This design comes from an exercise in tuning for small area, a short achievable clock period and few clock cycles per item on the open sky130 flow, not from production work. At most, simulation tests tie the RTL to the original design; equivalence was not proved. Some runs may be left out. An edit can pass the tests and still lose a function that they never use. Only the layout flow was run in runs 1 to 6, 14 and 15; the RTL was not checked for function there.

File: design.v
module Exp(
    input clk,
    input rst,
    input [31:0] x,
    input [31:0] n,
    output [31:0] res,
    output done
);
    reg [31:0] b, r, m;
    wire [31:0] bq = b;
    wire [31:0] sq, pr;
    sq32 u_sq (.a(b), .y(sq));
    wire [31:0] bm = m[0] ? bq : 32'd1;
    mul32 u_mul (.a(r), .b(bm), .y(pr));
    assign res = r;
    assign done = ~|m;
    always @(posedge clk) begin
        if (rst) begin
            b <= x;
            r <= 32'd1;
            m <= n;
        end else begin
            b <= sq;
            r <= pr;
            m <= m >> 1;
        end
    end
endmodule
module sq32(
    input [31:0] a,
    output [31:0] y
);
    wire [31:0] ra, rb;
    wire s1 = ~a[0];
    wire s2 = ~(a[0] & a[1]);
    wire s3 = ~(a[0] & a[2]);
    wire s4 = ~(a[0] & a[3]);
    wire s5 = ~(a[0] & a[4]);
    wire s6 = ~(a[0] & a[5]);
    wire s7 = ~(a[0] & a[6]);
    wire s8 = ~(a[0] & a[7]);
    wire s9 = ~(a[0] & a[8]);
    wire s10 = ~(a[0] & a[9]);
    wire s11 = ~(a[0] & a[10]);
    wire s12 = ~(a[0] & a[11]);
    wire s13 = ~(a[0] & a[12]);
    wire s14 = ~(a[0] & a[13]);
    wire s15 = ~(a[0] & a[14]);
    wire s16 = ~(a[0] & a[15]);
    wire s17 = ~(a[0] & a[16]);
    wire s18 = ~(a[0] & a[17]);
    wire s19 = ~(a[0] & a[18]);
    wire s20 = ~(a[0] & a[19]);
    wire s21 = ~(a[0] & a[20]);
    wire s22 = ~(a[0] & a[21]);
    wire s23 = ~(a[0] & a[22]);
    wire s24 = ~(a[0] & a[23]);
    wire s25 = ~(a[0] & a[24]);
    wire s26 = ~(a[0] & a[25]);
    wire s27 = ~(a[0] & a[26]);
    wire s28 = ~(a[0] & a[27]);
    wire s29 = ~(a[0] & a[28]);
    wire s30 = ~(a[0] & a[29]);
    wire s31 = ~(a[0] & a[30]);
    wire s32 = ~a[1];
    wire s33 = ~(a[1] & a[2]);
    wire s34 = ~(a[1] & a[3]);
    wire s35 = ~(a[1] & a[4]);
    wire s36 = ~(a[1] & a[5]);
    wire s37 = ~(a[1] & a[6]);
    wire s38 = ~(a[1] & a[7]);
    wire s39 = ~(a[1] & a[8]);
    wire s40 = ~(a[1] & a[9]);
    wire s41 = ~(a[1] & a[10]);
    wire s42 = ~(a[1] & a[11]);
    wire s43 = ~(a[1] & a[12]);
    wire s44 = ~(a[1] & a[13]);
    wire s45 = ~(a[1] & a[14]);
    wire s46 = ~(a[1] & a[15]);
    wire s47 = ~(a[1] & a[16]);
    wire s48 = ~(a[1] & a[17]);
    wire s49 = ~(a[1] & a[18]);
    wire s50 = ~(a[1] & a[19]);
    wire s51 = ~(a[1] & a[20]);
    wire s52 = ~(a[1] & a[21]);
    wire s53 = ~(a[1] & a[22]);
    wire s54 = ~(a[1] & a[23]);
    wire s55 = ~(a[1] & a[24]);
    wire s56 = ~(a[1] & a[25]);
    wire s57 = ~(a[1] & a[26]);
    wire s58 = ~(a[1] & a[27]);
    wire s59 = ~(a[1] & a[28]);
    wire s60 = ~(a[1] & a[29]);
    wire s61 = ~a[2];
    wire s62 = ~(a[2] & a[3]);
    wire s63 = ~(a[2] & a[4]);
    wire s64 = ~(a[2] & a[5]);
    wire s65 = ~(a[2] & a[6]);
    wire s66 = ~(a[2] & a[7]);
    wire s67 = ~(a[2] & a[8]);
    wire s68 = ~(a[2] & a[9]);
    wire s69 = ~(a[2] & a[10]);
    wire s70 = ~(a[2] & a[11]);
    wire s71 = ~(a[2] & a[12]);
    wire s72 = ~(a[2] & a[13]);
    wire s73 = ~(a[2] & a[14]);
    wire s74 = ~(a[2] & a[15]);
    wire s75 = ~(a[2] & a[16]);
    wire s76 = ~(a[2] & a[17]);
    wire s77 = ~(a[2] & a[18]);
    wire s78 = ~(a[2] & a[19]);
    wire s79 = ~(a[2] & a[20]);
    wire s80 = ~(a[2] & a[21]);
    wire s81 = ~(a[2] & a[22]);
    wire s82 = ~(a[2] & a[23]);
    wire s83 = ~(a[2] & a[24]);
    wire s84 = ~(a[2] & a[25]);
    wire s85 = ~(a[2] & a[26]);
    wire s86 = ~(a[2] & a[27]);
    wire s87 = ~(a[2] & a[28]);
    wire s88 = ~a[3];
    wire s89 = ~(a[3] & a[4]);
    wire s90 = ~(a[3] & a[5]);
    wire s91 = ~(a[3] & a[6]);
    wire s92 = ~(a[3] & a[7]);
    wire s93 = ~(a[3] & a[8]);
    wire s94 = ~(a[3] & a[9]);
    wire s95 = ~(a[3] & a[10]);
    wire s96 = ~(a[3] & a[11]);
    wire s97 = ~(a[3] & a[12]);
    wire s98 = ~(a[3] & a[13]);
    wire s99 = ~(a[3] & a[14]);
    wire s100 = ~(a[3] & a[15]);
    wire s101 = ~(a[3] & a[16]);
    wire s102 = ~(a[3] & a[17]);
    wire s103 = ~(a[3] & a[18]);
    wire s104 = ~(a[3] & a[19]);
    wire s105 = ~(a[3] & a[20]);
    wire s106 = ~(a[3] & a[21]);
    wire s107 = ~(a[3] & a[22]);
    wire s108 = ~(a[3] & a[23]);
    wire s109 = ~(a[3] & a[24]);
    wire s110 = ~(a[3] & a[25]);
    wire s111 = ~(a[3] & a[26]);
    wire s112 = ~(a[3] & a[27]);
    wire s113 = ~a[4];
    wire s114 = ~(a[4] & a[5]);
    wire s115 = ~(a[4] & a[6]);
    wire s116 = ~(a[4] & a[7]);
    wire s117 = ~(a[4] & a[8]);
    wire s118 = ~(a[4] & a[9]);
    wire s119 = ~(a[4] & a[10]);
    wire s120 = ~(a[4] & a[11]);
    wire s121 = ~(a[4] & a[12]);
    wire s122 = ~(a[4] & a[13]);
    wire s123 = ~(a[4] & a[14]);
    wire s124 = ~(a[4] & a[15]);
    wire s125 = ~(a[4] & a[16]);
    wire s126 = ~(a[4] & a[17]);
    wire s127 = ~(a[4] & a[18]);
    wire s128 = ~(a[4] & a[19]);
    wire s129 = ~(a[4] & a[20]);
    wire s130 = ~(a[4] & a[21]);
    wire s131 = ~(a[4] & a[22]);
    wire s132 = ~(a[4] & a[23]);
    wire s133 = ~(a[4] & a[24]);
    wire s134 = ~(a[4] & a[25]);
    wire s135 = ~(a[4] & a[26]);
    wire s136 = ~a[5];
    wire s137 = ~(a[5] & a[6]);
    wire s138 = ~(a[5] & a[7]);
    wire s139 = ~(a[5] & a[8]);
    wire s140 = ~(a[5] & a[9]);
    wire s141 = ~(a[5] & a[10]);
    wire s142 = ~(a[5] & a[11]);
    wire s143 = ~(a[5] & a[12]);
    wire s144 = ~(a[5] & a[13]);
    wire s145 = ~(a[5] & a[14]);
    wire s146 = ~(a[5] & a[15]);
    wire s147 = ~(a[5] & a[16]);
    wire s148 = ~(a[5] & a[17]);
    wire s149 = ~(a[5] & a[18]);
    wire s150 = ~(a[5] & a[19]);
    wire s151 = ~(a[5] & a[20]);
    wire s152 = ~(a[5] & a[21]);
    wire s153 = ~(a[5] & a[22]);
    wire s154 = ~(a[5] & a[23]);
    wire s155 = ~(a[5] & a[24]);
    wire s156 = ~(a[5] & a[25]);
    wire s157 = ~a[6];
    wire s158 = ~(a[6] & a[7]);
    wire s159 = ~(a[6] & a[8]);
    wire s160 = ~(a[6] & a[9]);
    wire s161 = ~(a[6] & a[10]);
    wire s162 = ~(a[6] & a[11]);
    wire s163 = ~(a[6] & a[12]);
    wire s164 = ~(a[6] & a[13]);
    wire s165 = ~(a[6] & a[14]);
    wire s166 = ~(a[6] & a[15]);
    wire s167 = ~(a[6] & a[16]);
    wire s168 = ~(a[6] & a[17]);
    wire s169 = ~(a[6] & a[18]);
    wire s170 = ~(a[6] & a[19]);
    wire s171 = ~(a[6] & a[20]);
    wire s172 = ~(a[6] & a[21]);
    wire s173 = ~(a[6] & a[22]);
    wire s174 = ~(a[6] & a[23]);
    wire s175 = ~(a[6] & a[24]);
    wire s176 = ~a[7];
    wire s177 = ~(a[7] & a[8]);
    wire s178 = ~(a[7] & a[9]);
    wire s179 = ~(a[7] & a[10]);
    wire s180 = ~(a[7] & a[11]);
    wire s181 = ~(a[7] & a[12]);
    wire s182 = ~(a[7] & a[13]);
    wire s183 = ~(a[7] & a[14]);
    wire s184 = ~(a[7] & a[15]);
    wire s185 = ~(a[7] & a[16]);
    wire s186 = ~(a[7] & a[17]);
    wire s187 = ~(a[7] & a[18]);
    wire s188 = ~(a[7] & a[19]);
    wire s189 = ~(a[7] & a[20]);
    wire s190 = ~(a[7] & a[21]);
    wire s191 = ~(a[7] & a[22]);
    wire s192 = ~(a[7] & a[23]);
    wire s193 = ~a[8];
    wire s194 = ~(a[8] & a[9]);
    wire s195 = ~(a[8] & a[10]);
    wire s196 = ~(a[8] & a[11]);
    wire s197 = ~(a[8] & a[12]);
    wire s198 = ~(a[8] & a[13]);
    wire s199 = ~(a[8] & a[14]);
    wire s200 = ~(a[8] & a[15]);
    wire s201 = ~(a[8] & a[16]);
    wire s202 = ~(a[8] & a[17]);
    wire s203 = ~(a[8] & a[18]);
    wire s204 = ~(a[8] & a[19]);
    wire s205 = ~(a[8] & a[20]);
    wire s206 = ~(a[8] & a[21]);
    wire s207 = ~(a[8] & a[22]);
    wire s208 = ~a[9];
    wire s209 = ~(a[9] & a[10]);
    wire s210 = ~(a[9] & a[11]);
    wire s211 = ~(a[9] & a[12]);
    wire s212 = ~(a[9] & a[13]);
    wire s213 = ~(a[9] & a[14]);
    wire s214 = ~(a[9] & a[15]);
    wire s215 = ~(a[9] & a[16]);
    wire s216 = ~(a[9] & a[17]);
    wire s217 = ~(a[9] & a[18]);
    wire s218 = ~(a[9] & a[19]);
    wire s219 = ~(a[9] & a[20]);
    wire s220 = ~(a[9] & a[21]);
    wire s221 = ~a[10];
    wire s222 = ~(a[10] & a[11]);
    wire s223 = ~(a[10] & a[12]);
    wire s224 = ~(a[10] & a[13]);
    wire s225 = ~(a[10] & a[14]);
    wire s226 = ~(a[10] & a[15]);
    wire s227 = ~(a[10] & a[16]);
    wire s228 = ~(a[10] & a[17]);
    wire s229 = ~(a[10] & a[18]);
    wire s230 = ~(a[10] & a[19]);
    wire s231 = ~(a[10] & a[20]);
    wire s232 = ~a[11];
    wire s233 = ~(a[11] & a[12]);
    wire s234 = ~(a[11] & a[13]);
    wire s235 = ~(a[11] & a[14]);
    wire s236 = ~(a[11] & a[15]);
    wire s237 = ~(a[11] & a[16]);
    wire s238 = ~(a[11] & a[17]);
    wire s239 = ~(a[11] & a[18]);
    wire s240 = ~(a[11] & a[19]);
    wire s241 = ~a[12];
    wire s242 = ~(a[12] & a[13]);
    wire s243 = ~(a[12] & a[14]);
    wire s244 = ~(a[12] & a[15]);
    wire s245 = ~(a[12] & a[16]);
    wire s246 = ~(a[12] & a[17]);
    wire s247 = ~(a[12] & a[18]);
    wire s248 = ~a[13];
    wire s249 = ~(a[13] & a[14]);
    wire s250 = ~(a[13] & a[15]);
    wire s251 = ~(a[13] & a[16]);
    wire s252 = ~(a[13] & a[17]);
    wire s253 = ~a[14];
    wire s254 = ~(a[14] & a[15]);
    wire s255 = ~(a[14] & a[16]);
    wire s256 = ~a[15];
    wire s257, s258;
    fa u_s257 (.a(s248), .b(s26), .c(1'b1), .s(s257), .co(s258));
    wire s259, s260;
    fa u_s259 (.a(s27), .b(s56), .c(1'b1), .s(s259), .co(s260));
    wire s261, s262;
    fa u_s261 (.a(s253), .b(s28), .c(s57), .s(s261), .co(s262));
    wire s263, s264;
    fa u_s263 (.a(s84), .b(s109), .c(1'b1), .s(s263), .co(s264));
    wire s265, s266;
    fa u_s265 (.a(s29), .b(s58), .c(s85), .s(s265), .co(s266));
    wire s267, s268;
    fa u_s267 (.a(s110), .b(s133), .c(1'b1), .s(s267), .co(s268));
    wire s269, s270;
    fa u_s269 (.a(s256), .b(s30), .c(s59), .s(s269), .co(s270));
    wire s271, s272;
    fa u_s271 (.a(s86), .b(s111), .c(s134), .s(s271), .co(s272));
    wire s273, s274;
    fa u_s273 (.a(s155), .b(s174), .c(1'b1), .s(s273), .co(s274));
    wire s275, s276;
    fa u_s275 (.a(s208), .b(s18), .c(1'b1), .s(s275), .co(s276));
    wire s277, s278;
    fa u_s277 (.a(s19), .b(s48), .c(1'b1), .s(s277), .co(s278));
    wire s279, s280;
    fa u_s279 (.a(s221), .b(s20), .c(s49), .s(s279), .co(s280));
    wire s281, s282;
    fa u_s281 (.a(s76), .b(s101), .c(1'b1), .s(s281), .co(s282));
    wire s283, s284;
    fa u_s283 (.a(s21), .b(s50), .c(s77), .s(s283), .co(s284));
    wire s285, s286;
    fa u_s285 (.a(s102), .b(s125), .c(1'b1), .s(s285), .co(s286));
    wire s287, s288;
    fa u_s287 (.a(s232), .b(s22), .c(s51), .s(s287), .co(s288));
    wire s289, s290;
    fa u_s289 (.a(s78), .b(s103), .c(s126), .s(s289), .co(s290));
    wire s291, s292;
    fa u_s291 (.a(s147), .b(s166), .c(1'b1), .s(s291), .co(s292));
    wire s293, s294;
    fa u_s293 (.a(s23), .b(s52), .c(s79), .s(s293), .co(s294));
    wire s295, s296;
    fa u_s295 (.a(s104), .b(s127), .c(s148), .s(s295), .co(s296));
    wire s297, s298;
    fa u_s297 (.a(s167), .b(s184), .c(1'b1), .s(s297), .co(s298));
    wire s299, s300;
    fa u_s299 (.a(s241), .b(s24), .c(s53), .s(s299), .co(s300));
    wire s301, s302;
    fa u_s301 (.a(s80), .b(s105), .c(s128), .s(s301), .co(s302));
    wire s303, s304;
    fa u_s303 (.a(s149), .b(s168), .c(s185), .s(s303), .co(s304));
    wire s305, s306;
    fa u_s305 (.a(s200), .b(s213), .c(1'b1), .s(s305), .co(s306));
    wire s307, s308;
    fa u_s307 (.a(s25), .b(s54), .c(s81), .s(s307), .co(s308));
    wire s309, s310;
    fa u_s309 (.a(s106), .b(s129), .c(s150), .s(s309), .co(s310));
    wire s311, s312;
    fa u_s311 (.a(s169), .b(s186), .c(s201), .s(s311), .co(s312));
    wire s313, s314;
    fa u_s313 (.a(s214), .b(s225), .c(1'b1), .s(s313), .co(s314));
    wire s315, s316;
    fa u_s315 (.a(s55), .b(s82), .c(s107), .s(s315), .co(s316));
    wire s317, s318;
    fa u_s317 (.a(s130), .b(s151), .c(s170), .s(s317), .co(s318));
    wire s319, s320;
    fa u_s319 (.a(s187), .b(s202), .c(s215), .s(s319), .co(s320));
    wire s321, s322;
    fa u_s321 (.a(s226), .b(s235), .c(s242), .s(s321), .co(s322));
    wire s323, s324;
    fa u_s323 (.a(s83), .b(s108), .c(s131), .s(s323), .co(s324));
    wire s325, s326;
    fa u_s325 (.a(s152), .b(s171), .c(s188), .s(s325), .co(s326));
    wire s327, s328;
    fa u_s327 (.a(s203), .b(s216), .c(s227), .s(s327), .co(s328));
    wire s329, s330;
    fa u_s329 (.a(s236), .b(s243), .c(s259), .s(s329), .co(s330));
    wire s331, s332;
    fa u_s331 (.a(s132), .b(s153), .c(s172), .s(s331), .co(s332));
    wire s333, s334;
    fa u_s333 (.a(s189), .b(s204), .c(s217), .s(s333), .co(s334));
    wire s335, s336;
    fa u_s335 (.a(s228), .b(s237), .c(s244), .s(s335), .co(s336));
    wire s337, s338;
    fa u_s337 (.a(s249), .b(s263), .c(s260), .s(s337), .co(s338));
    wire s339, s340;
    fa u_s339 (.a(s154), .b(s173), .c(s190), .s(s339), .co(s340));
    wire s341, s342;
    fa u_s341 (.a(s205), .b(s218), .c(s229), .s(s341), .co(s342));
    wire s343, s344;
    fa u_s343 (.a(s238), .b(s245), .c(s250), .s(s343), .co(s344));
    wire s345, s346;
    fa u_s345 (.a(s267), .b(s262), .c(s264), .s(s345), .co(s346));
    wire s347, s348;
    fa u_s347 (.a(s191), .b(s206), .c(s219), .s(s347), .co(s348));
    wire s349, s350;
    fa u_s349 (.a(s230), .b(s239), .c(s246), .s(s349), .co(s350));
    wire s351, s352;
    fa u_s351 (.a(s251), .b(s254), .c(s273), .s(s351), .co(s352));
    wire s353, s354;
    fa u_s353 (.a(s266), .b(s268), .c(s269), .s(s353), .co(s354));
    wire s355, s356;
    fa u_s355 (.a(s157), .b(s12), .c(1'b1), .s(s355), .co(s356));
    wire s357, s358;
    fa u_s357 (.a(s13), .b(s42), .c(1'b1), .s(s357), .co(s358));
    wire s359, s360;
    fa u_s359 (.a(s176), .b(s14), .c(s43), .s(s359), .co(s360));
    wire s361, s362;
    fa u_s361 (.a(s70), .b(s95), .c(1'b1), .s(s361), .co(s362));
    wire s363, s364;
    fa u_s363 (.a(s15), .b(s44), .c(s71), .s(s363), .co(s364));
    wire s365, s366;
    fa u_s365 (.a(s96), .b(s119), .c(1'b1), .s(s365), .co(s366));
    wire s367, s368;
    fa u_s367 (.a(s193), .b(s16), .c(s45), .s(s367), .co(s368));
    wire s369, s370;
    fa u_s369 (.a(s72), .b(s97), .c(s120), .s(s369), .co(s370));
    wire s371, s372;
    fa u_s371 (.a(s141), .b(s160), .c(1'b1), .s(s371), .co(s372));
    wire s373, s374;
    fa u_s373 (.a(s17), .b(s46), .c(s73), .s(s373), .co(s374));
    wire s375, s376;
    fa u_s375 (.a(s98), .b(s121), .c(s142), .s(s375), .co(s376));
    wire s377, s378;
    fa u_s377 (.a(s161), .b(s178), .c(1'b1), .s(s377), .co(s378));
    wire s379, s380;
    fa u_s379 (.a(s47), .b(s74), .c(s99), .s(s379), .co(s380));
    wire s381, s382;
    fa u_s381 (.a(s122), .b(s143), .c(s162), .s(s381), .co(s382));
    wire s383, s384;
    fa u_s383 (.a(s179), .b(s194), .c(s275), .s(s383), .co(s384));
    wire s385, s386;
    fa u_s385 (.a(s75), .b(s100), .c(s123), .s(s385), .co(s386));
    wire s387, s388;
    fa u_s387 (.a(s144), .b(s163), .c(s180), .s(s387), .co(s388));
    wire s389, s390;
    fa u_s389 (.a(s195), .b(s277), .c(s276), .s(s389), .co(s390));
    wire s391, s392;
    fa u_s391 (.a(s124), .b(s145), .c(s164), .s(s391), .co(s392));
    wire s393, s394;
    fa u_s393 (.a(s181), .b(s196), .c(s209), .s(s393), .co(s394));
    wire s395, s396;
    fa u_s395 (.a(s281), .b(s278), .c(s279), .s(s395), .co(s396));
    wire s397, s398;
    fa u_s397 (.a(s146), .b(s165), .c(s182), .s(s397), .co(s398));
    wire s399, s400;
    fa u_s399 (.a(s197), .b(s210), .c(s285), .s(s399), .co(s400));
    wire s401, s402;
    fa u_s401 (.a(s280), .b(s282), .c(s283), .s(s401), .co(s402));
    wire s403, s404;
    fa u_s403 (.a(s183), .b(s198), .c(s211), .s(s403), .co(s404));
    wire s405, s406;
    fa u_s405 (.a(s222), .b(s291), .c(s284), .s(s405), .co(s406));
    wire s407, s408;
    fa u_s407 (.a(s286), .b(s287), .c(s289), .s(s407), .co(s408));
    wire s409, s410;
    fa u_s409 (.a(s199), .b(s212), .c(s223), .s(s409), .co(s410));
    wire s411, s412;
    fa u_s411 (.a(s297), .b(s288), .c(s290), .s(s411), .co(s412));
    wire s413, s414;
    fa u_s413 (.a(s292), .b(s293), .c(s295), .s(s413), .co(s414));
    wire s415, s416;
    fa u_s415 (.a(s224), .b(s233), .c(s305), .s(s415), .co(s416));
    wire s417, s418;
    fa u_s417 (.a(s294), .b(s296), .c(s298), .s(s417), .co(s418));
    wire s419, s420;
    fa u_s419 (.a(s299), .b(s301), .c(s303), .s(s419), .co(s420));
    wire s421, s422;
    fa u_s421 (.a(s234), .b(s313), .c(s300), .s(s421), .co(s422));
    wire s423, s424;
    fa u_s423 (.a(s302), .b(s304), .c(s306), .s(s423), .co(s424));
    wire s425, s426;
    fa u_s425 (.a(s307), .b(s309), .c(s311), .s(s425), .co(s426));
    wire s427, s428;
    fa u_s427 (.a(s257), .b(s308), .c(s310), .s(s427), .co(s428));
    wire s429, s430;
    fa u_s429 (.a(s312), .b(s314), .c(s315), .s(s429), .co(s430));
    wire s431, s432;
    fa u_s431 (.a(s317), .b(s319), .c(s321), .s(s431), .co(s432));
    wire s433, s434;
    fa u_s433 (.a(s316), .b(s318), .c(s320), .s(s433), .co(s434));
    wire s435, s436;
    fa u_s435 (.a(s322), .b(s258), .c(s323), .s(s435), .co(s436));
    wire s437, s438;
    fa u_s437 (.a(s325), .b(s327), .c(s329), .s(s437), .co(s438));
    wire s439, s440;
    fa u_s439 (.a(s324), .b(s326), .c(s328), .s(s439), .co(s440));
    wire s441, s442;
    fa u_s441 (.a(s331), .b(s333), .c(s335), .s(s441), .co(s442));
    wire s443, s444;
    fa u_s443 (.a(s261), .b(s330), .c(s337), .s(s443), .co(s444));
    wire s445, s446;
    fa u_s445 (.a(s332), .b(s334), .c(s336), .s(s445), .co(s446));
    wire s447, s448;
    fa u_s447 (.a(s339), .b(s341), .c(s343), .s(s447), .co(s448));
    wire s449, s450;
    fa u_s449 (.a(s265), .b(s338), .c(s345), .s(s449), .co(s450));
    wire s451, s452;
    fa u_s451 (.a(s340), .b(s342), .c(s344), .s(s451), .co(s452));
    wire s453, s454;
    fa u_s453 (.a(s347), .b(s349), .c(s271), .s(s453), .co(s454));
    wire s455, s456;
    fa u_s455 (.a(s346), .b(s351), .c(s353), .s(s455), .co(s456));
    wire s457, s458;
    fa u_s457 (.a(s113), .b(s8), .c(1'b1), .s(s457), .co(s458));
    wire s459, s460;
    fa u_s459 (.a(s9), .b(s38), .c(1'b1), .s(s459), .co(s460));
    wire s461, s462;
    fa u_s461 (.a(s136), .b(s10), .c(s39), .s(s461), .co(s462));
    wire s463, s464;
    fa u_s463 (.a(s66), .b(s91), .c(1'b1), .s(s463), .co(s464));
    wire s465, s466;
    fa u_s465 (.a(s11), .b(s40), .c(s67), .s(s465), .co(s466));
    wire s467, s468;
    fa u_s467 (.a(s92), .b(s115), .c(1'b1), .s(s467), .co(s468));
    wire s469, s470;
    fa u_s469 (.a(s41), .b(s68), .c(s93), .s(s469), .co(s470));
    wire s471, s472;
    fa u_s471 (.a(s116), .b(s137), .c(s355), .s(s471), .co(s472));
    wire s473, s474;
    fa u_s473 (.a(s69), .b(s94), .c(s117), .s(s473), .co(s474));
    wire s475, s476;
    fa u_s475 (.a(s138), .b(s357), .c(s356), .s(s475), .co(s476));
    wire s477, s478;
    fa u_s477 (.a(s118), .b(s139), .c(s158), .s(s477), .co(s478));
    wire s479, s480;
    fa u_s479 (.a(s361), .b(s358), .c(s359), .s(s479), .co(s480));
    wire s481, s482;
    fa u_s481 (.a(s140), .b(s159), .c(s365), .s(s481), .co(s482));
    wire s483, s484;
    fa u_s483 (.a(s360), .b(s362), .c(s363), .s(s483), .co(s484));
    wire s485, s486;
    fa u_s485 (.a(s177), .b(s371), .c(s364), .s(s485), .co(s486));
    wire s487, s488;
    fa u_s487 (.a(s366), .b(s367), .c(s369), .s(s487), .co(s488));
    wire s489, s490;
    fa u_s489 (.a(s377), .b(s368), .c(s370), .s(s489), .co(s490));
    wire s491, s492;
    fa u_s491 (.a(s372), .b(s373), .c(s375), .s(s491), .co(s492));
    wire s493, s494;
    fa u_s493 (.a(s374), .b(s376), .c(s378), .s(s493), .co(s494));
    wire s495, s496;
    fa u_s495 (.a(s379), .b(s381), .c(s383), .s(s495), .co(s496));
    wire s497, s498;
    fa u_s497 (.a(s380), .b(s382), .c(s385), .s(s497), .co(s498));
    wire s499, s500;
    fa u_s499 (.a(s387), .b(s384), .c(s389), .s(s499), .co(s500));
    wire s501, s502;
    fa u_s501 (.a(s386), .b(s388), .c(s391), .s(s501), .co(s502));
    wire s503, s504;
    fa u_s503 (.a(s393), .b(s390), .c(s395), .s(s503), .co(s504));
    wire s505, s506;
    fa u_s505 (.a(s392), .b(s394), .c(s397), .s(s505), .co(s506));
    wire s507, s508;
    fa u_s507 (.a(s399), .b(s396), .c(s401), .s(s507), .co(s508));
    wire s509, s510;
    fa u_s509 (.a(s398), .b(s403), .c(s400), .s(s509), .co(s510));
    wire s511, s512;
    fa u_s511 (.a(s402), .b(s405), .c(s407), .s(s511), .co(s512));
    wire s513, s514;
    fa u_s513 (.a(s404), .b(s409), .c(s406), .s(s513), .co(s514));
    wire s515, s516;
    fa u_s515 (.a(s408), .b(s411), .c(s413), .s(s515), .co(s516));
    wire s517, s518;
    fa u_s517 (.a(s410), .b(s412), .c(s415), .s(s517), .co(s518));
    wire s519, s520;
    fa u_s519 (.a(s414), .b(s417), .c(s419), .s(s519), .co(s520));
    wire s521, s522;
    fa u_s521 (.a(s416), .b(s418), .c(s420), .s(s521), .co(s522));
    wire s523, s524;
    fa u_s523 (.a(s421), .b(s423), .c(s425), .s(s523), .co(s524));
    wire s525, s526;
    fa u_s525 (.a(s422), .b(s424), .c(s426), .s(s525), .co(s526));
    wire s527, s528;
    fa u_s527 (.a(s427), .b(s429), .c(s431), .s(s527), .co(s528));
    wire s529, s530;
    fa u_s529 (.a(s428), .b(s430), .c(s432), .s(s529), .co(s530));
    wire s531, s532;
    fa u_s531 (.a(s433), .b(s435), .c(s437), .s(s531), .co(s532));
    wire s533, s534;
    fa u_s533 (.a(s434), .b(s436), .c(s439), .s(s533), .co(s534));
    wire s535, s536;
    fa u_s535 (.a(s441), .b(s438), .c(s443), .s(s535), .co(s536));
    wire s537, s538;
    fa u_s537 (.a(s440), .b(s442), .c(s445), .s(s537), .co(s538));
    wire s539, s540;
    fa u_s539 (.a(s447), .b(s444), .c(s449), .s(s539), .co(s540));
    wire s541, s542;
    fa u_s541 (.a(s446), .b(s448), .c(s451), .s(s541), .co(s542));
    wire s543, s544;
    fa u_s543 (.a(s453), .b(s450), .c(s455), .s(s543), .co(s544));
    wire s545, s546;
    fa u_s545 (.a(s88), .b(s6), .c(1'b1), .s(s545), .co(s546));
    wire s547, s548;
    fa u_s547 (.a(s7), .b(s36), .c(1'b1), .s(s547), .co(s548));
    wire s549, s550;
    fa u_s549 (.a(s37), .b(s64), .c(s89), .s(s549), .co(s550));
    wire s551, s552;
    fa u_s551 (.a(s65), .b(s90), .c(s459), .s(s551), .co(s552));
    wire s553, s554;
    fa u_s553 (.a(s114), .b(s463), .c(s460), .s(s553), .co(s554));
    wire s555, s556;
    fa u_s555 (.a(s467), .b(s462), .c(s464), .s(s555), .co(s556));
    wire s557, s558;
    fa u_s557 (.a(s466), .b(s468), .c(s469), .s(s557), .co(s558));
    wire s559, s560;
    fa u_s559 (.a(s470), .b(s473), .c(s472), .s(s559), .co(s560));
    wire s561, s562;
    fa u_s561 (.a(s474), .b(s477), .c(s476), .s(s561), .co(s562));
    wire s563, s564;
    fa u_s563 (.a(s478), .b(s481), .c(s480), .s(s563), .co(s564));
    wire s565, s566;
    fa u_s565 (.a(s482), .b(s484), .c(s485), .s(s565), .co(s566));
    wire s567, s568;
    fa u_s567 (.a(s486), .b(s488), .c(s489), .s(s567), .co(s568));
    wire s569, s570;
    fa u_s569 (.a(s490), .b(s492), .c(s493), .s(s569), .co(s570));
    wire s571, s572;
    fa u_s571 (.a(s494), .b(s497), .c(s496), .s(s571), .co(s572));
    wire s573, s574;
    fa u_s573 (.a(s498), .b(s501), .c(s500), .s(s573), .co(s574));
    wire s575, s576;
    fa u_s575 (.a(s502), .b(s505), .c(s504), .s(s575), .co(s576));
    wire s577, s578;
    fa u_s577 (.a(s506), .b(s509), .c(s508), .s(s577), .co(s578));
    wire s579, s580;
    fa u_s579 (.a(s510), .b(s513), .c(s512), .s(s579), .co(s580));
    wire s581, s582;
    fa u_s581 (.a(s514), .b(s517), .c(s516), .s(s581), .co(s582));
    wire s583, s584;
    fa u_s583 (.a(s518), .b(s520), .c(s521), .s(s583), .co(s584));
    wire s585, s586;
    fa u_s585 (.a(s522), .b(s524), .c(s525), .s(s585), .co(s586));
    wire s587, s588;
    fa u_s587 (.a(s526), .b(s528), .c(s529), .s(s587), .co(s588));
    wire s589, s590;
    fa u_s589 (.a(s530), .b(s533), .c(s532), .s(s589), .co(s590));
    wire s591, s592;
    fa u_s591 (.a(s534), .b(s537), .c(s536), .s(s591), .co(s592));
    wire s593, s594;
    fa u_s593 (.a(s538), .b(s541), .c(s540), .s(s593), .co(s594));
    wire s595, s596;
    fa u_s595 (.a(s61), .b(s4), .c(1'b1), .s(s595), .co(s596));
    wire s597, s598;
    fa u_s597 (.a(s5), .b(s34), .c(1'b1), .s(s597), .co(s598));
    wire s599, s600;
    fa u_s599 (.a(s35), .b(s62), .c(s545), .s(s599), .co(s600));
    wire s601, s602;
    fa u_s601 (.a(s63), .b(s547), .c(s546), .s(s601), .co(s602));
    wire s603, s604;
    fa u_s603 (.a(s457), .b(s548), .c(s549), .s(s603), .co(s604));
    wire s605, s606;
    fa u_s605 (.a(s550), .b(s458), .c(s551), .s(s605), .co(s606));
    wire s607, s608;
    fa u_s607 (.a(s461), .b(s552), .c(s553), .s(s607), .co(s608));
    wire s609, s610;
    fa u_s609 (.a(s465), .b(s554), .c(s555), .s(s609), .co(s610));
    wire s611, s612;
    fa u_s611 (.a(s556), .b(s471), .c(s557), .s(s611), .co(s612));
    wire s613, s614;
    fa u_s613 (.a(s558), .b(s475), .c(s559), .s(s613), .co(s614));
    wire s615, s616;
    fa u_s615 (.a(s479), .b(s560), .c(s561), .s(s615), .co(s616));
    wire s617, s618;
    fa u_s617 (.a(s483), .b(s562), .c(s563), .s(s617), .co(s618));
    wire s619, s620;
    fa u_s619 (.a(s487), .b(s564), .c(s565), .s(s619), .co(s620));
    wire s621, s622;
    fa u_s621 (.a(s491), .b(s566), .c(s567), .s(s621), .co(s622));
    wire s623, s624;
    fa u_s623 (.a(s568), .b(s495), .c(s569), .s(s623), .co(s624));
    wire s625, s626;
    fa u_s625 (.a(s570), .b(s499), .c(s571), .s(s625), .co(s626));
    wire s627, s628;
    fa u_s627 (.a(s503), .b(s572), .c(s573), .s(s627), .co(s628));
    wire s629, s630;
    fa u_s629 (.a(s507), .b(s574), .c(s575), .s(s629), .co(s630));
    wire s631, s632;
    fa u_s631 (.a(s511), .b(s576), .c(s577), .s(s631), .co(s632));
    wire s633, s634;
    fa u_s633 (.a(s515), .b(s578), .c(s579), .s(s633), .co(s634));
    wire s635, s636;
    fa u_s635 (.a(s519), .b(s580), .c(s581), .s(s635), .co(s636));
    wire s637, s638;
    fa u_s637 (.a(s523), .b(s582), .c(s583), .s(s637), .co(s638));
    wire s639, s640;
    fa u_s639 (.a(s527), .b(s584), .c(s585), .s(s639), .co(s640));
    wire s641, s642;
    fa u_s641 (.a(s586), .b(s531), .c(s587), .s(s641), .co(s642));
    wire s643, s644;
    fa u_s643 (.a(s588), .b(s535), .c(s589), .s(s643), .co(s644));
    wire s645, s646;
    fa u_s645 (.a(s539), .b(s590), .c(s591), .s(s645), .co(s646));
    wire s647, s648;
    fa u_s647 (.a(s543), .b(s592), .c(s593), .s(s647), .co(s648));
    assign ra[0] = s1;
    assign rb[0] = 1'b1;
    assign ra[1] = 1'b1;
    assign rb[1] = 1'b1;
    assign ra[2] = s32;
    assign rb[2] = s2;
    assign ra[3] = s3;
    assign rb[3] = 1'b1;
    assign ra[4] = s595;
    assign rb[4] = s33;
    assign ra[5] = s596;
    assign rb[5] = s597;
    assign ra[6] = s598;
    assign rb[6] = s599;
    assign ra[7] = s600;
    assign rb[7] = s601;
    assign ra[8] = s602;
    assign rb[8] = s603;
    assign ra[9] = s604;
    assign rb[9] = s605;
    assign ra[10] = s606;
    assign rb[10] = s607;
    assign ra[11] = s608;
    assign rb[11] = s609;
    assign ra[12] = s610;
    assign rb[12] = s611;
    assign ra[13] = s612;
    assign rb[13] = s613;
    assign ra[14] = s614;
    assign rb[14] = s615;
    assign ra[15] = s616;
    assign rb[15] = s617;
    assign ra[16] = s618;
    assign rb[16] = s619;
    assign ra[17] = s620;
    assign rb[17] = s621;
    assign ra[18] = s622;
    assign rb[18] = s623;
    assign ra[19] = s624;
    assign rb[19] = s625;
    assign ra[20] = s626;
    assign rb[20] = s627;
    assign ra[21] = s628;
    assign rb[21] = s629;
    assign ra[22] = s630;
    assign rb[22] = s631;
    assign ra[23] = s632;
    assign rb[23] = s633;
    assign ra[24] = s634;
    assign rb[24] = s635;
    assign ra[25] = s636;
    assign rb[25] = s637;
    assign ra[26] = s638;
    assign rb[26] = s639;
    assign ra[27] = s640;
    assign rb[27] = s641;
    assign ra[28] = s642;
    assign rb[28] = s643;
    assign ra[29] = s644;
    assign rb[29] = s645;
    assign ra[30] = s646;
    assign rb[30] = s647;
    assign ra[31] = ~(~(s31 ^ s60 ^ s87 ^ s112 ^ s135 ^ s156 ^ s175 ^ s192 ^ s207 ^ s220 ^ s231 ^ s240 ^ s247 ^ s252 ^ s255 ^ s270 ^ s272 ^ s274 ^ s348 ^ s350 ^ s352 ^ s354 ^ s452 ^ s454 ^ s456 ^ s542 ^ s544 ^ s594 ^ s648));
    assign rb[31] = 1'b1;
    assign y = ~(ra + rb + 32'd1);
endmodule
module mul32(
    input [31:0] a,
    input [31:0] b,
    output [31:0] y
);
    wire [31:0] ra, rb;
    wire one0 = b[0] ^ 1'b0;
    wire two0 = (b[1] & ~b[0] & ~1'b0) | (~b[1] & b[0] & 1'b0);
    wire neg0 = b[1] & ~(b[0] & 1'b0);
    wire m1 = (one0 & a[0]) ^ neg0;
    wire m2 = (one0 & a[1] | two0 & a[0]) ^ neg0;
    wire m3 = (one0 & a[2] | two0 & a[1]) ^ neg0;
    wire m4 = (one0 & a[3] | two0 & a[2]) ^ neg0;
    wire m5 = (one0 & a[4] | two0 & a[3]) ^ neg0;
    wire m6 = (one0 & a[5] | two0 & a[4]) ^ neg0;
    wire m7 = (one0 & a[6] | two0 & a[5]) ^ neg0;
    wire m8 = (one0 & a[7] | two0 & a[6]) ^ neg0;
    wire m9 = (one0 & a[8] | two0 & a[7]) ^ neg0;
    wire m10 = (one0 & a[9] | two0 & a[8]) ^ neg0;
    wire m11 = (one0 & a[10] | two0 & a[9]) ^ neg0;
    wire m12 = (one0 & a[11] | two0 & a[10]) ^ neg0;
    wire m13 = (one0 & a[12] | two0 & a[11]) ^ neg0;
    wire m14 = (one0 & a[13] | two0 & a[12]) ^ neg0;
    wire m15 = (one0 & a[14] | two0 & a[13]) ^ neg0;
    wire m16 = (one0 & a[15] | two0 & a[14]) ^ neg0;
    wire m17 = (one0 & a[16] | two0 & a[15]) ^ neg0;
    wire m18 = (one0 & a[17] | two0 & a[16]) ^ neg0;
    wire m19 = (one0 & a[18] | two0 & a[17]) ^ neg0;
    wire m20 = (one0 & a[19] | two0 & a[18]) ^ neg0;
    wire m21 = (one0 & a[20] | two0 & a[19]) ^ neg0;
    wire m22 = (one0 & a[21] | two0 & a[20]) ^ neg0;
    wire m23 = (one0 & a[22] | two0 & a[21]) ^ neg0;
    wire m24 = (one0 & a[23] | two0 & a[22]) ^ neg0;
    wire m25 = (one0 & a[24] | two0 & a[23]) ^ neg0;
    wire m26 = (one0 & a[25] | two0 & a[24]) ^ neg0;
    wire m27 = (one0 & a[26] | two0 & a[25]) ^ neg0;
    wire m28 = (one0 & a[27] | two0 & a[26]) ^ neg0;
    wire m29 = (one0 & a[28] | two0 & a[27]) ^ neg0;
    wire m30 = (one0 & a[29] | two0 & a[28]) ^ neg0;
    wire m31 = (one0 & a[30] | two0 & a[29]) ^ neg0;
    wire m32 = (one0 & a[31] | two0 & a[30]) ^ neg0;
    wire m33 = neg0;
    wire one1 = b[2] ^ b[1];
    wire two1 = (b[3] & ~b[2] & ~b[1]) | (~b[3] & b[2] & b[1]);
    wire neg1 = b[3] & ~(b[2] & b[1]);
    wire m34 = (one1 & a[0]) ^ neg1;
    wire m35 = (one1 & a[1] | two1 & a[0]) ^ neg1;
    wire m36 = (one1 & a[2] | two1 & a[1]) ^ neg1;
    wire m37 = (one1 & a[3] | two1 & a[2]) ^ neg1;
    wire m38 = (one1 & a[4] | two1 & a[3]) ^ neg1;
    wire m39 = (one1 & a[5] | two1 & a[4]) ^ neg1;
    wire m40 = (one1 & a[6] | two1 & a[5]) ^ neg1;
    wire m41 = (one1 & a[7] | two1 & a[6]) ^ neg1;
    wire m42 = (one1 & a[8] | two1 & a[7]) ^ neg1;
    wire m43 = (one1 & a[9] | two1 & a[8]) ^ neg1;
    wire m44 = (one1 & a[10] | two1 & a[9]) ^ neg1;
    wire m45 = (one1 & a[11] | two1 & a[10]) ^ neg1;
    wire m46 = (one1 & a[12] | two1 & a[11]) ^ neg1;
    wire m47 = (one1 & a[13] | two1 & a[12]) ^ neg1;
    wire m48 = (one1 & a[14] | two1 & a[13]) ^ neg1;
    wire m49 = (one1 & a[15] | two1 & a[14]) ^ neg1;
    wire m50 = (one1 & a[16] | two1 & a[15]) ^ neg1;
    wire m51 = (one1 & a[17] | two1 & a[16]) ^ neg1;
    wire m52 = (one1 & a[18] | two1 & a[17]) ^ neg1;
    wire m53 = (one1 & a[19] | two1 & a[18]) ^ neg1;
    wire m54 = (one1 & a[20] | two1 & a[19]) ^ neg1;
    wire m55 = (one1 & a[21] | two1 & a[20]) ^ neg1;
    wire m56 = (one1 & a[22] | two1 & a[21]) ^ neg1;
    wire m57 = (one1 & a[23] | two1 & a[22]) ^ neg1;
    wire m58 = (one1 & a[24] | two1 & a[23]) ^ neg1;
    wire m59 = (one1 & a[25] | two1 & a[24]) ^ neg1;
    wire m60 = (one1 & a[26] | two1 & a[25]) ^ neg1;
    wire m61 = (one1 & a[27] | two1 & a[26]) ^ neg1;
    wire m62 = (one1 & a[28] | two1 & a[27]) ^ neg1;
    wire m63 = (one1 & a[29] | two1 & a[28]) ^ neg1;
    wire m64 = neg1;
    wire one2 = b[4] ^ b[3];
    wire two2 = (b[5] & ~b[4] & ~b[3]) | (~b[5] & b[4] & b[3]);
    wire neg2 = b[5] & ~(b[4] & b[3]);
    wire m65 = (one2 & a[0]) ^ neg2;
    wire m66 = (one2 & a[1] | two2 & a[0]) ^ neg2;
    wire m67 = (one2 & a[2] | two2 & a[1]) ^ neg2;
    wire m68 = (one2 & a[3] | two2 & a[2]) ^ neg2;
    wire m69 = (one2 & a[4] | two2 & a[3]) ^ neg2;
    wire m70 = (one2 & a[5] | two2 & a[4]) ^ neg2;
    wire m71 = (one2 & a[6] | two2 & a[5]) ^ neg2;
    wire m72 = (one2 & a[7] | two2 & a[6]) ^ neg2;
    wire m73 = (one2 & a[8] | two2 & a[7]) ^ neg2;
    wire m74 = (one2 & a[9] | two2 & a[8]) ^ neg2;
    wire m75 = (one2 & a[10] | two2 & a[9]) ^ neg2;
    wire m76 = (one2 & a[11] | two2 & a[10]) ^ neg2;
    wire m77 = (one2 & a[12] | two2 & a[11]) ^ neg2;
    wire m78 = (one2 & a[13] | two2 & a[12]) ^ neg2;
    wire m79 = (one2 & a[14] | two2 & a[13]) ^ neg2;
    wire m80 = (one2 & a[15] | two2 & a[14]) ^ neg2;
    wire m81 = (one2 & a[16] | two2 & a[15]) ^ neg2;
    wire m82 = (one2 & a[17] | two2 & a[16]) ^ neg2;
    wire m83 = (one2 & a[18] | two2 & a[17]) ^ neg2;
    wire m84 = (one2 & a[19] | two2 & a[18]) ^ neg2;
    wire m85 = (one2 & a[20] | two2 & a[19]) ^ neg2;
    wire m86 = (one2 & a[21] | two2 & a[20]) ^ neg2;
    wire m87 = (one2 & a[22] | two2 & a[21]) ^ neg2;
    wire m88 = (one2 & a[23] | two2 & a[22]) ^ neg2;
    wire m89 = (one2 & a[24] | two2 & a[23]) ^ neg2;
    wire m90 = (one2 & a[25] | two2 & a[24]) ^ neg2;
    wire m91 = (one2 & a[26] | two2 & a[25]) ^ neg2;
    wire m92 = (one2 & a[27] | two2 & a[26]) ^ neg2;
    wire m93 = neg2;
    wire one3 = b[6] ^ b[5];
    wire two3 = (b[7] & ~b[6] & ~b[5]) | (~b[7] & b[6] & b[5]);
    wire neg3 = b[7] & ~(b[6] & b[5]);
    wire m94 = (one3 & a[0]) ^ neg3;
    wire m95 = (one3 & a[1] | two3 & a[0]) ^ neg3;
    wire m96 = (one3 & a[2] | two3 & a[1]) ^ neg3;
    wire m97 = (one3 & a[3] | two3 & a[2]) ^ neg3;
    wire m98 = (one3 & a[4] | two3 & a[3]) ^ neg3;
    wire m99 = (one3 & a[5] | two3 & a[4]) ^ neg3;
    wire m100 = (one3 & a[6] | two3 & a[5]) ^ neg3;
    wire m101 = (one3 & a[7] | two3 & a[6]) ^ neg3;
    wire m102 = (one3 & a[8] | two3 & a[7]) ^ neg3;
    wire m103 = (one3 & a[9] | two3 & a[8]) ^ neg3;
    wire m104 = (one3 & a[10] | two3 & a[9]) ^ neg3;
    wire m105 = (one3 & a[11] | two3 & a[10]) ^ neg3;
    wire m106 = (one3 & a[12] | two3 & a[11]) ^ neg3;
    wire m107 = (one3 & a[13] | two3 & a[12]) ^ neg3;
    wire m108 = (one3 & a[14] | two3 & a[13]) ^ neg3;
    wire m109 = (one3 & a[15] | two3 & a[14]) ^ neg3;
    wire m110 = (one3 & a[16] | two3 & a[15]) ^ neg3;
    wire m111 = (one3 & a[17] | two3 & a[16]) ^ neg3;
    wire m112 = (one3 & a[18] | two3 & a[17]) ^ neg3;
    wire m113 = (one3 & a[19] | two3 & a[18]) ^ neg3;
    wire m114 = (one3 & a[20] | two3 & a[19]) ^ neg3;
    wire m115 = (one3 & a[21] | two3 & a[20]) ^ neg3;
    wire m116 = (one3 & a[22] | two3 & a[21]) ^ neg3;
    wire m117 = (one3 & a[23] | two3 & a[22]) ^ neg3;
    wire m118 = (one3 & a[24] | two3 & a[23]) ^ neg3;
    wire m119 = (one3 & a[25] | two3 & a[24]) ^ neg3;
    wire m120 = neg3;
    wire one4 = b[8] ^ b[7];
    wire two4 = (b[9] & ~b[8] & ~b[7]) | (~b[9] & b[8] & b[7]);
    wire neg4 = b[9] & ~(b[8] & b[7]);
    wire m121 = (one4 & a[0]) ^ neg4;
    wire m122 = (one4 & a[1] | two4 & a[0]) ^ neg4;
    wire m123 = (one4 & a[2] | two4 & a[1]) ^ neg4;
    wire m124 = (one4 & a[3] | two4 & a[2]) ^ neg4;
    wire m125 = (one4 & a[4] | two4 & a[3]) ^ neg4;
    wire m126 = (one4 & a[5] | two4 & a[4]) ^ neg4;
    wire m127 = (one4 & a[6] | two4 & a[5]) ^ neg4;
    wire m128 = (one4 & a[7] | two4 & a[6]) ^ neg4;
    wire m129 = (one4 & a[8] | two4 & a[7]) ^ neg4;
    wire m130 = (one4 & a[9] | two4 & a[8]) ^ neg4;
    wire m131 = (one4 & a[10] | two4 & a[9]) ^ neg4;
    wire m132 = (one4 & a[11] | two4 & a[10]) ^ neg4;
    wire m133 = (one4 & a[12] | two4 & a[11]) ^ neg4;
    wire m134 = (one4 & a[13] | two4 & a[12]) ^ neg4;
    wire m135 = (one4 & a[14] | two4 & a[13]) ^ neg4;
    wire m136 = (one4 & a[15] | two4 & a[14]) ^ neg4;
    wire m137 = (one4 & a[16] | two4 & a[15]) ^ neg4;
    wire m138 = (one4 & a[17] | two4 & a[16]) ^ neg4;
    wire m139 = (one4 & a[18] | two4 & a[17]) ^ neg4;
    wire m140 = (one4 & a[19] | two4 & a[18]) ^ neg4;
    wire m141 = (one4 & a[20] | two4 & a[19]) ^ neg4;
    wire m142 = (one4 & a[21] | two4 & a[20]) ^ neg4;
    wire m143 = (one4 & a[22] | two4 & a[21]) ^ neg4;
    wire m144 = (one4 & a[23] | two4 & a[22]) ^ neg4;
    wire m145 = neg4;
    wire one5 = b[10] ^ b[9];
    wire two5 = (b[11] & ~b[10] & ~b[9]) | (~b[11] & b[10] & b[9]);
    wire neg5 = b[11] & ~(b[10] & b[9]);
    wire m146 = (one5 & a[0]) ^ neg5;
    wire m147 = (one5 & a[1] | two5 & a[0]) ^ neg5;
    wire m148 = (one5 & a[2] | two5 & a[1]) ^ neg5;
    wire m149 = (one5 & a[3] | two5 & a[2]) ^ neg5;
    wire m150 = (one5 & a[4] | two5 & a[3]) ^ neg5;
    wire m151 = (one5 & a[5] | two5 & a[4]) ^ neg5;
    wire m152 = (one5 & a[6] | two5 & a[5]) ^ neg5;
    wire m153 = (one5 & a[7] | two5 & a[6]) ^ neg5;
    wire m154 = (one5 & a[8] | two5 & a[7]) ^ neg5;
    wire m155 = (one5 & a[9] | two5 & a[8]) ^ neg5;
    wire m156 = (one5 & a[10] | two5 & a[9]) ^ neg5;
    wire m157 = (one5 & a[11] | two5 & a[10]) ^ neg5;
    wire m158 = (one5 & a[12] | two5 & a[11]) ^ neg5;
    wire m159 = (one5 & a[13] | two5 & a[12]) ^ neg5;
    wire m160 = (one5 & a[14] | two5 & a[13]) ^ neg5;
    wire m161 = (one5 & a[15] | two5 & a[14]) ^ neg5;
    wire m162 = (one5 & a[16] | two5 & a[15]) ^ neg5;
    wire m163 = (one5 & a[17] | two5 & a[16]) ^ neg5;
    wire m164 = (one5 & a[18] | two5 & a[17]) ^ neg5;
    wire m165 = (one5 & a[19] | two5 & a[18]) ^ neg5;
    wire m166 = (one5 & a[20] | two5 & a[19]) ^ neg5;
    wire m167 = (one5 & a[21] | two5 & a[20]) ^ neg5;
    wire m168 = neg5;
    wire one6 = b[12] ^ b[11];
    wire two6 = (b[13] & ~b[12] & ~b[11]) | (~b[13] & b[12] & b[11]);
    wire neg6 = b[13] & ~(b[12] & b[11]);
    wire m169 = (one6 & a[0]) ^ neg6;
    wire m170 = (one6 & a[1] | two6 & a[0]) ^ neg6;
    wire m171 = (one6 & a[2] | two6 & a[1]) ^ neg6;
    wire m172 = (one6 & a[3] | two6 & a[2]) ^ neg6;
    wire m173 = (one6 & a[4] | two6 & a[3]) ^ neg6;
    wire m174 = (one6 & a[5] | two6 & a[4]) ^ neg6;
    wire m175 = (one6 & a[6] | two6 & a[5]) ^ neg6;
    wire m176 = (one6 & a[7] | two6 & a[6]) ^ neg6;
    wire m177 = (one6 & a[8] | two6 & a[7]) ^ neg6;
    wire m178 = (one6 & a[9] | two6 & a[8]) ^ neg6;
    wire m179 = (one6 & a[10] | two6 & a[9]) ^ neg6;
    wire m180 = (one6 & a[11] | two6 & a[10]) ^ neg6;
    wire m181 = (one6 & a[12] | two6 & a[11]) ^ neg6;
    wire m182 = (one6 & a[13] | two6 & a[12]) ^ neg6;
    wire m183 = (one6 & a[14] | two6 & a[13]) ^ neg6;
    wire m184 = (one6 & a[15] | two6 & a[14]) ^ neg6;
    wire m185 = (one6 & a[16] | two6 & a[15]) ^ neg6;
    wire m186 = (one6 & a[17] | two6 & a[16]) ^ neg6;
    wire m187 = (one6 & a[18] | two6 & a[17]) ^ neg6;
    wire m188 = (one6 & a[19] | two6 & a[18]) ^ neg6;
    wire m189 = neg6;
    wire one7 = b[14] ^ b[13];
    wire two7 = (b[15] & ~b[14] & ~b[13]) | (~b[15] & b[14] & b[13]);
    wire neg7 = b[15] & ~(b[14] & b[13]);
    wire m190 = (one7 & a[0]) ^ neg7;
    wire m191 = (one7 & a[1] | two7 & a[0]) ^ neg7;
    wire m192 = (one7 & a[2] | two7 & a[1]) ^ neg7;
    wire m193 = (one7 & a[3] | two7 & a[2]) ^ neg7;
    wire m194 = (one7 & a[4] | two7 & a[3]) ^ neg7;
    wire m195 = (one7 & a[5] | two7 & a[4]) ^ neg7;
    wire m196 = (one7 & a[6] | two7 & a[5]) ^ neg7;
    wire m197 = (one7 & a[7] | two7 & a[6]) ^ neg7;
    wire m198 = (one7 & a[8] | two7 & a[7]) ^ neg7;
    wire m199 = (one7 & a[9] | two7 & a[8]) ^ neg7;
    wire m200 = (one7 & a[10] | two7 & a[9]) ^ neg7;
    wire m201 = (one7 & a[11] | two7 & a[10]) ^ neg7;
    wire m202 = (one7 & a[12] | two7 & a[11]) ^ neg7;
    wire m203 = (one7 & a[13] | two7 & a[12]) ^ neg7;
    wire m204 = (one7 & a[14] | two7 & a[13]) ^ neg7;
    wire m205 = (one7 & a[15] | two7 & a[14]) ^ neg7;
    wire m206 = (one7 & a[16] | two7 & a[15]) ^ neg7;
    wire m207 = (one7 & a[17] | two7 & a[16]) ^ neg7;
    wire m208 = neg7;
    wire one8 = b[16] ^ b[15];
    wire two8 = (b[17] & ~b[16] & ~b[15]) | (~b[17] & b[16] & b[15]);
    wire neg8 = b[17] & ~(b[16] & b[15]);
    wire m209 = (one8 & a[0]) ^ neg8;
    wire m210 = (one8 & a[1] | two8 & a[0]) ^ neg8;
    wire m211 = (one8 & a[2] | two8 & a[1]) ^ neg8;
    wire m212 = (one8 & a[3] | two8 & a[2]) ^ neg8;
    wire m213 = (one8 & a[4] | two8 & a[3]) ^ neg8;
    wire m214 = (one8 & a[5] | two8 & a[4]) ^ neg8;
    wire m215 = (one8 & a[6] | two8 & a[5]) ^ neg8;
    wire m216 = (one8 & a[7] | two8 & a[6]) ^ neg8;
    wire m217 = (one8 & a[8] | two8 & a[7]) ^ neg8;
    wire m218 = (one8 & a[9] | two8 & a[8]) ^ neg8;
    wire m219 = (one8 & a[10] | two8 & a[9]) ^ neg8;
    wire m220 = (one8 & a[11] | two8 & a[10]) ^ neg8;
    wire m221 = (one8 & a[12] | two8 & a[11]) ^ neg8;
    wire m222 = (one8 & a[13] | two8 & a[12]) ^ neg8;
    wire m223 = (one8 & a[14] | two8 & a[13]) ^ neg8;
    wire m224 = (one8 & a[15] | two8 & a[14]) ^ neg8;
    wire m225 = neg8;
    wire one9 = b[18] ^ b[17];
    wire two9 = (b[19] & ~b[18] & ~b[17]) | (~b[19] & b[18] & b[17]);
    wire neg9 = b[19] & ~(b[18] & b[17]);
    wire m226 = (one9 & a[0]) ^ neg9;
    wire m227 = (one9 & a[1] | two9 & a[0]) ^ neg9;
    wire m228 = (one9 & a[2] | two9 & a[1]) ^ neg9;
    wire m229 = (one9 & a[3] | two9 & a[2]) ^ neg9;
    wire m230 = (one9 & a[4] | two9 & a[3]) ^ neg9;
    wire m231 = (one9 & a[5] | two9 & a[4]) ^ neg9;
    wire m232 = (one9 & a[6] | two9 & a[5]) ^ neg9;
    wire m233 = (one9 & a[7] | two9 & a[6]) ^ neg9;
    wire m234 = (one9 & a[8] | two9 & a[7]) ^ neg9;
    wire m235 = (one9 & a[9] | two9 & a[8]) ^ neg9;
    wire m236 = (one9 & a[10] | two9 & a[9]) ^ neg9;
    wire m237 = (one9 & a[11] | two9 & a[10]) ^ neg9;
    wire m238 = (one9 & a[12] | two9 & a[11]) ^ neg9;
    wire m239 = (one9 & a[13] | two9 & a[12]) ^ neg9;
    wire m240 = neg9;
    wire one10 = b[20] ^ b[19];
    wire two10 = (b[21] & ~b[20] & ~b[19]) | (~b[21] & b[20] & b[19]);
    wire neg10 = b[21] & ~(b[20] & b[19]);
    wire m241 = (one10 & a[0]) ^ neg10;
    wire m242 = (one10 & a[1] | two10 & a[0]) ^ neg10;
    wire m243 = (one10 & a[2] | two10 & a[1]) ^ neg10;
    wire m244 = (one10 & a[3] | two10 & a[2]) ^ neg10;
    wire m245 = (one10 & a[4] | two10 & a[3]) ^ neg10;
    wire m246 = (one10 & a[5] | two10 & a[4]) ^ neg10;
    wire m247 = (one10 & a[6] | two10 & a[5]) ^ neg10;
    wire m248 = (one10 & a[7] | two10 & a[6]) ^ neg10;
    wire m249 = (one10 & a[8] | two10 & a[7]) ^ neg10;
    wire m250 = (one10 & a[9] | two10 & a[8]) ^ neg10;
    wire m251 = (one10 & a[10] | two10 & a[9]) ^ neg10;
    wire m252 = (one10 & a[11] | two10 & a[10]) ^ neg10;
    wire m253 = neg10;
    wire one11 = b[22] ^ b[21];
    wire two11 = (b[23] & ~b[22] & ~b[21]) | (~b[23] & b[22] & b[21]);
    wire neg11 = b[23] & ~(b[22] & b[21]);
    wire m254 = (one11 & a[0]) ^ neg11;
    wire m255 = (one11 & a[1] | two11 & a[0]) ^ neg11;
    wire m256 = (one11 & a[2] | two11 & a[1]) ^ neg11;
    wire m257 = (one11 & a[3] | two11 & a[2]) ^ neg11;
    wire m258 = (one11 & a[4] | two11 & a[3]) ^ neg11;
    wire m259 = (one11 & a[5] | two11 & a[4]) ^ neg11;
    wire m260 = (one11 & a[6] | two11 & a[5]) ^ neg11;
    wire m261 = (one11 & a[7] | two11 & a[6]) ^ neg11;
    wire m262 = (one11 & a[8] | two11 & a[7]) ^ neg11;
    wire m263 = (one11 & a[9] | two11 & a[8]) ^ neg11;
    wire m264 = neg11;
    wire one12 = b[24] ^ b[23];
    wire two12 = (b[25] & ~b[24] & ~b[23]) | (~b[25] & b[24] & b[23]);
    wire neg12 = b[25] & ~(b[24] & b[23]);
    wire m265 = (one12 & a[0]) ^ neg12;
    wire m266 = (one12 & a[1] | two12 & a[0]) ^ neg12;
    wire m267 = (one12 & a[2] | two12 & a[1]) ^ neg12;
    wire m268 = (one12 & a[3] | two12 & a[2]) ^ neg12;
    wire m269 = (one12 & a[4] | two12 & a[3]) ^ neg12;
    wire m270 = (one12 & a[5] | two12 & a[4]) ^ neg12;
    wire m271 = (one12 & a[6] | two12 & a[5]) ^ neg12;
    wire m272 = (one12 & a[7] | two12 & a[6]) ^ neg12;
    wire m273 = neg12;
    wire one13 = b[26] ^ b[25];
    wire two13 = (b[27] & ~b[26] & ~b[25]) | (~b[27] & b[26] & b[25]);
    wire neg13 = b[27] & ~(b[26] & b[25]);
    wire m274 = (one13 & a[0]) ^ neg13;
    wire m275 = (one13 & a[1] | two13 & a[0]) ^ neg13;
    wire m276 = (one13 & a[2] | two13 & a[1]) ^ neg13;
    wire m277 = (one13 & a[3] | two13 & a[2]) ^ neg13;
    wire m278 = (one13 & a[4] | two13 & a[3]) ^ neg13;
    wire m279 = (one13 & a[5] | two13 & a[4]) ^ neg13;
    wire m280 = neg13;
    wire one14 = b[28] ^ b[27];
    wire two14 = (b[29] & ~b[28] & ~b[27]) | (~b[29] & b[28] & b[27]);
    wire neg14 = b[29] & ~(b[28] & b[27]);
    wire m281 = (one14 & a[0]) ^ neg14;
    wire m282 = (one14 & a[1] | two14 & a[0]) ^ neg14;
    wire m283 = (one14 & a[2] | two14 & a[1]) ^ neg14;
    wire m284 = (one14 & a[3] | two14 & a[2]) ^ neg14;
    wire m285 = neg14;
    wire one15 = b[30] ^ b[29];
    wire two15 = (b[31] & ~b[30] & ~b[29]) | (~b[31] & b[30] & b[29]);
    wire neg15 = b[31] & ~(b[30] & b[29]);
    wire m286 = (one15 & a[0]) ^ neg15;
    wire m287 = (one15 & a[1] | two15 & a[0]) ^ neg15;
    wire m288 = neg15;
    wire m289, m290;
    ha u_m289 (.a(m273), .b(m25), .s(m289), .co(m290));
    wire m291, m292;
    ha u_m291 (.a(m26), .b(m57), .s(m291), .co(m292));
    wire m293, m294;
    fa u_m293 (.a(m280), .b(m27), .c(m58), .s(m293), .co(m294));
    wire m295, m296;
    ha u_m295 (.a(m87), .b(m114), .s(m295), .co(m296));
    wire m297, m298;
    fa u_m297 (.a(m28), .b(m59), .c(m88), .s(m297), .co(m298));
    wire m299, m300;
    ha u_m299 (.a(m115), .b(m140), .s(m299), .co(m300));
    wire m301, m302;
    fa u_m301 (.a(m285), .b(m29), .c(m60), .s(m301), .co(m302));
    wire m303, m304;
    fa u_m303 (.a(m89), .b(m116), .c(m141), .s(m303), .co(m304));
    wire m305, m306;
    ha u_m305 (.a(m164), .b(m185), .s(m305), .co(m306));
    wire m307, m308;
    fa u_m307 (.a(m30), .b(m61), .c(m90), .s(m307), .co(m308));
    wire m309, m310;
    fa u_m309 (.a(m117), .b(m142), .c(m165), .s(m309), .co(m310));
    wire m311, m312;
    ha u_m311 (.a(m186), .b(m205), .s(m311), .co(m312));
    wire m313, m314;
    fa u_m313 (.a(m288), .b(m31), .c(m62), .s(m313), .co(m314));
    wire m315, m316;
    fa u_m315 (.a(m91), .b(m118), .c(m143), .s(m315), .co(m316));
    wire m317, m318;
    fa u_m317 (.a(m166), .b(m187), .c(m206), .s(m317), .co(m318));
    wire m319, m320;
    ha u_m319 (.a(m223), .b(m238), .s(m319), .co(m320));
    wire m321, m322;
    ha u_m321 (.a(m225), .b(m17), .s(m321), .co(m322));
    wire m323, m324;
    ha u_m323 (.a(m18), .b(m49), .s(m323), .co(m324));
    wire m325, m326;
    fa u_m325 (.a(m240), .b(m19), .c(m50), .s(m325), .co(m326));
    wire m327, m328;
    ha u_m327 (.a(m79), .b(m106), .s(m327), .co(m328));
    wire m329, m330;
    fa u_m329 (.a(m20), .b(m51), .c(m80), .s(m329), .co(m330));
    wire m331, m332;
    ha u_m331 (.a(m107), .b(m132), .s(m331), .co(m332));
    wire m333, m334;
    fa u_m333 (.a(m253), .b(m21), .c(m52), .s(m333), .co(m334));
    wire m335, m336;
    fa u_m335 (.a(m81), .b(m108), .c(m133), .s(m335), .co(m336));
    wire m337, m338;
    ha u_m337 (.a(m156), .b(m177), .s(m337), .co(m338));
    wire m339, m340;
    fa u_m339 (.a(m22), .b(m53), .c(m82), .s(m339), .co(m340));
    wire m341, m342;
    fa u_m341 (.a(m109), .b(m134), .c(m157), .s(m341), .co(m342));
    wire m343, m344;
    ha u_m343 (.a(m178), .b(m197), .s(m343), .co(m344));
    wire m345, m346;
    fa u_m345 (.a(m264), .b(m23), .c(m54), .s(m345), .co(m346));
    wire m347, m348;
    fa u_m347 (.a(m83), .b(m110), .c(m135), .s(m347), .co(m348));
    wire m349, m350;
    fa u_m349 (.a(m158), .b(m179), .c(m198), .s(m349), .co(m350));
    wire m351, m352;
    ha u_m351 (.a(m215), .b(m230), .s(m351), .co(m352));
    wire m353, m354;
    fa u_m353 (.a(m24), .b(m55), .c(m84), .s(m353), .co(m354));
    wire m355, m356;
    fa u_m355 (.a(m111), .b(m136), .c(m159), .s(m355), .co(m356));
    wire m357, m358;
    fa u_m357 (.a(m180), .b(m199), .c(m216), .s(m357), .co(m358));
    wire m359, m360;
    ha u_m359 (.a(m231), .b(m244), .s(m359), .co(m360));
    wire m361, m362;
    fa u_m361 (.a(m56), .b(m85), .c(m112), .s(m361), .co(m362));
    wire m363, m364;
    fa u_m363 (.a(m137), .b(m160), .c(m181), .s(m363), .co(m364));
    wire m365, m366;
    fa u_m365 (.a(m200), .b(m217), .c(m232), .s(m365), .co(m366));
    wire m367, m368;
    fa u_m367 (.a(m245), .b(m256), .c(m265), .s(m367), .co(m368));
    wire m369, m370;
    fa u_m369 (.a(m86), .b(m113), .c(m138), .s(m369), .co(m370));
    wire m371, m372;
    fa u_m371 (.a(m161), .b(m182), .c(m201), .s(m371), .co(m372));
    wire m373, m374;
    fa u_m373 (.a(m218), .b(m233), .c(m246), .s(m373), .co(m374));
    wire m375, m376;
    fa u_m375 (.a(m257), .b(m266), .c(m291), .s(m375), .co(m376));
    wire m377, m378;
    fa u_m377 (.a(m139), .b(m162), .c(m183), .s(m377), .co(m378));
    wire m379, m380;
    fa u_m379 (.a(m202), .b(m219), .c(m234), .s(m379), .co(m380));
    wire m381, m382;
    fa u_m381 (.a(m247), .b(m258), .c(m267), .s(m381), .co(m382));
    wire m383, m384;
    fa u_m383 (.a(m274), .b(m295), .c(m292), .s(m383), .co(m384));
    wire m385, m386;
    fa u_m385 (.a(m163), .b(m184), .c(m203), .s(m385), .co(m386));
    wire m387, m388;
    fa u_m387 (.a(m220), .b(m235), .c(m248), .s(m387), .co(m388));
    wire m389, m390;
    fa u_m389 (.a(m259), .b(m268), .c(m275), .s(m389), .co(m390));
    wire m391, m392;
    fa u_m391 (.a(m299), .b(m294), .c(m296), .s(m391), .co(m392));
    wire m393, m394;
    fa u_m393 (.a(m204), .b(m221), .c(m236), .s(m393), .co(m394));
    wire m395, m396;
    fa u_m395 (.a(m249), .b(m260), .c(m269), .s(m395), .co(m396));
    wire m397, m398;
    fa u_m397 (.a(m276), .b(m281), .c(m305), .s(m397), .co(m398));
    wire m399, m400;
    fa u_m399 (.a(m298), .b(m300), .c(m301), .s(m399), .co(m400));
    wire m401, m402;
    fa u_m401 (.a(m222), .b(m237), .c(m250), .s(m401), .co(m402));
    wire m403, m404;
    fa u_m403 (.a(m261), .b(m270), .c(m277), .s(m403), .co(m404));
    wire m405, m406;
    fa u_m405 (.a(m282), .b(m311), .c(m302), .s(m405), .co(m406));
    wire m407, m408;
    fa u_m407 (.a(m304), .b(m306), .c(m307), .s(m407), .co(m408));
    wire m409, m410;
    fa u_m409 (.a(m251), .b(m262), .c(m271), .s(m409), .co(m410));
    wire m411, m412;
    fa u_m411 (.a(m278), .b(m283), .c(m286), .s(m411), .co(m412));
    wire m413, m414;
    fa u_m413 (.a(m319), .b(m308), .c(m310), .s(m413), .co(m414));
    wire m415, m416;
    fa u_m415 (.a(m312), .b(m313), .c(m315), .s(m415), .co(m416));
    wire m417, m418;
    ha u_m417 (.a(m168), .b(m11), .s(m417), .co(m418));
    wire m419, m420;
    ha u_m419 (.a(m12), .b(m43), .s(m419), .co(m420));
    wire m421, m422;
    fa u_m421 (.a(m189), .b(m13), .c(m44), .s(m421), .co(m422));
    wire m423, m424;
    ha u_m423 (.a(m73), .b(m100), .s(m423), .co(m424));
    wire m425, m426;
    fa u_m425 (.a(m14), .b(m45), .c(m74), .s(m425), .co(m426));
    wire m427, m428;
    ha u_m427 (.a(m101), .b(m126), .s(m427), .co(m428));
    wire m429, m430;
    fa u_m429 (.a(m208), .b(m15), .c(m46), .s(m429), .co(m430));
    wire m431, m432;
    fa u_m431 (.a(m75), .b(m102), .c(m127), .s(m431), .co(m432));
    wire m433, m434;
    ha u_m433 (.a(m150), .b(m171), .s(m433), .co(m434));
    wire m435, m436;
    fa u_m435 (.a(m16), .b(m47), .c(m76), .s(m435), .co(m436));
    wire m437, m438;
    fa u_m437 (.a(m103), .b(m128), .c(m151), .s(m437), .co(m438));
    wire m439, m440;
    ha u_m439 (.a(m172), .b(m191), .s(m439), .co(m440));
    wire m441, m442;
    fa u_m441 (.a(m48), .b(m77), .c(m104), .s(m441), .co(m442));
    wire m443, m444;
    fa u_m443 (.a(m129), .b(m152), .c(m173), .s(m443), .co(m444));
    wire m445, m446;
    fa u_m445 (.a(m192), .b(m209), .c(m321), .s(m445), .co(m446));
    wire m447, m448;
    fa u_m447 (.a(m78), .b(m105), .c(m130), .s(m447), .co(m448));
    wire m449, m450;
    fa u_m449 (.a(m153), .b(m174), .c(m193), .s(m449), .co(m450));
    wire m451, m452;
    fa u_m451 (.a(m210), .b(m323), .c(m322), .s(m451), .co(m452));
    wire m453, m454;
    fa u_m453 (.a(m131), .b(m154), .c(m175), .s(m453), .co(m454));
    wire m455, m456;
    fa u_m455 (.a(m194), .b(m211), .c(m226), .s(m455), .co(m456));
    wire m457, m458;
    fa u_m457 (.a(m327), .b(m324), .c(m325), .s(m457), .co(m458));
    wire m459, m460;
    fa u_m459 (.a(m155), .b(m176), .c(m195), .s(m459), .co(m460));
    wire m461, m462;
    fa u_m461 (.a(m212), .b(m227), .c(m331), .s(m461), .co(m462));
    wire m463, m464;
    fa u_m463 (.a(m326), .b(m328), .c(m329), .s(m463), .co(m464));
    wire m465, m466;
    fa u_m465 (.a(m196), .b(m213), .c(m228), .s(m465), .co(m466));
    wire m467, m468;
    fa u_m467 (.a(m241), .b(m337), .c(m330), .s(m467), .co(m468));
    wire m469, m470;
    fa u_m469 (.a(m332), .b(m333), .c(m335), .s(m469), .co(m470));
    wire m471, m472;
    fa u_m471 (.a(m214), .b(m229), .c(m242), .s(m471), .co(m472));
    wire m473, m474;
    fa u_m473 (.a(m343), .b(m334), .c(m336), .s(m473), .co(m474));
    wire m475, m476;
    fa u_m475 (.a(m338), .b(m339), .c(m341), .s(m475), .co(m476));
    wire m477, m478;
    fa u_m477 (.a(m243), .b(m254), .c(m351), .s(m477), .co(m478));
    wire m479, m480;
    fa u_m479 (.a(m340), .b(m342), .c(m344), .s(m479), .co(m480));
    wire m481, m482;
    fa u_m481 (.a(m345), .b(m347), .c(m349), .s(m481), .co(m482));
    wire m483, m484;
    fa u_m483 (.a(m255), .b(m359), .c(m346), .s(m483), .co(m484));
    wire m485, m486;
    fa u_m485 (.a(m348), .b(m350), .c(m352), .s(m485), .co(m486));
    wire m487, m488;
    fa u_m487 (.a(m353), .b(m355), .c(m357), .s(m487), .co(m488));
    wire m489, m490;
    fa u_m489 (.a(m289), .b(m354), .c(m356), .s(m489), .co(m490));
    wire m491, m492;
    fa u_m491 (.a(m358), .b(m360), .c(m361), .s(m491), .co(m492));
    wire m493, m494;
    fa u_m493 (.a(m363), .b(m365), .c(m367), .s(m493), .co(m494));
    wire m495, m496;
    fa u_m495 (.a(m362), .b(m364), .c(m366), .s(m495), .co(m496));
    wire m497, m498;
    fa u_m497 (.a(m368), .b(m290), .c(m369), .s(m497), .co(m498));
    wire m499, m500;
    fa u_m499 (.a(m371), .b(m373), .c(m375), .s(m499), .co(m500));
    wire m501, m502;
    fa u_m501 (.a(m370), .b(m372), .c(m374), .s(m501), .co(m502));
    wire m503, m504;
    fa u_m503 (.a(m377), .b(m379), .c(m381), .s(m503), .co(m504));
    wire m505, m506;
    fa u_m505 (.a(m293), .b(m376), .c(m383), .s(m505), .co(m506));
    wire m507, m508;
    fa u_m507 (.a(m378), .b(m380), .c(m382), .s(m507), .co(m508));
    wire m509, m510;
    fa u_m509 (.a(m385), .b(m387), .c(m389), .s(m509), .co(m510));
    wire m511, m512;
    fa u_m511 (.a(m297), .b(m384), .c(m391), .s(m511), .co(m512));
    wire m513, m514;
    fa u_m513 (.a(m386), .b(m388), .c(m390), .s(m513), .co(m514));
    wire m515, m516;
    fa u_m515 (.a(m393), .b(m395), .c(m303), .s(m515), .co(m516));
    wire m517, m518;
    fa u_m517 (.a(m392), .b(m397), .c(m399), .s(m517), .co(m518));
    wire m519, m520;
    fa u_m519 (.a(m394), .b(m396), .c(m401), .s(m519), .co(m520));
    wire m521, m522;
    fa u_m521 (.a(m403), .b(m309), .c(m398), .s(m521), .co(m522));
    wire m523, m524;
    fa u_m523 (.a(m400), .b(m405), .c(m407), .s(m523), .co(m524));
    wire m525, m526;
    fa u_m525 (.a(m402), .b(m404), .c(m409), .s(m525), .co(m526));
    wire m527, m528;
    fa u_m527 (.a(m411), .b(m317), .c(m406), .s(m527), .co(m528));
    wire m529, m530;
    fa u_m529 (.a(m408), .b(m413), .c(m415), .s(m529), .co(m530));
    wire m531, m532;
    ha u_m531 (.a(m120), .b(m7), .s(m531), .co(m532));
    wire m533, m534;
    ha u_m533 (.a(m8), .b(m39), .s(m533), .co(m534));
    wire m535, m536;
    fa u_m535 (.a(m145), .b(m9), .c(m40), .s(m535), .co(m536));
    wire m537, m538;
    ha u_m537 (.a(m69), .b(m96), .s(m537), .co(m538));
    wire m539, m540;
    fa u_m539 (.a(m10), .b(m41), .c(m70), .s(m539), .co(m540));
    wire m541, m542;
    ha u_m541 (.a(m97), .b(m122), .s(m541), .co(m542));
    wire m543, m544;
    fa u_m543 (.a(m42), .b(m71), .c(m98), .s(m543), .co(m544));
    wire m545, m546;
    fa u_m545 (.a(m123), .b(m146), .c(m417), .s(m545), .co(m546));
    wire m547, m548;
    fa u_m547 (.a(m72), .b(m99), .c(m124), .s(m547), .co(m548));
    wire m549, m550;
    fa u_m549 (.a(m147), .b(m419), .c(m418), .s(m549), .co(m550));
    wire m551, m552;
    fa u_m551 (.a(m125), .b(m148), .c(m169), .s(m551), .co(m552));
    wire m553, m554;
    fa u_m553 (.a(m423), .b(m420), .c(m421), .s(m553), .co(m554));
    wire m555, m556;
    fa u_m555 (.a(m149), .b(m170), .c(m427), .s(m555), .co(m556));
    wire m557, m558;
    fa u_m557 (.a(m422), .b(m424), .c(m425), .s(m557), .co(m558));
    wire m559, m560;
    fa u_m559 (.a(m190), .b(m433), .c(m426), .s(m559), .co(m560));
    wire m561, m562;
    fa u_m561 (.a(m428), .b(m429), .c(m431), .s(m561), .co(m562));
    wire m563, m564;
    fa u_m563 (.a(m439), .b(m430), .c(m432), .s(m563), .co(m564));
    wire m565, m566;
    fa u_m565 (.a(m434), .b(m435), .c(m437), .s(m565), .co(m566));
    wire m567, m568;
    fa u_m567 (.a(m436), .b(m438), .c(m440), .s(m567), .co(m568));
    wire m569, m570;
    fa u_m569 (.a(m441), .b(m443), .c(m445), .s(m569), .co(m570));
    wire m571, m572;
    fa u_m571 (.a(m442), .b(m444), .c(m447), .s(m571), .co(m572));
    wire m573, m574;
    fa u_m573 (.a(m449), .b(m446), .c(m451), .s(m573), .co(m574));
    wire m575, m576;
    fa u_m575 (.a(m448), .b(m450), .c(m453), .s(m575), .co(m576));
    wire m577, m578;
    fa u_m577 (.a(m455), .b(m452), .c(m457), .s(m577), .co(m578));
    wire m579, m580;
    fa u_m579 (.a(m454), .b(m456), .c(m459), .s(m579), .co(m580));
    wire m581, m582;
    fa u_m581 (.a(m461), .b(m458), .c(m463), .s(m581), .co(m582));
    wire m583, m584;
    fa u_m583 (.a(m460), .b(m465), .c(m462), .s(m583), .co(m584));
    wire m585, m586;
    fa u_m585 (.a(m464), .b(m467), .c(m469), .s(m585), .co(m586));
    wire m587, m588;
    fa u_m587 (.a(m466), .b(m471), .c(m468), .s(m587), .co(m588));
    wire m589, m590;
    fa u_m589 (.a(m470), .b(m473), .c(m475), .s(m589), .co(m590));
    wire m591, m592;
    fa u_m591 (.a(m472), .b(m474), .c(m477), .s(m591), .co(m592));
    wire m593, m594;
    fa u_m593 (.a(m476), .b(m479), .c(m481), .s(m593), .co(m594));
    wire m595, m596;
    fa u_m595 (.a(m478), .b(m480), .c(m482), .s(m595), .co(m596));
    wire m597, m598;
    fa u_m597 (.a(m483), .b(m485), .c(m487), .s(m597), .co(m598));
    wire m599, m600;
    fa u_m599 (.a(m484), .b(m486), .c(m488), .s(m599), .co(m600));
    wire m601, m602;
    fa u_m601 (.a(m489), .b(m491), .c(m493), .s(m601), .co(m602));
    wire m603, m604;
    fa u_m603 (.a(m490), .b(m492), .c(m494), .s(m603), .co(m604));
    wire m605, m606;
    fa u_m605 (.a(m495), .b(m497), .c(m499), .s(m605), .co(m606));
    wire m607, m608;
    fa u_m607 (.a(m496), .b(m498), .c(m501), .s(m607), .co(m608));
    wire m609, m610;
    fa u_m609 (.a(m503), .b(m500), .c(m505), .s(m609), .co(m610));
    wire m611, m612;
    fa u_m611 (.a(m502), .b(m504), .c(m507), .s(m611), .co(m612));
    wire m613, m614;
    fa u_m613 (.a(m509), .b(m506), .c(m511), .s(m613), .co(m614));
    wire m615, m616;
    fa u_m615 (.a(m508), .b(m510), .c(m513), .s(m615), .co(m616));
    wire m617, m618;
    fa u_m617 (.a(m515), .b(m512), .c(m517), .s(m617), .co(m618));
    wire m619, m620;
    fa u_m619 (.a(m514), .b(m516), .c(m519), .s(m619), .co(m620));
    wire m621, m622;
    fa u_m621 (.a(m521), .b(m518), .c(m523), .s(m621), .co(m622));
    wire m623, m624;
    fa u_m623 (.a(m520), .b(m525), .c(m522), .s(m623), .co(m624));
    wire m625, m626;
    fa u_m625 (.a(m527), .b(m524), .c(m529), .s(m625), .co(m626));
    wire m627, m628;
    ha u_m627 (.a(m93), .b(m5), .s(m627), .co(m628));
    wire m629, m630;
    ha u_m629 (.a(m6), .b(m37), .s(m629), .co(m630));
    wire m631, m632;
    fa u_m631 (.a(m38), .b(m67), .c(m94), .s(m631), .co(m632));
    wire m633, m634;
    fa u_m633 (.a(m68), .b(m95), .c(m533), .s(m633), .co(m634));
    wire m635, m636;
    fa u_m635 (.a(m121), .b(m537), .c(m534), .s(m635), .co(m636));
    wire m637, m638;
    fa u_m637 (.a(m541), .b(m536), .c(m538), .s(m637), .co(m638));
    wire m639, m640;
    fa u_m639 (.a(m540), .b(m542), .c(m543), .s(m639), .co(m640));
    wire m641, m642;
    fa u_m641 (.a(m544), .b(m547), .c(m546), .s(m641), .co(m642));
    wire m643, m644;
    fa u_m643 (.a(m548), .b(m551), .c(m550), .s(m643), .co(m644));
    wire m645, m646;
    fa u_m645 (.a(m552), .b(m555), .c(m554), .s(m645), .co(m646));
    wire m647, m648;
    fa u_m647 (.a(m556), .b(m558), .c(m559), .s(m647), .co(m648));
    wire m649, m650;
    fa u_m649 (.a(m560), .b(m562), .c(m563), .s(m649), .co(m650));
    wire m651, m652;
    fa u_m651 (.a(m564), .b(m566), .c(m567), .s(m651), .co(m652));
    wire m653, m654;
    fa u_m653 (.a(m568), .b(m571), .c(m570), .s(m653), .co(m654));
    wire m655, m656;
    fa u_m655 (.a(m572), .b(m575), .c(m574), .s(m655), .co(m656));
    wire m657, m658;
    fa u_m657 (.a(m576), .b(m579), .c(m578), .s(m657), .co(m658));
    wire m659, m660;
    fa u_m659 (.a(m580), .b(m583), .c(m582), .s(m659), .co(m660));
    wire m661, m662;
    fa u_m661 (.a(m584), .b(m587), .c(m586), .s(m661), .co(m662));
    wire m663, m664;
    fa u_m663 (.a(m588), .b(m591), .c(m590), .s(m663), .co(m664));
    wire m665, m666;
    fa u_m665 (.a(m592), .b(m594), .c(m595), .s(m665), .co(m666));
    wire m667, m668;
    fa u_m667 (.a(m596), .b(m598), .c(m599), .s(m667), .co(m668));
    wire m669, m670;
    fa u_m669 (.a(m600), .b(m602), .c(m603), .s(m669), .co(m670));
    wire m671, m672;
    fa u_m671 (.a(m604), .b(m607), .c(m606), .s(m671), .co(m672));
    wire m673, m674;
    fa u_m673 (.a(m608), .b(m611), .c(m610), .s(m673), .co(m674));
    wire m675, m676;
    fa u_m675 (.a(m612), .b(m615), .c(m614), .s(m675), .co(m676));
    wire m677, m678;
    fa u_m677 (.a(m616), .b(m619), .c(m618), .s(m677), .co(m678));
    wire m679, m680;
    fa u_m679 (.a(m620), .b(m623), .c(m622), .s(m679), .co(m680));
    wire m681, m682;
    ha u_m681 (.a(m64), .b(m3), .s(m681), .co(m682));
    wire m683, m684;
    ha u_m683 (.a(m4), .b(m35), .s(m683), .co(m684));
    wire m685, m686;
    fa u_m685 (.a(m36), .b(m65), .c(m627), .s(m685), .co(m686));
    wire m687, m688;
    fa u_m687 (.a(m66), .b(m629), .c(m628), .s(m687), .co(m688));
    wire m689, m690;
    fa u_m689 (.a(m531), .b(m630), .c(m631), .s(m689), .co(m690));
    wire m691, m692;
    fa u_m691 (.a(m632), .b(m532), .c(m633), .s(m691), .co(m692));
    wire m693, m694;
    fa u_m693 (.a(m535), .b(m634), .c(m635), .s(m693), .co(m694));
    wire m695, m696;
    fa u_m695 (.a(m539), .b(m636), .c(m637), .s(m695), .co(m696));
    wire m697, m698;
    fa u_m697 (.a(m638), .b(m545), .c(m639), .s(m697), .co(m698));
    wire m699, m700;
    fa u_m699 (.a(m640), .b(m549), .c(m641), .s(m699), .co(m700));
    wire m701, m702;
    fa u_m701 (.a(m553), .b(m642), .c(m643), .s(m701), .co(m702));
    wire m703, m704;
    fa u_m703 (.a(m557), .b(m644), .c(m645), .s(m703), .co(m704));
    wire m705, m706;
    fa u_m705 (.a(m561), .b(m646), .c(m647), .s(m705), .co(m706));
    wire m707, m708;
    fa u_m707 (.a(m565), .b(m648), .c(m649), .s(m707), .co(m708));
    wire m709, m710;
    fa u_m709 (.a(m569), .b(m650), .c(m651), .s(m709), .co(m710));
    wire m711, m712;
    fa u_m711 (.a(m652), .b(m573), .c(m653), .s(m711), .co(m712));
    wire m713, m714;
    fa u_m713 (.a(m577), .b(m654), .c(m655), .s(m713), .co(m714));
    wire m715, m716;
    fa u_m715 (.a(m581), .b(m656), .c(m657), .s(m715), .co(m716));
    wire m717, m718;
    fa u_m717 (.a(m585), .b(m658), .c(m659), .s(m717), .co(m718));
    wire m719, m720;
    fa u_m719 (.a(m589), .b(m660), .c(m661), .s(m719), .co(m720));
    wire m721, m722;
    fa u_m721 (.a(m593), .b(m662), .c(m663), .s(m721), .co(m722));
    wire m723, m724;
    fa u_m723 (.a(m597), .b(m664), .c(m665), .s(m723), .co(m724));
    wire m725, m726;
    fa u_m725 (.a(m601), .b(m666), .c(m667), .s(m725), .co(m726));
    wire m727, m728;
    fa u_m727 (.a(m605), .b(m668), .c(m669), .s(m727), .co(m728));
    wire m729, m730;
    fa u_m729 (.a(m670), .b(m609), .c(m671), .s(m729), .co(m730));
    wire m731, m732;
    fa u_m731 (.a(m613), .b(m672), .c(m673), .s(m731), .co(m732));
    wire m733, m734;
    fa u_m733 (.a(m617), .b(m674), .c(m675), .s(m733), .co(m734));
    wire m735, m736;
    fa u_m735 (.a(m621), .b(m676), .c(m677), .s(m735), .co(m736));
    wire m737, m738;
    fa u_m737 (.a(m625), .b(m678), .c(m679), .s(m737), .co(m738));
    assign ra[0] = m33;
    assign rb[0] = m1;
    assign ra[1] = m2;
    assign rb[1] = 1'b0;
    assign ra[2] = m681;
    assign rb[2] = m34;
    assign ra[3] = m682;
    assign rb[3] = m683;
    assign ra[4] = m684;
    assign rb[4] = m685;
    assign ra[5] = m686;
    assign rb[5] = m687;
    assign ra[6] = m688;
    assign rb[6] = m689;
    assign ra[7] = m690;
    assign rb[7] = m691;
    assign ra[8] = m692;
    assign rb[8] = m693;
    assign ra[9] = m694;
    assign rb[9] = m695;
    assign ra[10] = m696;
    assign rb[10] = m697;
    assign ra[11] = m698;
    assign rb[11] = m699;
    assign ra[12] = m700;
    assign rb[12] = m701;
    assign ra[13] = m702;
    assign rb[13] = m703;
    assign ra[14] = m704;
    assign rb[14] = m705;
    assign ra[15] = m706;
    assign rb[15] = m707;
    assign ra[16] = m708;
    assign rb[16] = m709;
    assign ra[17] = m710;
    assign rb[17] = m711;
    assign ra[18] = m712;
    assign rb[18] = m713;
    assign ra[19] = m714;
    assign rb[19] = m715;
    assign ra[20] = m716;
    assign rb[20] = m717;
    assign ra[21] = m718;
    assign rb[21] = m719;
    assign ra[22] = m720;
    assign rb[22] = m721;
    assign ra[23] = m722;
    assign rb[23] = m723;
    assign ra[24] = m724;
    assign rb[24] = m725;
    assign ra[25] = m726;
    assign rb[25] = m727;
    assign ra[26] = m728;
    assign rb[26] = m729;
    assign ra[27] = m730;
    assign rb[27] = m731;
    assign ra[28] = m732;
    assign rb[28] = m733;
    assign ra[29] = m734;
    assign rb[29] = m735;
    assign ra[30] = m736;
    assign rb[30] = m737;
    assign ra[31] = m32 ^ m63 ^ m92 ^ m119 ^ m144 ^ m167 ^ m188 ^ m207 ^ m224 ^ m239 ^ m252 ^ m263 ^ m272 ^ m279 ^ m284 ^ m287 ^ m314 ^ m316 ^ m318 ^ m320 ^ m410 ^ m412 ^ m414 ^ m416 ^ m526 ^ m528 ^ m530 ^ m624 ^ m626 ^ m680 ^ m738;
    assign rb[31] = 1'b0;
    assign y = ra + rb;
endmodule
module fa(input a, input b, input c, output s, output co);
    assign s = a ^ b ^ c;
    assign co = (a & b) | (a & c) | (b & c);
endmodule
module ha(input a, input b, output s, output co);
    assign s = a ^ b;
    assign co = a & b;
endmodule
File: flow/run.sh
#!/bin/bash
# The standard layout, with plain buffers (instead of the resizer's default
# pick) on the ports.
set -euo pipefail
export BUFFER_PORTS_ARGS="-buffer_cell sky130_fd_sc_hd__buf_1"
bash standard.sh > orfs_make.log 2>&1
File: standard.sh
#!/bin/bash
# synth_recipe.tcl (not shown) runs the flow's synth.tcl, then flattens the netlist and writes it again
# the make line also repeats each setting of config.mk as NAME=value (left out here)
make -C /OpenROAD-flow-scripts/flow DESIGN_CONFIG=/design/flow/config.mk WORK_HOME=/design/flow/orfs CLKGATE_MAP_FILE= SYNTH_SCRIPT=/design/flow/synth_recipe.tcl "${@:-finish}"
File: config.mk
export PLATFORM = sky130hd
export DESIGN_NAME = Exp
export DESIGN_NICKNAME = Exp
export VERILOG_FILES = /design/flow/design.v
export SDC_FILE = /design/flow/constraint.sdc
export NUM_CORES = 4
export LEC_CHECK = 0
export CAP_MARGIN = 20
export CORE_MARGIN = 2
export CORE_UTILIZATION = 45
export PLACE_DENSITY = 0.6
export SETUP_SLACK_MARGIN = 3.5
export SLEW_MARGIN = 20
export SYNTH_HIERARCHICAL = 1
File: constraint.sdc
create_clock -name core_clock -period 10.0 [get_ports {clk}]
set_input_delay 2.0000 -clock core_clock [delete_from_list [all_inputs] [get_ports {clk}]]
set_output_delay 2.0000 -clock core_clock [all_outputs]
set_load 0.01 [all_outputs]
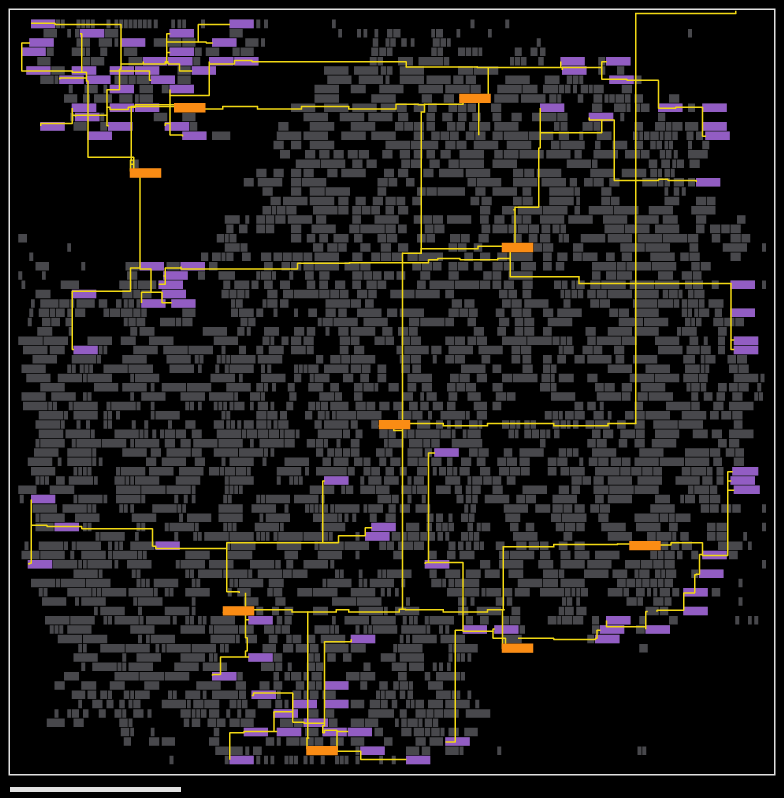
*Routed clock nets over the placement, run 1*
Scale bar: 50 um.
Key: flip-flops = purple [count 96]; clock wires = yellow [length 2290 um]; cells driving clock nets = orange [count 9]
Position of the flops: all over the die.

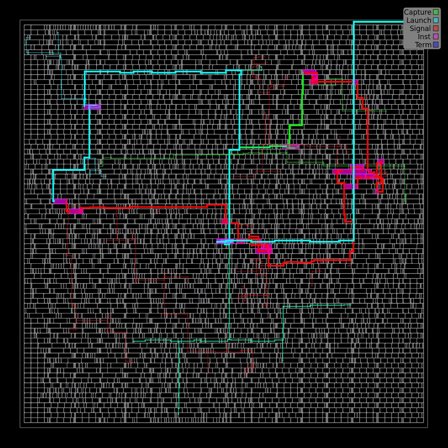
*Critical path on the layout, run 1*
fin cells: 2884
setup_tns: 0 ns

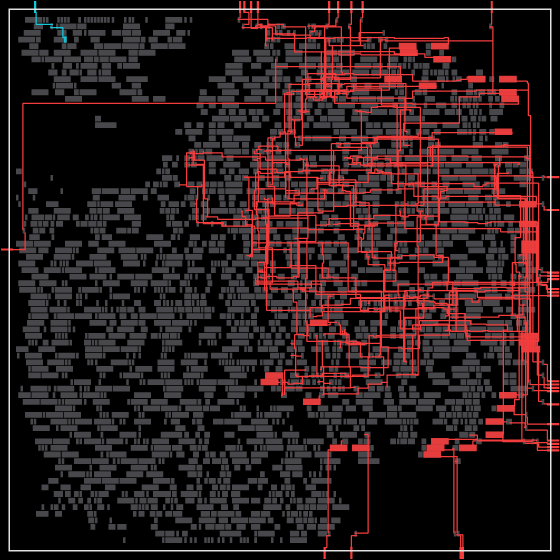
*I/O nets highlighted, run 1*
Key: `done` = cyan [bits 1, direction output, edge top, end cells 1, buffers 1, wire 22.9 um]; `res` = red [bits 32, direction output, edge 18 right, 9 top, 4 bottom, 1 left, end cells 32, buffers 38, wire 8340 um]

==> impl_results.md, run 1 <==
- Status: no timing/DRC/antenna violations
- Placed instance area: approximately 0.022 sq mm
- Cell count of the worst reg-to-reg path: 22
- Tap cells: 615
- Slowest CP cell: fa_1
- Final wirelength: 68800 um
- Placed cells: 2853
- Sequential element share of the synthesized area: 0.0890
- Routed vias: 17400
- Seq. cell area: between 0.0015 and 0.002 sq mm
- FFs & Latches: 96
- Non-clk buf share: 0.0403
- Initial core utilization: 0.454
- R2R setup slack: 3.82 ns
- Reg-to-reg endpoint: r[31]
- Final hold viol count: 0
- Hpwl dp: 48300 um
- FILL cells: 4450
- CTS clk-pin slew, worst paths: 0.11 ns
- Final Instance Area: 0.0231 sq mm
- Synth Register Bits: 96
- Main synth FF type: dfxtp_1
- Pin count of the biggest net entering global routing: 65
- Core Region: 0.0475 sq mm
- Multi-input gate count: 1956
- Post-route ant nets: 0
- Metal3 WL: 5600 um
- Die X: 223 um
- Synth cell types: 71
- Post-Route M1 WL: approximately 28000 um
- Initial DRT Pass Iterations: 6
- Multiplexer share of the synthesized area: 0.0351
- Cell area after synthesis: between 0.02 and 0.025 sq mm
- Met1 Track Usage GR: 0.376
- Critical Path Max Stage Delay: 0.51 ns
- Hold buffers post-CTS: 0
- Non-Clock Inverter Count: 40
- Drt wl/cell: about 24 um
- H-tree Lvls: 3
### M1 wires, run 1

Supply wires on this layer in gray. Cells faint in the background.
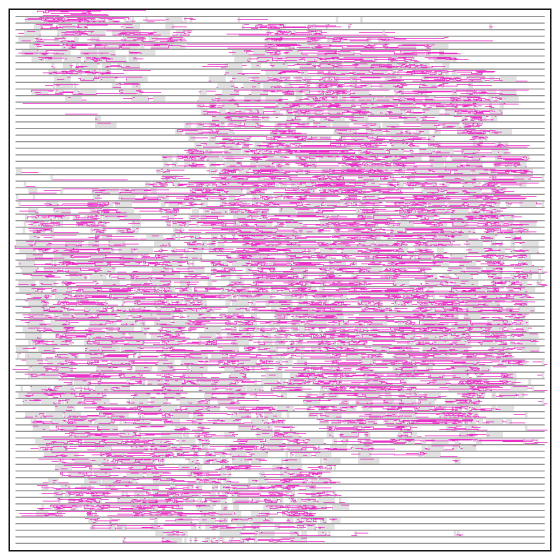

## Run 2: what changed since run 1
--- a/config.mk
+++ b/config.mk
@@ -9,4 +9,4 @@
 export CORE_MARGIN = 2
-export CORE_UTILIZATION = 45
-export PLACE_DENSITY = 0.6
+export CORE_UTILIZATION = 65
+export PLACE_DENSITY = 0.8
 export SETUP_SLACK_MARGIN = 3.5
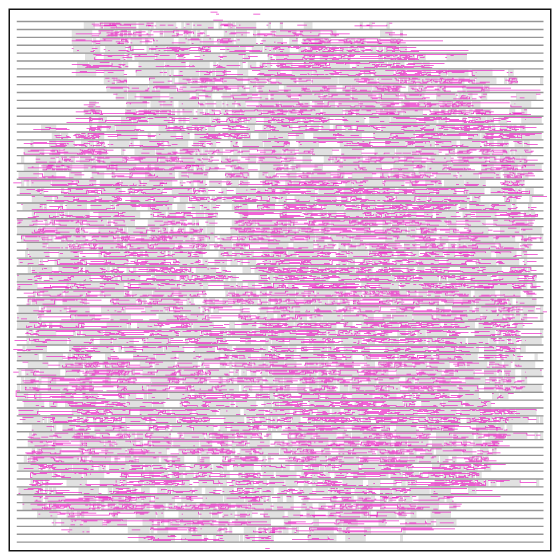
*M1 wires, run 2*
Supply wires on this layer in gray. Cells faint in the background.
The layer holds 36% of the routed length. The longest straight run is 58.9 um. The wires run mostly horizontal.

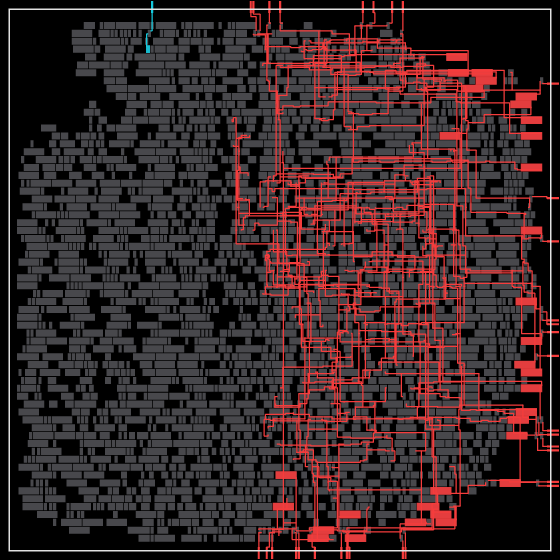
*I/O nets highlighted, run 2*
Ports: 99
Port-buffer cells: 98

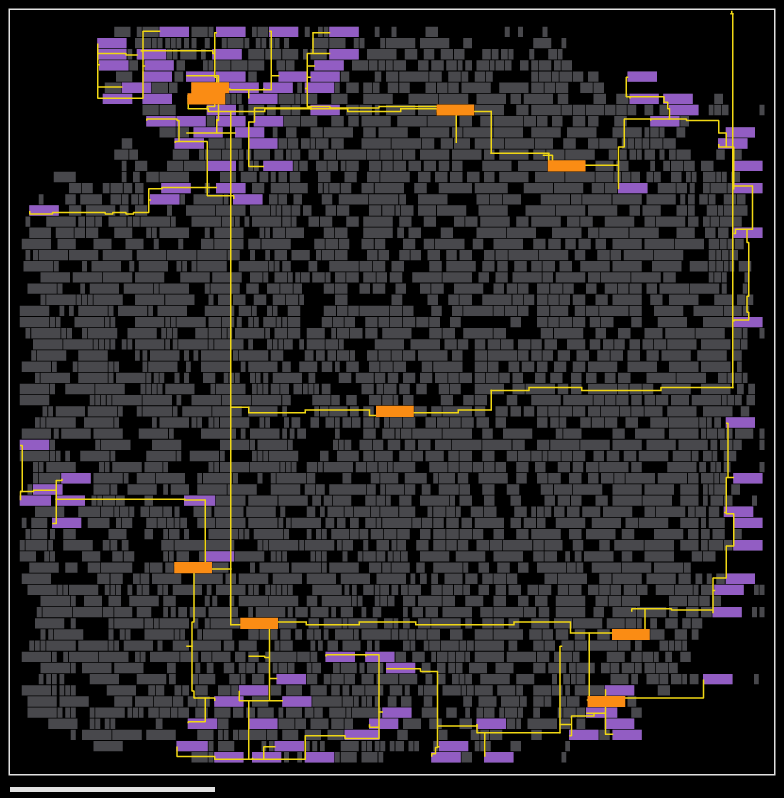
*Routed clock nets over the placement, run 2*
Scale bar: 50 um.
Key: clock wires = yellow [length 1660 um]; cells driving clock nets = orange [count 9]; flip-flops = purple [count 96]
There are 10 routed clock nets.
clock skew: 0.0109 ns
clock latency (worst-skew pair): 0.39 ns

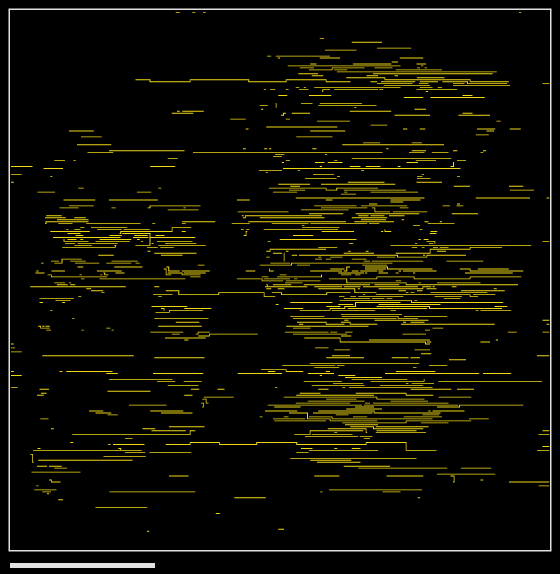
*M3 wires, run 2*
Scale bar: 50 um.
The layer carries 6510 um of wire. 326 nets have wire on it. The layer holds 10% of the routed length. The wires run mostly horizontal. The longest straight run is 65.1 um.

==> run 2 against run 1 <==
  * Still clean
  * Synthesized cell count unchanged
  * Sequential cell count unchanged
  * Clock-buffer cell count unchanged
  * Final cell count down 6.4%
  * Die area down 30%
  * Critical path depth down 1
  * Worst setup slack worse by 0.057 ns
  * Design area down 1.5%
  * Register-to-register slack worse by 0.06 ns
  * Global-route usage up 9.5 points
  * Critical path type unchanged
  * Largest cell class unchanged
  * Highest routed layer unchanged
==> impl_results.md, run 2 <==
- Reg-to-reg endpoint: r[31]
- Tap cells: between 400 and 500
- Initial core utilization: 0.662
- Clk sink count: 96
- H-tree Lvls: 3
- R2R setup slack: ~3.8 ns
- Final hold viol count: 0
- CTS clk-pin slew, worst paths: about 0.080 ns
- Synth Register Bits: 96
- Final Instance Area: 0.0227 sq mm
- Sequential element share of the synthesized area: 0.0890
- Non-Clock Inverter Count: 40
- Hold crit path type: reg -> reg
- CP Depth: 21
- Fin cells: about 2700
- Final wirelength: 63700 um
- Hpwl dp: 44900 um
- Non-clk buf share: 0.0372
- Placed instance area: 0.0222 sq mm
- Pin count of the biggest net entering global routing: 72
- Cell area after synthesis: 0.0216 sq mm
- Placed cells: around 2700
- Initial DRT Pass Iterations: 11
- Cell count of the worst reg-to-reg path: 21
- FILL cells: 2535
- Hold buffers post-CTS: 0
- Routed vias: approximately 18000
- Max_slew headroom: 0.212
- Main synth FF type: dfxtp_1
- Core Region: 0.0326 sq mm
- Multiplexer share of the synthesized area: 0.0351
- Seq. cell area: ~0.0019 sq mm
- Met1 Track Usage GR: 0.455
- Drt wl/cell: 23.6 um
- FFs & Latches: 96
- Multi-input gate count: between 1500 and 2000
- Ys async rst share: 0
- Setup_tns: 0 ns
- Slowest CP cell: fa_1
- Status: no timing/DRC/antenna violations
### Critical path on the layout, run 2

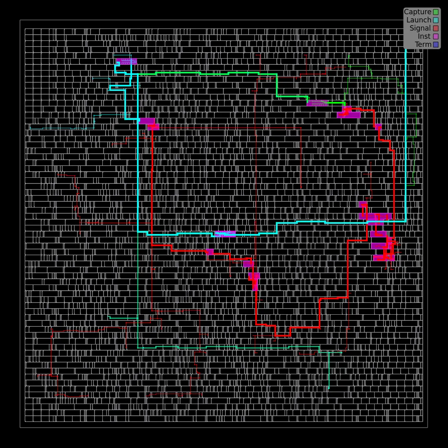

## Run 3: what changed since run 2
--- a/design.v
+++ b/design.v
@@ -12,4 +12,3 @@
     sq32 u_sq (.a(b), .y(sq));
-    wire [31:0] bm = m[0] ? bq : 32'd1;
-    mul32 u_mul (.a(r), .b(bm), .y(pr));
+    mul32 u_mul (.a(r), .b(bq), .e(m[0]), .y(pr));
     assign res = r;
@@ -750,2 +749,3 @@
     input [31:0] b,
+    input e,
     output [31:0] y
@@ -753,5 +753,5 @@
     wire [31:0] ra, rb;
-    wire one0 = b[0] ^ 1'b0;
-    wire two0 = (b[1] & ~b[0] & ~1'b0) | (~b[1] & b[0] & 1'b0);
-    wire neg0 = b[1] & ~(b[0] & 1'b0);
+    wire one0 = (b[0] ^ 1'b0) | ~e;
+    wire two0 = ((b[1] & ~b[0] & ~1'b0) | (~b[1] & b[0] & 1'b0)) & e;
+    wire neg0 = b[1] & ~(b[0] & 1'b0) & e;
     wire m1 = (one0 & a[0]) ^ neg0;
@@ -789,5 +789,5 @@
     wire m33 = neg0;
-    wire one1 = b[2] ^ b[1];
-    wire two1 = (b[3] & ~b[2] & ~b[1]) | (~b[3] & b[2] & b[1]);
-    wire neg1 = b[3] & ~(b[2] & b[1]);
+    wire one1 = (b[2] ^ b[1]) & e;
+    wire two1 = ((b[3] & ~b[2] & ~b[1]) | (~b[3] & b[2] & b[1])) & e;
+    wire neg1 = b[3] & ~(b[2] & b[1]) & e;
     wire m34 = (one1 & a[0]) ^ neg1;
@@ -823,5 +823,5 @@
     wire m64 = neg1;
-    wire one2 = b[4] ^ b[3];
-    wire two2 = (b[5] & ~b[4] & ~b[3]) | (~b[5] & b[4] & b[3]);
-    wire neg2 = b[5] & ~(b[4] & b[3]);
+    wire one2 = (b[4] ^ b[3]) & e;
+    wire two2 = ((b[5] & ~b[4] & ~b[3]) | (~b[5] & b[4] & b[3])) & e;
+    wire neg2 = b[5] & ~(b[4] & b[3]) & e;
     wire m65 = (one2 & a[0]) ^ neg2;
@@ -855,5 +855,5 @@
     wire m93 = neg2;
-    wire one3 = b[6] ^ b[5];
-    wire two3 = (b[7] & ~b[6] & ~b[5]) | (~b[7] & b[6] & b[5]);
-    wire neg3 = b[7] & ~(b[6] & b[5]);
+    wire one3 = (b[6] ^ b[5]) & e;
+    wire two3 = ((b[7] & ~b[6] & ~b[5]) | (~b[7] & b[6] & b[5])) & e;
+    wire neg3 = b[7] & ~(b[6] & b[5]) & e;
     wire m94 = (one3 & a[0]) ^ neg3;
@@ -885,5 +885,5 @@
     wire m120 = neg3;
-    wire one4 = b[8] ^ b[7];
-    wire two4 = (b[9] & ~b[8] & ~b[7]) | (~b[9] & b[8] & b[7]);
-    wire neg4 = b[9] & ~(b[8] & b[7]);
+    wire one4 = (b[8] ^ b[7]) & e;
+    wire two4 = ((b[9] & ~b[8] & ~b[7]) | (~b[9] & b[8] & b[7])) & e;
+    wire neg4 = b[9] & ~(b[8] & b[7]) & e;
     wire m121 = (one4 & a[0]) ^ neg4;
@@ -913,5 +913,5 @@
     wire m145 = neg4;
-    wire one5 = b[10] ^ b[9];
-    wire two5 = (b[11] & ~b[10] & ~b[9]) | (~b[11] & b[10] & b[9]);
-    wire neg5 = b[11] & ~(b[10] & b[9]);
+    wire one5 = (b[10] ^ b[9]) & e;
+    wire two5 = ((b[11] & ~b[10] & ~b[9]) | (~b[11] & b[10] & b[9])) & e;
+    wire neg5 = b[11] & ~(b[10] & b[9]) & e;
     wire m146 = (one5 & a[0]) ^ neg5;
@@ -939,5 +939,5 @@
     wire m168 = neg5;
-    wire one6 = b[12] ^ b[11];
-    wire two6 = (b[13] & ~b[12] & ~b[11]) | (~b[13] & b[12] & b[11]);
-    wire neg6 = b[13] & ~(b[12] & b[11]);
+    wire one6 = (b[12] ^ b[11]) & e;
+    wire two6 = ((b[13] & ~b[12] & ~b[11]) | (~b[13] & b[12] & b[11])) & e;
+    wire neg6 = b[13] & ~(b[12] & b[11]) & e;
     wire m169 = (one6 & a[0]) ^ neg6;
@@ -963,5 +963,5 @@
     wire m189 = neg6;
-    wire one7 = b[14] ^ b[13];
-    wire two7 = (b[15] & ~b[14] & ~b[13]) | (~b[15] & b[14] & b[13]);
-    wire neg7 = b[15] & ~(b[14] & b[13]);
+    wire one7 = (b[14] ^ b[13]) & e;
+    wire two7 = ((b[15] & ~b[14] & ~b[13]) | (~b[15] & b[14] & b[13])) & e;
+    wire neg7 = b[15] & ~(b[14] & b[13]) & e;
     wire m190 = (one7 & a[0]) ^ neg7;
@@ -985,5 +985,5 @@
     wire m208 = neg7;
-    wire one8 = b[16] ^ b[15];
-    wire two8 = (b[17] & ~b[16] & ~b[15]) | (~b[17] & b[16] & b[15]);
-    wire neg8 = b[17] & ~(b[16] & b[15]);
+    wire one8 = (b[16] ^ b[15]) & e;
+    wire two8 = ((b[17] & ~b[16] & ~b[15]) | (~b[17] & b[16] & b[15])) & e;
+    wire neg8 = b[17] & ~(b[16] & b[15]) & e;
     wire m209 = (one8 & a[0]) ^ neg8;
@@ -1005,5 +1005,5 @@
     wire m225 = neg8;
-    wire one9 = b[18] ^ b[17];
-    wire two9 = (b[19] & ~b[18] & ~b[17]) | (~b[19] & b[18] & b[17]);
-    wire neg9 = b[19] & ~(b[18] & b[17]);
+    wire one9 = (b[18] ^ b[17]) & e;
+    wire two9 = ((b[19] & ~b[18] & ~b[17]) | (~b[19] & b[18] & b[17])) & e;
+    wire neg9 = b[19] & ~(b[18] & b[17]) & e;
     wire m226 = (one9 & a[0]) ^ neg9;
@@ -1023,5 +1023,5 @@
     wire m240 = neg9;
-    wire one10 = b[20] ^ b[19];
-    wire two10 = (b[21] & ~b[20] & ~b[19]) | (~b[21] & b[20] & b[19]);
-    wire neg10 = b[21] & ~(b[20] & b[19]);
+    wire one10 = (b[20] ^ b[19]) & e;
+    wire two10 = ((b[21] & ~b[20] & ~b[19]) | (~b[21] & b[20] & b[19])) & e;
+    wire neg10 = b[21] & ~(b[20] & b[19]) & e;
     wire m241 = (one10 & a[0]) ^ neg10;
@@ -1039,5 +1039,5 @@
     wire m253 = neg10;
-    wire one11 = b[22] ^ b[21];
-    wire two11 = (b[23] & ~b[22] & ~b[21]) | (~b[23] & b[22] & b[21]);
-    wire neg11 = b[23] & ~(b[22] & b[21]);
+    wire one11 = (b[22] ^ b[21]) & e;
+    wire two11 = ((b[23] & ~b[22] & ~b[21]) | (~b[23] & b[22] & b[21])) & e;
+    wire neg11 = b[23] & ~(b[22] & b[21]) & e;
     wire m254 = (one11 & a[0]) ^ neg11;
@@ -1053,5 +1053,5 @@
     wire m264 = neg11;
-    wire one12 = b[24] ^ b[23];
-    wire two12 = (b[25] & ~b[24] & ~b[23]) | (~b[25] & b[24] & b[23]);
-    wire neg12 = b[25] & ~(b[24] & b[23]);
+    wire one12 = (b[24] ^ b[23]) & e;
+    wire two12 = ((b[25] & ~b[24] & ~b[23]) | (~b[25] & b[24] & b[23])) & e;
+    wire neg12 = b[25] & ~(b[24] & b[23]) & e;
     wire m265 = (one12 & a[0]) ^ neg12;
@@ -1065,5 +1065,5 @@
     wire m273 = neg12;
-    wire one13 = b[26] ^ b[25];
-    wire two13 = (b[27] & ~b[26] & ~b[25]) | (~b[27] & b[26] & b[25]);
-    wire neg13 = b[27] & ~(b[26] & b[25]);
+    wire one13 = (b[26] ^ b[25]) & e;
+    wire two13 = ((b[27] & ~b[26] & ~b[25]) | (~b[27] & b[26] & b[25])) & e;
+    wire neg13 = b[27] & ~(b[26] & b[25]) & e;
     wire m274 = (one13 & a[0]) ^ neg13;
@@ -1075,5 +1075,5 @@
     wire m280 = neg13;
-    wire one14 = b[28] ^ b[27];
-    wire two14 = (b[29] & ~b[28] & ~b[27]) | (~b[29] & b[28] & b[27]);
-    wire neg14 = b[29] & ~(b[28] & b[27]);
+    wire one14 = (b[28] ^ b[27]) & e;
+    wire two14 = ((b[29] & ~b[28] & ~b[27]) | (~b[29] & b[28] & b[27])) & e;
+    wire neg14 = b[29] & ~(b[28] & b[27]) & e;
     wire m281 = (one14 & a[0]) ^ neg14;
@@ -1083,5 +1083,5 @@
     wire m285 = neg14;
-    wire one15 = b[30] ^ b[29];
-    wire two15 = (b[31] & ~b[30] & ~b[29]) | (~b[31] & b[30] & b[29]);
-    wire neg15 = b[31] & ~(b[30] & b[29]);
+    wire one15 = (b[30] ^ b[29]) & e;
+    wire two15 = ((b[31] & ~b[30] & ~b[29]) | (~b[31] & b[30] & b[29])) & e;
+    wire neg15 = b[31] & ~(b[30] & b[29]) & e;
     wire m286 = (one15 & a[0]) ^ neg15;
--- a/config.mk
+++ b/config.mk
@@ -9,4 +9,4 @@
 export CORE_MARGIN = 2
-export CORE_UTILIZATION = 65
-export PLACE_DENSITY = 0.8
+export CORE_UTILIZATION = 45
+export PLACE_DENSITY = 0.6
 export SETUP_SLACK_MARGIN = 3.5
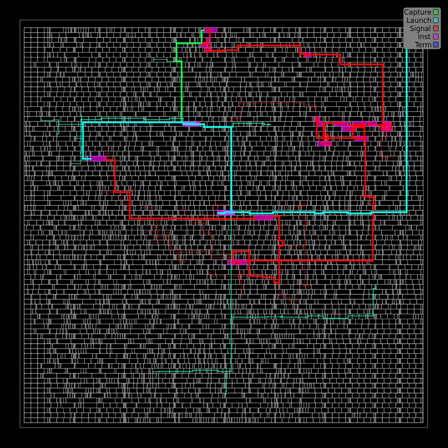
*Critical path on the layout, run 3*
setup ws final: 3.71 ns
fin cells: 2873

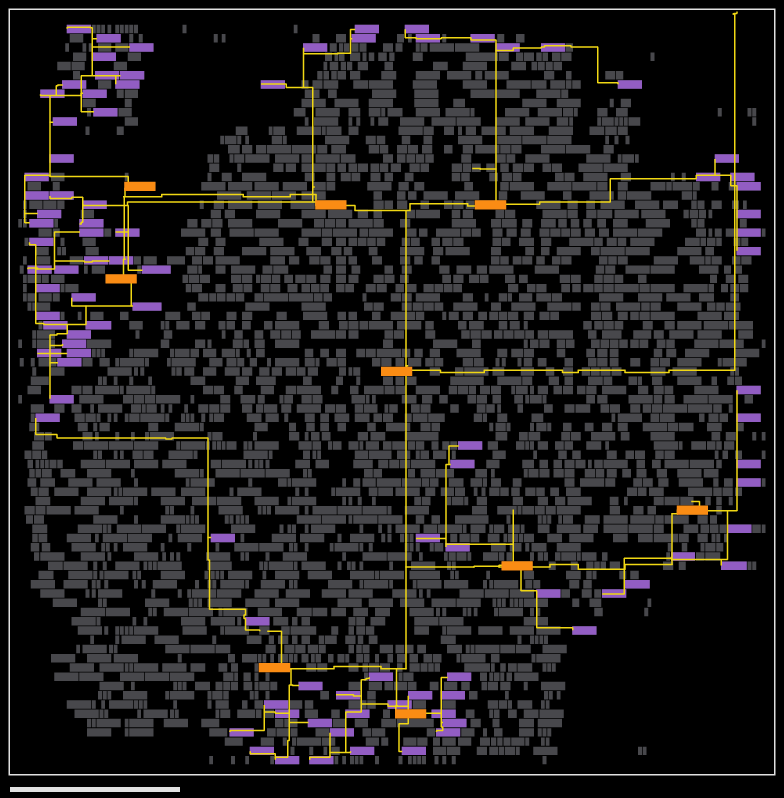
*Routed clock nets over the placement, run 3*
Scale bar: 50 um.
clock skew: 0.0168 ns

==> run 3 against run 2 <==
  * Area after synthesis is 1.4% higher
  * Sequential cell count did not move
  * Final cell count is 6.4% higher
  * Register-to-register slack lost 0.05 ns
  * Synthesized cell count decreased by 0.84%
  * Core utilization shrank 21 points
  * Clock-buffer cell count rose by 1
==> impl_results.md, run 3 <==
- Initial DRT Pass Iterations: 8
- Critical Path Max Stage Delay: 0.51 ns
- H-tree Lvls: 3
- Tap cells: ~600
- Non-clk buf share: 0.0469
- Non-Clock Inverter Count: 72
- Cell count of the worst reg-to-reg path: 19
- Initial core utilization: 0.457
- Clock latency (worst-skew pair): about 0.4 ns
- CP Depth: 19
- Met1 Track Usage GR: 0.373
- Synth Register Bits: between 90 and 100
- Hold buffers post-CTS: 0
- Multiplexer share of the synthesized area: 0.0469
- Hpwl dp: 48100 um
- Setup_tns: 0 ns
- Post-route ant nets: 0
- Die X: between 200 and 250 um
- Synth cell types: 84
- Core Region: 0.0478 sq mm
- R2R setup slack: 3.71 ns
- Status: no timing/DRC/antenna violations
- CTS clk-pin slew, worst paths: ~0.09 ns
- Ys async rst share: 0
- Sequential element share of the synthesized area: 0.0878
- Seq. cell area: 0.00193 sq mm
- Final hold viol count: 0
- Final Instance Area: 0.0235 sq mm
- Drt wl/cell: 24.2 um
- Slowest CP cell: fa_1
- Placed cells: 2828
- Max_slew headroom: 0.189
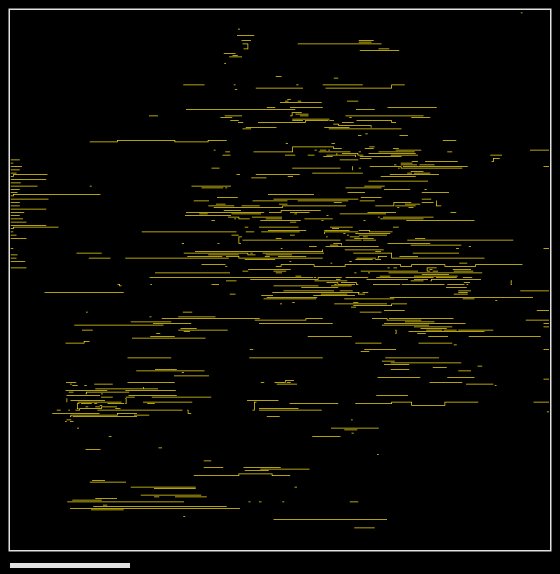
*M3 wires, run 3*
Scale bar: 50 um.
final wirelength: 69600 um
met3 usage: 0.0523
routed vias: 17600

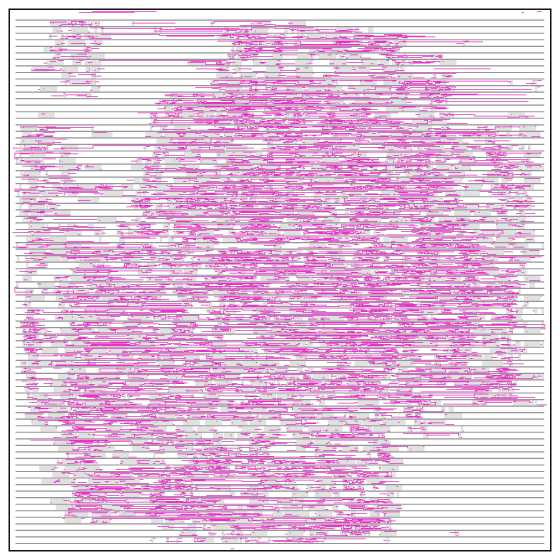
*M1 wires, run 3*
Supply wires on this layer in gray. Cells faint in the background.
2517 nets have wire on it. The wires run mostly horizontal.

### I/O nets highlighted, run 3

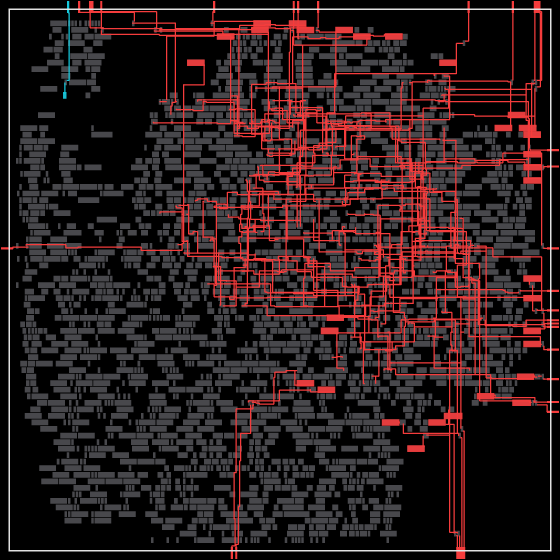

## Run 4: what changed since run 3
--- a/design.v
+++ b/design.v
@@ -12,3 +12,4 @@
     sq32 u_sq (.a(b), .y(sq));
-    mul32 u_mul (.a(r), .b(bq), .e(m[0]), .y(pr));
+    wire [31:0] bm = m[0] ? bq : 32'd1;
+    mul32 u_mul (.a(r), .b(bm), .y(pr));
     assign res = r;
@@ -742,3 +743,59 @@
     assign rb[30] = s647;
-    assign ra[31] = ~(~(s31 ^ s60 ^ s87 ^ s112 ^ s135 ^ s156 ^ s175 ^ s192 ^ s207 ^ s220 ^ s231 ^ s240 ^ s247 ^ s252 ^ s255 ^ s270 ^ s272 ^ s274 ^ s348 ^ s350 ^ s352 ^ s354 ^ s452 ^ s454 ^ s456 ^ s542 ^ s544 ^ s594 ^ s648));
+    wire s649;
+    x2 u_s649 (.a(s31), .b(s60), .y(s649));
+    wire s650;
+    x2 u_s650 (.a(s87), .b(s112), .y(s650));
+    wire s651;
+    x2 u_s651 (.a(s135), .b(s156), .y(s651));
+    wire s652;
+    x2 u_s652 (.a(s175), .b(s192), .y(s652));
+    wire s653;
+    x2 u_s653 (.a(s207), .b(s220), .y(s653));
+    wire s654;
+    x2 u_s654 (.a(s231), .b(s240), .y(s654));
+    wire s655;
+    x2 u_s655 (.a(s247), .b(s252), .y(s655));
+    wire s656;
+    x2 u_s656 (.a(s255), .b(s649), .y(s656));
+    wire s657;
+    x2 u_s657 (.a(s650), .b(s651), .y(s657));
+    wire s658;
+    x2 u_s658 (.a(s652), .b(s653), .y(s658));
+    wire s659;
+    x2 u_s659 (.a(s654), .b(s655), .y(s659));
+    wire s660;
+    x2 u_s660 (.a(s270), .b(s272), .y(s660));
+    wire s661;
+    x2 u_s661 (.a(s274), .b(s348), .y(s661));
+    wire s662;
+    x2 u_s662 (.a(s350), .b(s656), .y(s662));
+    wire s663;
+    x2 u_s663 (.a(s657), .b(s658), .y(s663));
+    wire s664;
+    x2 u_s664 (.a(s659), .b(s660), .y(s664));
+    wire s665;
+    x2 u_s665 (.a(s661), .b(s662), .y(s665));
+    wire s666;
+    x2 u_s666 (.a(s663), .b(s352), .y(s666));
+    wire s667;
+    x2 u_s667 (.a(s452), .b(s664), .y(s667));
+    wire s668;
+    x2 u_s668 (.a(s354), .b(s454), .y(s668));
+    wire s669;
+    x2 u_s669 (.a(s665), .b(s666), .y(s669));
+    wire s670;
+    x2 u_s670 (.a(s667), .b(s668), .y(s670));
+    wire s671;
+    x2 u_s671 (.a(s669), .b(s542), .y(s671));
+    wire s672;
+    x2 u_s672 (.a(s456), .b(s670), .y(s672));
+    wire s673;
+    x2 u_s673 (.a(s671), .b(s672), .y(s673));
+    wire s674;
+    x2 u_s674 (.a(s673), .b(s544), .y(s674));
+    wire s675;
+    x2 u_s675 (.a(s674), .b(s594), .y(s675));
+    wire s676;
+    x2 u_s676 (.a(s675), .b(s648), .y(s676));
+    assign ra[31] = s676;
     assign rb[31] = 1'b1;
@@ -749,3 +806,2 @@
     input [31:0] b,
-    input e,
     output [31:0] y
@@ -753,5 +809,5 @@
     wire [31:0] ra, rb;
-    wire one0 = (b[0] ^ 1'b0) | ~e;
-    wire two0 = ((b[1] & ~b[0] & ~1'b0) | (~b[1] & b[0] & 1'b0)) & e;
-    wire neg0 = b[1] & ~(b[0] & 1'b0) & e;
+    wire one0 = b[0] ^ 1'b0;
+    wire two0 = ((b[1] & ~b[0] & ~1'b0) | (~b[1] & b[0] & 1'b0));
+    wire neg0 = b[1] & ~(b[0] & 1'b0);
     wire m1 = (one0 & a[0]) ^ neg0;
@@ -789,5 +845,5 @@
     wire m33 = neg0;
-    wire one1 = (b[2] ^ b[1]) & e;
-    wire two1 = ((b[3] & ~b[2] & ~b[1]) | (~b[3] & b[2] & b[1])) & e;
-    wire neg1 = b[3] & ~(b[2] & b[1]) & e;
+    wire one1 = b[2] ^ b[1];
+    wire two1 = ((b[3] & ~b[2] & ~b[1]) | (~b[3] & b[2] & b[1]));
+    wire neg1 = b[3] & ~(b[2] & b[1]);
     wire m34 = (one1 & a[0]) ^ neg1;
@@ -823,5 +879,5 @@
     wire m64 = neg1;
-    wire one2 = (b[4] ^ b[3]) & e;
-    wire two2 = ((b[5] & ~b[4] & ~b[3]) | (~b[5] & b[4] & b[3])) & e;
-    wire neg2 = b[5] & ~(b[4] & b[3]) & e;
+    wire one2 = b[4] ^ b[3];
+    wire two2 = ((b[5] & ~b[4] & ~b[3]) | (~b[5] & b[4] & b[3]));
+    wire neg2 = b[5] & ~(b[4] & b[3]);
     wire m65 = (one2 & a[0]) ^ neg2;
@@ -855,5 +911,5 @@
     wire m93 = neg2;
-    wire one3 = (b[6] ^ b[5]) & e;
-    wire two3 = ((b[7] & ~b[6] & ~b[5]) | (~b[7] & b[6] & b[5])) & e;
-    wire neg3 = b[7] & ~(b[6] & b[5]) & e;
+    wire one3 = b[6] ^ b[5];
+    wire two3 = ((b[7] & ~b[6] & ~b[5]) | (~b[7] & b[6] & b[5]));
+    wire neg3 = b[7] & ~(b[6] & b[5]);
     wire m94 = (one3 & a[0]) ^ neg3;
@@ -885,5 +941,5 @@
     wire m120 = neg3;
-    wire one4 = (b[8] ^ b[7]) & e;
-    wire two4 = ((b[9] & ~b[8] & ~b[7]) | (~b[9] & b[8] & b[7])) & e;
-    wire neg4 = b[9] & ~(b[8] & b[7]) & e;
+    wire one4 = b[8] ^ b[7];
+    wire two4 = ((b[9] & ~b[8] & ~b[7]) | (~b[9] & b[8] & b[7]));
+    wire neg4 = b[9] & ~(b[8] & b[7]);
     wire m121 = (one4 & a[0]) ^ neg4;
@@ -913,5 +969,5 @@
     wire m145 = neg4;
-    wire one5 = (b[10] ^ b[9]) & e;
-    wire two5 = ((b[11] & ~b[10] & ~b[9]) | (~b[11] & b[10] & b[9])) & e;
-    wire neg5 = b[11] & ~(b[10] & b[9]) & e;
+    wire one5 = b[10] ^ b[9];
+    wire two5 = ((b[11] & ~b[10] & ~b[9]) | (~b[11] & b[10] & b[9]));
+    wire neg5 = b[11] & ~(b[10] & b[9]);
     wire m146 = (one5 & a[0]) ^ neg5;
@@ -939,5 +995,5 @@
     wire m168 = neg5;
-    wire one6 = (b[12] ^ b[11]) & e;
-    wire two6 = ((b[13] & ~b[12] & ~b[11]) | (~b[13] & b[12] & b[11])) & e;
-    wire neg6 = b[13] & ~(b[12] & b[11]) & e;
+    wire one6 = b[12] ^ b[11];
+    wire two6 = ((b[13] & ~b[12] & ~b[11]) | (~b[13] & b[12] & b[11]));
+    wire neg6 = b[13] & ~(b[12] & b[11]);
     wire m169 = (one6 & a[0]) ^ neg6;
@@ -963,5 +1019,5 @@
     wire m189 = neg6;
-    wire one7 = (b[14] ^ b[13]) & e;
-    wire two7 = ((b[15] & ~b[14] & ~b[13]) | (~b[15] & b[14] & b[13])) & e;
-    wire neg7 = b[15] & ~(b[14] & b[13]) & e;
+    wire one7 = b[14] ^ b[13];
+    wire two7 = ((b[15] & ~b[14] & ~b[13]) | (~b[15] & b[14] & b[13]));
+    wire neg7 = b[15] & ~(b[14] & b[13]);
     wire m190 = (one7 & a[0]) ^ neg7;
@@ -985,5 +1041,5 @@
     wire m208 = neg7;
-    wire one8 = (b[16] ^ b[15]) & e;
-    wire two8 = ((b[17] & ~b[16] & ~b[15]) | (~b[17] & b[16] & b[15])) & e;
-    wire neg8 = b[17] & ~(b[16] & b[15]) & e;
+    wire one8 = b[16] ^ b[15];
+    wire two8 = ((b[17] & ~b[16] & ~b[15]) | (~b[17] & b[16] & b[15]));
+    wire neg8 = b[17] & ~(b[16] & b[15]);
     wire m209 = (one8 & a[0]) ^ neg8;
@@ -1005,5 +1061,5 @@
     wire m225 = neg8;
-    wire one9 = (b[18] ^ b[17]) & e;
-    wire two9 = ((b[19] & ~b[18] & ~b[17]) | (~b[19] & b[18] & b[17])) & e;
-    wire neg9 = b[19] & ~(b[18] & b[17]) & e;
+    wire one9 = b[18] ^ b[17];
+    wire two9 = ((b[19] & ~b[18] & ~b[17]) | (~b[19] & b[18] & b[17]));
+    wire neg9 = b[19] & ~(b[18] & b[17]);
     wire m226 = (one9 & a[0]) ^ neg9;
@@ -1023,5 +1079,5 @@
     wire m240 = neg9;
-    wire one10 = (b[20] ^ b[19]) & e;
-    wire two10 = ((b[21] & ~b[20] & ~b[19]) | (~b[21] & b[20] & b[19])) & e;
-    wire neg10 = b[21] & ~(b[20] & b[19]) & e;
+    wire one10 = b[20] ^ b[19];
+    wire two10 = ((b[21] & ~b[20] & ~b[19]) | (~b[21] & b[20] & b[19]));
+    wire neg10 = b[21] & ~(b[20] & b[19]);
     wire m241 = (one10 & a[0]) ^ neg10;
@@ -1039,5 +1095,5 @@
     wire m253 = neg10;
-    wire one11 = (b[22] ^ b[21]) & e;
-    wire two11 = ((b[23] & ~b[22] & ~b[21]) | (~b[23] & b[22] & b[21])) & e;
-    wire neg11 = b[23] & ~(b[22] & b[21]) & e;
+    wire one11 = b[22] ^ b[21];
+    wire two11 = ((b[23] & ~b[22] & ~b[21]) | (~b[23] & b[22] & b[21]));
+    wire neg11 = b[23] & ~(b[22] & b[21]);
     wire m254 = (one11 & a[0]) ^ neg11;
@@ -1053,5 +1109,5 @@
     wire m264 = neg11;
-    wire one12 = (b[24] ^ b[23]) & e;
-    wire two12 = ((b[25] & ~b[24] & ~b[23]) | (~b[25] & b[24] & b[23])) & e;
-    wire neg12 = b[25] & ~(b[24] & b[23]) & e;
+    wire one12 = b[24] ^ b[23];
+    wire two12 = ((b[25] & ~b[24] & ~b[23]) | (~b[25] & b[24] & b[23]));
+    wire neg12 = b[25] & ~(b[24] & b[23]);
     wire m265 = (one12 & a[0]) ^ neg12;
@@ -1065,5 +1121,5 @@
     wire m273 = neg12;
-    wire one13 = (b[26] ^ b[25]) & e;
-    wire two13 = ((b[27] & ~b[26] & ~b[25]) | (~b[27] & b[26] & b[25])) & e;
-    wire neg13 = b[27] & ~(b[26] & b[25]) & e;
+    wire one13 = b[26] ^ b[25];
+    wire two13 = ((b[27] & ~b[26] & ~b[25]) | (~b[27] & b[26] & b[25]));
+    wire neg13 = b[27] & ~(b[26] & b[25]);
     wire m274 = (one13 & a[0]) ^ neg13;
@@ -1075,5 +1131,5 @@
     wire m280 = neg13;
-    wire one14 = (b[28] ^ b[27]) & e;
-    wire two14 = ((b[29] & ~b[28] & ~b[27]) | (~b[29] & b[28] & b[27])) & e;
-    wire neg14 = b[29] & ~(b[28] & b[27]) & e;
+    wire one14 = b[28] ^ b[27];
+    wire two14 = ((b[29] & ~b[28] & ~b[27]) | (~b[29] & b[28] & b[27]));
+    wire neg14 = b[29] & ~(b[28] & b[27]);
     wire m281 = (one14 & a[0]) ^ neg14;
@@ -1083,5 +1139,5 @@
     wire m285 = neg14;
-    wire one15 = (b[30] ^ b[29]) & e;
-    wire two15 = ((b[31] & ~b[30] & ~b[29]) | (~b[31] & b[30] & b[29])) & e;
-    wire neg15 = b[31] & ~(b[30] & b[29]) & e;
+    wire one15 = b[30] ^ b[29];
+    wire two15 = ((b[31] & ~b[30] & ~b[29]) | (~b[31] & b[30] & b[29]));
+    wire neg15 = b[31] & ~(b[30] & b[29]);
     wire m286 = (one15 & a[0]) ^ neg15;
@@ -1601,3 +1657,63 @@
     assign rb[30] = m737;
-    assign ra[31] = m32 ^ m63 ^ m92 ^ m119 ^ m144 ^ m167 ^ m188 ^ m207 ^ m224 ^ m239 ^ m252 ^ m263 ^ m272 ^ m279 ^ m284 ^ m287 ^ m314 ^ m316 ^ m318 ^ m320 ^ m410 ^ m412 ^ m414 ^ m416 ^ m526 ^ m528 ^ m530 ^ m624 ^ m626 ^ m680 ^ m738;
+    wire m739;
+    x2 u_m739 (.a(m32), .b(m63), .y(m739));
+    wire m740;
+    x2 u_m740 (.a(m92), .b(m119), .y(m740));
+    wire m741;
+    x2 u_m741 (.a(m144), .b(m167), .y(m741));
+    wire m742;
+    x2 u_m742 (.a(m188), .b(m207), .y(m742));
+    wire m743;
+    x2 u_m743 (.a(m224), .b(m239), .y(m743));
+    wire m744;
+    x2 u_m744 (.a(m252), .b(m263), .y(m744));
+    wire m745;
+    x2 u_m745 (.a(m272), .b(m279), .y(m745));
+    wire m746;
+    x2 u_m746 (.a(m284), .b(m287), .y(m746));
+    wire m747;
+    x2 u_m747 (.a(m739), .b(m740), .y(m747));
+    wire m748;
+    x2 u_m748 (.a(m741), .b(m742), .y(m748));
+    wire m749;
+    x2 u_m749 (.a(m743), .b(m744), .y(m749));
+    wire m750;
+    x2 u_m750 (.a(m745), .b(m746), .y(m750));
+    wire m751;
+    x2 u_m751 (.a(m314), .b(m316), .y(m751));
+    wire m752;
+    x2 u_m752 (.a(m318), .b(m320), .y(m752));
+    wire m753;
+    x2 u_m753 (.a(m410), .b(m412), .y(m753));
+    wire m754;
+    x2 u_m754 (.a(m747), .b(m748), .y(m754));
+    wire m755;
+    x2 u_m755 (.a(m749), .b(m750), .y(m755));
+    wire m756;
+    x2 u_m756 (.a(m751), .b(m752), .y(m756));
+    wire m757;
+    x2 u_m757 (.a(m753), .b(m754), .y(m757));
+    wire m758;
+    x2 u_m758 (.a(m755), .b(m414), .y(m758));
+    wire m759;
+    x2 u_m759 (.a(m756), .b(m416), .y(m759));
+    wire m760;
+    x2 u_m760 (.a(m526), .b(m757), .y(m760));
+    wire m761;
+    x2 u_m761 (.a(m758), .b(m759), .y(m761));
+    wire m762;
+    x2 u_m762 (.a(m760), .b(m528), .y(m762));
+    wire m763;
+    x2 u_m763 (.a(m530), .b(m761), .y(m763));
+    wire m764;
+    x2 u_m764 (.a(m762), .b(m763), .y(m764));
+    wire m765;
+    x2 u_m765 (.a(m624), .b(m626), .y(m765));
+    wire m766;
+    x2 u_m766 (.a(m764), .b(m765), .y(m766));
+    wire m767;
+    x2 u_m767 (.a(m680), .b(m766), .y(m767));
+    wire m768;
+    x2 u_m768 (.a(m767), .b(m738), .y(m768));
+    assign ra[31] = m768;
     assign rb[31] = 1'b0;
@@ -1609,2 +1725,5 @@
 endmodule
+module x2(input a, input b, output y);
+    assign y = a ^ b;
+endmodule
 module ha(input a, input b, output s, output co);
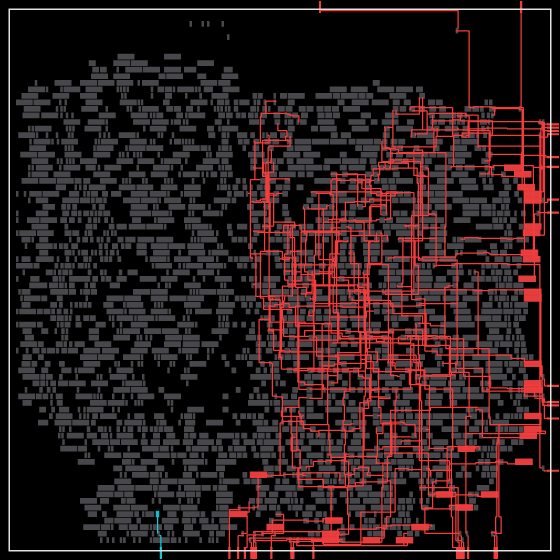
*I/O nets highlighted, run 4*
Key: `done` = cyan [bits 1, direction output, edge bottom, end cells 1, buffers 1, wire 13.2 um]; `res` = red [bits 32, direction output, edge 17 bottom, 13 right, 2 top, end cells 32, buffers 42, wire 8040 um]

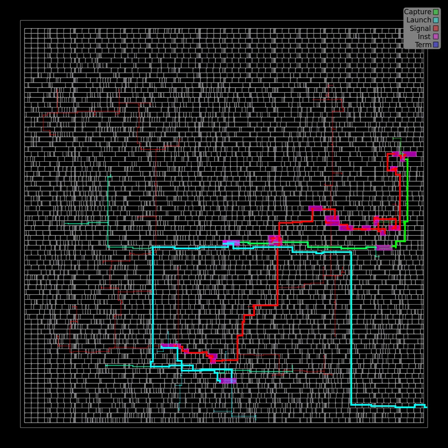
*Critical path on the layout, run 4*
setup ws final: 3.78 ns
Tmin final: 6.22 ns

==> run 4 against run 3 <==
  * Via count fell by 1.8%
  * Non-clock buffer count fell by 16
  * Global-route usage shrank 1.5 points
  * Die area rose by 0.21%
  * Sequential cell count unchanged
  * Routed wire length is 5.9% lower
  * Worst setup slack improved by 0.068 ns
  * Clock skew increased by 0.0044 ns
==> impl_results.md, run 4 <==
- Status: no timing/DRC/antenna violations
- Synth cell types: 73
- Post-Route M1 WL: approximately 28000 um
- Ports: 99
- H-tree Lvls: 3
- Metal3 WL: 4440 um
- N_diodes: 0
- Main synth FF type: dfxtp_1
- Reg-to-reg endpoint: r[30]
- Fin cells: 2929
- Pin count of the biggest net entering global routing: 66
- Setup_tns: 0 ns
- Initial core utilization: 0.457
- Core Region: 0.0479 sq mm
- Port-buffer cells: about 100
- Multi-input gate count: 1963
- Seq. cell area: between 0.0015 and 0.002 sq mm
- Cell count of the worst reg-to-reg path: 21
- R2R setup slack: 3.78 ns
- Post-route ant nets: 0
- Cell area after synthesis: 0.0219 sq mm
- RSZ-0062 raised after global routing: false
- Final hold viol count: 0
- Tap cells: 615
- Layout clock area frac: 0.0123
- Routed vias: between 15000 and 20000
- Met1 Track Usage GR: 0.355
- FFs & Latches: between 90 and 100
- Non-Clock Inverter Count: 77
- Crit path top cell by count: fa_1
- CTS tree: yes
- Hold buffers post-CTS: 0
- Clk sink count: 96
- Placed instance area: roughly 0.023 sq mm
- FILL cells: 4484
- Max_slew headroom: 0.323
- Die X: approximately 220 um
- Sequential element share of the synthesized area: 0.0876
- Initial DRT Pass Iterations: 5
- Multiplexer share of the synthesized area: 0.0335
- Hpwl dp: 48300 um
- Met3 usage: 0.0483
- Drt wl/cell: 22.4 um
- Slowest CP cell: fa_1
- CTS clk-pin slew, worst paths: 0.08 ns
- Synth Register Bits: 96
- Final wirelength: 65500 um
- Ys async rst share: 0
- Placed cells: 2900
- Worst hold path stage count: 1
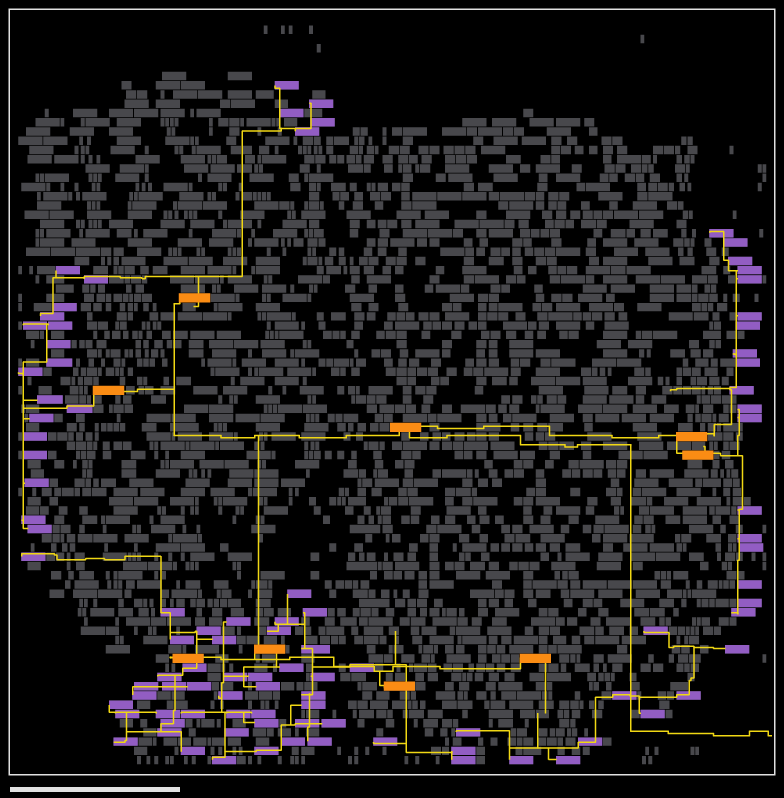
*Routed clock nets over the placement, run 4*
Scale bar: 50 um.
clock latency (worst-skew pair): 0.40 ns
clock skew: 0.0212 ns

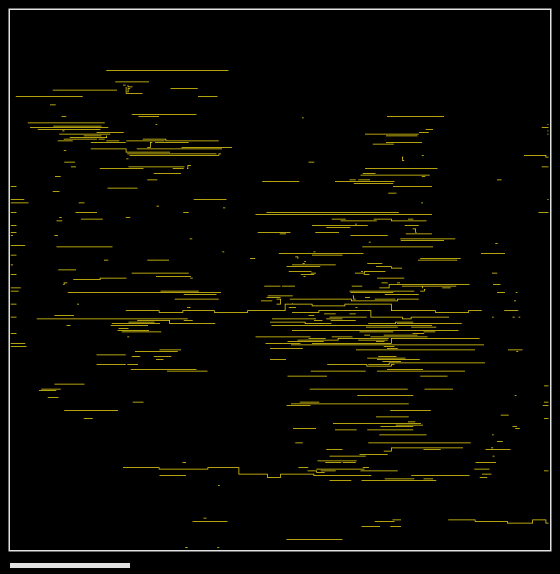
*M3 wires, run 4*
Scale bar: 50 um.
238 nets have wire on it. The layer holds 6.8% of the routed length. The longest straight run is 80.0 um. The wires run mostly horizontal.

### M1 wires, run 4

Supply wires on this layer in gray. Cells faint in the background.
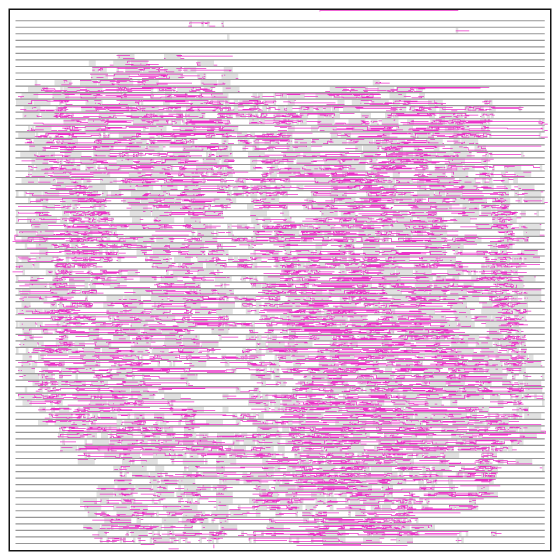

## Run 5: large edit since run 4, in outline
design.v: 1732 -> 2271 lines; modules unchanged: 3
  sq32: edited, 775 -> 719 lines
  mul32: edited, 918 -> 858 lines
  cpa_inv: new, 322 lines
  cpa_pos: new, 322 lines
  ksa: new, 4 lines
  ksag: new, 3 lines
  kso: new, 4 lines
  ksog: new, 3 lines
  removed: x2
==> module kso as of run 5 <==
module kso(input gh, input ph, input gl, input pl, output g, output p);
    assign g = ~(gh & (ph | gl));
    assign p = ~(ph | pl);
endmodule
==> module cpa_inv as of run 5 <==
module cpa_inv(input [31:0] a, input [31:0] b, output [31:0] y);
    wire [31:0] p = a ^ b;
    wire g0 = a[0] | b[0];
    wire g1 = a[1] & b[1];
    wire g2 = a[2] & b[2];
    wire g3 = a[3] & b[3];
    wire g4 = a[4] & b[4];
    wire g5 = a[5] & b[5];
    wire g6 = a[6] & b[6];
    wire g7 = a[7] & b[7];
    wire g8 = a[8] & b[8];
    wire g9 = a[9] & b[9];
    wire g10 = a[10] & b[10];
    wire g11 = a[11] & b[11];
    wire g12 = a[12] & b[12];
    wire g13 = a[13] & b[13];
    wire g14 = a[14] & b[14];
    wire g15 = a[15] & b[15];
    wire g16 = a[16] & b[16];
    wire g17 = a[17] & b[17];
    wire g18 = a[18] & b[18];
    wire g19 = a[19] & b[19];
    wire g20 = a[20] & b[20];
    wire g21 = a[21] & b[21];
    wire g22 = a[22] & b[22];
    wire g23 = a[23] & b[23];
    wire g24 = a[24] & b[24];
    wire g25 = a[25] & b[25];
    wire g26 = a[26] & b[26];
    wire g27 = a[27] & b[27];
    wire g28 = a[28] & b[28];
    wire g29 = a[29] & b[29];
    wire g30 = a[30] & b[30];
    wire G1, P1;
    ksa u1 (.gh(g30), .ph(p[30]), .gl(g29), .pl(p[29]), .g(G1), .p(P1));
    wire G2, P2;
    ksa u2 (.gh(g29), .ph(p[29]), .gl(g28), .pl(p[28]), .g(G2), .p(P2));
    wire G3, P3;
    ksa u3 (.gh(g28), .ph(p[28]), .gl(g27), .pl(p[27]), .g(G3), .p(P3));
    wire G4, P4;
    ksa u4 (.gh(g27), .ph(p[27]), .gl(g26), .pl(p[26]), .g(G4), .p(P4));
    wire G5, P5;
    ksa u5 (.gh(g26), .ph(p[26]), .gl(g25), .pl(p[25]), .g(G5), .p(P5));
    wire G6, P6;
    ksa u6 (.gh(g25), .ph(p[25]), .gl(g24), .pl(p[24]), .g(G6), .p(P6));
    wire G7, P7;
    ksa u7 (.gh(g24), .ph(p[24]), .gl(g23), .pl(p[23]), .g(G7), .p(P7));
    wire G8, P8;
    ksa u8 (.gh(g23), .ph(p[23]), .gl(g22), .pl(p[22]), .g(G8), .p(P8));
    wire G9, P9;
    ksa u9 (.gh(g22), .ph(p[22]), .gl(g21), .pl(p[21]), .g(G9), .p(P9));
    wire G10, P10;
    ksa u10 (.gh(g21), .ph(p[21]), .gl(g20), .pl(p[20]), .g(G10), .p(P10));
    wire G11, P11;
    ksa u11 (.gh(g20), .ph(p[20]), .gl(g19), .pl(p[19]), .g(G11), .p(P11));
    wire G12, P12;
    ksa u12 (.gh(g19), .ph(p[19]), .gl(g18), .pl(p[18]), .g(G12), .p(P12));
    wire G13, P13;
    ksa u13 (.gh(g18), .ph(p[18]), .gl(g17), .pl(p[17]), .g(G13), .p(P13));
    wire G14, P14;
    ksa u14 (.gh(g17), .ph(p[17]), .gl(g16), .pl(p[16]), .g(G14), .p(P14));
    wire G15, P15;
    ksa u15 (.gh(g16), .ph(p[16]), .gl(g15), .pl(p[15]), .g(G15), .p(P15));
    wire G16, P16;
    ksa u16 (.gh(g15), .ph(p[15]), .gl(g14), .pl(p[14]), .g(G16), .p(P16));
    wire G17, P17;
    ksa u17 (.gh(g14), .ph(p[14]), .gl(g13), .pl(p[13]), .g(G17), .p(P17));
    wire G18, P18;
    ksa u18 (.gh(g13), .ph(p[13]), .gl(g12), .pl(p[12]), .g(G18), .p(P18));
    wire G19, P19;
    ksa u19 (.gh(g12), .ph(p[12]), .gl(g11), .pl(p[11]), .g(G19), .p(P19));
    wire G20, P20;
    ksa u20 (.gh(g11), .ph(p[11]), .gl(g10), .pl(p[10]), .g(G20), .p(P20));
    wire G21, P21;
    ksa u21 (.gh(g10), .ph(p[10]), .gl(g9), .pl(p[9]), .g(G21), .p(P21));
    wire G22, P22;
    ksa u22 (.gh(g9), .ph(p[9]), .gl(g8), .pl(p[8]), .g(G22), .p(P22));
    wire G23, P23;
    ksa u23 (.gh(g8), .ph(p[8]), .gl(g7), .pl(p[7]), .g(G23), .p(P23));
    wire G24, P24;
    ksa u24 (.gh(g7), .ph(p[7]), .gl(g6), .pl(p[6]), .g(G24), .p(P24));
    wire G25, P25;
    ksa u25 (.gh(g6), .ph(p[6]), .gl(g5), .pl(p[5]), .g(G25), .p(P25));
    wire G26, P26;
    ksa u26 (.gh(g5), .ph(p[5]), .gl(g4), .pl(p[4]), .g(G26), .p(P26));
    wire G27, P27;
    ksa u27 (.gh(g4), .ph(p[4]), .gl(g3), .pl(p[3]), .g(G27), .p(P27));
    wire G28, P28;
    ksa u28 (.gh(g3), .ph(p[3]), .gl(g2), .pl(p[2]), .g(G28), .p(P28));
    wire G29, P29;
    ksa u29 (.gh(g2), .ph(p[2]), .gl(g1), .pl(p[1]), .g(G29), .p(P29));
    wire G30;
    ksag u30 (.gh(g1), .ph(p[1]), .gl(g0), .g(G30));
    wire G31, P31;
    kso u31 (.gh(G1), .ph(P1), .gl(G3), .pl(P3), .g(G31), .p(P31));
    wire G32, P32;
    kso u32 (.gh(G2), .ph(P2), .gl(G4), .pl(P4), .g(G32), .p(P32));
    wire G33, P33;
    kso u33 (.gh(G3), .ph(P3), .gl(G5), .pl(P5), .g(G33), .p(P33));
    wire G34, P34;
    kso u34 (.gh(G4), .ph(P4), .gl(G6), .pl(P6), .g(G34), .p(P34));
    wire G35, P35;
    kso u35 (.gh(G5), .ph(P5), .gl(G7), .pl(P7), .g(G35), .p(P35));
    wire G36, P36;
    kso u36 (.gh(G6), .ph(P6), .gl(G8), .pl(P8), .g(G36), .p(P36));
    wire G37, P37;
    kso u37 (.gh(G7), .ph(P7), .gl(G9), .pl(P9), .g(G37), .p(P37));
    wire G38, P38;
    kso u38 (.gh(G8), .ph(P8), .gl(G10), .pl(P10), .g(G38), .p(P38));
    wire G39, P39;
    kso u39 (.gh(G9), .ph(P9), .gl(G11), .pl(P11), .g(G39), .p(P39));
    wire G40, P40;
    kso u40 (.gh(G10), .ph(P10), .gl(G12), .pl(P12), .g(G40), .p(P40));
    wire G41, P41;
    kso u41 (.gh(G11), .ph(P11), .gl(G13), .pl(P13), .g(G41), .p(P41));
    wire G42, P42;
    kso u42 (.gh(G12), .ph(P12), .gl(G14), .pl(P14), .g(G42), .p(P42));
    wire G43, P43;
    kso u43 (.gh(G13), .ph(P13), .gl(G15), .pl(P15), .g(G43), .p(P43));
    wire G44, P44;
    kso u44 (.gh(G14), .ph(P14), .gl(G16), .pl(P16), .g(G44), .p(P44));
    wire G45, P45;
    kso u45 (.gh(G15), .ph(P15), .gl(G17), .pl(P17), .g(G45), .p(P45));
    wire G46, P46;
    kso u46 (.gh(G16), .ph(P16), .gl(G18), .pl(P18), .g(G46), .p(P46));
    wire G47, P47;
    kso u47 (.gh(G17), .ph(P17), .gl(G19), .pl(P19), .g(G47), .p(P47));
    wire G48, P48;
    kso u48 (.gh(G18), .ph(P18), .gl(G20), .pl(P20), .g(G48), .p(P48));
    wire G49, P49;
    kso u49 (.gh(G19), .ph(P19), .gl(G21), .pl(P21), .g(G49), .p(P49));
    wire G50, P50;
    kso u50 (.gh(G20), .ph(P20), .gl(G22), .pl(P22), .g(G50), .p(P50));
    wire G51, P51;
    kso u51 (.gh(G21), .ph(P21), .gl(G23), .pl(P23), .g(G51), .p(P51));
    wire G52, P52;
    kso u52 (.gh(G22), .ph(P22), .gl(G24), .pl(P24), .g(G52), .p(P52));
    wire G53, P53;
    kso u53 (.gh(G23), .ph(P23), .gl(G25), .pl(P25), .g(G53), .p(P53));
    wire G54, P54;
    kso u54 (.gh(G24), .ph(P24), .gl(G26), .pl(P26), .g(G54), .p(P54));
    wire G55, P55;
    kso u55 (.gh(G25), .ph(P25), .gl(G27), .pl(P27), .g(G55), .p(P55));
    wire G56, P56;
    kso u56 (.gh(G26), .ph(P26), .gl(G28), .pl(P28), .g(G56), .p(P56));
    wire G57, P57;
    kso u57 (.gh(G27), .ph(P27), .gl(G29), .pl(P29), .g(G57), .p(P57));
    wire G58;
    ksog u58 (.gh(G28), .ph(P28), .gl(G30), .g(G58));
    wire n_g0 = ~g0;
    wire G59;
    ksog u59 (.gh(G29), .ph(P29), .gl(n_g0), .g(G59));
    wire G60, P60;
    ksa u60 (.gh(G31), .ph(P31), .gl(G35), .pl(P35), .g(G60), .p(P60));
    wire G61, P61;
    ksa u61 (.gh(G32), .ph(P32), .gl(G36), .pl(P36), .g(G61), .p(P61));
    wire G62, P62;
    ksa u62 (.gh(G33), .ph(P33), .gl(G37), .pl(P37), .g(G62), .p(P62));
    wire G63, P63;
    ksa u63 (.gh(G34), .ph(P34), .gl(G38), .pl(P38), .g(G63), .p(P63));
    wire G64, P64;
    ksa u64 (.gh(G35), .ph(P35), .gl(G39), .pl(P39), .g(G64), .p(P64));
    wire G65, P65;
    ksa u65 (.gh(G36), .ph(P36), .gl(G40), .pl(P40), .g(G65), .p(P65));
    wire G66, P66;
    ksa u66 (.gh(G37), .ph(P37), .gl(G41), .pl(P41), .g(G66), .p(P66));
    wire G67, P67;
    ksa u67 (.gh(G38), .ph(P38), .gl(G42), .pl(P42), .g(G67), .p(P67));
    wire G68, P68;
    ksa u68 (.gh(G39), .ph(P39), .gl(G43), .pl(P43), .g(G68), .p(P68));
    wire G69, P69;
    ksa u69 (.gh(G40), .ph(P40), .gl(G44), .pl(P44), .g(G69), .p(P69));
    wire G70, P70;
    ksa u70 (.gh(G41), .ph(P41), .gl(G45), .pl(P45), .g(G70), .p(P70));
    wire G71, P71;
    ksa u71 (.gh(G42), .ph(P42), .gl(G46), .pl(P46), .g(G71), .p(P71));
    wire G72, P72;
    ksa u72 (.gh(G43), .ph(P43), .gl(G47), .pl(P47), .g(G72), .p(P72));
    wire G73, P73;
    ksa u73 (.gh(G44), .ph(P44), .gl(G48), .pl(P48), .g(G73), .p(P73));
    wire G74, P74;
    ksa u74 (.gh(G45), .ph(P45), .gl(G49), .pl(P49), .g(G74), .p(P74));
    wire G75, P75;
    ksa u75 (.gh(G46), .ph(P46), .gl(G50), .pl(P50), .g(G75), .p(P75));
    wire G76, P76;
    ksa u76 (.gh(G47), .ph(P47), .gl(G51), .pl(P51), .g(G76), .p(P76));
    wire G77, P77;
    ksa u77 (.gh(G48), .ph(P48), .gl(G52), .pl(P52), .g(G77), .p(P77));
    wire G78, P78;
    ksa u78 (.gh(G49), .ph(P49), .gl(G53), .pl(P53), .g(G78), .p(P78));
    wire G79, P79;
    ksa u79 (.gh(G50), .ph(P50), .gl(G54), .pl(P54), .g(G79), .p(P79));
    wire G80, P80;
    ksa u80 (.gh(G51), .ph(P51), .gl(G55), .pl(P55), .g(G80), .p(P80));
    wire G81, P81;
    ksa u81 (.gh(G52), .ph(P52), .gl(G56), .pl(P56), .g(G81), .p(P81));
    wire G82, P82;
    ksa u82 (.gh(G53), .ph(P53), .gl(G57), .pl(P57), .g(G82), .p(P82));
    wire G83;
    ksag u83 (.gh(G54), .ph(P54), .gl(G58), .g(G83));
    wire G84;
    ksag u84 (.gh(G55), .ph(P55), .gl(G59), .g(G84));
    wire n_G30 = ~G30;
    wire G85;
    ksag u85 (.gh(G56), .ph(P56), .gl(n_G30), .g(G85));
    wire G86;
    ksag u86 (.gh(G57), .ph(P57), .gl(g0), .g(G86));
    wire G87, P87;
    kso u87 (.gh(G60), .ph(P60), .gl(G68), .pl(P68), .g(G87), .p(P87));
    wire G88, P88;
    kso u88 (.gh(G61), .ph(P61), .gl(G69), .pl(P69), .g(G88), .p(P88));
    wire G89, P89;
    kso u89 (.gh(G62), .ph(P62), .gl(G70), .pl(P70), .g(G89), .p(P89));
    wire G90, P90;
    kso u90 (.gh(G63), .ph(P63), .gl(G71), .pl(P71), .g(G90), .p(P90));
    wire G91, P91;
    kso u91 (.gh(G64), .ph(P64), .gl(G72), .pl(P72), .g(G91), .p(P91));
    wire G92, P92;
    kso u92 (.gh(G65), .ph(P65), .gl(G73), .pl(P73), .g(G92), .p(P92));
    wire G93, P93;
    kso u93 (.gh(G66), .ph(P66), .gl(G74), .pl(P74), .g(G93), .p(P93));
    wire G94, P94;
    kso u94 (.gh(G67), .ph(P67), .gl(G75), .pl(P75), .g(G94), .p(P94));
    wire G95, P95;
    kso u95 (.gh(G68), .ph(P68), .gl(G76), .pl(P76), .g(G95), .p(P95));
    wire G96, P96;
    kso u96 (.gh(G69), .ph(P69), .gl(G77), .pl(P77), .g(G96), .p(P96));
    wire G97, P97;
    kso u97 (.gh(G70), .ph(P70), .gl(G78), .pl(P78), .g(G97), .p(P97));
    wire G98, P98;
    kso u98 (.gh(G71), .ph(P71), .gl(G79), .pl(P79), .g(G98), .p(P98));
    wire G99, P99;
    kso u99 (.gh(G72), .ph(P72), .gl(G80), .pl(P80), .g(G99), .p(P99));
    wire G100, P100;
    kso u100 (.gh(G73), .ph(P73), .gl(G81), .pl(P81), .g(G100), .p(P100));
    wire G101, P101;
    kso u101 (.gh(G74), .ph(P74), .gl(G82), .pl(P82), .g(G101), .p(P101));
    wire G102;
    ksog u102 (.gh(G75), .ph(P75), .gl(G83), .g(G102));
    wire G103;
    ksog u103 (.gh(G76), .ph(P76), .gl(G84), .g(G103));
    wire G104;
    ksog u104 (.gh(G77), .ph(P77), .gl(G85), .g(G104));
    wire G105;
    ksog u105 (.gh(G78), .ph(P78), .gl(G86), .g(G105));
    wire n_G58 = ~G58;
    wire G106;
    ksog u106 (.gh(G79), .ph(P79), .gl(n_G58), .g(G106));
    wire n_G59 = ~G59;
    wire G107;
    ksog u107 (.gh(G80), .ph(P80), .gl(n_G59), .g(G107));
    wire G108;
    ksog u108 (.gh(G81), .ph(P81), .gl(G30), .g(G108));
    wire G109;
    ksog u109 (.gh(G82), .ph(P82), .gl(n_g0), .g(G109));
    wire G110;
    ksag u110 (.gh(G87), .ph(P87), .gl(G103), .g(G110));
    wire G111;
    ksag u111 (.gh(G88), .ph(P88), .gl(G104), .g(G111));
    wire G112;
    ksag u112 (.gh(G89), .ph(P89), .gl(G105), .g(G112));
    wire G113;
    ksag u113 (.gh(G90), .ph(P90), .gl(G106), .g(G113));
    wire G114;
    ksag u114 (.gh(G91), .ph(P91), .gl(G107), .g(G114));
    wire G115;
    ksag u115 (.gh(G92), .ph(P92), .gl(G108), .g(G115));
    wire G116;
    ksag u116 (.gh(G93), .ph(P93), .gl(G109), .g(G116));
    wire n_G83 = ~G83;
    wire G117;
    ksag u117 (.gh(G94), .ph(P94), .gl(n_G83), .g(G117));
    wire n_G84 = ~G84;
    wire G118;
    ksag u118 (.gh(G95), .ph(P95), .gl(n_G84), .g(G118));
    wire n_G85 = ~G85;
    wire G119;
    ksag u119 (.gh(G96), .ph(P96), .gl(n_G85), .g(G119));
    wire n_G86 = ~G86;
    wire G120;
    ksag u120 (.gh(G97), .ph(P97), .gl(n_G86), .g(G120));
    wire G121;
    ksag u121 (.gh(G98), .ph(P98), .gl(G58), .g(G121));
    wire G122;
    ksag u122 (.gh(G99), .ph(P99), .gl(G59), .g(G122));
    wire G123;
    ksag u123 (.gh(G100), .ph(P100), .gl(n_G30), .g(G123));
    wire G124;
    ksag u124 (.gh(G101), .ph(P101), .gl(g0), .g(G124));
    assign y[0] = p[0];
    assign y[1] = ~(p[1] ^ g0);
    assign y[2] = (p[2] ^ G30);
    assign y[3] = ~(p[3] ^ G59);
    assign y[4] = ~(p[4] ^ G58);
    assign y[5] = (p[5] ^ G86);
    assign y[6] = (p[6] ^ G85);
    assign y[7] = (p[7] ^ G84);
    assign y[8] = (p[8] ^ G83);
    assign y[9] = ~(p[9] ^ G109);
    assign y[10] = ~(p[10] ^ G108);
    assign y[11] = ~(p[11] ^ G107);
    assign y[12] = ~(p[12] ^ G106);
    assign y[13] = ~(p[13] ^ G105);
    assign y[14] = ~(p[14] ^ G104);
    assign y[15] = ~(p[15] ^ G103);
    assign y[16] = ~(p[16] ^ G102);
    assign y[17] = (p[17] ^ G124);
    assign y[18] = (p[18] ^ G123);
    assign y[19] = (p[19] ^ G122);
    assign y[20] = (p[20] ^ G121);
    assign y[21] = (p[21] ^ G120);
    assign y[22] = (p[22] ^ G119);
    assign y[23] = (p[23] ^ G118);
    assign y[24] = (p[24] ^ G117);
    assign y[25] = (p[25] ^ G116);
    assign y[26] = (p[26] ^ G115);
    assign y[27] = (p[27] ^ G114);
    assign y[28] = (p[28] ^ G113);
    assign y[29] = (p[29] ^ G112);
    assign y[30] = (p[30] ^ G111);
    assign y[31] = (p[31] ^ G110);
endmodule
==> module ksag as of run 5 <==
module ksag(input gh, input ph, input gl, output g);
    assign g = ~(gh | (ph & gl));
endmodule
==> module ksa as of run 5 <==
module ksa(input gh, input ph, input gl, input pl, output g, output p);
    assign g = ~(gh | (ph & gl));
    assign p = ~(ph & pl);
endmodule
==> module ksog as of run 5 <==
module ksog(input gh, input ph, input gl, output g);
    assign g = ~(gh & (ph | gl));
endmodule
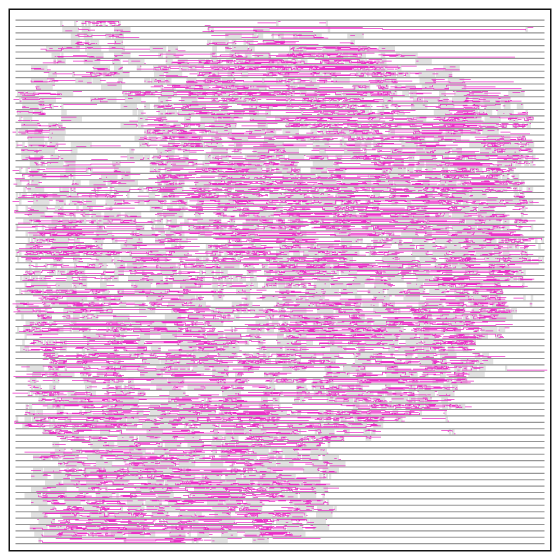
*M1 wires, run 5*
Supply wires on this layer in gray. Cells faint in the background.
The longest straight run is 81.9 um. The layer carries 31.5 mm of wire. 2682 nets have wire on it. The layer holds 40% of the routed length. The wires run mostly horizontal.

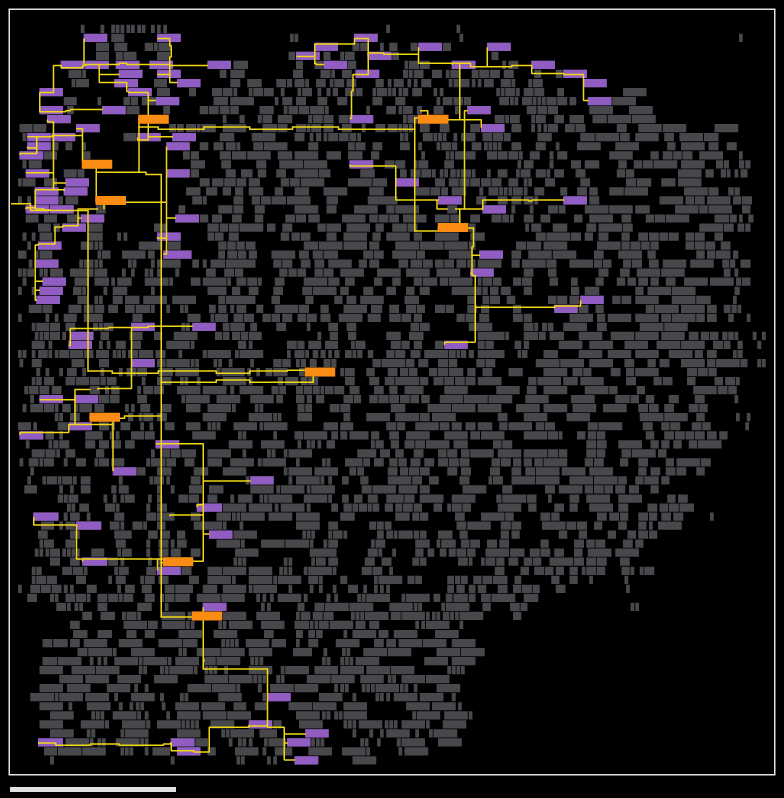
*Routed clock nets over the placement, run 5*
Scale bar: 50 um.
clock latency (worst-skew pair): 0.39 ns
clock skew: 0.0175 ns

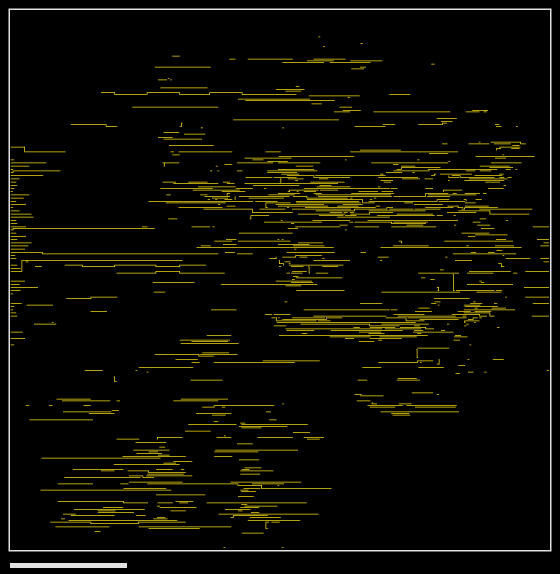
*M3 wires, run 5*
Scale bar: 50 um.
met3 usage: 0.0623
final wirelength: 78300 um
routed vias: 19000

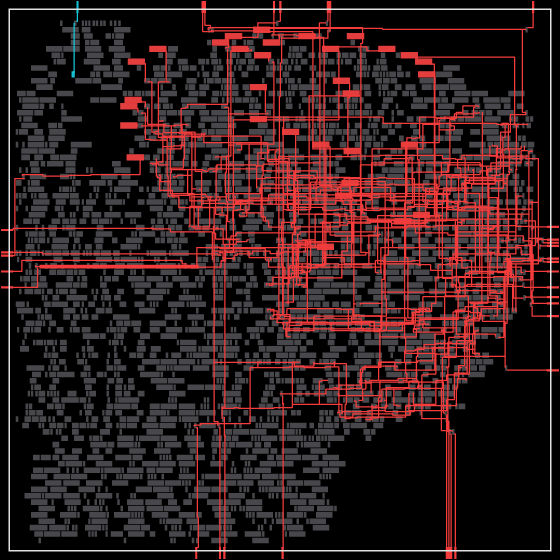
*I/O nets highlighted, run 5*

==> run 5 against run 4 <==
  * Still clean
  * Final cell count rose by 5.6%
  * Routed wire length rose by 20%
  * Clock-buffer cell count shrank 1
  * Core utilization grew 0.084 points
  * Fmax fell by 0.98%
  * Worst setup slack got worse by 0.062 ns
  * Sequential cell count did not move
  * Synthesized cell count rose by 4.0%
  * Die area rose by 4.8%
  * First-iteration DRC count rose by 64%
  * Hold slack improved by 0.0036 ns
  * Highest routed layer is now met5
==> impl_results.md, run 5 <==
- Status: no timing/DRC/antenna violations
- Pin count of the biggest net entering global routing: between 60 and 70
- Drt wl/cell: 25.3 um
- Non-Clock Inverter Count: 47
- Layout clock area frac: 0.0117
- Cell area after synthesis: roughly 0.023 sq mm
- N_diodes: 0
- Post-Route M1 WL: 31500 um
- Met1 Track Usage GR: 0.395
- Setup ws final: 3.72 ns
- Multi-input gate count: 2107
- Sequential element share of the synthesized area: 0.0836
- CTS clk-pin slew, worst paths: approximately 0.090 ns
- Max_slew headroom: 0.160
- Setup_tns: 0 ns
- Critical Path Max Stage Delay: 0.57 ns
- Hold buffers post-CTS: 0
- Slowest CP cell: fa_1
- Initial DRT Pass Iterations: 7
- H-tree Lvls: 3
- FILL cells: between 4000 and 5000
- Worst hold path stage count: 1
- Seq. cell area: 0.00193 sq mm
- Initial core utilization: 0.457
- Die X: 230 um
- Placed cells: 3063
- Fin cells: slightly above 3000
- Post-route ant nets: 0
- CTS tree: yes
### Critical path on the layout, run 5

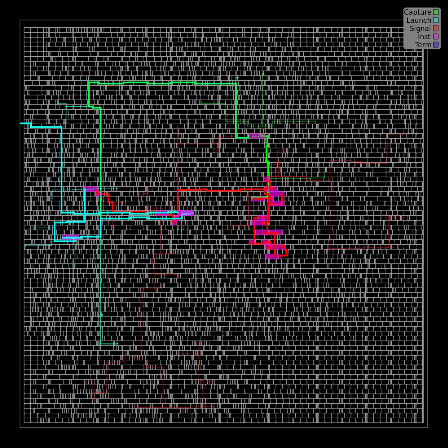

## Run 6: what changed since run 5
--- a/config.mk
+++ b/config.mk
@@ -11,3 +11,3 @@
 export PLACE_DENSITY = 0.6
-export SETUP_SLACK_MARGIN = 3.5
+export SETUP_SLACK_MARGIN = 4.2
 export SLEW_MARGIN = 20
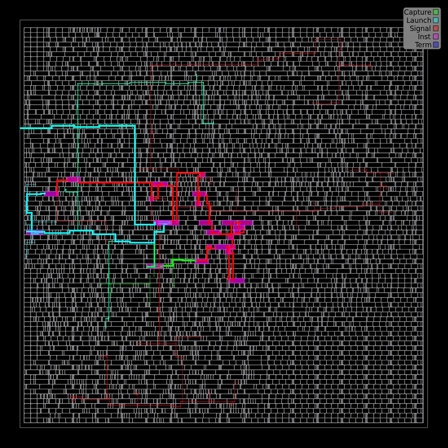
*Critical path on the layout, run 6*
fin cells: 3165
Layout Utilization: 0.525
setup ws final: 4.08 ns

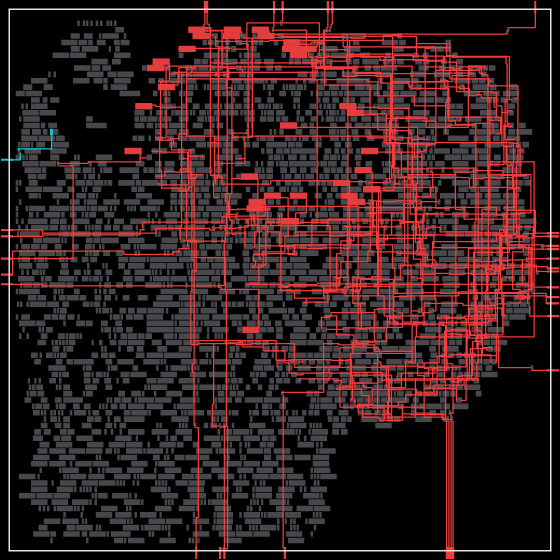
*I/O nets highlighted, run 6*
Key: `done` = cyan [bits 1, direction output, edge left, end cells 1, buffers 1, wire 28.2 um]; `res` = red [bits 32, direction output, edge 12 right, 8 bottom, 7 top, 5 left, end cells 32, buffers 46, wire 12100 um]

==> run 6 against run 5 <==
  * Die area did not move
  * First-iteration DRC count fell by 12%
  * Register-to-register slack improved by 0.36 ns
  * Critical path type unchanged
  * Critical path depth fell by 1
  * Area after synthesis did not move
  * Design area rose by 7.7%
  * Sequential share of layout area fell by 0.46 points
  * Sequential cell count did not move
  * Routed wire length rose by 6.2%
  * Hold slack got worse by 0.0024 ns
==> impl_results.md, run 6 <==
- Status: no timing/DRC/antenna violations
- Final Instance Area: approximately 0.026 sq mm
- Port-buffer cells: 98
- Multiplexer share of the synthesized area: 0.0381
- Crit path top cell by count: xnor2_1
- Ys async rst share: 0
- Slowest CP cell: fa_1
- Clock latency (worst-skew pair): 0.39 ns
- Placed cells: 3068
- Cell count of the worst reg-to-reg path: 19
- Worst hold path stage count: 1
- FFs & Latches: 96
- Placed instance area: 0.0239 sq mm
- Setup_tns: 0 ns
- Metal3 WL: 7960 um
- Die X: roughly 230 um
- Non-Clock Inverter Count: 50
- Final hold viol count: 0
- Non-clk buf share: 0.0776
- Post-Route M1 WL: roughly 33000 um
- Pin count of the biggest net entering global routing: 75
- Drt wl/cell: between 20 and 30 um
- Final wirelength: 83100 um
- Critical Path Max Stage Delay: 0.58 ns
- N_diodes: 0
- Met1 Track Usage GR: 0.415
- Routed vias: 19400
- FILL cells: 4537
- Core Region: 0.0503 sq mm
- Tap cells: 672
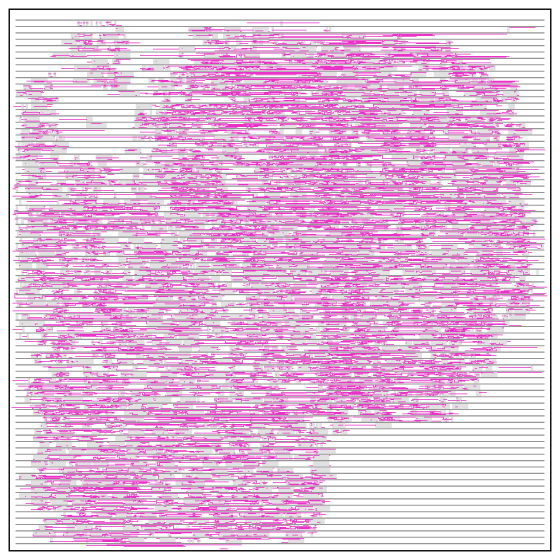
*M1 wires, run 6*
Supply wires on this layer in gray. Cells faint in the background.
2762 nets have wire on it. The longest straight run is 99.4 um.

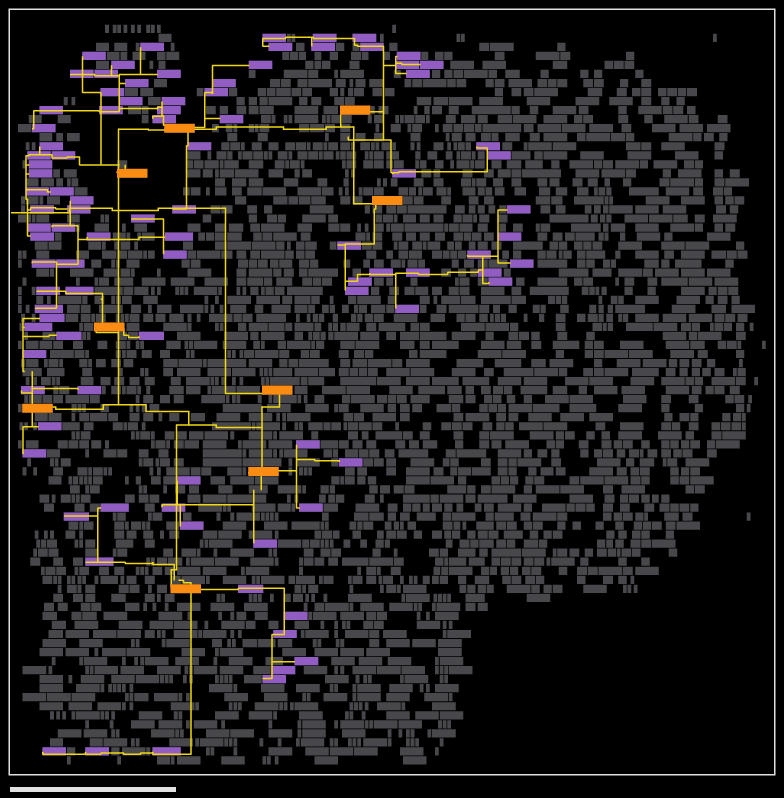
*Routed clock nets over the placement, run 6*
Scale bar: 50 um.
Key: cells driving clock nets = orange [count 9]; flip-flops = purple [count 96]; clock wires = yellow [length 1690 um]
There are 10 routed clock nets.
clock skew: 0.0203 ns

### M3 wires, run 6

Scale bar: 50 um.
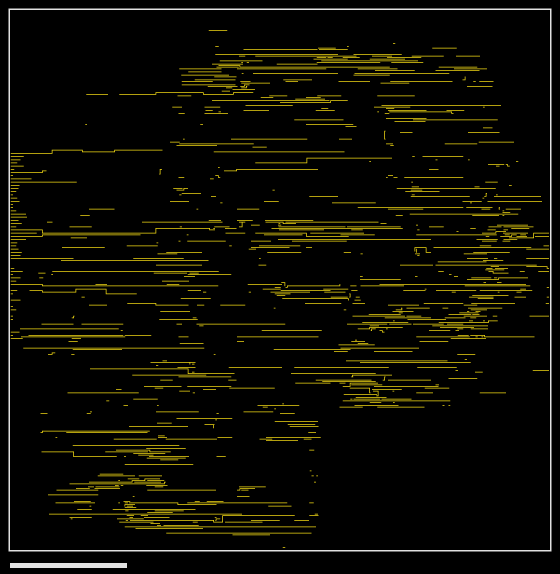

## Run 7: large edit since run 6, in outline
design.v: 2271 -> 1585 lines; modules unchanged: 2
  Exp: edited, 28 -> 46 lines
  sq32: edited, 719 -> 719 lines
  mul32: edited, 858 -> 812 lines
  removed: cpa_inv, cpa_pos, ksa, ksag, kso, ksog
==> module Exp as of run 7 <==
module Exp(
    input clk,
    input rst,
    input [31:0] x,
    input [31:0] n,
    output [31:0] res,
    output done
);
    reg [31:0] b, r, m;
    reg [15:0] one, two, neg;
    wire [31:0] sq, pr;
    sq32 u_sq (.a(b), .y(sq));
    mul32 u_mul (.a(r), .one(one), .two(two), .neg(neg), .y(pr));
    function [47:0] booth_enc(input [31:0] v, input e);
        integer i;
        reg hi, mid, lo;
        reg [15:0] o, t, g;
        begin
            for (i = 0; i < 16; i = i + 1) begin
                hi = v[2*i+1];
                mid = v[2*i];
                lo = (i == 0) ? 1'b0 : v[2*i-1];
                o[i] = (mid ^ lo) & e;
                t[i] = ((hi & ~mid & ~lo) | (~hi & mid & lo)) & e;
                g[i] = hi & ~(mid & lo) & e;
            end
            o[0] = o[0] | ~e;
            booth_enc = {o, t, g};
        end
    endfunction
    assign res = r;
    assign done = ~|m;
    always @(posedge clk) begin
        if (rst) begin
            b <= x;
            r <= 32'd1;
            m <= n;
            {one, two, neg} <= booth_enc(x, n[0]);
        end else begin
            b <= sq;
            r <= pr;
            m <= m >> 1;
            {one, two, neg} <= booth_enc(sq, m[1]);
        end
    end
endmodule
--- a/config.mk
+++ b/config.mk
@@ -10,5 +10,5 @@
 export CORE_UTILIZATION = 45
 export PLACE_DENSITY = 0.6
-export SETUP_SLACK_MARGIN = 4.2
+export SETUP_SLACK_MARGIN = 4
 export SLEW_MARGIN = 20
 export SYNTH_HIERARCHICAL = 1
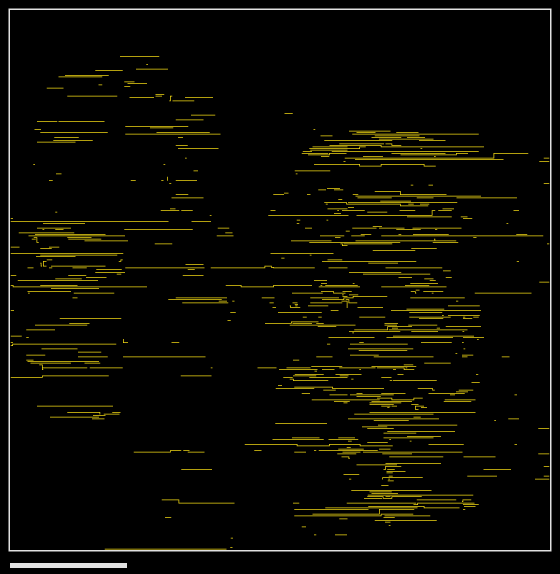
*M3 wires, run 7*
Scale bar: 50 um.
met3 usage: 0.0635
final wirelength: 74300 um

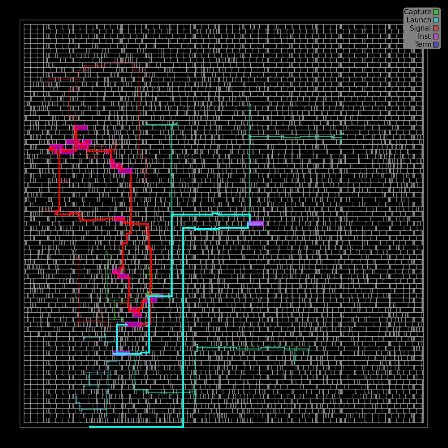
*Critical path on the layout, run 7*
setup ws final: 4.24 ns
Tmin final: 5.76 ns
Layout Utilization: 0.485
fin cells: 3019

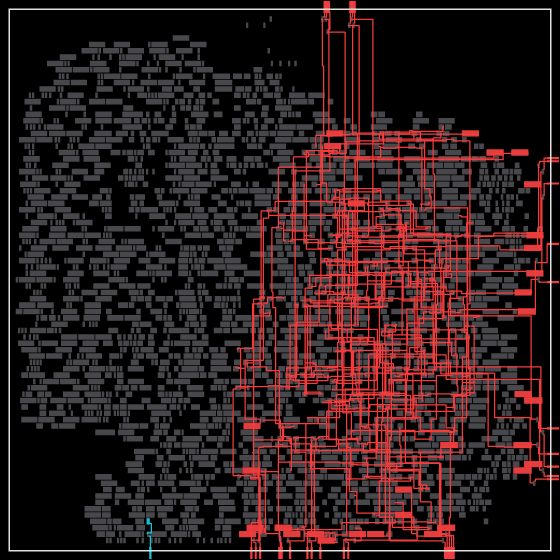
*I/O nets highlighted, run 7*

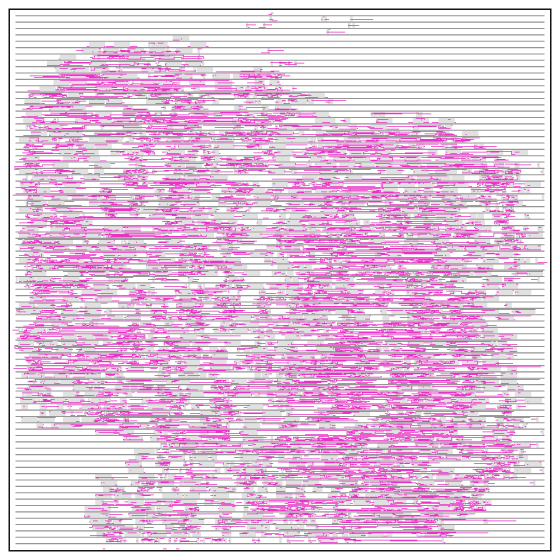
*M1 wires, run 7*
Supply wires on this layer in gray. Cells faint in the background.
The layer carries 28.5 mm of wire. The longest straight run is 72.2 um. 2619 nets have wire on it. The layer holds 38% of the routed length.

==> run 7 against run 6 <==
  * Still clean
  * Die area up 0.77%
  * Hold slack better by 0.010 ns
  * Routed wire length down 11%
  * Core utilization is 4.1 points lower
  * Clock-buffer cell count increased by 8
  * Critical path depth down 1
  * Highest routed layer unchanged
==> impl_results.md, run 7 <==
- Core Region: 0.0511 sq mm
- Synth Warn #: 7
- Non-clk buf share: 0.0318
- Final hold viol count: 0
- Root Buffer: clkbuf_16
- Hold buffers post-CTS: 0
- Multi-input gate count: between 1500 and 2000
- Crit path capture: one[15]
- Clock latency (worst-skew pair): 0.47 ns
- Initial core utilization: 0.454
- Placed instance area: 0.0240 sq mm
- Post-CTS Setup Bufs: 0
- Ports: 99
- Max_slew headroom: 0.349
- Placed cells: 2983
- Clock Tree Buf Depth: 2
- CTS tree: yes
- Critical Path Max Stage Delay: between 0.5 and 0.6 ns
- Cell count of the worst reg-to-reg path: 18
- Worst hold path stage count: 1
- Reg-to-reg endpoint: one[15]
- CTS clk-pin slew, worst paths: 0.07 ns
- Clk sink count: around 140
- Routed vias: ~18000
- Drt wl/cell: about 25 um
- N_diodes: 2
- Sequential share of cell area: 0.118
- Slowest CP cell: fa_1
- Remaining global-route overflow: 0
- Cell area after synthesis: 0.0232 sq mm
- H-tree Lvls: 4
- R2R setup slack: 4.24 ns
- Final Instance Area: 0.0248 sq mm
- Setup_tns: 0 ns
- RSZ-0062 raised after global routing: false
- FFs & Latches: around 140
- Post-Route M1 WL: roughly 29000 um
- Metal3 WL: around 6200 um
- Die X: between 200 and 250 um
- Non-Clock Inverter Count: 40
- Status: no timing/DRC/antenna violations
- Post-route ant nets: 0
- Crit path top cell by count: fa_1
- Tap cells: 680
- Met1 Track Usage GR: 0.338
- Port-buffer cells: 98
- Seq. cell area: between 0.002 and 0.003 sq mm
- Hpwl dp: 52100 um
- Clock skew: between 0.015 and 0.02 ns
- All-Layer GR Usage: 0.281
- Initial DRT Pass Iterations: 6
- FILL cells: 4783
Testbench counts for the RTL of run 7, summed over its fixed seeds: cycles 6,460, items 384.
### Routed clock nets over the placement, run 7

Scale bar: 50 um.
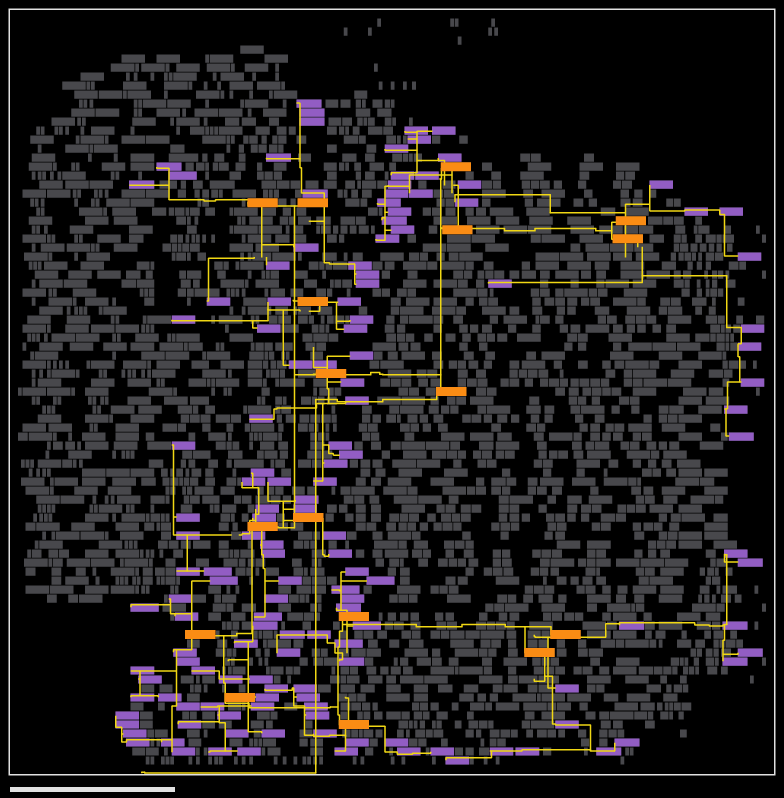

## Run 8: what changed since run 7
--- a/config.mk
+++ b/config.mk
@@ -11,3 +11,3 @@
 export PLACE_DENSITY = 0.6
-export SETUP_SLACK_MARGIN = 4
+export SETUP_SLACK_MARGIN = 3.5
 export SLEW_MARGIN = 20
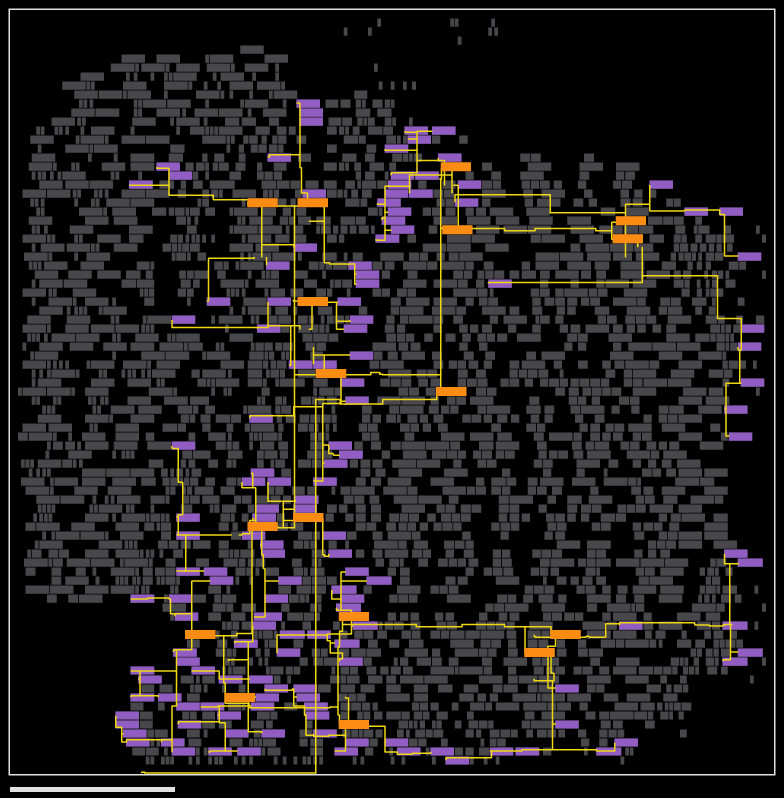
*Routed clock nets over the placement, run 8*
Scale bar: 50 um.
Key: flip-flops = purple [count 143]; clock wires = yellow [length 2430 um]; cells driving clock nets = orange [count 17]
There are 18 routed clock nets.

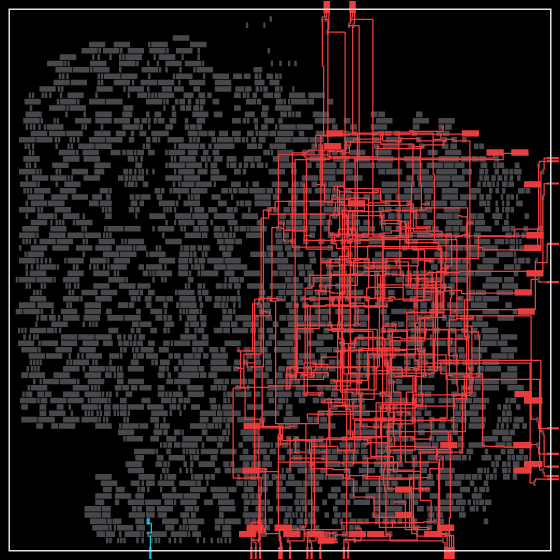
*I/O nets highlighted, run 8*
Key: `res` = red [bits 32, direction output, edge 16 bottom, 10 right, 6 top, end cells 32, buffers 41, wire 10100 um]; `done` = cyan [bits 1, direction output, edge bottom, end cells 1, buffers 1, wire 14.2 um]

==> run 8 against run 7 <==
  * Clock skew about the same
  * Clock-buffer cell count stayed put
  * Largest cell class unchanged
==> impl_results.md, run 8 <==
- FILL cells: 4797
- Clock latency (worst-skew pair): around 0.47 ns
- Post-CTS Setup Bufs: 0
- Status: no timing/DRC/antenna violations
- Pin count of the biggest net entering global routing: 63
- Crit path top cell by count: fa_1
- Top cell category: multi-input gates
- CTS tree: yes
- Drt wl/cell: 24.5 um
- Placed instance area: roughly 0.024 sq mm
- Root Buffer: clkbuf_16
- Met1 Track Usage GR: 0.338
- Non-Clock Inverter Count: 40
- CP Depth: 16
- Port-buffer cells: 98
- Met3 usage: 0.0635
- Post-route ant nets: 0
- Hold crit path type: reg -> reg
- CTS clk-pin slew, worst paths: 0.08 ns
- Setup ws final: 3.62 ns
- Max_slew headroom: 0.207
- Post-Route M1 WL: 28400 um
- Placed cells: 2983
- Layout clock area frac: 0.0241
- Clock Tree Buf Depth: 2
- N_diodes: 3
- Clk sink count: 143
- Cell area after synthesis: 0.0232 sq mm
- Final hold viol count: 0
- H-tree Lvls: 4
- Hold buffers post-CTS: 0
- Seq. cell area: 0.00288 sq mm
- Non-clk buf share: 0.0291
- Initial core utilization: 0.454
- Clock skew: 0.0197 ns
- Metal3 WL: 6120 um
- Final Instance Area: between 0.02 and 0.025 sq mm
- Initial DRT Pass Iterations: 6
- Worst hold path stage count: 1
- R2R setup slack: 3.62 ns
- Hpwl dp: 52100 um
- Critical Path Max Stage Delay: 1.03 ns
- Die X: 231 um
- Reg-to-reg endpoint: r[30]
- FFs & Latches: 143
- Cell count of the worst reg-to-reg path: 16
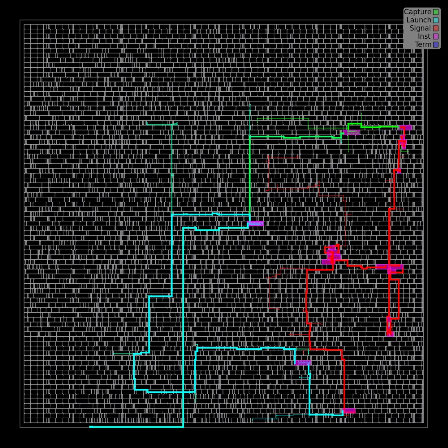
*Critical path on the layout, run 8*
fin cells: 3018
Tmin final: 6.38 ns
Layout Utilization: 0.482

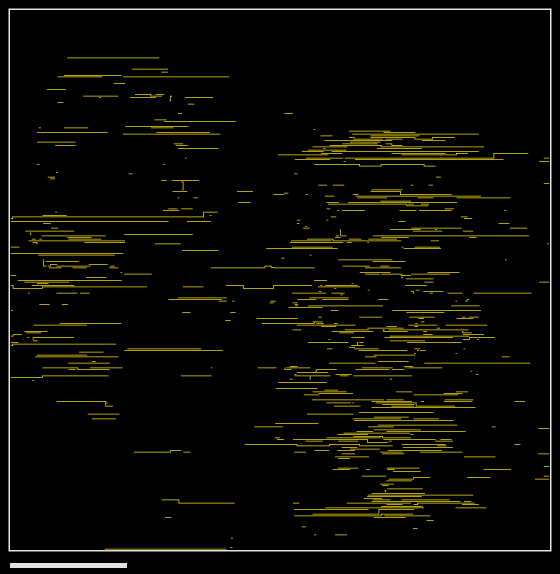
*M3 wires, run 8*
Scale bar: 50 um.
routed vias: 18400
final wirelength: 74000 um

### M1 wires, run 8

Supply wires on this layer in gray. Cells faint in the background.
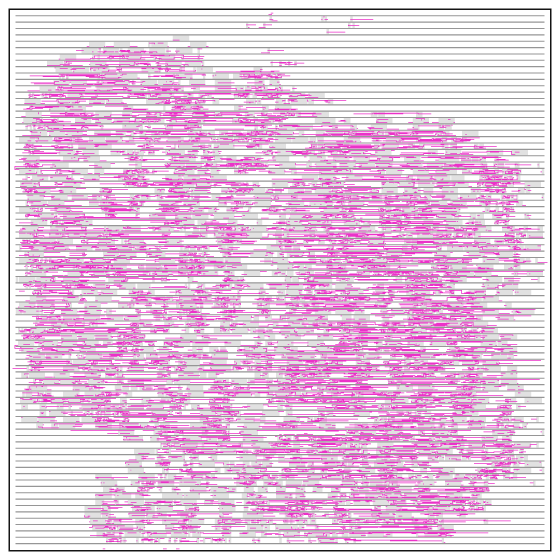

## Run 9: what changed since run 8
--- a/config.mk
+++ b/config.mk
@@ -11,3 +11,3 @@
 export PLACE_DENSITY = 0.6
-export SETUP_SLACK_MARGIN = 3.5
+export SETUP_SLACK_MARGIN = 5
 export SLEW_MARGIN = 20
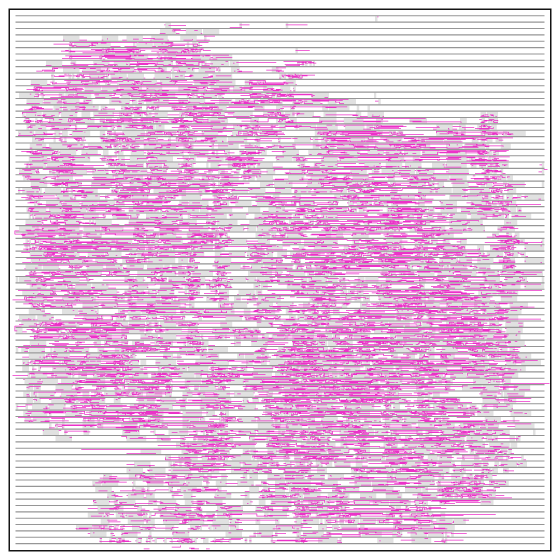
*M1 wires, run 9*
Supply wires on this layer in gray. Cells faint in the background.
The layer holds 38% of the routed length. The layer carries 30.5 mm of wire. The longest straight run is 73.1 um.

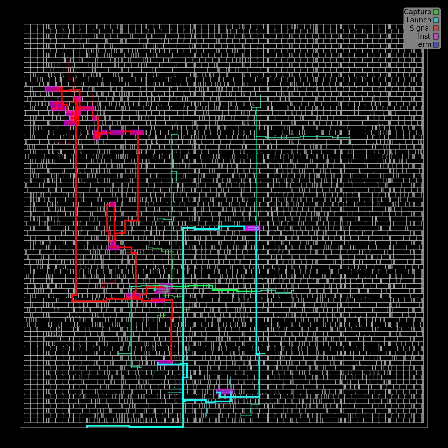
*Critical path on the layout, run 9*
Tmin final: 5.41 ns
setup ws final: 4.59 ns

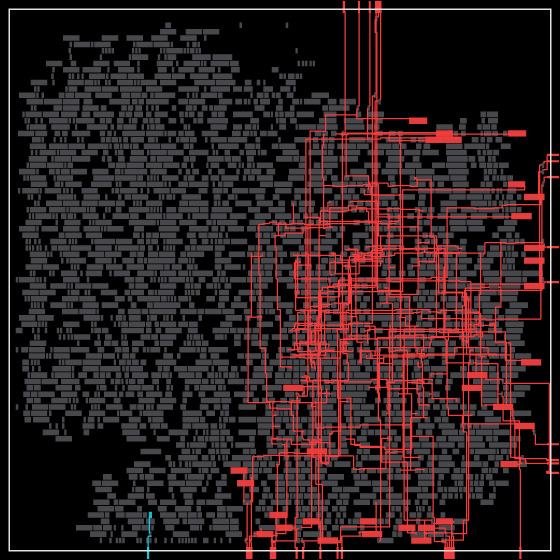
*I/O nets highlighted, run 9*
Key: `res` = red [bits 32, direction output, edge 17 bottom, 9 right, 6 top, end cells 32, buffers 43, wire 7960 um]; `done` = cyan [bits 1, direction output, edge bottom, end cells 1, buffers 1, wire 14.6 um]

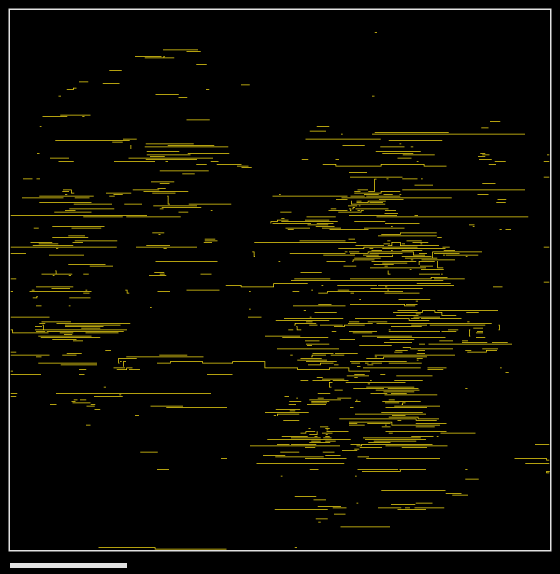
*M3 wires, run 9*
Scale bar: 50 um.
The wires run mostly horizontal. The layer carries 6310 um of wire.

==> run 9 against run 8 <==
  * Hold slack got worse by 0.0061 ns
  * Via count increased by 5.6%
  * Critical path depth increased by 4
  * Final cell count increased by 5.0%
  * Routed wire length increased by 9.1%
==> impl_results.md, run 9 <==
- Status: no timing/DRC/antenna violations
- Non-clk buf share: 0.0999
- FILL cells: 4395
- Final hold viol count: 0
- Remaining global-route overflow: 0
- Post-Route M1 WL: 30500 um
- Clock Tree Buf Depth: 2
- Placed instance area: 0.0242 sq mm
- Cell count of the worst reg-to-reg path: 20
- H-tree Lvls: 4
- Clk sink count: roughly 140
- Slowest CP cell: fa_2
- Synth Warn #: 7
- Crit path capture: one[14]
- Placed cells: roughly 3000
- Post-CTS Setup Bufs: 86
- Root Buffer: clkbuf_16
- Hold buffers post-CTS: 0
- N_diodes: 0
- Drt wl/cell: approximately 25 um
- Reg-to-reg endpoint: one[14]
- CTS clk-pin slew, worst paths: 0.07 ns
- Max_slew headroom: 0.385
- Clock skew: 0.0183 ns
- All-Layer GR Usage: 0.296
- Hpwl dp: roughly 54000 um
- Worst hold path stage count: 1
- RSZ-0062 raised after global routing: true
- Crit path top cell by count: fa_2
- Final Instance Area: 0.0282 sq mm
- Metal3 WL: 6310 um
- CP Depth: 20
- Ports: 99
- Post-route ant nets: 0
- Clock latency (worst-skew pair): ~0.48 ns
### Routed clock nets over the placement, run 9

Scale bar: 50 um.
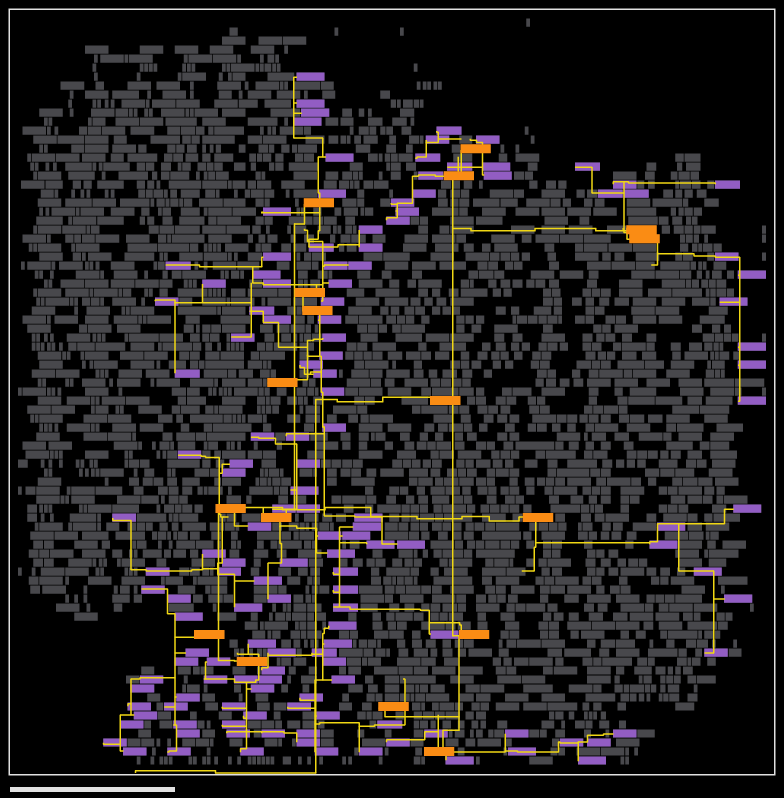

## Run 10: what changed since run 9
--- a/config.mk
+++ b/config.mk
@@ -11,3 +11,3 @@
 export PLACE_DENSITY = 0.6
-export SETUP_SLACK_MARGIN = 5
+export SETUP_SLACK_MARGIN = 4.3
 export SLEW_MARGIN = 20
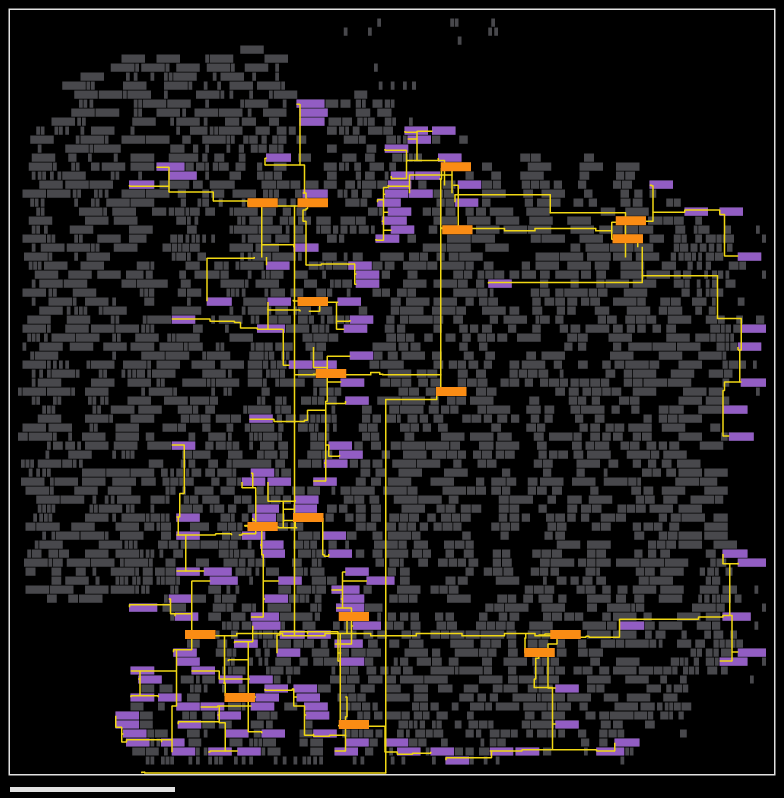
*Routed clock nets over the placement, run 10*
Scale bar: 50 um.
Key: cells driving clock nets = orange [count 17]; clock wires = yellow [length 2440 um]; flip-flops = purple [count 143]
There are 18 routed clock nets.
clock skew: 0.0148 ns

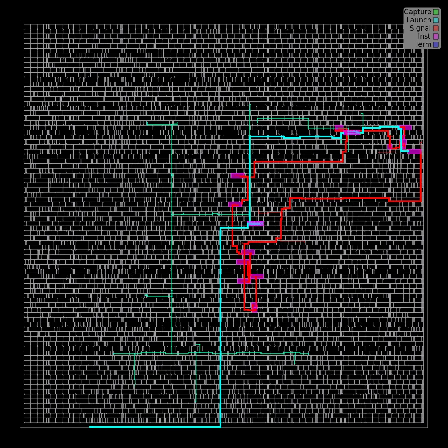
*Critical path on the layout, run 10*
Tmin final: 5.57 ns
setup ws final: 4.43 ns
fin cells: 3032

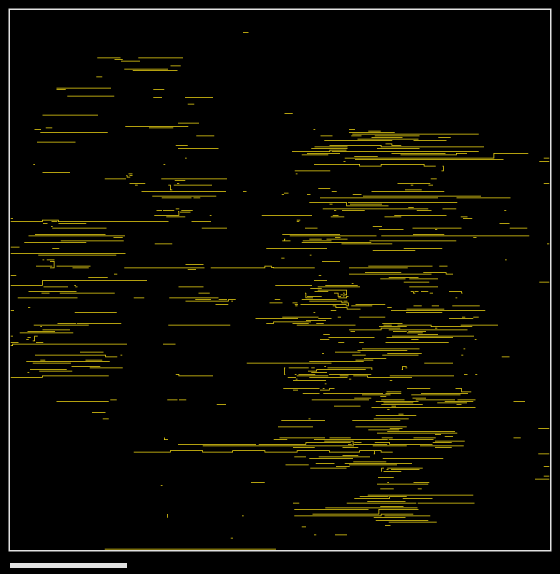
*M3 wires, run 10*
Scale bar: 50 um.
routed vias: 18500
final wirelength: 74900 um
met3 usage: 0.0620

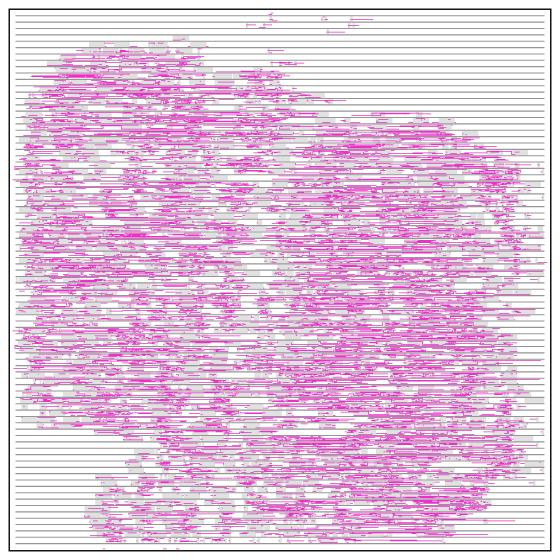
*M1 wires, run 10*
Supply wires on this layer in gray. Cells faint in the background.
The layer carries 28.7 mm of wire. The wires run mostly horizontal. The longest straight run is 71.8 um. The layer holds 38% of the routed length. 2636 nets have wire on it.
met1 Track Usage GR: 0.339

==> run 10 against run 9 <==
  * Worst setup slack got worse by 0.16 ns
  * Sequential cell count did not move
  * Critical path depth fell by 7
  * First-iteration DRC count fell by 3.7%
  * Global-route usage shrank 1.5 points
  * Non-clock buffer count shrank 140
  * Hold slack gained 0.0060 ns
  * Largest cell class unchanged
  * Clock-buffer cell count stayed put
==> impl_results.md, run 10 <==
- Final Instance Area: 0.0251 sq mm
- Reg-to-reg endpoint: r[30]
- FFs & Latches: around 140
- Critical Path Max Stage Delay: around 0.7 ns
- CTS clk-pin slew, worst paths: 0.08 ns
- Post-route ant nets: 0
- Layout clock area frac: 0.0236
- Worst hold path stage count: 1
- Hold crit path type: reg -> reg
- Layout Utilization: 0.491
- Max_slew headroom: 0.344
- Initial core utilization: 0.454
- CTS tree: yes
- Clk sink count: 143
- Setup_tns: 0 ns
- Drt wl/cell: 24.7 um
- Port-buffer cells: slightly below 100
- Initial DRT Pass Iterations: 6
- N_diodes: 2
- Status: no timing/DRC/antenna violations
- Hold buffers post-CTS: 0
- H-tree Lvls: 4
- Sequential share of cell area: 0.118
- Ports: ~100
- Core Region: 0.0511 sq mm
- Post-Route M1 WL: 28700 um
- Hpwl dp: 52100 um
- Pin count of the biggest net entering global routing: 63
- Final hold viol count: 0
- All-Layer GR Usage: 0.282
- Crit path capture: r[30]
- Top cell category: multi-input gates
- Metal3 WL: 6280 um
- FILL cells: roughly 4700
- Clock latency (worst-skew pair): 0.47 ns
### I/O nets highlighted, run 10

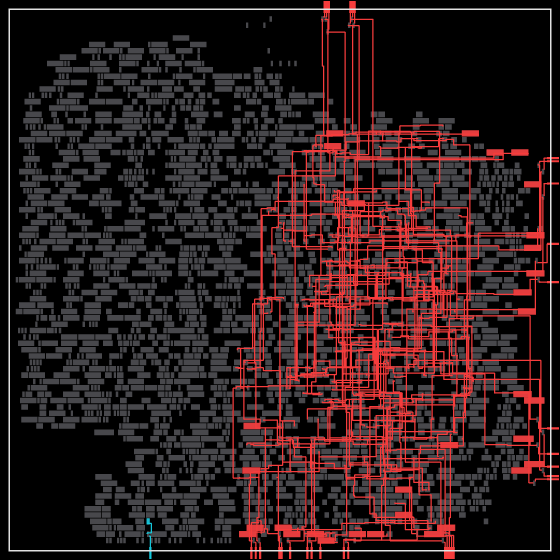

## Run 11: what changed since run 10
--- a/config.mk
+++ b/config.mk
@@ -11,3 +11,3 @@
 export PLACE_DENSITY = 0.6
-export SETUP_SLACK_MARGIN = 4.3
+export SETUP_SLACK_MARGIN = 4.6
 export SLEW_MARGIN = 20
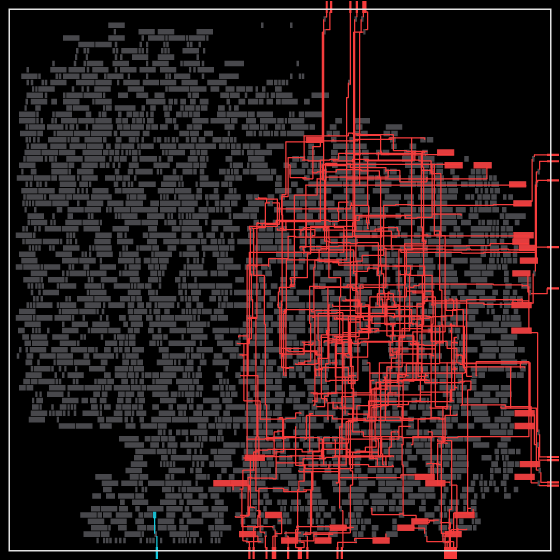
*I/O nets highlighted, run 11*

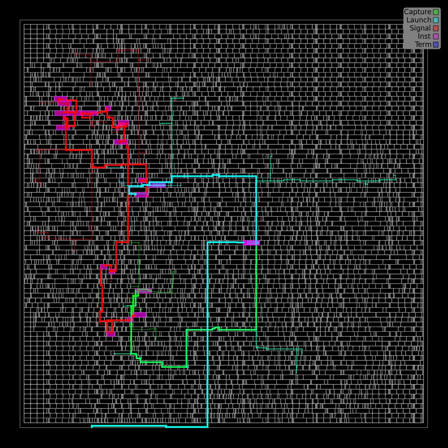
*Critical path on the layout, run 11*
Tmin final: 5.38 ns
Layout Utilization: 0.512
fin cells: 3088
setup ws final: 4.62 ns

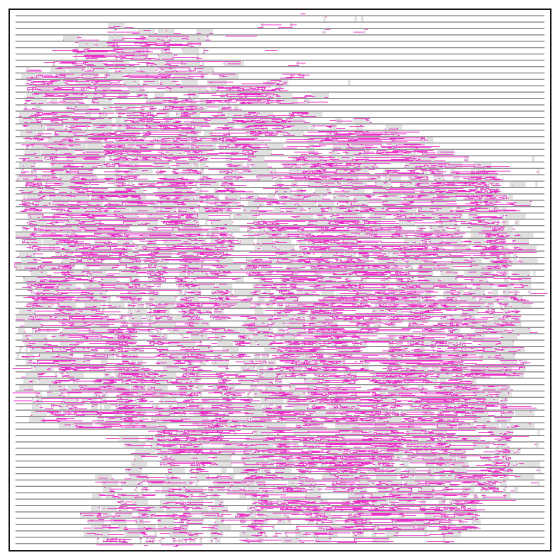
*M1 wires, run 11*
Supply wires on this layer in gray. Cells faint in the background.
The layer carries 29.2 mm of wire. 2688 nets have wire on it.
routed vias: 18800
final wirelength: 76100 um
met1 Track Usage GR: 0.353

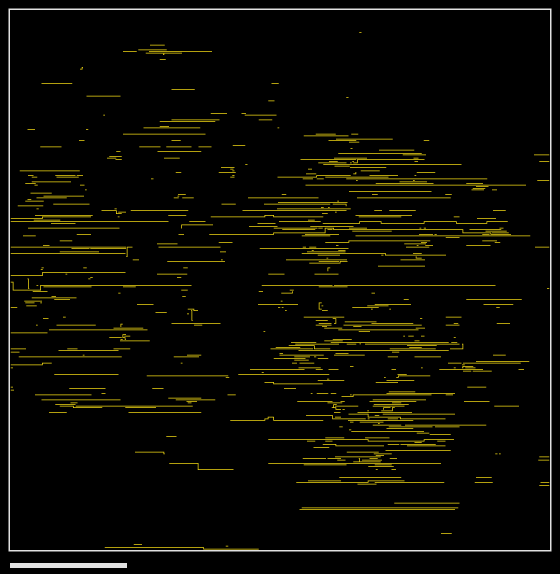
*M3 wires, run 11*
Scale bar: 50 um.
met3 usage: 0.0505

==> run 11 against run 10 <==
  * Worst setup slack improved by 0.19 ns
  * Core utilization increased by 2.1 points
  * Synthesized cell count stayed put
  * Sequential cell count stayed put
  * Area after synthesis unchanged
  * Critical endpoint is now one[15]
  * Clock skew shrank 0.0018 ns
  * Routed wire length grew 1.6%
  * Critical path type unchanged
  * Highest routed layer unchanged
  * Non-clock buffer count is 55 higher
  * Hold slack got worse by 0.0069 ns
==> impl_results.md, run 11 <==
- Clock skew: around 0.013 ns
- Crit path top cell by count: fa_1
- Tap cells: approximately 700
- Clk sink count: 143
- Reg-to-reg endpoint: one[15]
- All-Layer GR Usage: 0.284
- Seq. cell area: approximately 0.003 sq mm
- H-tree Lvls: 4
- Slowest CP cell: fa_1
- Non-Clock Inverter Count: 40
- Final Instance Area: ~0.026 sq mm
- Pin count of the biggest net entering global routing: around 70
- Sequential share of cell area: 0.116
- Max_slew headroom: 0.431
- Cell area after synthesis: roughly 0.023 sq mm
- Placed cells: 2978
- Top cell category: multi-input gates
- Root Buffer: clkbuf_16
- Initial core utilization: 0.454
- Status: no timing/DRC/antenna violations
- Setup_tns: 0 ns
- Core Region: 0.0511 sq mm
- N_diodes: 3
- RSZ-0062 raised after global routing: true
- Initial DRT Pass Iterations: 6
- Drt wl/cell: 24.6 um
- Port-buffer cells: 98
- Post-Route M1 WL: 29200 um
### Routed clock nets over the placement, run 11

Scale bar: 50 um.
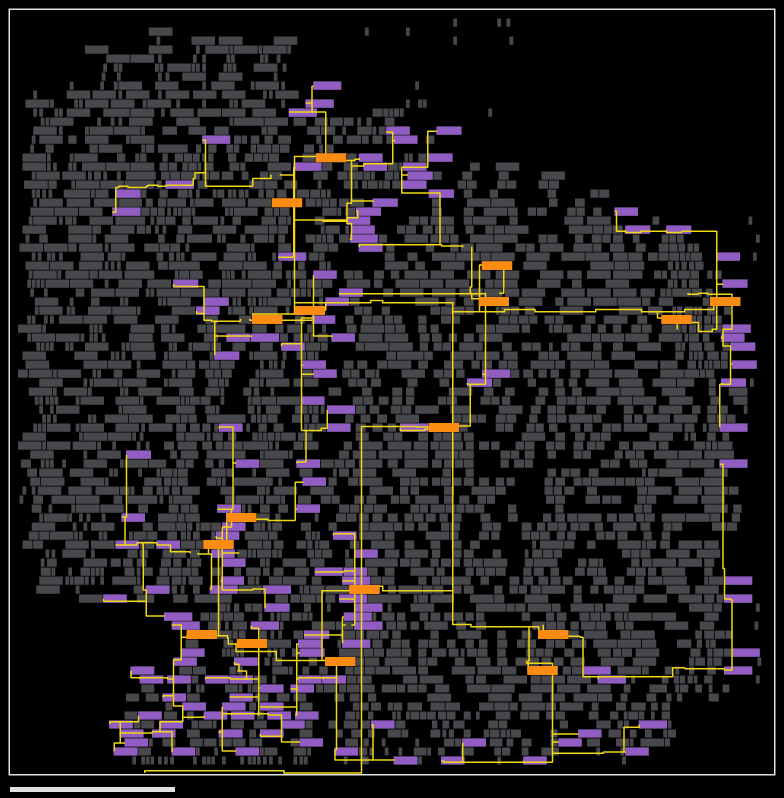

## Run 12: what changed since run 11
--- a/config.mk
+++ b/config.mk
@@ -7,3 +7,3 @@
 export LEC_CHECK = 0
-export CAP_MARGIN = 20
+export CAP_MARGIN = 0
 export CORE_MARGIN = 2
@@ -12,3 +12,3 @@
 export SETUP_SLACK_MARGIN = 4.6
-export SLEW_MARGIN = 20
+export SLEW_MARGIN = 0
 export SYNTH_HIERARCHICAL = 1
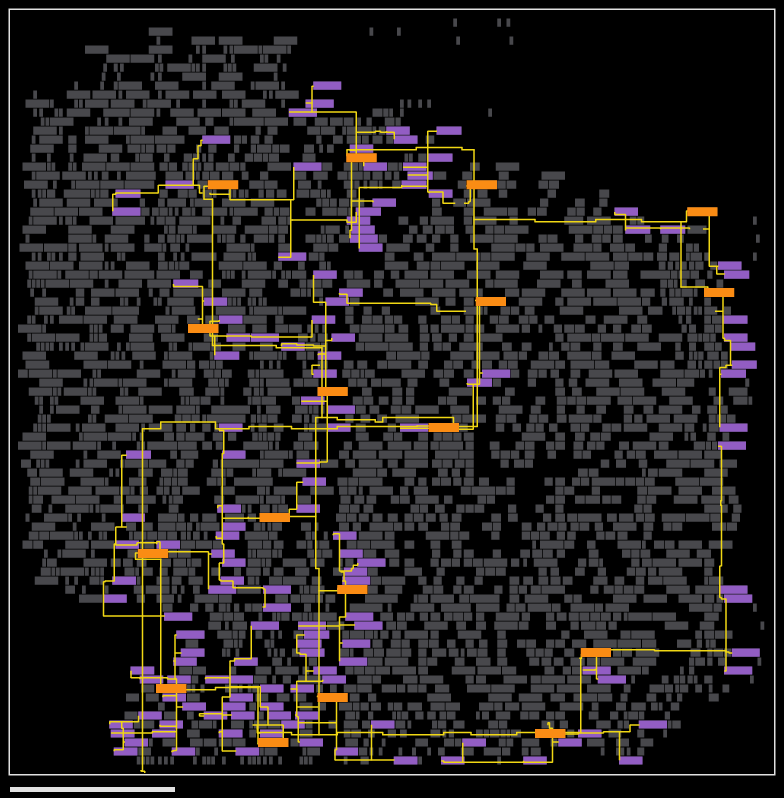
*Routed clock nets over the placement, run 12*
Scale bar: 50 um.
Key: clock wires = yellow [length 2540 um]; cells driving clock nets = orange [count 17]; flip-flops = purple [count 143]
Position of the flops: all over the die. There are 18 routed clock nets.
clock skew: 0.0152 ns
clock latency (worst-skew pair): 0.50 ns

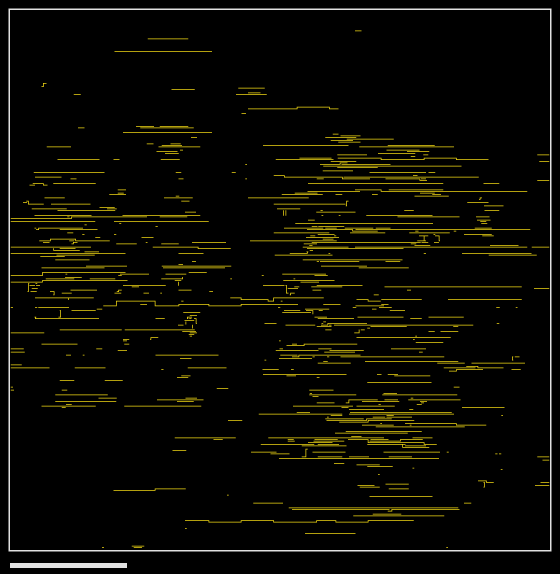
*M3 wires, run 12*
Scale bar: 50 um.
294 nets have wire on it. The layer holds 8.3% of the routed length.

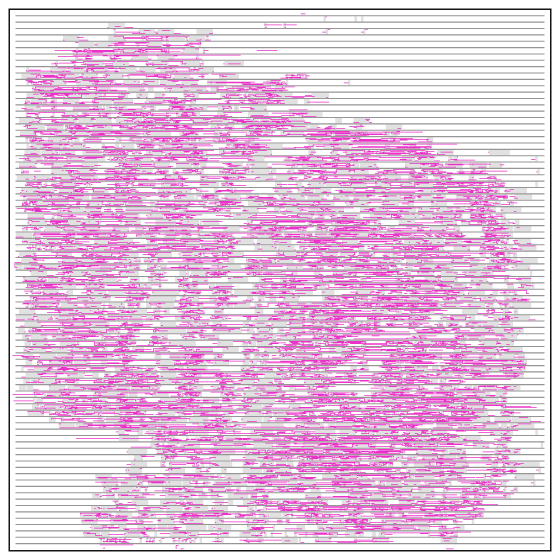
*M1 wires, run 12*
Supply wires on this layer in gray. Cells faint in the background.
routed vias: 18800
final wirelength: 76200 um

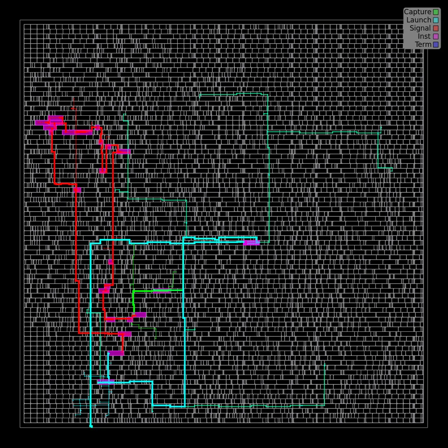
*Critical path on the layout, run 12*
Tmin final: 5.39 ns
Layout Utilization: 0.510
fin cells: 3071

==> run 12 against run 11 <==
  * Non-clock buffer count down 14
  * Critical path depth up 3
  * Sequential cell count unchanged
  * Sequential share of layout area about the same
  * First-iteration DRC count down 2.7%
  * Final cell count down 0.55%
  * Register-to-register slack about the same
  * Critical path type unchanged
==> impl_results.md, run 12 <==
- Status: no timing/DRC/antenna violations
- FILL cells: 4723
- Pin count of the biggest net entering global routing: 69
- Final hold viol count: 0
- Tap cells: 680
- Final Instance Area: roughly 0.026 sq mm
- RSZ-0062 raised after global routing: true
- CTS clk-pin slew, worst paths: 0.07 ns
- Sequential share of cell area: 0.116
- Worst hold path stage count: 1
- FFs & Latches: around 140
- Crit path capture: one[15]
- Post-route ant nets: 0
- Port-buffer cells: 98
- Met3 usage: 0.0563
- Reg-to-reg endpoint: one[15]
- Ports: a little under 100
- Setup_tns: 0 ns
- Non-Clock Inverter Count: 40
- Hold buffers post-CTS: 0
- Post-Route M1 WL: 29100 um
- CP Depth: 19
- Post-CTS Setup Bufs: 22
- All-Layer GR Usage: 0.283
- Top cell category: multi-input gates
- Seq. cell area: 0.00302 sq mm
- Root Buffer: clkbuf_16
- Placed instance area: 0.0240 sq mm
- Initial DRT Pass Iterations: 7
- Placed cells: 2978
- N_diodes: 0
- Core Region: 0.0511 sq mm
- Clk sink count: 143
- Setup ws final: 4.61 ns
- Synth Warn #: 7
- Met1 Track Usage GR: 0.346
- Critical Path Max Stage Delay: 0.57 ns
- Hold crit path type: reg -> reg
- H-tree Lvls: 4
- Layout clock area frac: 0.0221
- Non-clk buf share: 0.0641
- Hpwl dp: about 52000 um
### I/O nets highlighted, run 12

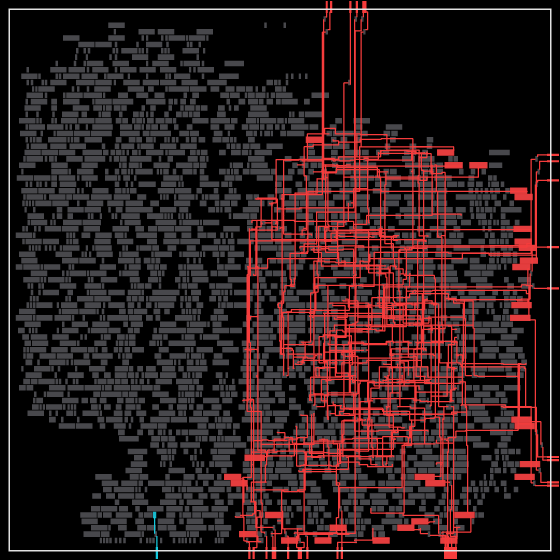

## Run 13: what changed since run 12
--- a/config.mk
+++ b/config.mk
@@ -7,8 +7,9 @@
 export LEC_CHECK = 0
-export CAP_MARGIN = 0
+export CAP_MARGIN = 20
 export CORE_MARGIN = 2
 export CORE_UTILIZATION = 45
+export CTS_BUF_LIST = sky130_fd_sc_hd__clkbuf_8
 export PLACE_DENSITY = 0.6
-export SETUP_SLACK_MARGIN = 4.6
-export SLEW_MARGIN = 0
+export SETUP_SLACK_MARGIN = 4.5
+export SLEW_MARGIN = 20
 export SYNTH_HIERARCHICAL = 1
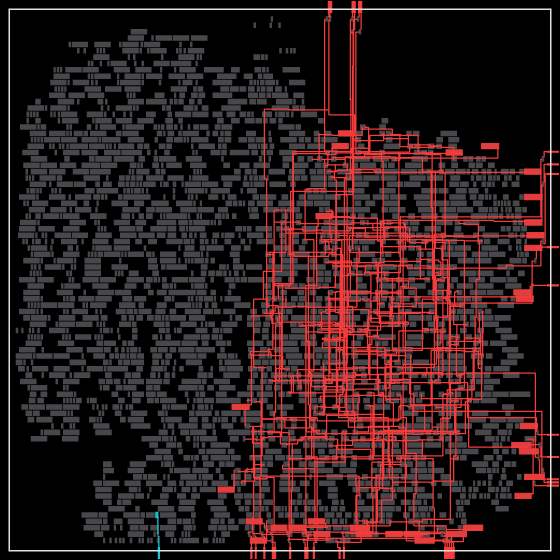
*I/O nets highlighted, run 13*
Key: `done` = cyan [bits 1, direction output, edge bottom, end cells 1, buffers 1, wire 13.7 um]; `res` = red [bits 32, direction output, edge 16 bottom, 10 right, 6 top, end cells 32, buffers 41, wire 10400 um]

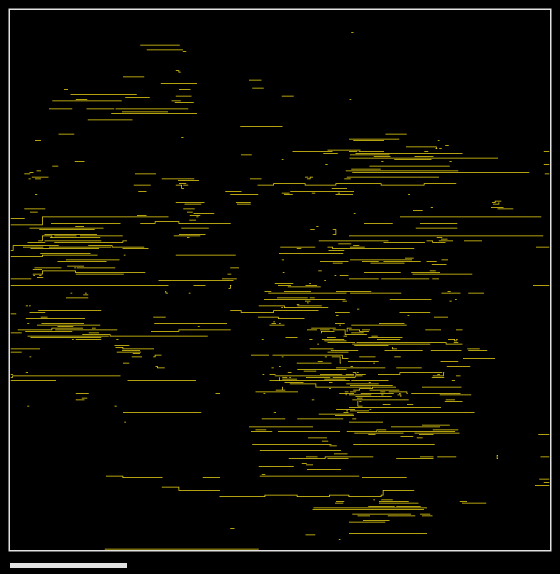
*M3 wires, run 13*
Scale bar: 50 um.
routed vias: 18600
final wirelength: 75500 um

==> run 13 against run 12 <==
  * Still clean on timing, DRC and antenna
  * Hold slack improved by 0.0059 ns
  * Largest cell class unchanged
  * Core utilization fell by 1.3 points
  * First-iteration DRC count is 3.3% lower
  * Non-clock buffer count is 17 lower
  * Clock-buffer cell count is 1 lower
  * Sequential share of layout area grew 0.20 points
  * Critical path depth is 2 lower
  * Critical endpoint is now r[30]
  * Die area unchanged
  * Global-route usage up 0.095 points
==> impl_results.md, run 13 <==
- Status: no timing/DRC/antenna violations
- Crit path capture: r[30]
- Setup_tns: 0 ns
- Initial core utilization: 0.454
- Layout clock area frac: 0.0160
- CP Depth: 17
- Non-Clock Inverter Count: 40
- Pin count of the biggest net entering global routing: 65
- Root Buffer: clkbuf_8
- Clock Tree Buf Depth: 2
- Remaining global-route overflow: 0
- Post-CTS Setup Bufs: 20
- Top cell category: multi-input gates
- FILL cells: 4761
- Final Instance Area: 0.0254 sq mm
- Synth Warn #: 7
- Ports: 99
- Met3 usage: 0.0611
- All-Layer GR Usage: 0.284
- Final hold viol count: 0
- GPL Wtd Cong: 0.898
- Tap cells: 680
- Reg-to-reg endpoint: r[30]
- R2R setup slack: 4.59 ns
- Multi-input combinational area share: 0.775
- Crit path top cell by count: fa_1
- Die X: between 200 and 250 um
- Metal3 WL: approximately 5800 um
- Initial DRT Pass Iterations: 8
- Post-route ant nets: 0
- Worst hold path stage count: 1
- Core Region: 0.0511 sq mm
- Slowest CP cell: or4b_2
- Seq. cell area: 0.00299 sq mm
- CP Capture Type: flop
- Critical Path Max Stage Delay: 0.63 ns
- Met1 Track Usage GR: 0.347
- Drt wl/cell: around 25 um
- Clk sink count: 143
- Port-buffer cells: slightly below 100
- Max_slew headroom: 0.327
- CTS clk-pin slew, worst paths: 0.09 ns
- FFs & Latches: 143
- Hpwl dp: 51800 um
- Commonest cells after routing, fill and taps aside: fa_1 (388), xnor2_1 (345), nand2_1 (282), a22oi_1 (256), ha_1 (104)
- Cell area after synthesis: around 0.023 sq mm
- N_diodes: 1
- Placed instance area: 0.0240 sq mm
- Hold buffers post-CTS: 0
- Hold crit path type: reg -> reg
- Non-clk buf share: 0.0513
- Crit Path Max Fanout: 31
- Post-Route M1 WL: 29500 um
- Multi-input gate count: ~2000
- Placed cells: 2982
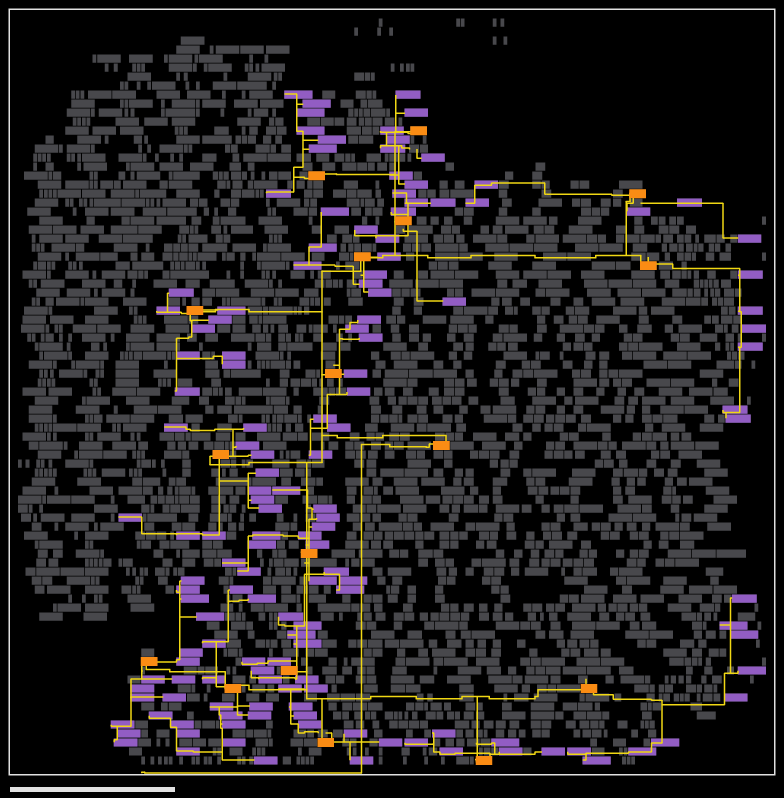
*Routed clock nets over the placement, run 13*
Scale bar: 50 um.
Key: flip-flops = purple [count 143]; clock wires = yellow [length 2270 um]; cells driving clock nets = orange [count 17]
There are 18 routed clock nets.
clock skew: 0.0176 ns
clock latency (worst-skew pair): 0.55 ns

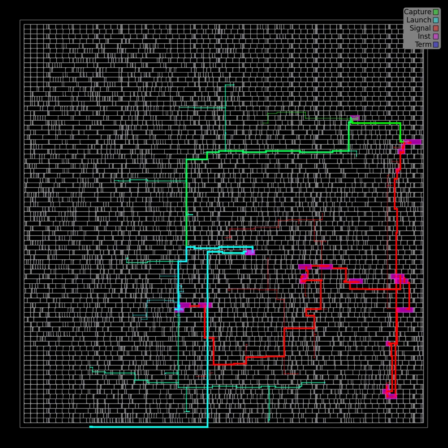
*Critical path on the layout, run 13*
Layout Utilization: 0.497
fin cells: 3055
Tmin final: 5.41 ns
setup ws final: 4.59 ns

### M1 wires, run 13

Supply wires on this layer in gray. Cells faint in the background.
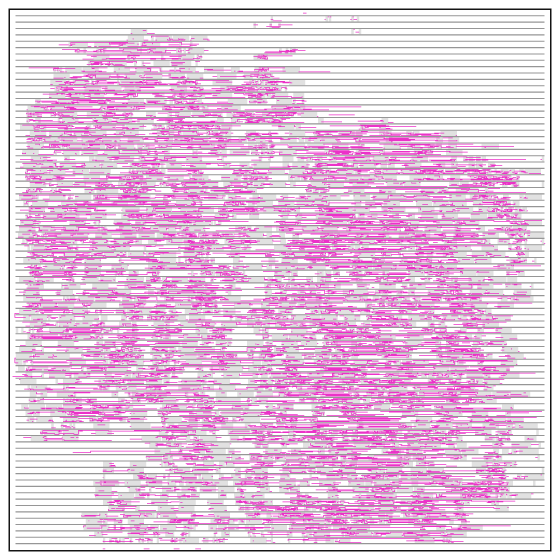

## Run 14: what changed since run 13
--- a/design.v
+++ b/design.v
@@ -10,22 +10,6 @@
     reg [15:0] one, two, neg;
-    wire [31:0] sq, pr;
-    sq32 u_sq (.a(b), .y(sq));
+    wire [31:0] nb, pr;
+    wire [47:0] nenc;
+    sq32 u_sq (.a(b), .x(x), .rst(rst), .e0(n[0]), .e1(m[1]), .nb(nb), .nenc(nenc));
     mul32 u_mul (.a(r), .one(one), .two(two), .neg(neg), .y(pr));
-    function [47:0] booth_enc(input [31:0] v, input e);
-        integer i;
-        reg hi, mid, lo;
-        reg [15:0] o, t, g;
-        begin
-            for (i = 0; i < 16; i = i + 1) begin
-                hi = v[2*i+1];
-                mid = v[2*i];
-                lo = (i == 0) ? 1'b0 : v[2*i-1];
-                o[i] = (mid ^ lo) & e;
-                t[i] = ((hi & ~mid & ~lo) | (~hi & mid & lo)) & e;
-                g[i] = hi & ~(mid & lo) & e;
-            end
-            o[0] = o[0] | ~e;
-            booth_enc = {o, t, g};
-        end
-    endfunction
     assign res = r;
@@ -33,12 +17,10 @@
     always @(posedge clk) begin
+        b <= nb;
+        {one, two, neg} <= nenc;
         if (rst) begin
-            b <= x;
             r <= 32'd1;
             m <= n;
-            {one, two, neg} <= booth_enc(x, n[0]);
         end else begin
-            b <= sq;
             r <= pr;
             m <= m >> 1;
-            {one, two, neg} <= booth_enc(sq, m[1]);
         end
@@ -48,5 +30,10 @@
     input [31:0] a,
-    output [31:0] y
+    input [31:0] x,
+    input rst,
+    input e0,
+    input e1,
+    output [31:0] nb,
+    output [47:0] nenc
 );
-    wire [31:0] ra, rb;
+    wire [31:0] ra, rb, y;
     wire s1 = ~a[0];
@@ -764,2 +751,21 @@
     assign y = ~(ra + rb + 32'd1);
+    function [47:0] booth_enc(input [31:0] v, input e);
+        integer i;
+        reg hi, mid, lo;
+        reg [15:0] o, t, g;
+        begin
+            for (i = 0; i < 16; i = i + 1) begin
+                hi = v[2*i+1];
+                mid = v[2*i];
+                lo = (i == 0) ? 1'b0 : v[2*i-1];
+                o[i] = (mid ^ lo) & e;
+                t[i] = ((hi & ~mid & ~lo) | (~hi & mid & lo)) & e;
+                g[i] = hi & ~(mid & lo) & e;
+            end
+            o[0] = o[0] | ~e;
+            booth_enc = {o, t, g};
+        end
+    endfunction
+    assign nb = rst ? x : y;
+    assign nenc = rst ? booth_enc(x, e0) : booth_enc(y, e1);
 endmodule
--- a/config.mk
+++ b/config.mk
@@ -10,5 +10,4 @@
 export CORE_UTILIZATION = 45
-export CTS_BUF_LIST = sky130_fd_sc_hd__clkbuf_8
 export PLACE_DENSITY = 0.6
-export SETUP_SLACK_MARGIN = 4.5
+export SETUP_SLACK_MARGIN = 4.6
 export SLEW_MARGIN = 20
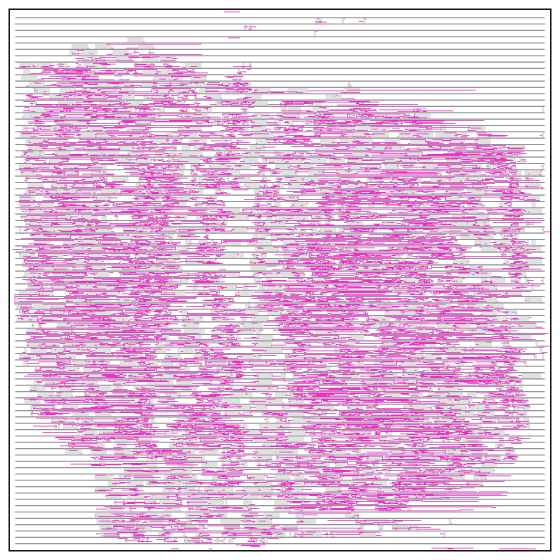
*M1 wires, run 14*
Supply wires on this layer in gray. Cells faint in the background.
The layer carries 31.8 mm of wire. The longest straight run is 72.7 um. 2727 nets have wire on it. The layer holds 41% of the routed length. The wires run mostly horizontal.

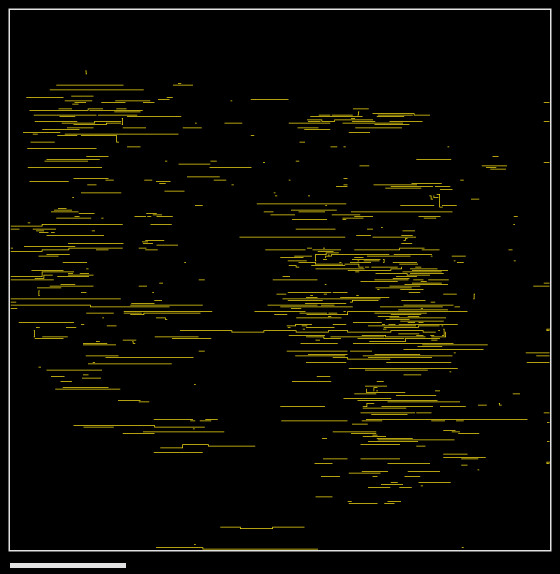
*M3 wires, run 14*
Scale bar: 50 um.
The layer holds 7.3% of the routed length. The layer carries 5670 um of wire.
routed vias: 18900
final wirelength: 77500 um
met3 usage: 0.0480

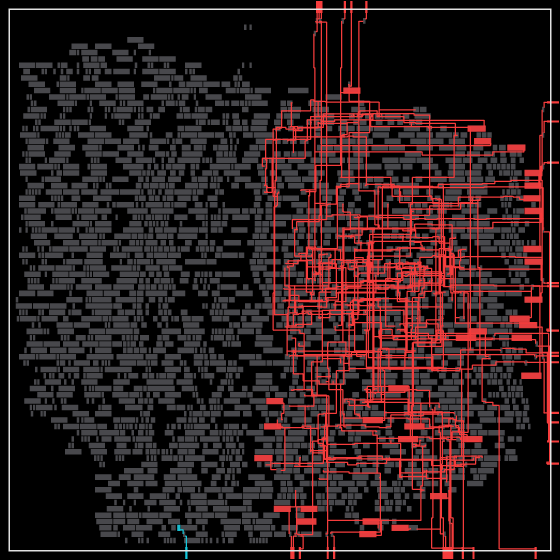
*I/O nets highlighted, run 14*
Key: `done` = cyan [bits 1, direction output, edge bottom, end cells 1, buffers 1, wire 9.60 um]; `res` = red [bits 32, direction output, edge 13 right, 13 bottom, 6 top, end cells 32, buffers 38, wire 9420 um]

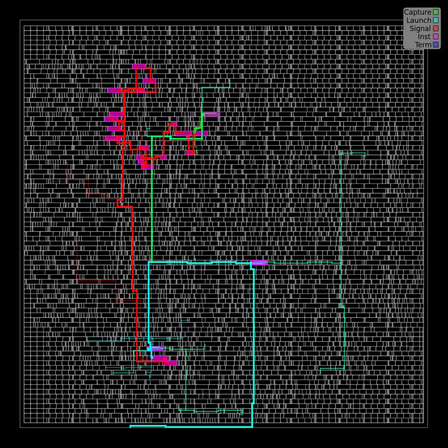
*Critical path on the layout, run 14*
Tmin final: 5.46 ns
setup ws final: 4.54 ns
fin cells: 3111
Layout Utilization: 0.511

==> run 14 against run 13 <==
  * Design area grew 3.4%
  * Die area grew 0.72%
  * Sequential cell count is the same
  * Critical path depth grew 2
  * Still clean
  * Non-clock buffer count grew 11
  * Routed wire length grew 2.7%
==> impl_results.md, run 14 <==
- Reg-to-reg endpoint: neg[15]
- Root Buffer: clkbuf_16
- CP Depth: 19
- All-Layer GR Usage: 0.288
- Layout clock area frac: 0.0220
- Crit Path Max Fanout: 7
- Ports: 99
- Hold buffers post-CTS: 0
- Post-Route M1 WL: 31800 um
- Initial core utilization: 0.455
- Non-Clock Inverter Count: 45
- Multi-input combinational area share: 0.761
- Pin count of the biggest net entering global routing: between 60 and 70
- Cell count of the worst reg-to-reg path: 19
- Met1 Track Usage GR: 0.376
- Non-clk buf share: 0.0626
- Status: no timing/DRC/antenna violations
- Hpwl dp: 52100 um
- Hold crit path type: reg -> reg
- Multi-input gate count: 2013
- Max_slew headroom: 0.275
- Sequential share of cell area: 0.115
- Synth Warn #: 8
- RSZ-0062 raised after global routing: true
- Clk sink count: 143
- CTS tree: yes
- Clock skew: 0.0104 ns
- Commonest cells after routing, fill and taps aside: fa_1 (382), xnor2_1 (341), nand2_1 (305), a22oi_1 (257), ha_1 (103)
- Top cell category: multi-input gates
- FFs & Latches: 143
- CTS clk-pin slew, worst paths: 0.07 ns
- Placed instance area: 0.0242 sq mm
- FILL cells: between 4000 and 5000
- N_diodes: 4
- Worst hold path stage count: 1
### Routed clock nets over the placement, run 14

Scale bar: 50 um.
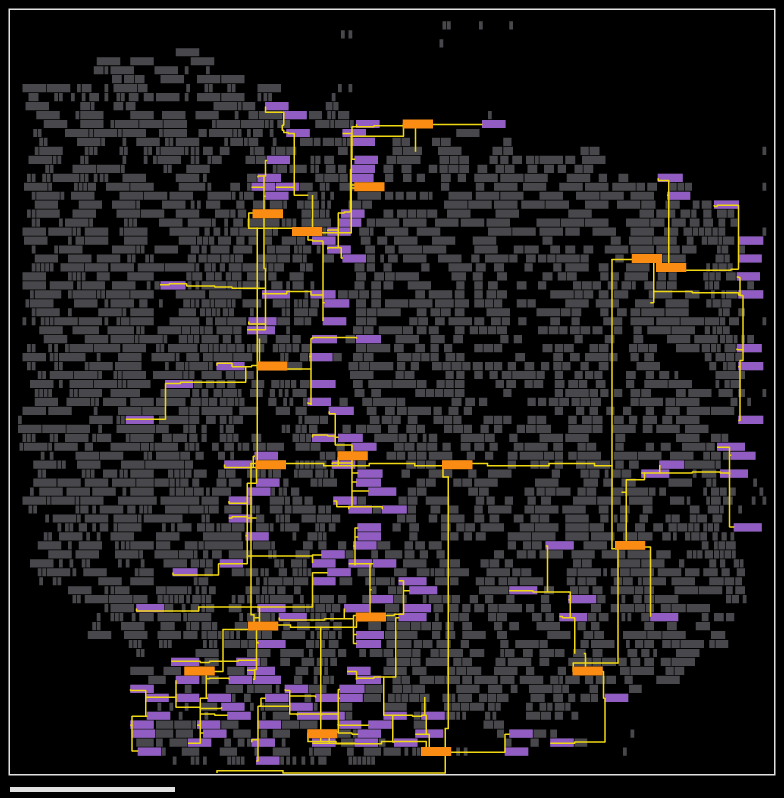

## Run 15: what changed since run 14
--- a/design.v
+++ b/design.v
@@ -10,6 +10,22 @@
     reg [15:0] one, two, neg;
-    wire [31:0] nb, pr;
-    wire [47:0] nenc;
-    sq32 u_sq (.a(b), .x(x), .rst(rst), .e0(n[0]), .e1(m[1]), .nb(nb), .nenc(nenc));
+    wire [31:0] sq, pr;
+    sq32 u_sq (.a(b), .y(sq));
     mul32 u_mul (.a(r), .one(one), .two(two), .neg(neg), .y(pr));
+    function [47:0] booth_enc(input [31:0] v, input e);
+        integer i;
+        reg hi, mid, lo;
+        reg [15:0] o, t, g;
+        begin
+            for (i = 0; i < 16; i = i + 1) begin
+                hi = v[2*i+1];
+                mid = v[2*i];
+                lo = (i == 0) ? 1'b0 : v[2*i-1];
+                o[i] = (mid ^ lo) & e;
+                t[i] = ((hi & ~mid & ~lo) | (~hi & mid & lo)) & e;
+                g[i] = hi & ~(mid & lo) & e;
+            end
+            o[0] = o[0] | ~e;
+            booth_enc = {o, t, g};
+        end
+    endfunction
     assign res = r;
@@ -17,10 +33,12 @@
     always @(posedge clk) begin
-        b <= nb;
-        {one, two, neg} <= nenc;
         if (rst) begin
+            b <= x;
             r <= 32'd1;
             m <= n;
+            {one, two, neg} <= booth_enc(x, n[0]);
         end else begin
+            b <= sq;
             r <= pr;
             m <= m >> 1;
+            {one, two, neg} <= booth_enc(sq, m[1]);
         end
@@ -30,10 +48,5 @@
     input [31:0] a,
-    input [31:0] x,
-    input rst,
-    input e0,
-    input e1,
-    output [31:0] nb,
-    output [47:0] nenc
+    output [31:0] y
 );
-    wire [31:0] ra, rb, y;
+    wire [31:0] ra, rb;
     wire s1 = ~a[0];
@@ -748,24 +761,61 @@
     assign rb[30] = s647;
-    assign ra[31] = ~(~(s31 ^ s60 ^ s87 ^ s112 ^ s135 ^ s156 ^ s175 ^ s192 ^ s207 ^ s220 ^ s231 ^ s240 ^ s247 ^ s252 ^ s255 ^ s270 ^ s272 ^ s274 ^ s348 ^ s350 ^ s352 ^ s354 ^ s452 ^ s454 ^ s456 ^ s542 ^ s544 ^ s594 ^ s648));
+    wire s649;
+    x2 u_s649 (.a(s31), .b(s60), .y(s649));
+    wire s650;
+    x2 u_s650 (.a(s87), .b(s112), .y(s650));
+    wire s651;
+    x2 u_s651 (.a(s135), .b(s156), .y(s651));
+    wire s652;
+    x2 u_s652 (.a(s175), .b(s192), .y(s652));
+    wire s653;
+    x2 u_s653 (.a(s207), .b(s220), .y(s653));
+    wire s654;
+    x2 u_s654 (.a(s231), .b(s240), .y(s654));
+    wire s655;
+    x2 u_s655 (.a(s247), .b(s252), .y(s655));
+    wire s656;
+    x2 u_s656 (.a(s255), .b(s649), .y(s656));
+    wire s657;
+    x2 u_s657 (.a(s650), .b(s651), .y(s657));
+    wire s658;
+    x2 u_s658 (.a(s652), .b(s653), .y(s658));
+    wire s659;
+    x2 u_s659 (.a(s654), .b(s655), .y(s659));
+    wire s660;
+    x2 u_s660 (.a(s270), .b(s272), .y(s660));
+    wire s661;
+    x2 u_s661 (.a(s274), .b(s348), .y(s661));
+    wire s662;
+    x2 u_s662 (.a(s350), .b(s656), .y(s662));
+    wire s663;
+    x2 u_s663 (.a(s657), .b(s658), .y(s663));
+    wire s664;
+    x2 u_s664 (.a(s659), .b(s660), .y(s664));
+    wire s665;
+    x2 u_s665 (.a(s661), .b(s662), .y(s665));
+    wire s666;
+    x2 u_s666 (.a(s663), .b(s352), .y(s666));
+    wire s667;
+    x2 u_s667 (.a(s452), .b(s664), .y(s667));
+    wire s668;
+    x2 u_s668 (.a(s354), .b(s454), .y(s668));
+    wire s669;
+    x2 u_s669 (.a(s665), .b(s666), .y(s669));
+    wire s670;
+    x2 u_s670 (.a(s667), .b(s668), .y(s670));
+    wire s671;
+    x2 u_s671 (.a(s669), .b(s542), .y(s671));
+    wire s672;
+    x2 u_s672 (.a(s456), .b(s670), .y(s672));
+    wire s673;
+    x2 u_s673 (.a(s671), .b(s672), .y(s673));
+    wire s674;
+    x2 u_s674 (.a(s673), .b(s544), .y(s674));
+    wire s675;
+    x2 u_s675 (.a(s674), .b(s594), .y(s675));
+    wire s676;
+    x2 u_s676 (.a(s675), .b(s648), .y(s676));
+    assign ra[31] = s676;
     assign rb[31] = 1'b1;
     assign y = ~(ra + rb + 32'd1);
-    function [47:0] booth_enc(input [31:0] v, input e);
-        integer i;
-        reg hi, mid, lo;
-        reg [15:0] o, t, g;
-        begin
-            for (i = 0; i < 16; i = i + 1) begin
-                hi = v[2*i+1];
-                mid = v[2*i];
-                lo = (i == 0) ? 1'b0 : v[2*i-1];
-                o[i] = (mid ^ lo) & e;
-                t[i] = ((hi & ~mid & ~lo) | (~hi & mid & lo)) & e;
-                g[i] = hi & ~(mid & lo) & e;
-            end
-            o[0] = o[0] | ~e;
-            booth_enc = {o, t, g};
-        end
-    endfunction
-    assign nb = rst ? x : y;
-    assign nenc = rst ? booth_enc(x, e0) : booth_enc(y, e1);
 endmodule
@@ -1579,3 +1629,63 @@
     assign rb[30] = m737;
-    assign ra[31] = m32 ^ m63 ^ m92 ^ m119 ^ m144 ^ m167 ^ m188 ^ m207 ^ m224 ^ m239 ^ m252 ^ m263 ^ m272 ^ m279 ^ m284 ^ m287 ^ m314 ^ m316 ^ m318 ^ m320 ^ m410 ^ m412 ^ m414 ^ m416 ^ m526 ^ m528 ^ m530 ^ m624 ^ m626 ^ m680 ^ m738;
+    wire m739;
+    x2 u_m739 (.a(m32), .b(m63), .y(m739));
+    wire m740;
+    x2 u_m740 (.a(m92), .b(m119), .y(m740));
+    wire m741;
+    x2 u_m741 (.a(m144), .b(m167), .y(m741));
+    wire m742;
+    x2 u_m742 (.a(m188), .b(m207), .y(m742));
+    wire m743;
+    x2 u_m743 (.a(m224), .b(m239), .y(m743));
+    wire m744;
+    x2 u_m744 (.a(m252), .b(m263), .y(m744));
+    wire m745;
+    x2 u_m745 (.a(m272), .b(m279), .y(m745));
+    wire m746;
+    x2 u_m746 (.a(m284), .b(m287), .y(m746));
+    wire m747;
+    x2 u_m747 (.a(m739), .b(m740), .y(m747));
+    wire m748;
+    x2 u_m748 (.a(m741), .b(m742), .y(m748));
+    wire m749;
+    x2 u_m749 (.a(m743), .b(m744), .y(m749));
+    wire m750;
+    x2 u_m750 (.a(m745), .b(m746), .y(m750));
+    wire m751;
+    x2 u_m751 (.a(m314), .b(m316), .y(m751));
+    wire m752;
+    x2 u_m752 (.a(m318), .b(m320), .y(m752));
+    wire m753;
+    x2 u_m753 (.a(m410), .b(m412), .y(m753));
+    wire m754;
+    x2 u_m754 (.a(m747), .b(m748), .y(m754));
+    wire m755;
+    x2 u_m755 (.a(m749), .b(m750), .y(m755));
+    wire m756;
+    x2 u_m756 (.a(m751), .b(m752), .y(m756));
+    wire m757;
+    x2 u_m757 (.a(m753), .b(m754), .y(m757));
+    wire m758;
+    x2 u_m758 (.a(m755), .b(m414), .y(m758));
+    wire m759;
+    x2 u_m759 (.a(m756), .b(m416), .y(m759));
+    wire m760;
+    x2 u_m760 (.a(m526), .b(m757), .y(m760));
+    wire m761;
+    x2 u_m761 (.a(m758), .b(m759), .y(m761));
+    wire m762;
+    x2 u_m762 (.a(m760), .b(m528), .y(m762));
+    wire m763;
+    x2 u_m763 (.a(m530), .b(m761), .y(m763));
+    wire m764;
+    x2 u_m764 (.a(m762), .b(m763), .y(m764));
+    wire m765;
+    x2 u_m765 (.a(m624), .b(m626), .y(m765));
+    wire m766;
+    x2 u_m766 (.a(m764), .b(m765), .y(m766));
+    wire m767;
+    x2 u_m767 (.a(m680), .b(m766), .y(m767));
+    wire m768;
+    x2 u_m768 (.a(m767), .b(m738), .y(m768));
+    assign ra[31] = m768;
     assign rb[31] = 1'b0;
@@ -1587,2 +1697,5 @@
 endmodule
+module x2(input a, input b, output y);
+    assign y = a ^ b;
+endmodule
 module ha(input a, input b, output s, output co);
--- a/config.mk
+++ b/config.mk
@@ -11,3 +11,3 @@
 export PLACE_DENSITY = 0.6
-export SETUP_SLACK_MARGIN = 4.6
+export SETUP_SLACK_MARGIN = 4
 export SLEW_MARGIN = 20
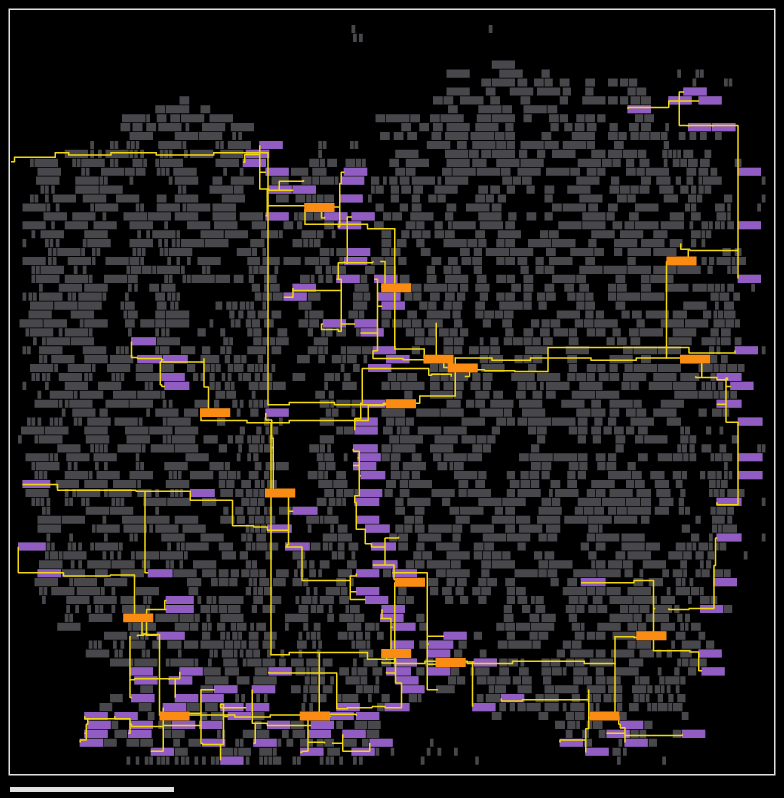
*Routed clock nets over the placement, run 15*
Scale bar: 50 um.
Key: flip-flops = purple [count 143]; cells driving clock nets = orange [count 17]; clock wires = yellow [length 2530 um]
Position of the flops: all over the die. There are 18 routed clock nets.

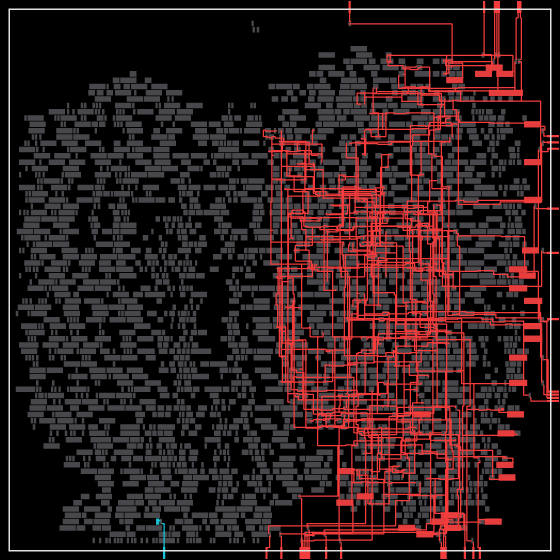
*I/O nets highlighted, run 15*
Key: `res` = red [bits 32, direction output, edge 15 bottom, 10 right, 7 top, end cells 32, buffers 44, wire 10100 um]; `done` = cyan [bits 1, direction output, edge bottom, end cells 1, buffers 1, wire 13.2 um]

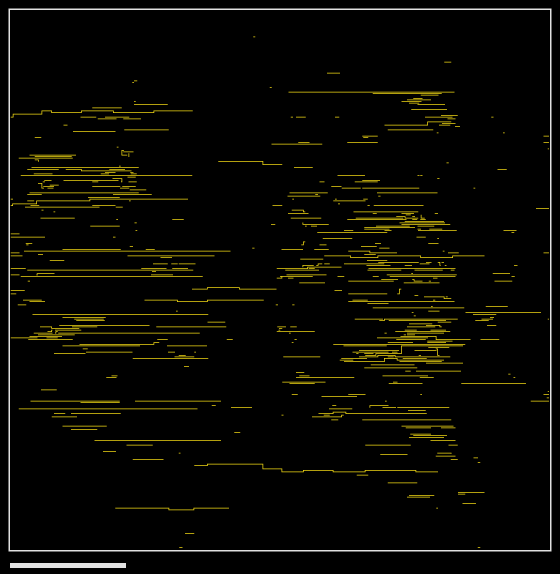
*M3 wires, run 15*
Scale bar: 50 um.
249 nets have wire on it. The longest straight run is 88.8 um. The layer holds 7.0% of the routed length. The layer carries 5150 um of wire.
final wirelength: 73500 um
met3 usage: 0.0498
routed vias: 18700

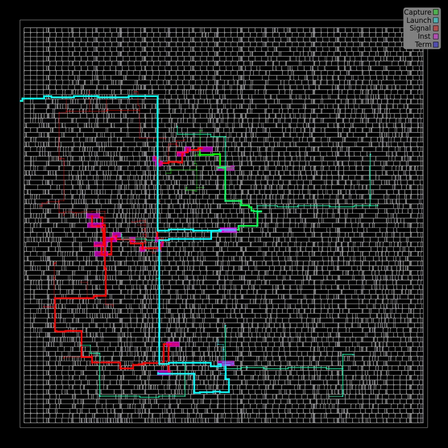
*Critical path on the layout, run 15*
Layout Utilization: 0.486
setup ws final: 4.23 ns
Tmin final: 5.77 ns
fin cells: 3092

==> run 15 against run 14 <==
  * Still clean on timing, DRC and antenna
  * First-iteration DRC count down 18%
  * Routed wire length fell by 5.1%
  * Core utilization decreased by 2.6 points
  * Die area rose by 0.97%
  * Sequential cell count did not move
  * Fmax is 5.4% lower
  * Via count shrank 1.2%
  * Critical path type unchanged
  * Critical endpoint is now one[14]
  * Largest cell class unchanged
==> impl_results.md, run 15 <==
- CTS tree: yes
- Die X: 233 um
- Reg-to-reg endpoint: one[14]
- Post-Route M1 WL: between 30000 and 40000 um
- Ports: 99
- Status: no timing/DRC/antenna violations
- Multi-input gate count: a little over 2000
- FFs & Latches: 143
- Clock latency (worst-skew pair): approximately 0.5 ns
- Multi-input combinational area share: 0.789
- Crit path capture: one[14]
- All-Layer GR Usage: 0.279
- Final Instance Area: 0.0250 sq mm
- Clock Tree Buf Depth: 2
- Critical Path Max Stage Delay: 0.56 ns
- Non-clk buf share: 0.0287
- FILL cells: 4892
- Synth Warn #: 7
- Post-CTS Setup Bufs: 0
- Met1 Track Usage GR: 0.355
- RSZ-0062 raised after global routing: true
- Port-buffer cells: 98
- Layout clock area frac: 0.0246
- Placed instance area: 0.0243 sq mm
- Cell count of the worst reg-to-reg path: 17
- Tap cells: 680
- Metal3 WL: 5150 um
- Cell area after synthesis: 0.0236 sq mm
- Core Region: 0.0515 sq mm
- Top cell category: multi-input gates
- Post-route ant nets: 0
- Seq. cell area: 0.00292 sq mm
- CP Depth: 17
- Non-Clock Inverter Count: 49

## what the ideal ports hide
The flow's constraints put no driver on any port. The routed layouts listed below were extracted and timed again, unchanged, in two steps.
Step 1 (the two cells are an assumption about what drives the block):
set clk [get_ports {clk}]
set_driving_cell -lib_cell sky130_fd_sc_hd__clkbuf_16 $clk
set_driving_cell -lib_cell sky130_fd_sc_hd__buf_2 [delete_from_list [all_inputs] $clk]
Step 2 also shifts input and output timing later by t, the mid clock arrival at the registers, as if the neighbouring blocks saw the same clock.
Slacks: ideal ports / drivers / drivers and shift; pairs: ideal ports / drivers.
run | t (ns) | slack for setup (ns) | worst setup path at the end | clock arrival spread, ns | worst slew at a driven data input, ns
run 1 | 0.475 | 3.821 / 3.821 / 3.821 | register to register | 0.038 / 0.038 | 0.05
run 2 | 0.446 | 3.764 / 3.764 / 3.764 | register to register | 0.011 / 0.010 | 0.06
run 3 | 0.453 | 3.712 / 3.712 / 3.712 | register to register | 0.017 / 0.017 | 0.05
run 4 | 0.446 | 3.780 / 3.780 / 3.780 | register to register | 0.021 / 0.021 | 0.06
run 5 | 0.434 | 3.719 / 3.719 / 3.719 | register to register | 0.018 / 0.017 | 0.07
run 6 | 0.427 | 4.079 / 4.079 / 4.079 | register to register | 0.020 / 0.021 | 0.06
run 7 | 0.516 | 4.244 / 4.244 / 4.244 | register to register | 0.020 / 0.020 | 0.12
run 8 | 0.518 | 3.619 / 3.619 / 3.619 | register to register | 0.020 / 0.019 | 0.12
run 9 | 0.524 | 4.587 / 4.587 / 4.587 | register to register | 0.019 / 0.019 | 0.10
run 10 | 0.516 | 4.430 / 4.430 / 4.430 | register to register | 0.014 / 0.015 | 0.11
run 11 | 0.517 | 4.619 / 4.619 / 4.619 | register to register | 0.014 / 0.014 | 0.12
run 12 | 0.546 | 4.610 / 4.610 / 4.610 | register to register | 0.016 / 0.016 | 0.12
run 13 | 0.587 | 4.590 / 4.590 / 4.590 | register to register | 0.018 / 0.018 | 0.11
run 14 | 0.524 | 4.537 / 4.537 / 4.537 | register to register | 0.011 / 0.010 | 0.09
run 15 | 0.540 | 4.227 / 4.227 / 4.227 | register to register | 0.025 / 0.025 | 0.09
After both steps setup and hold are still met in every run listed.
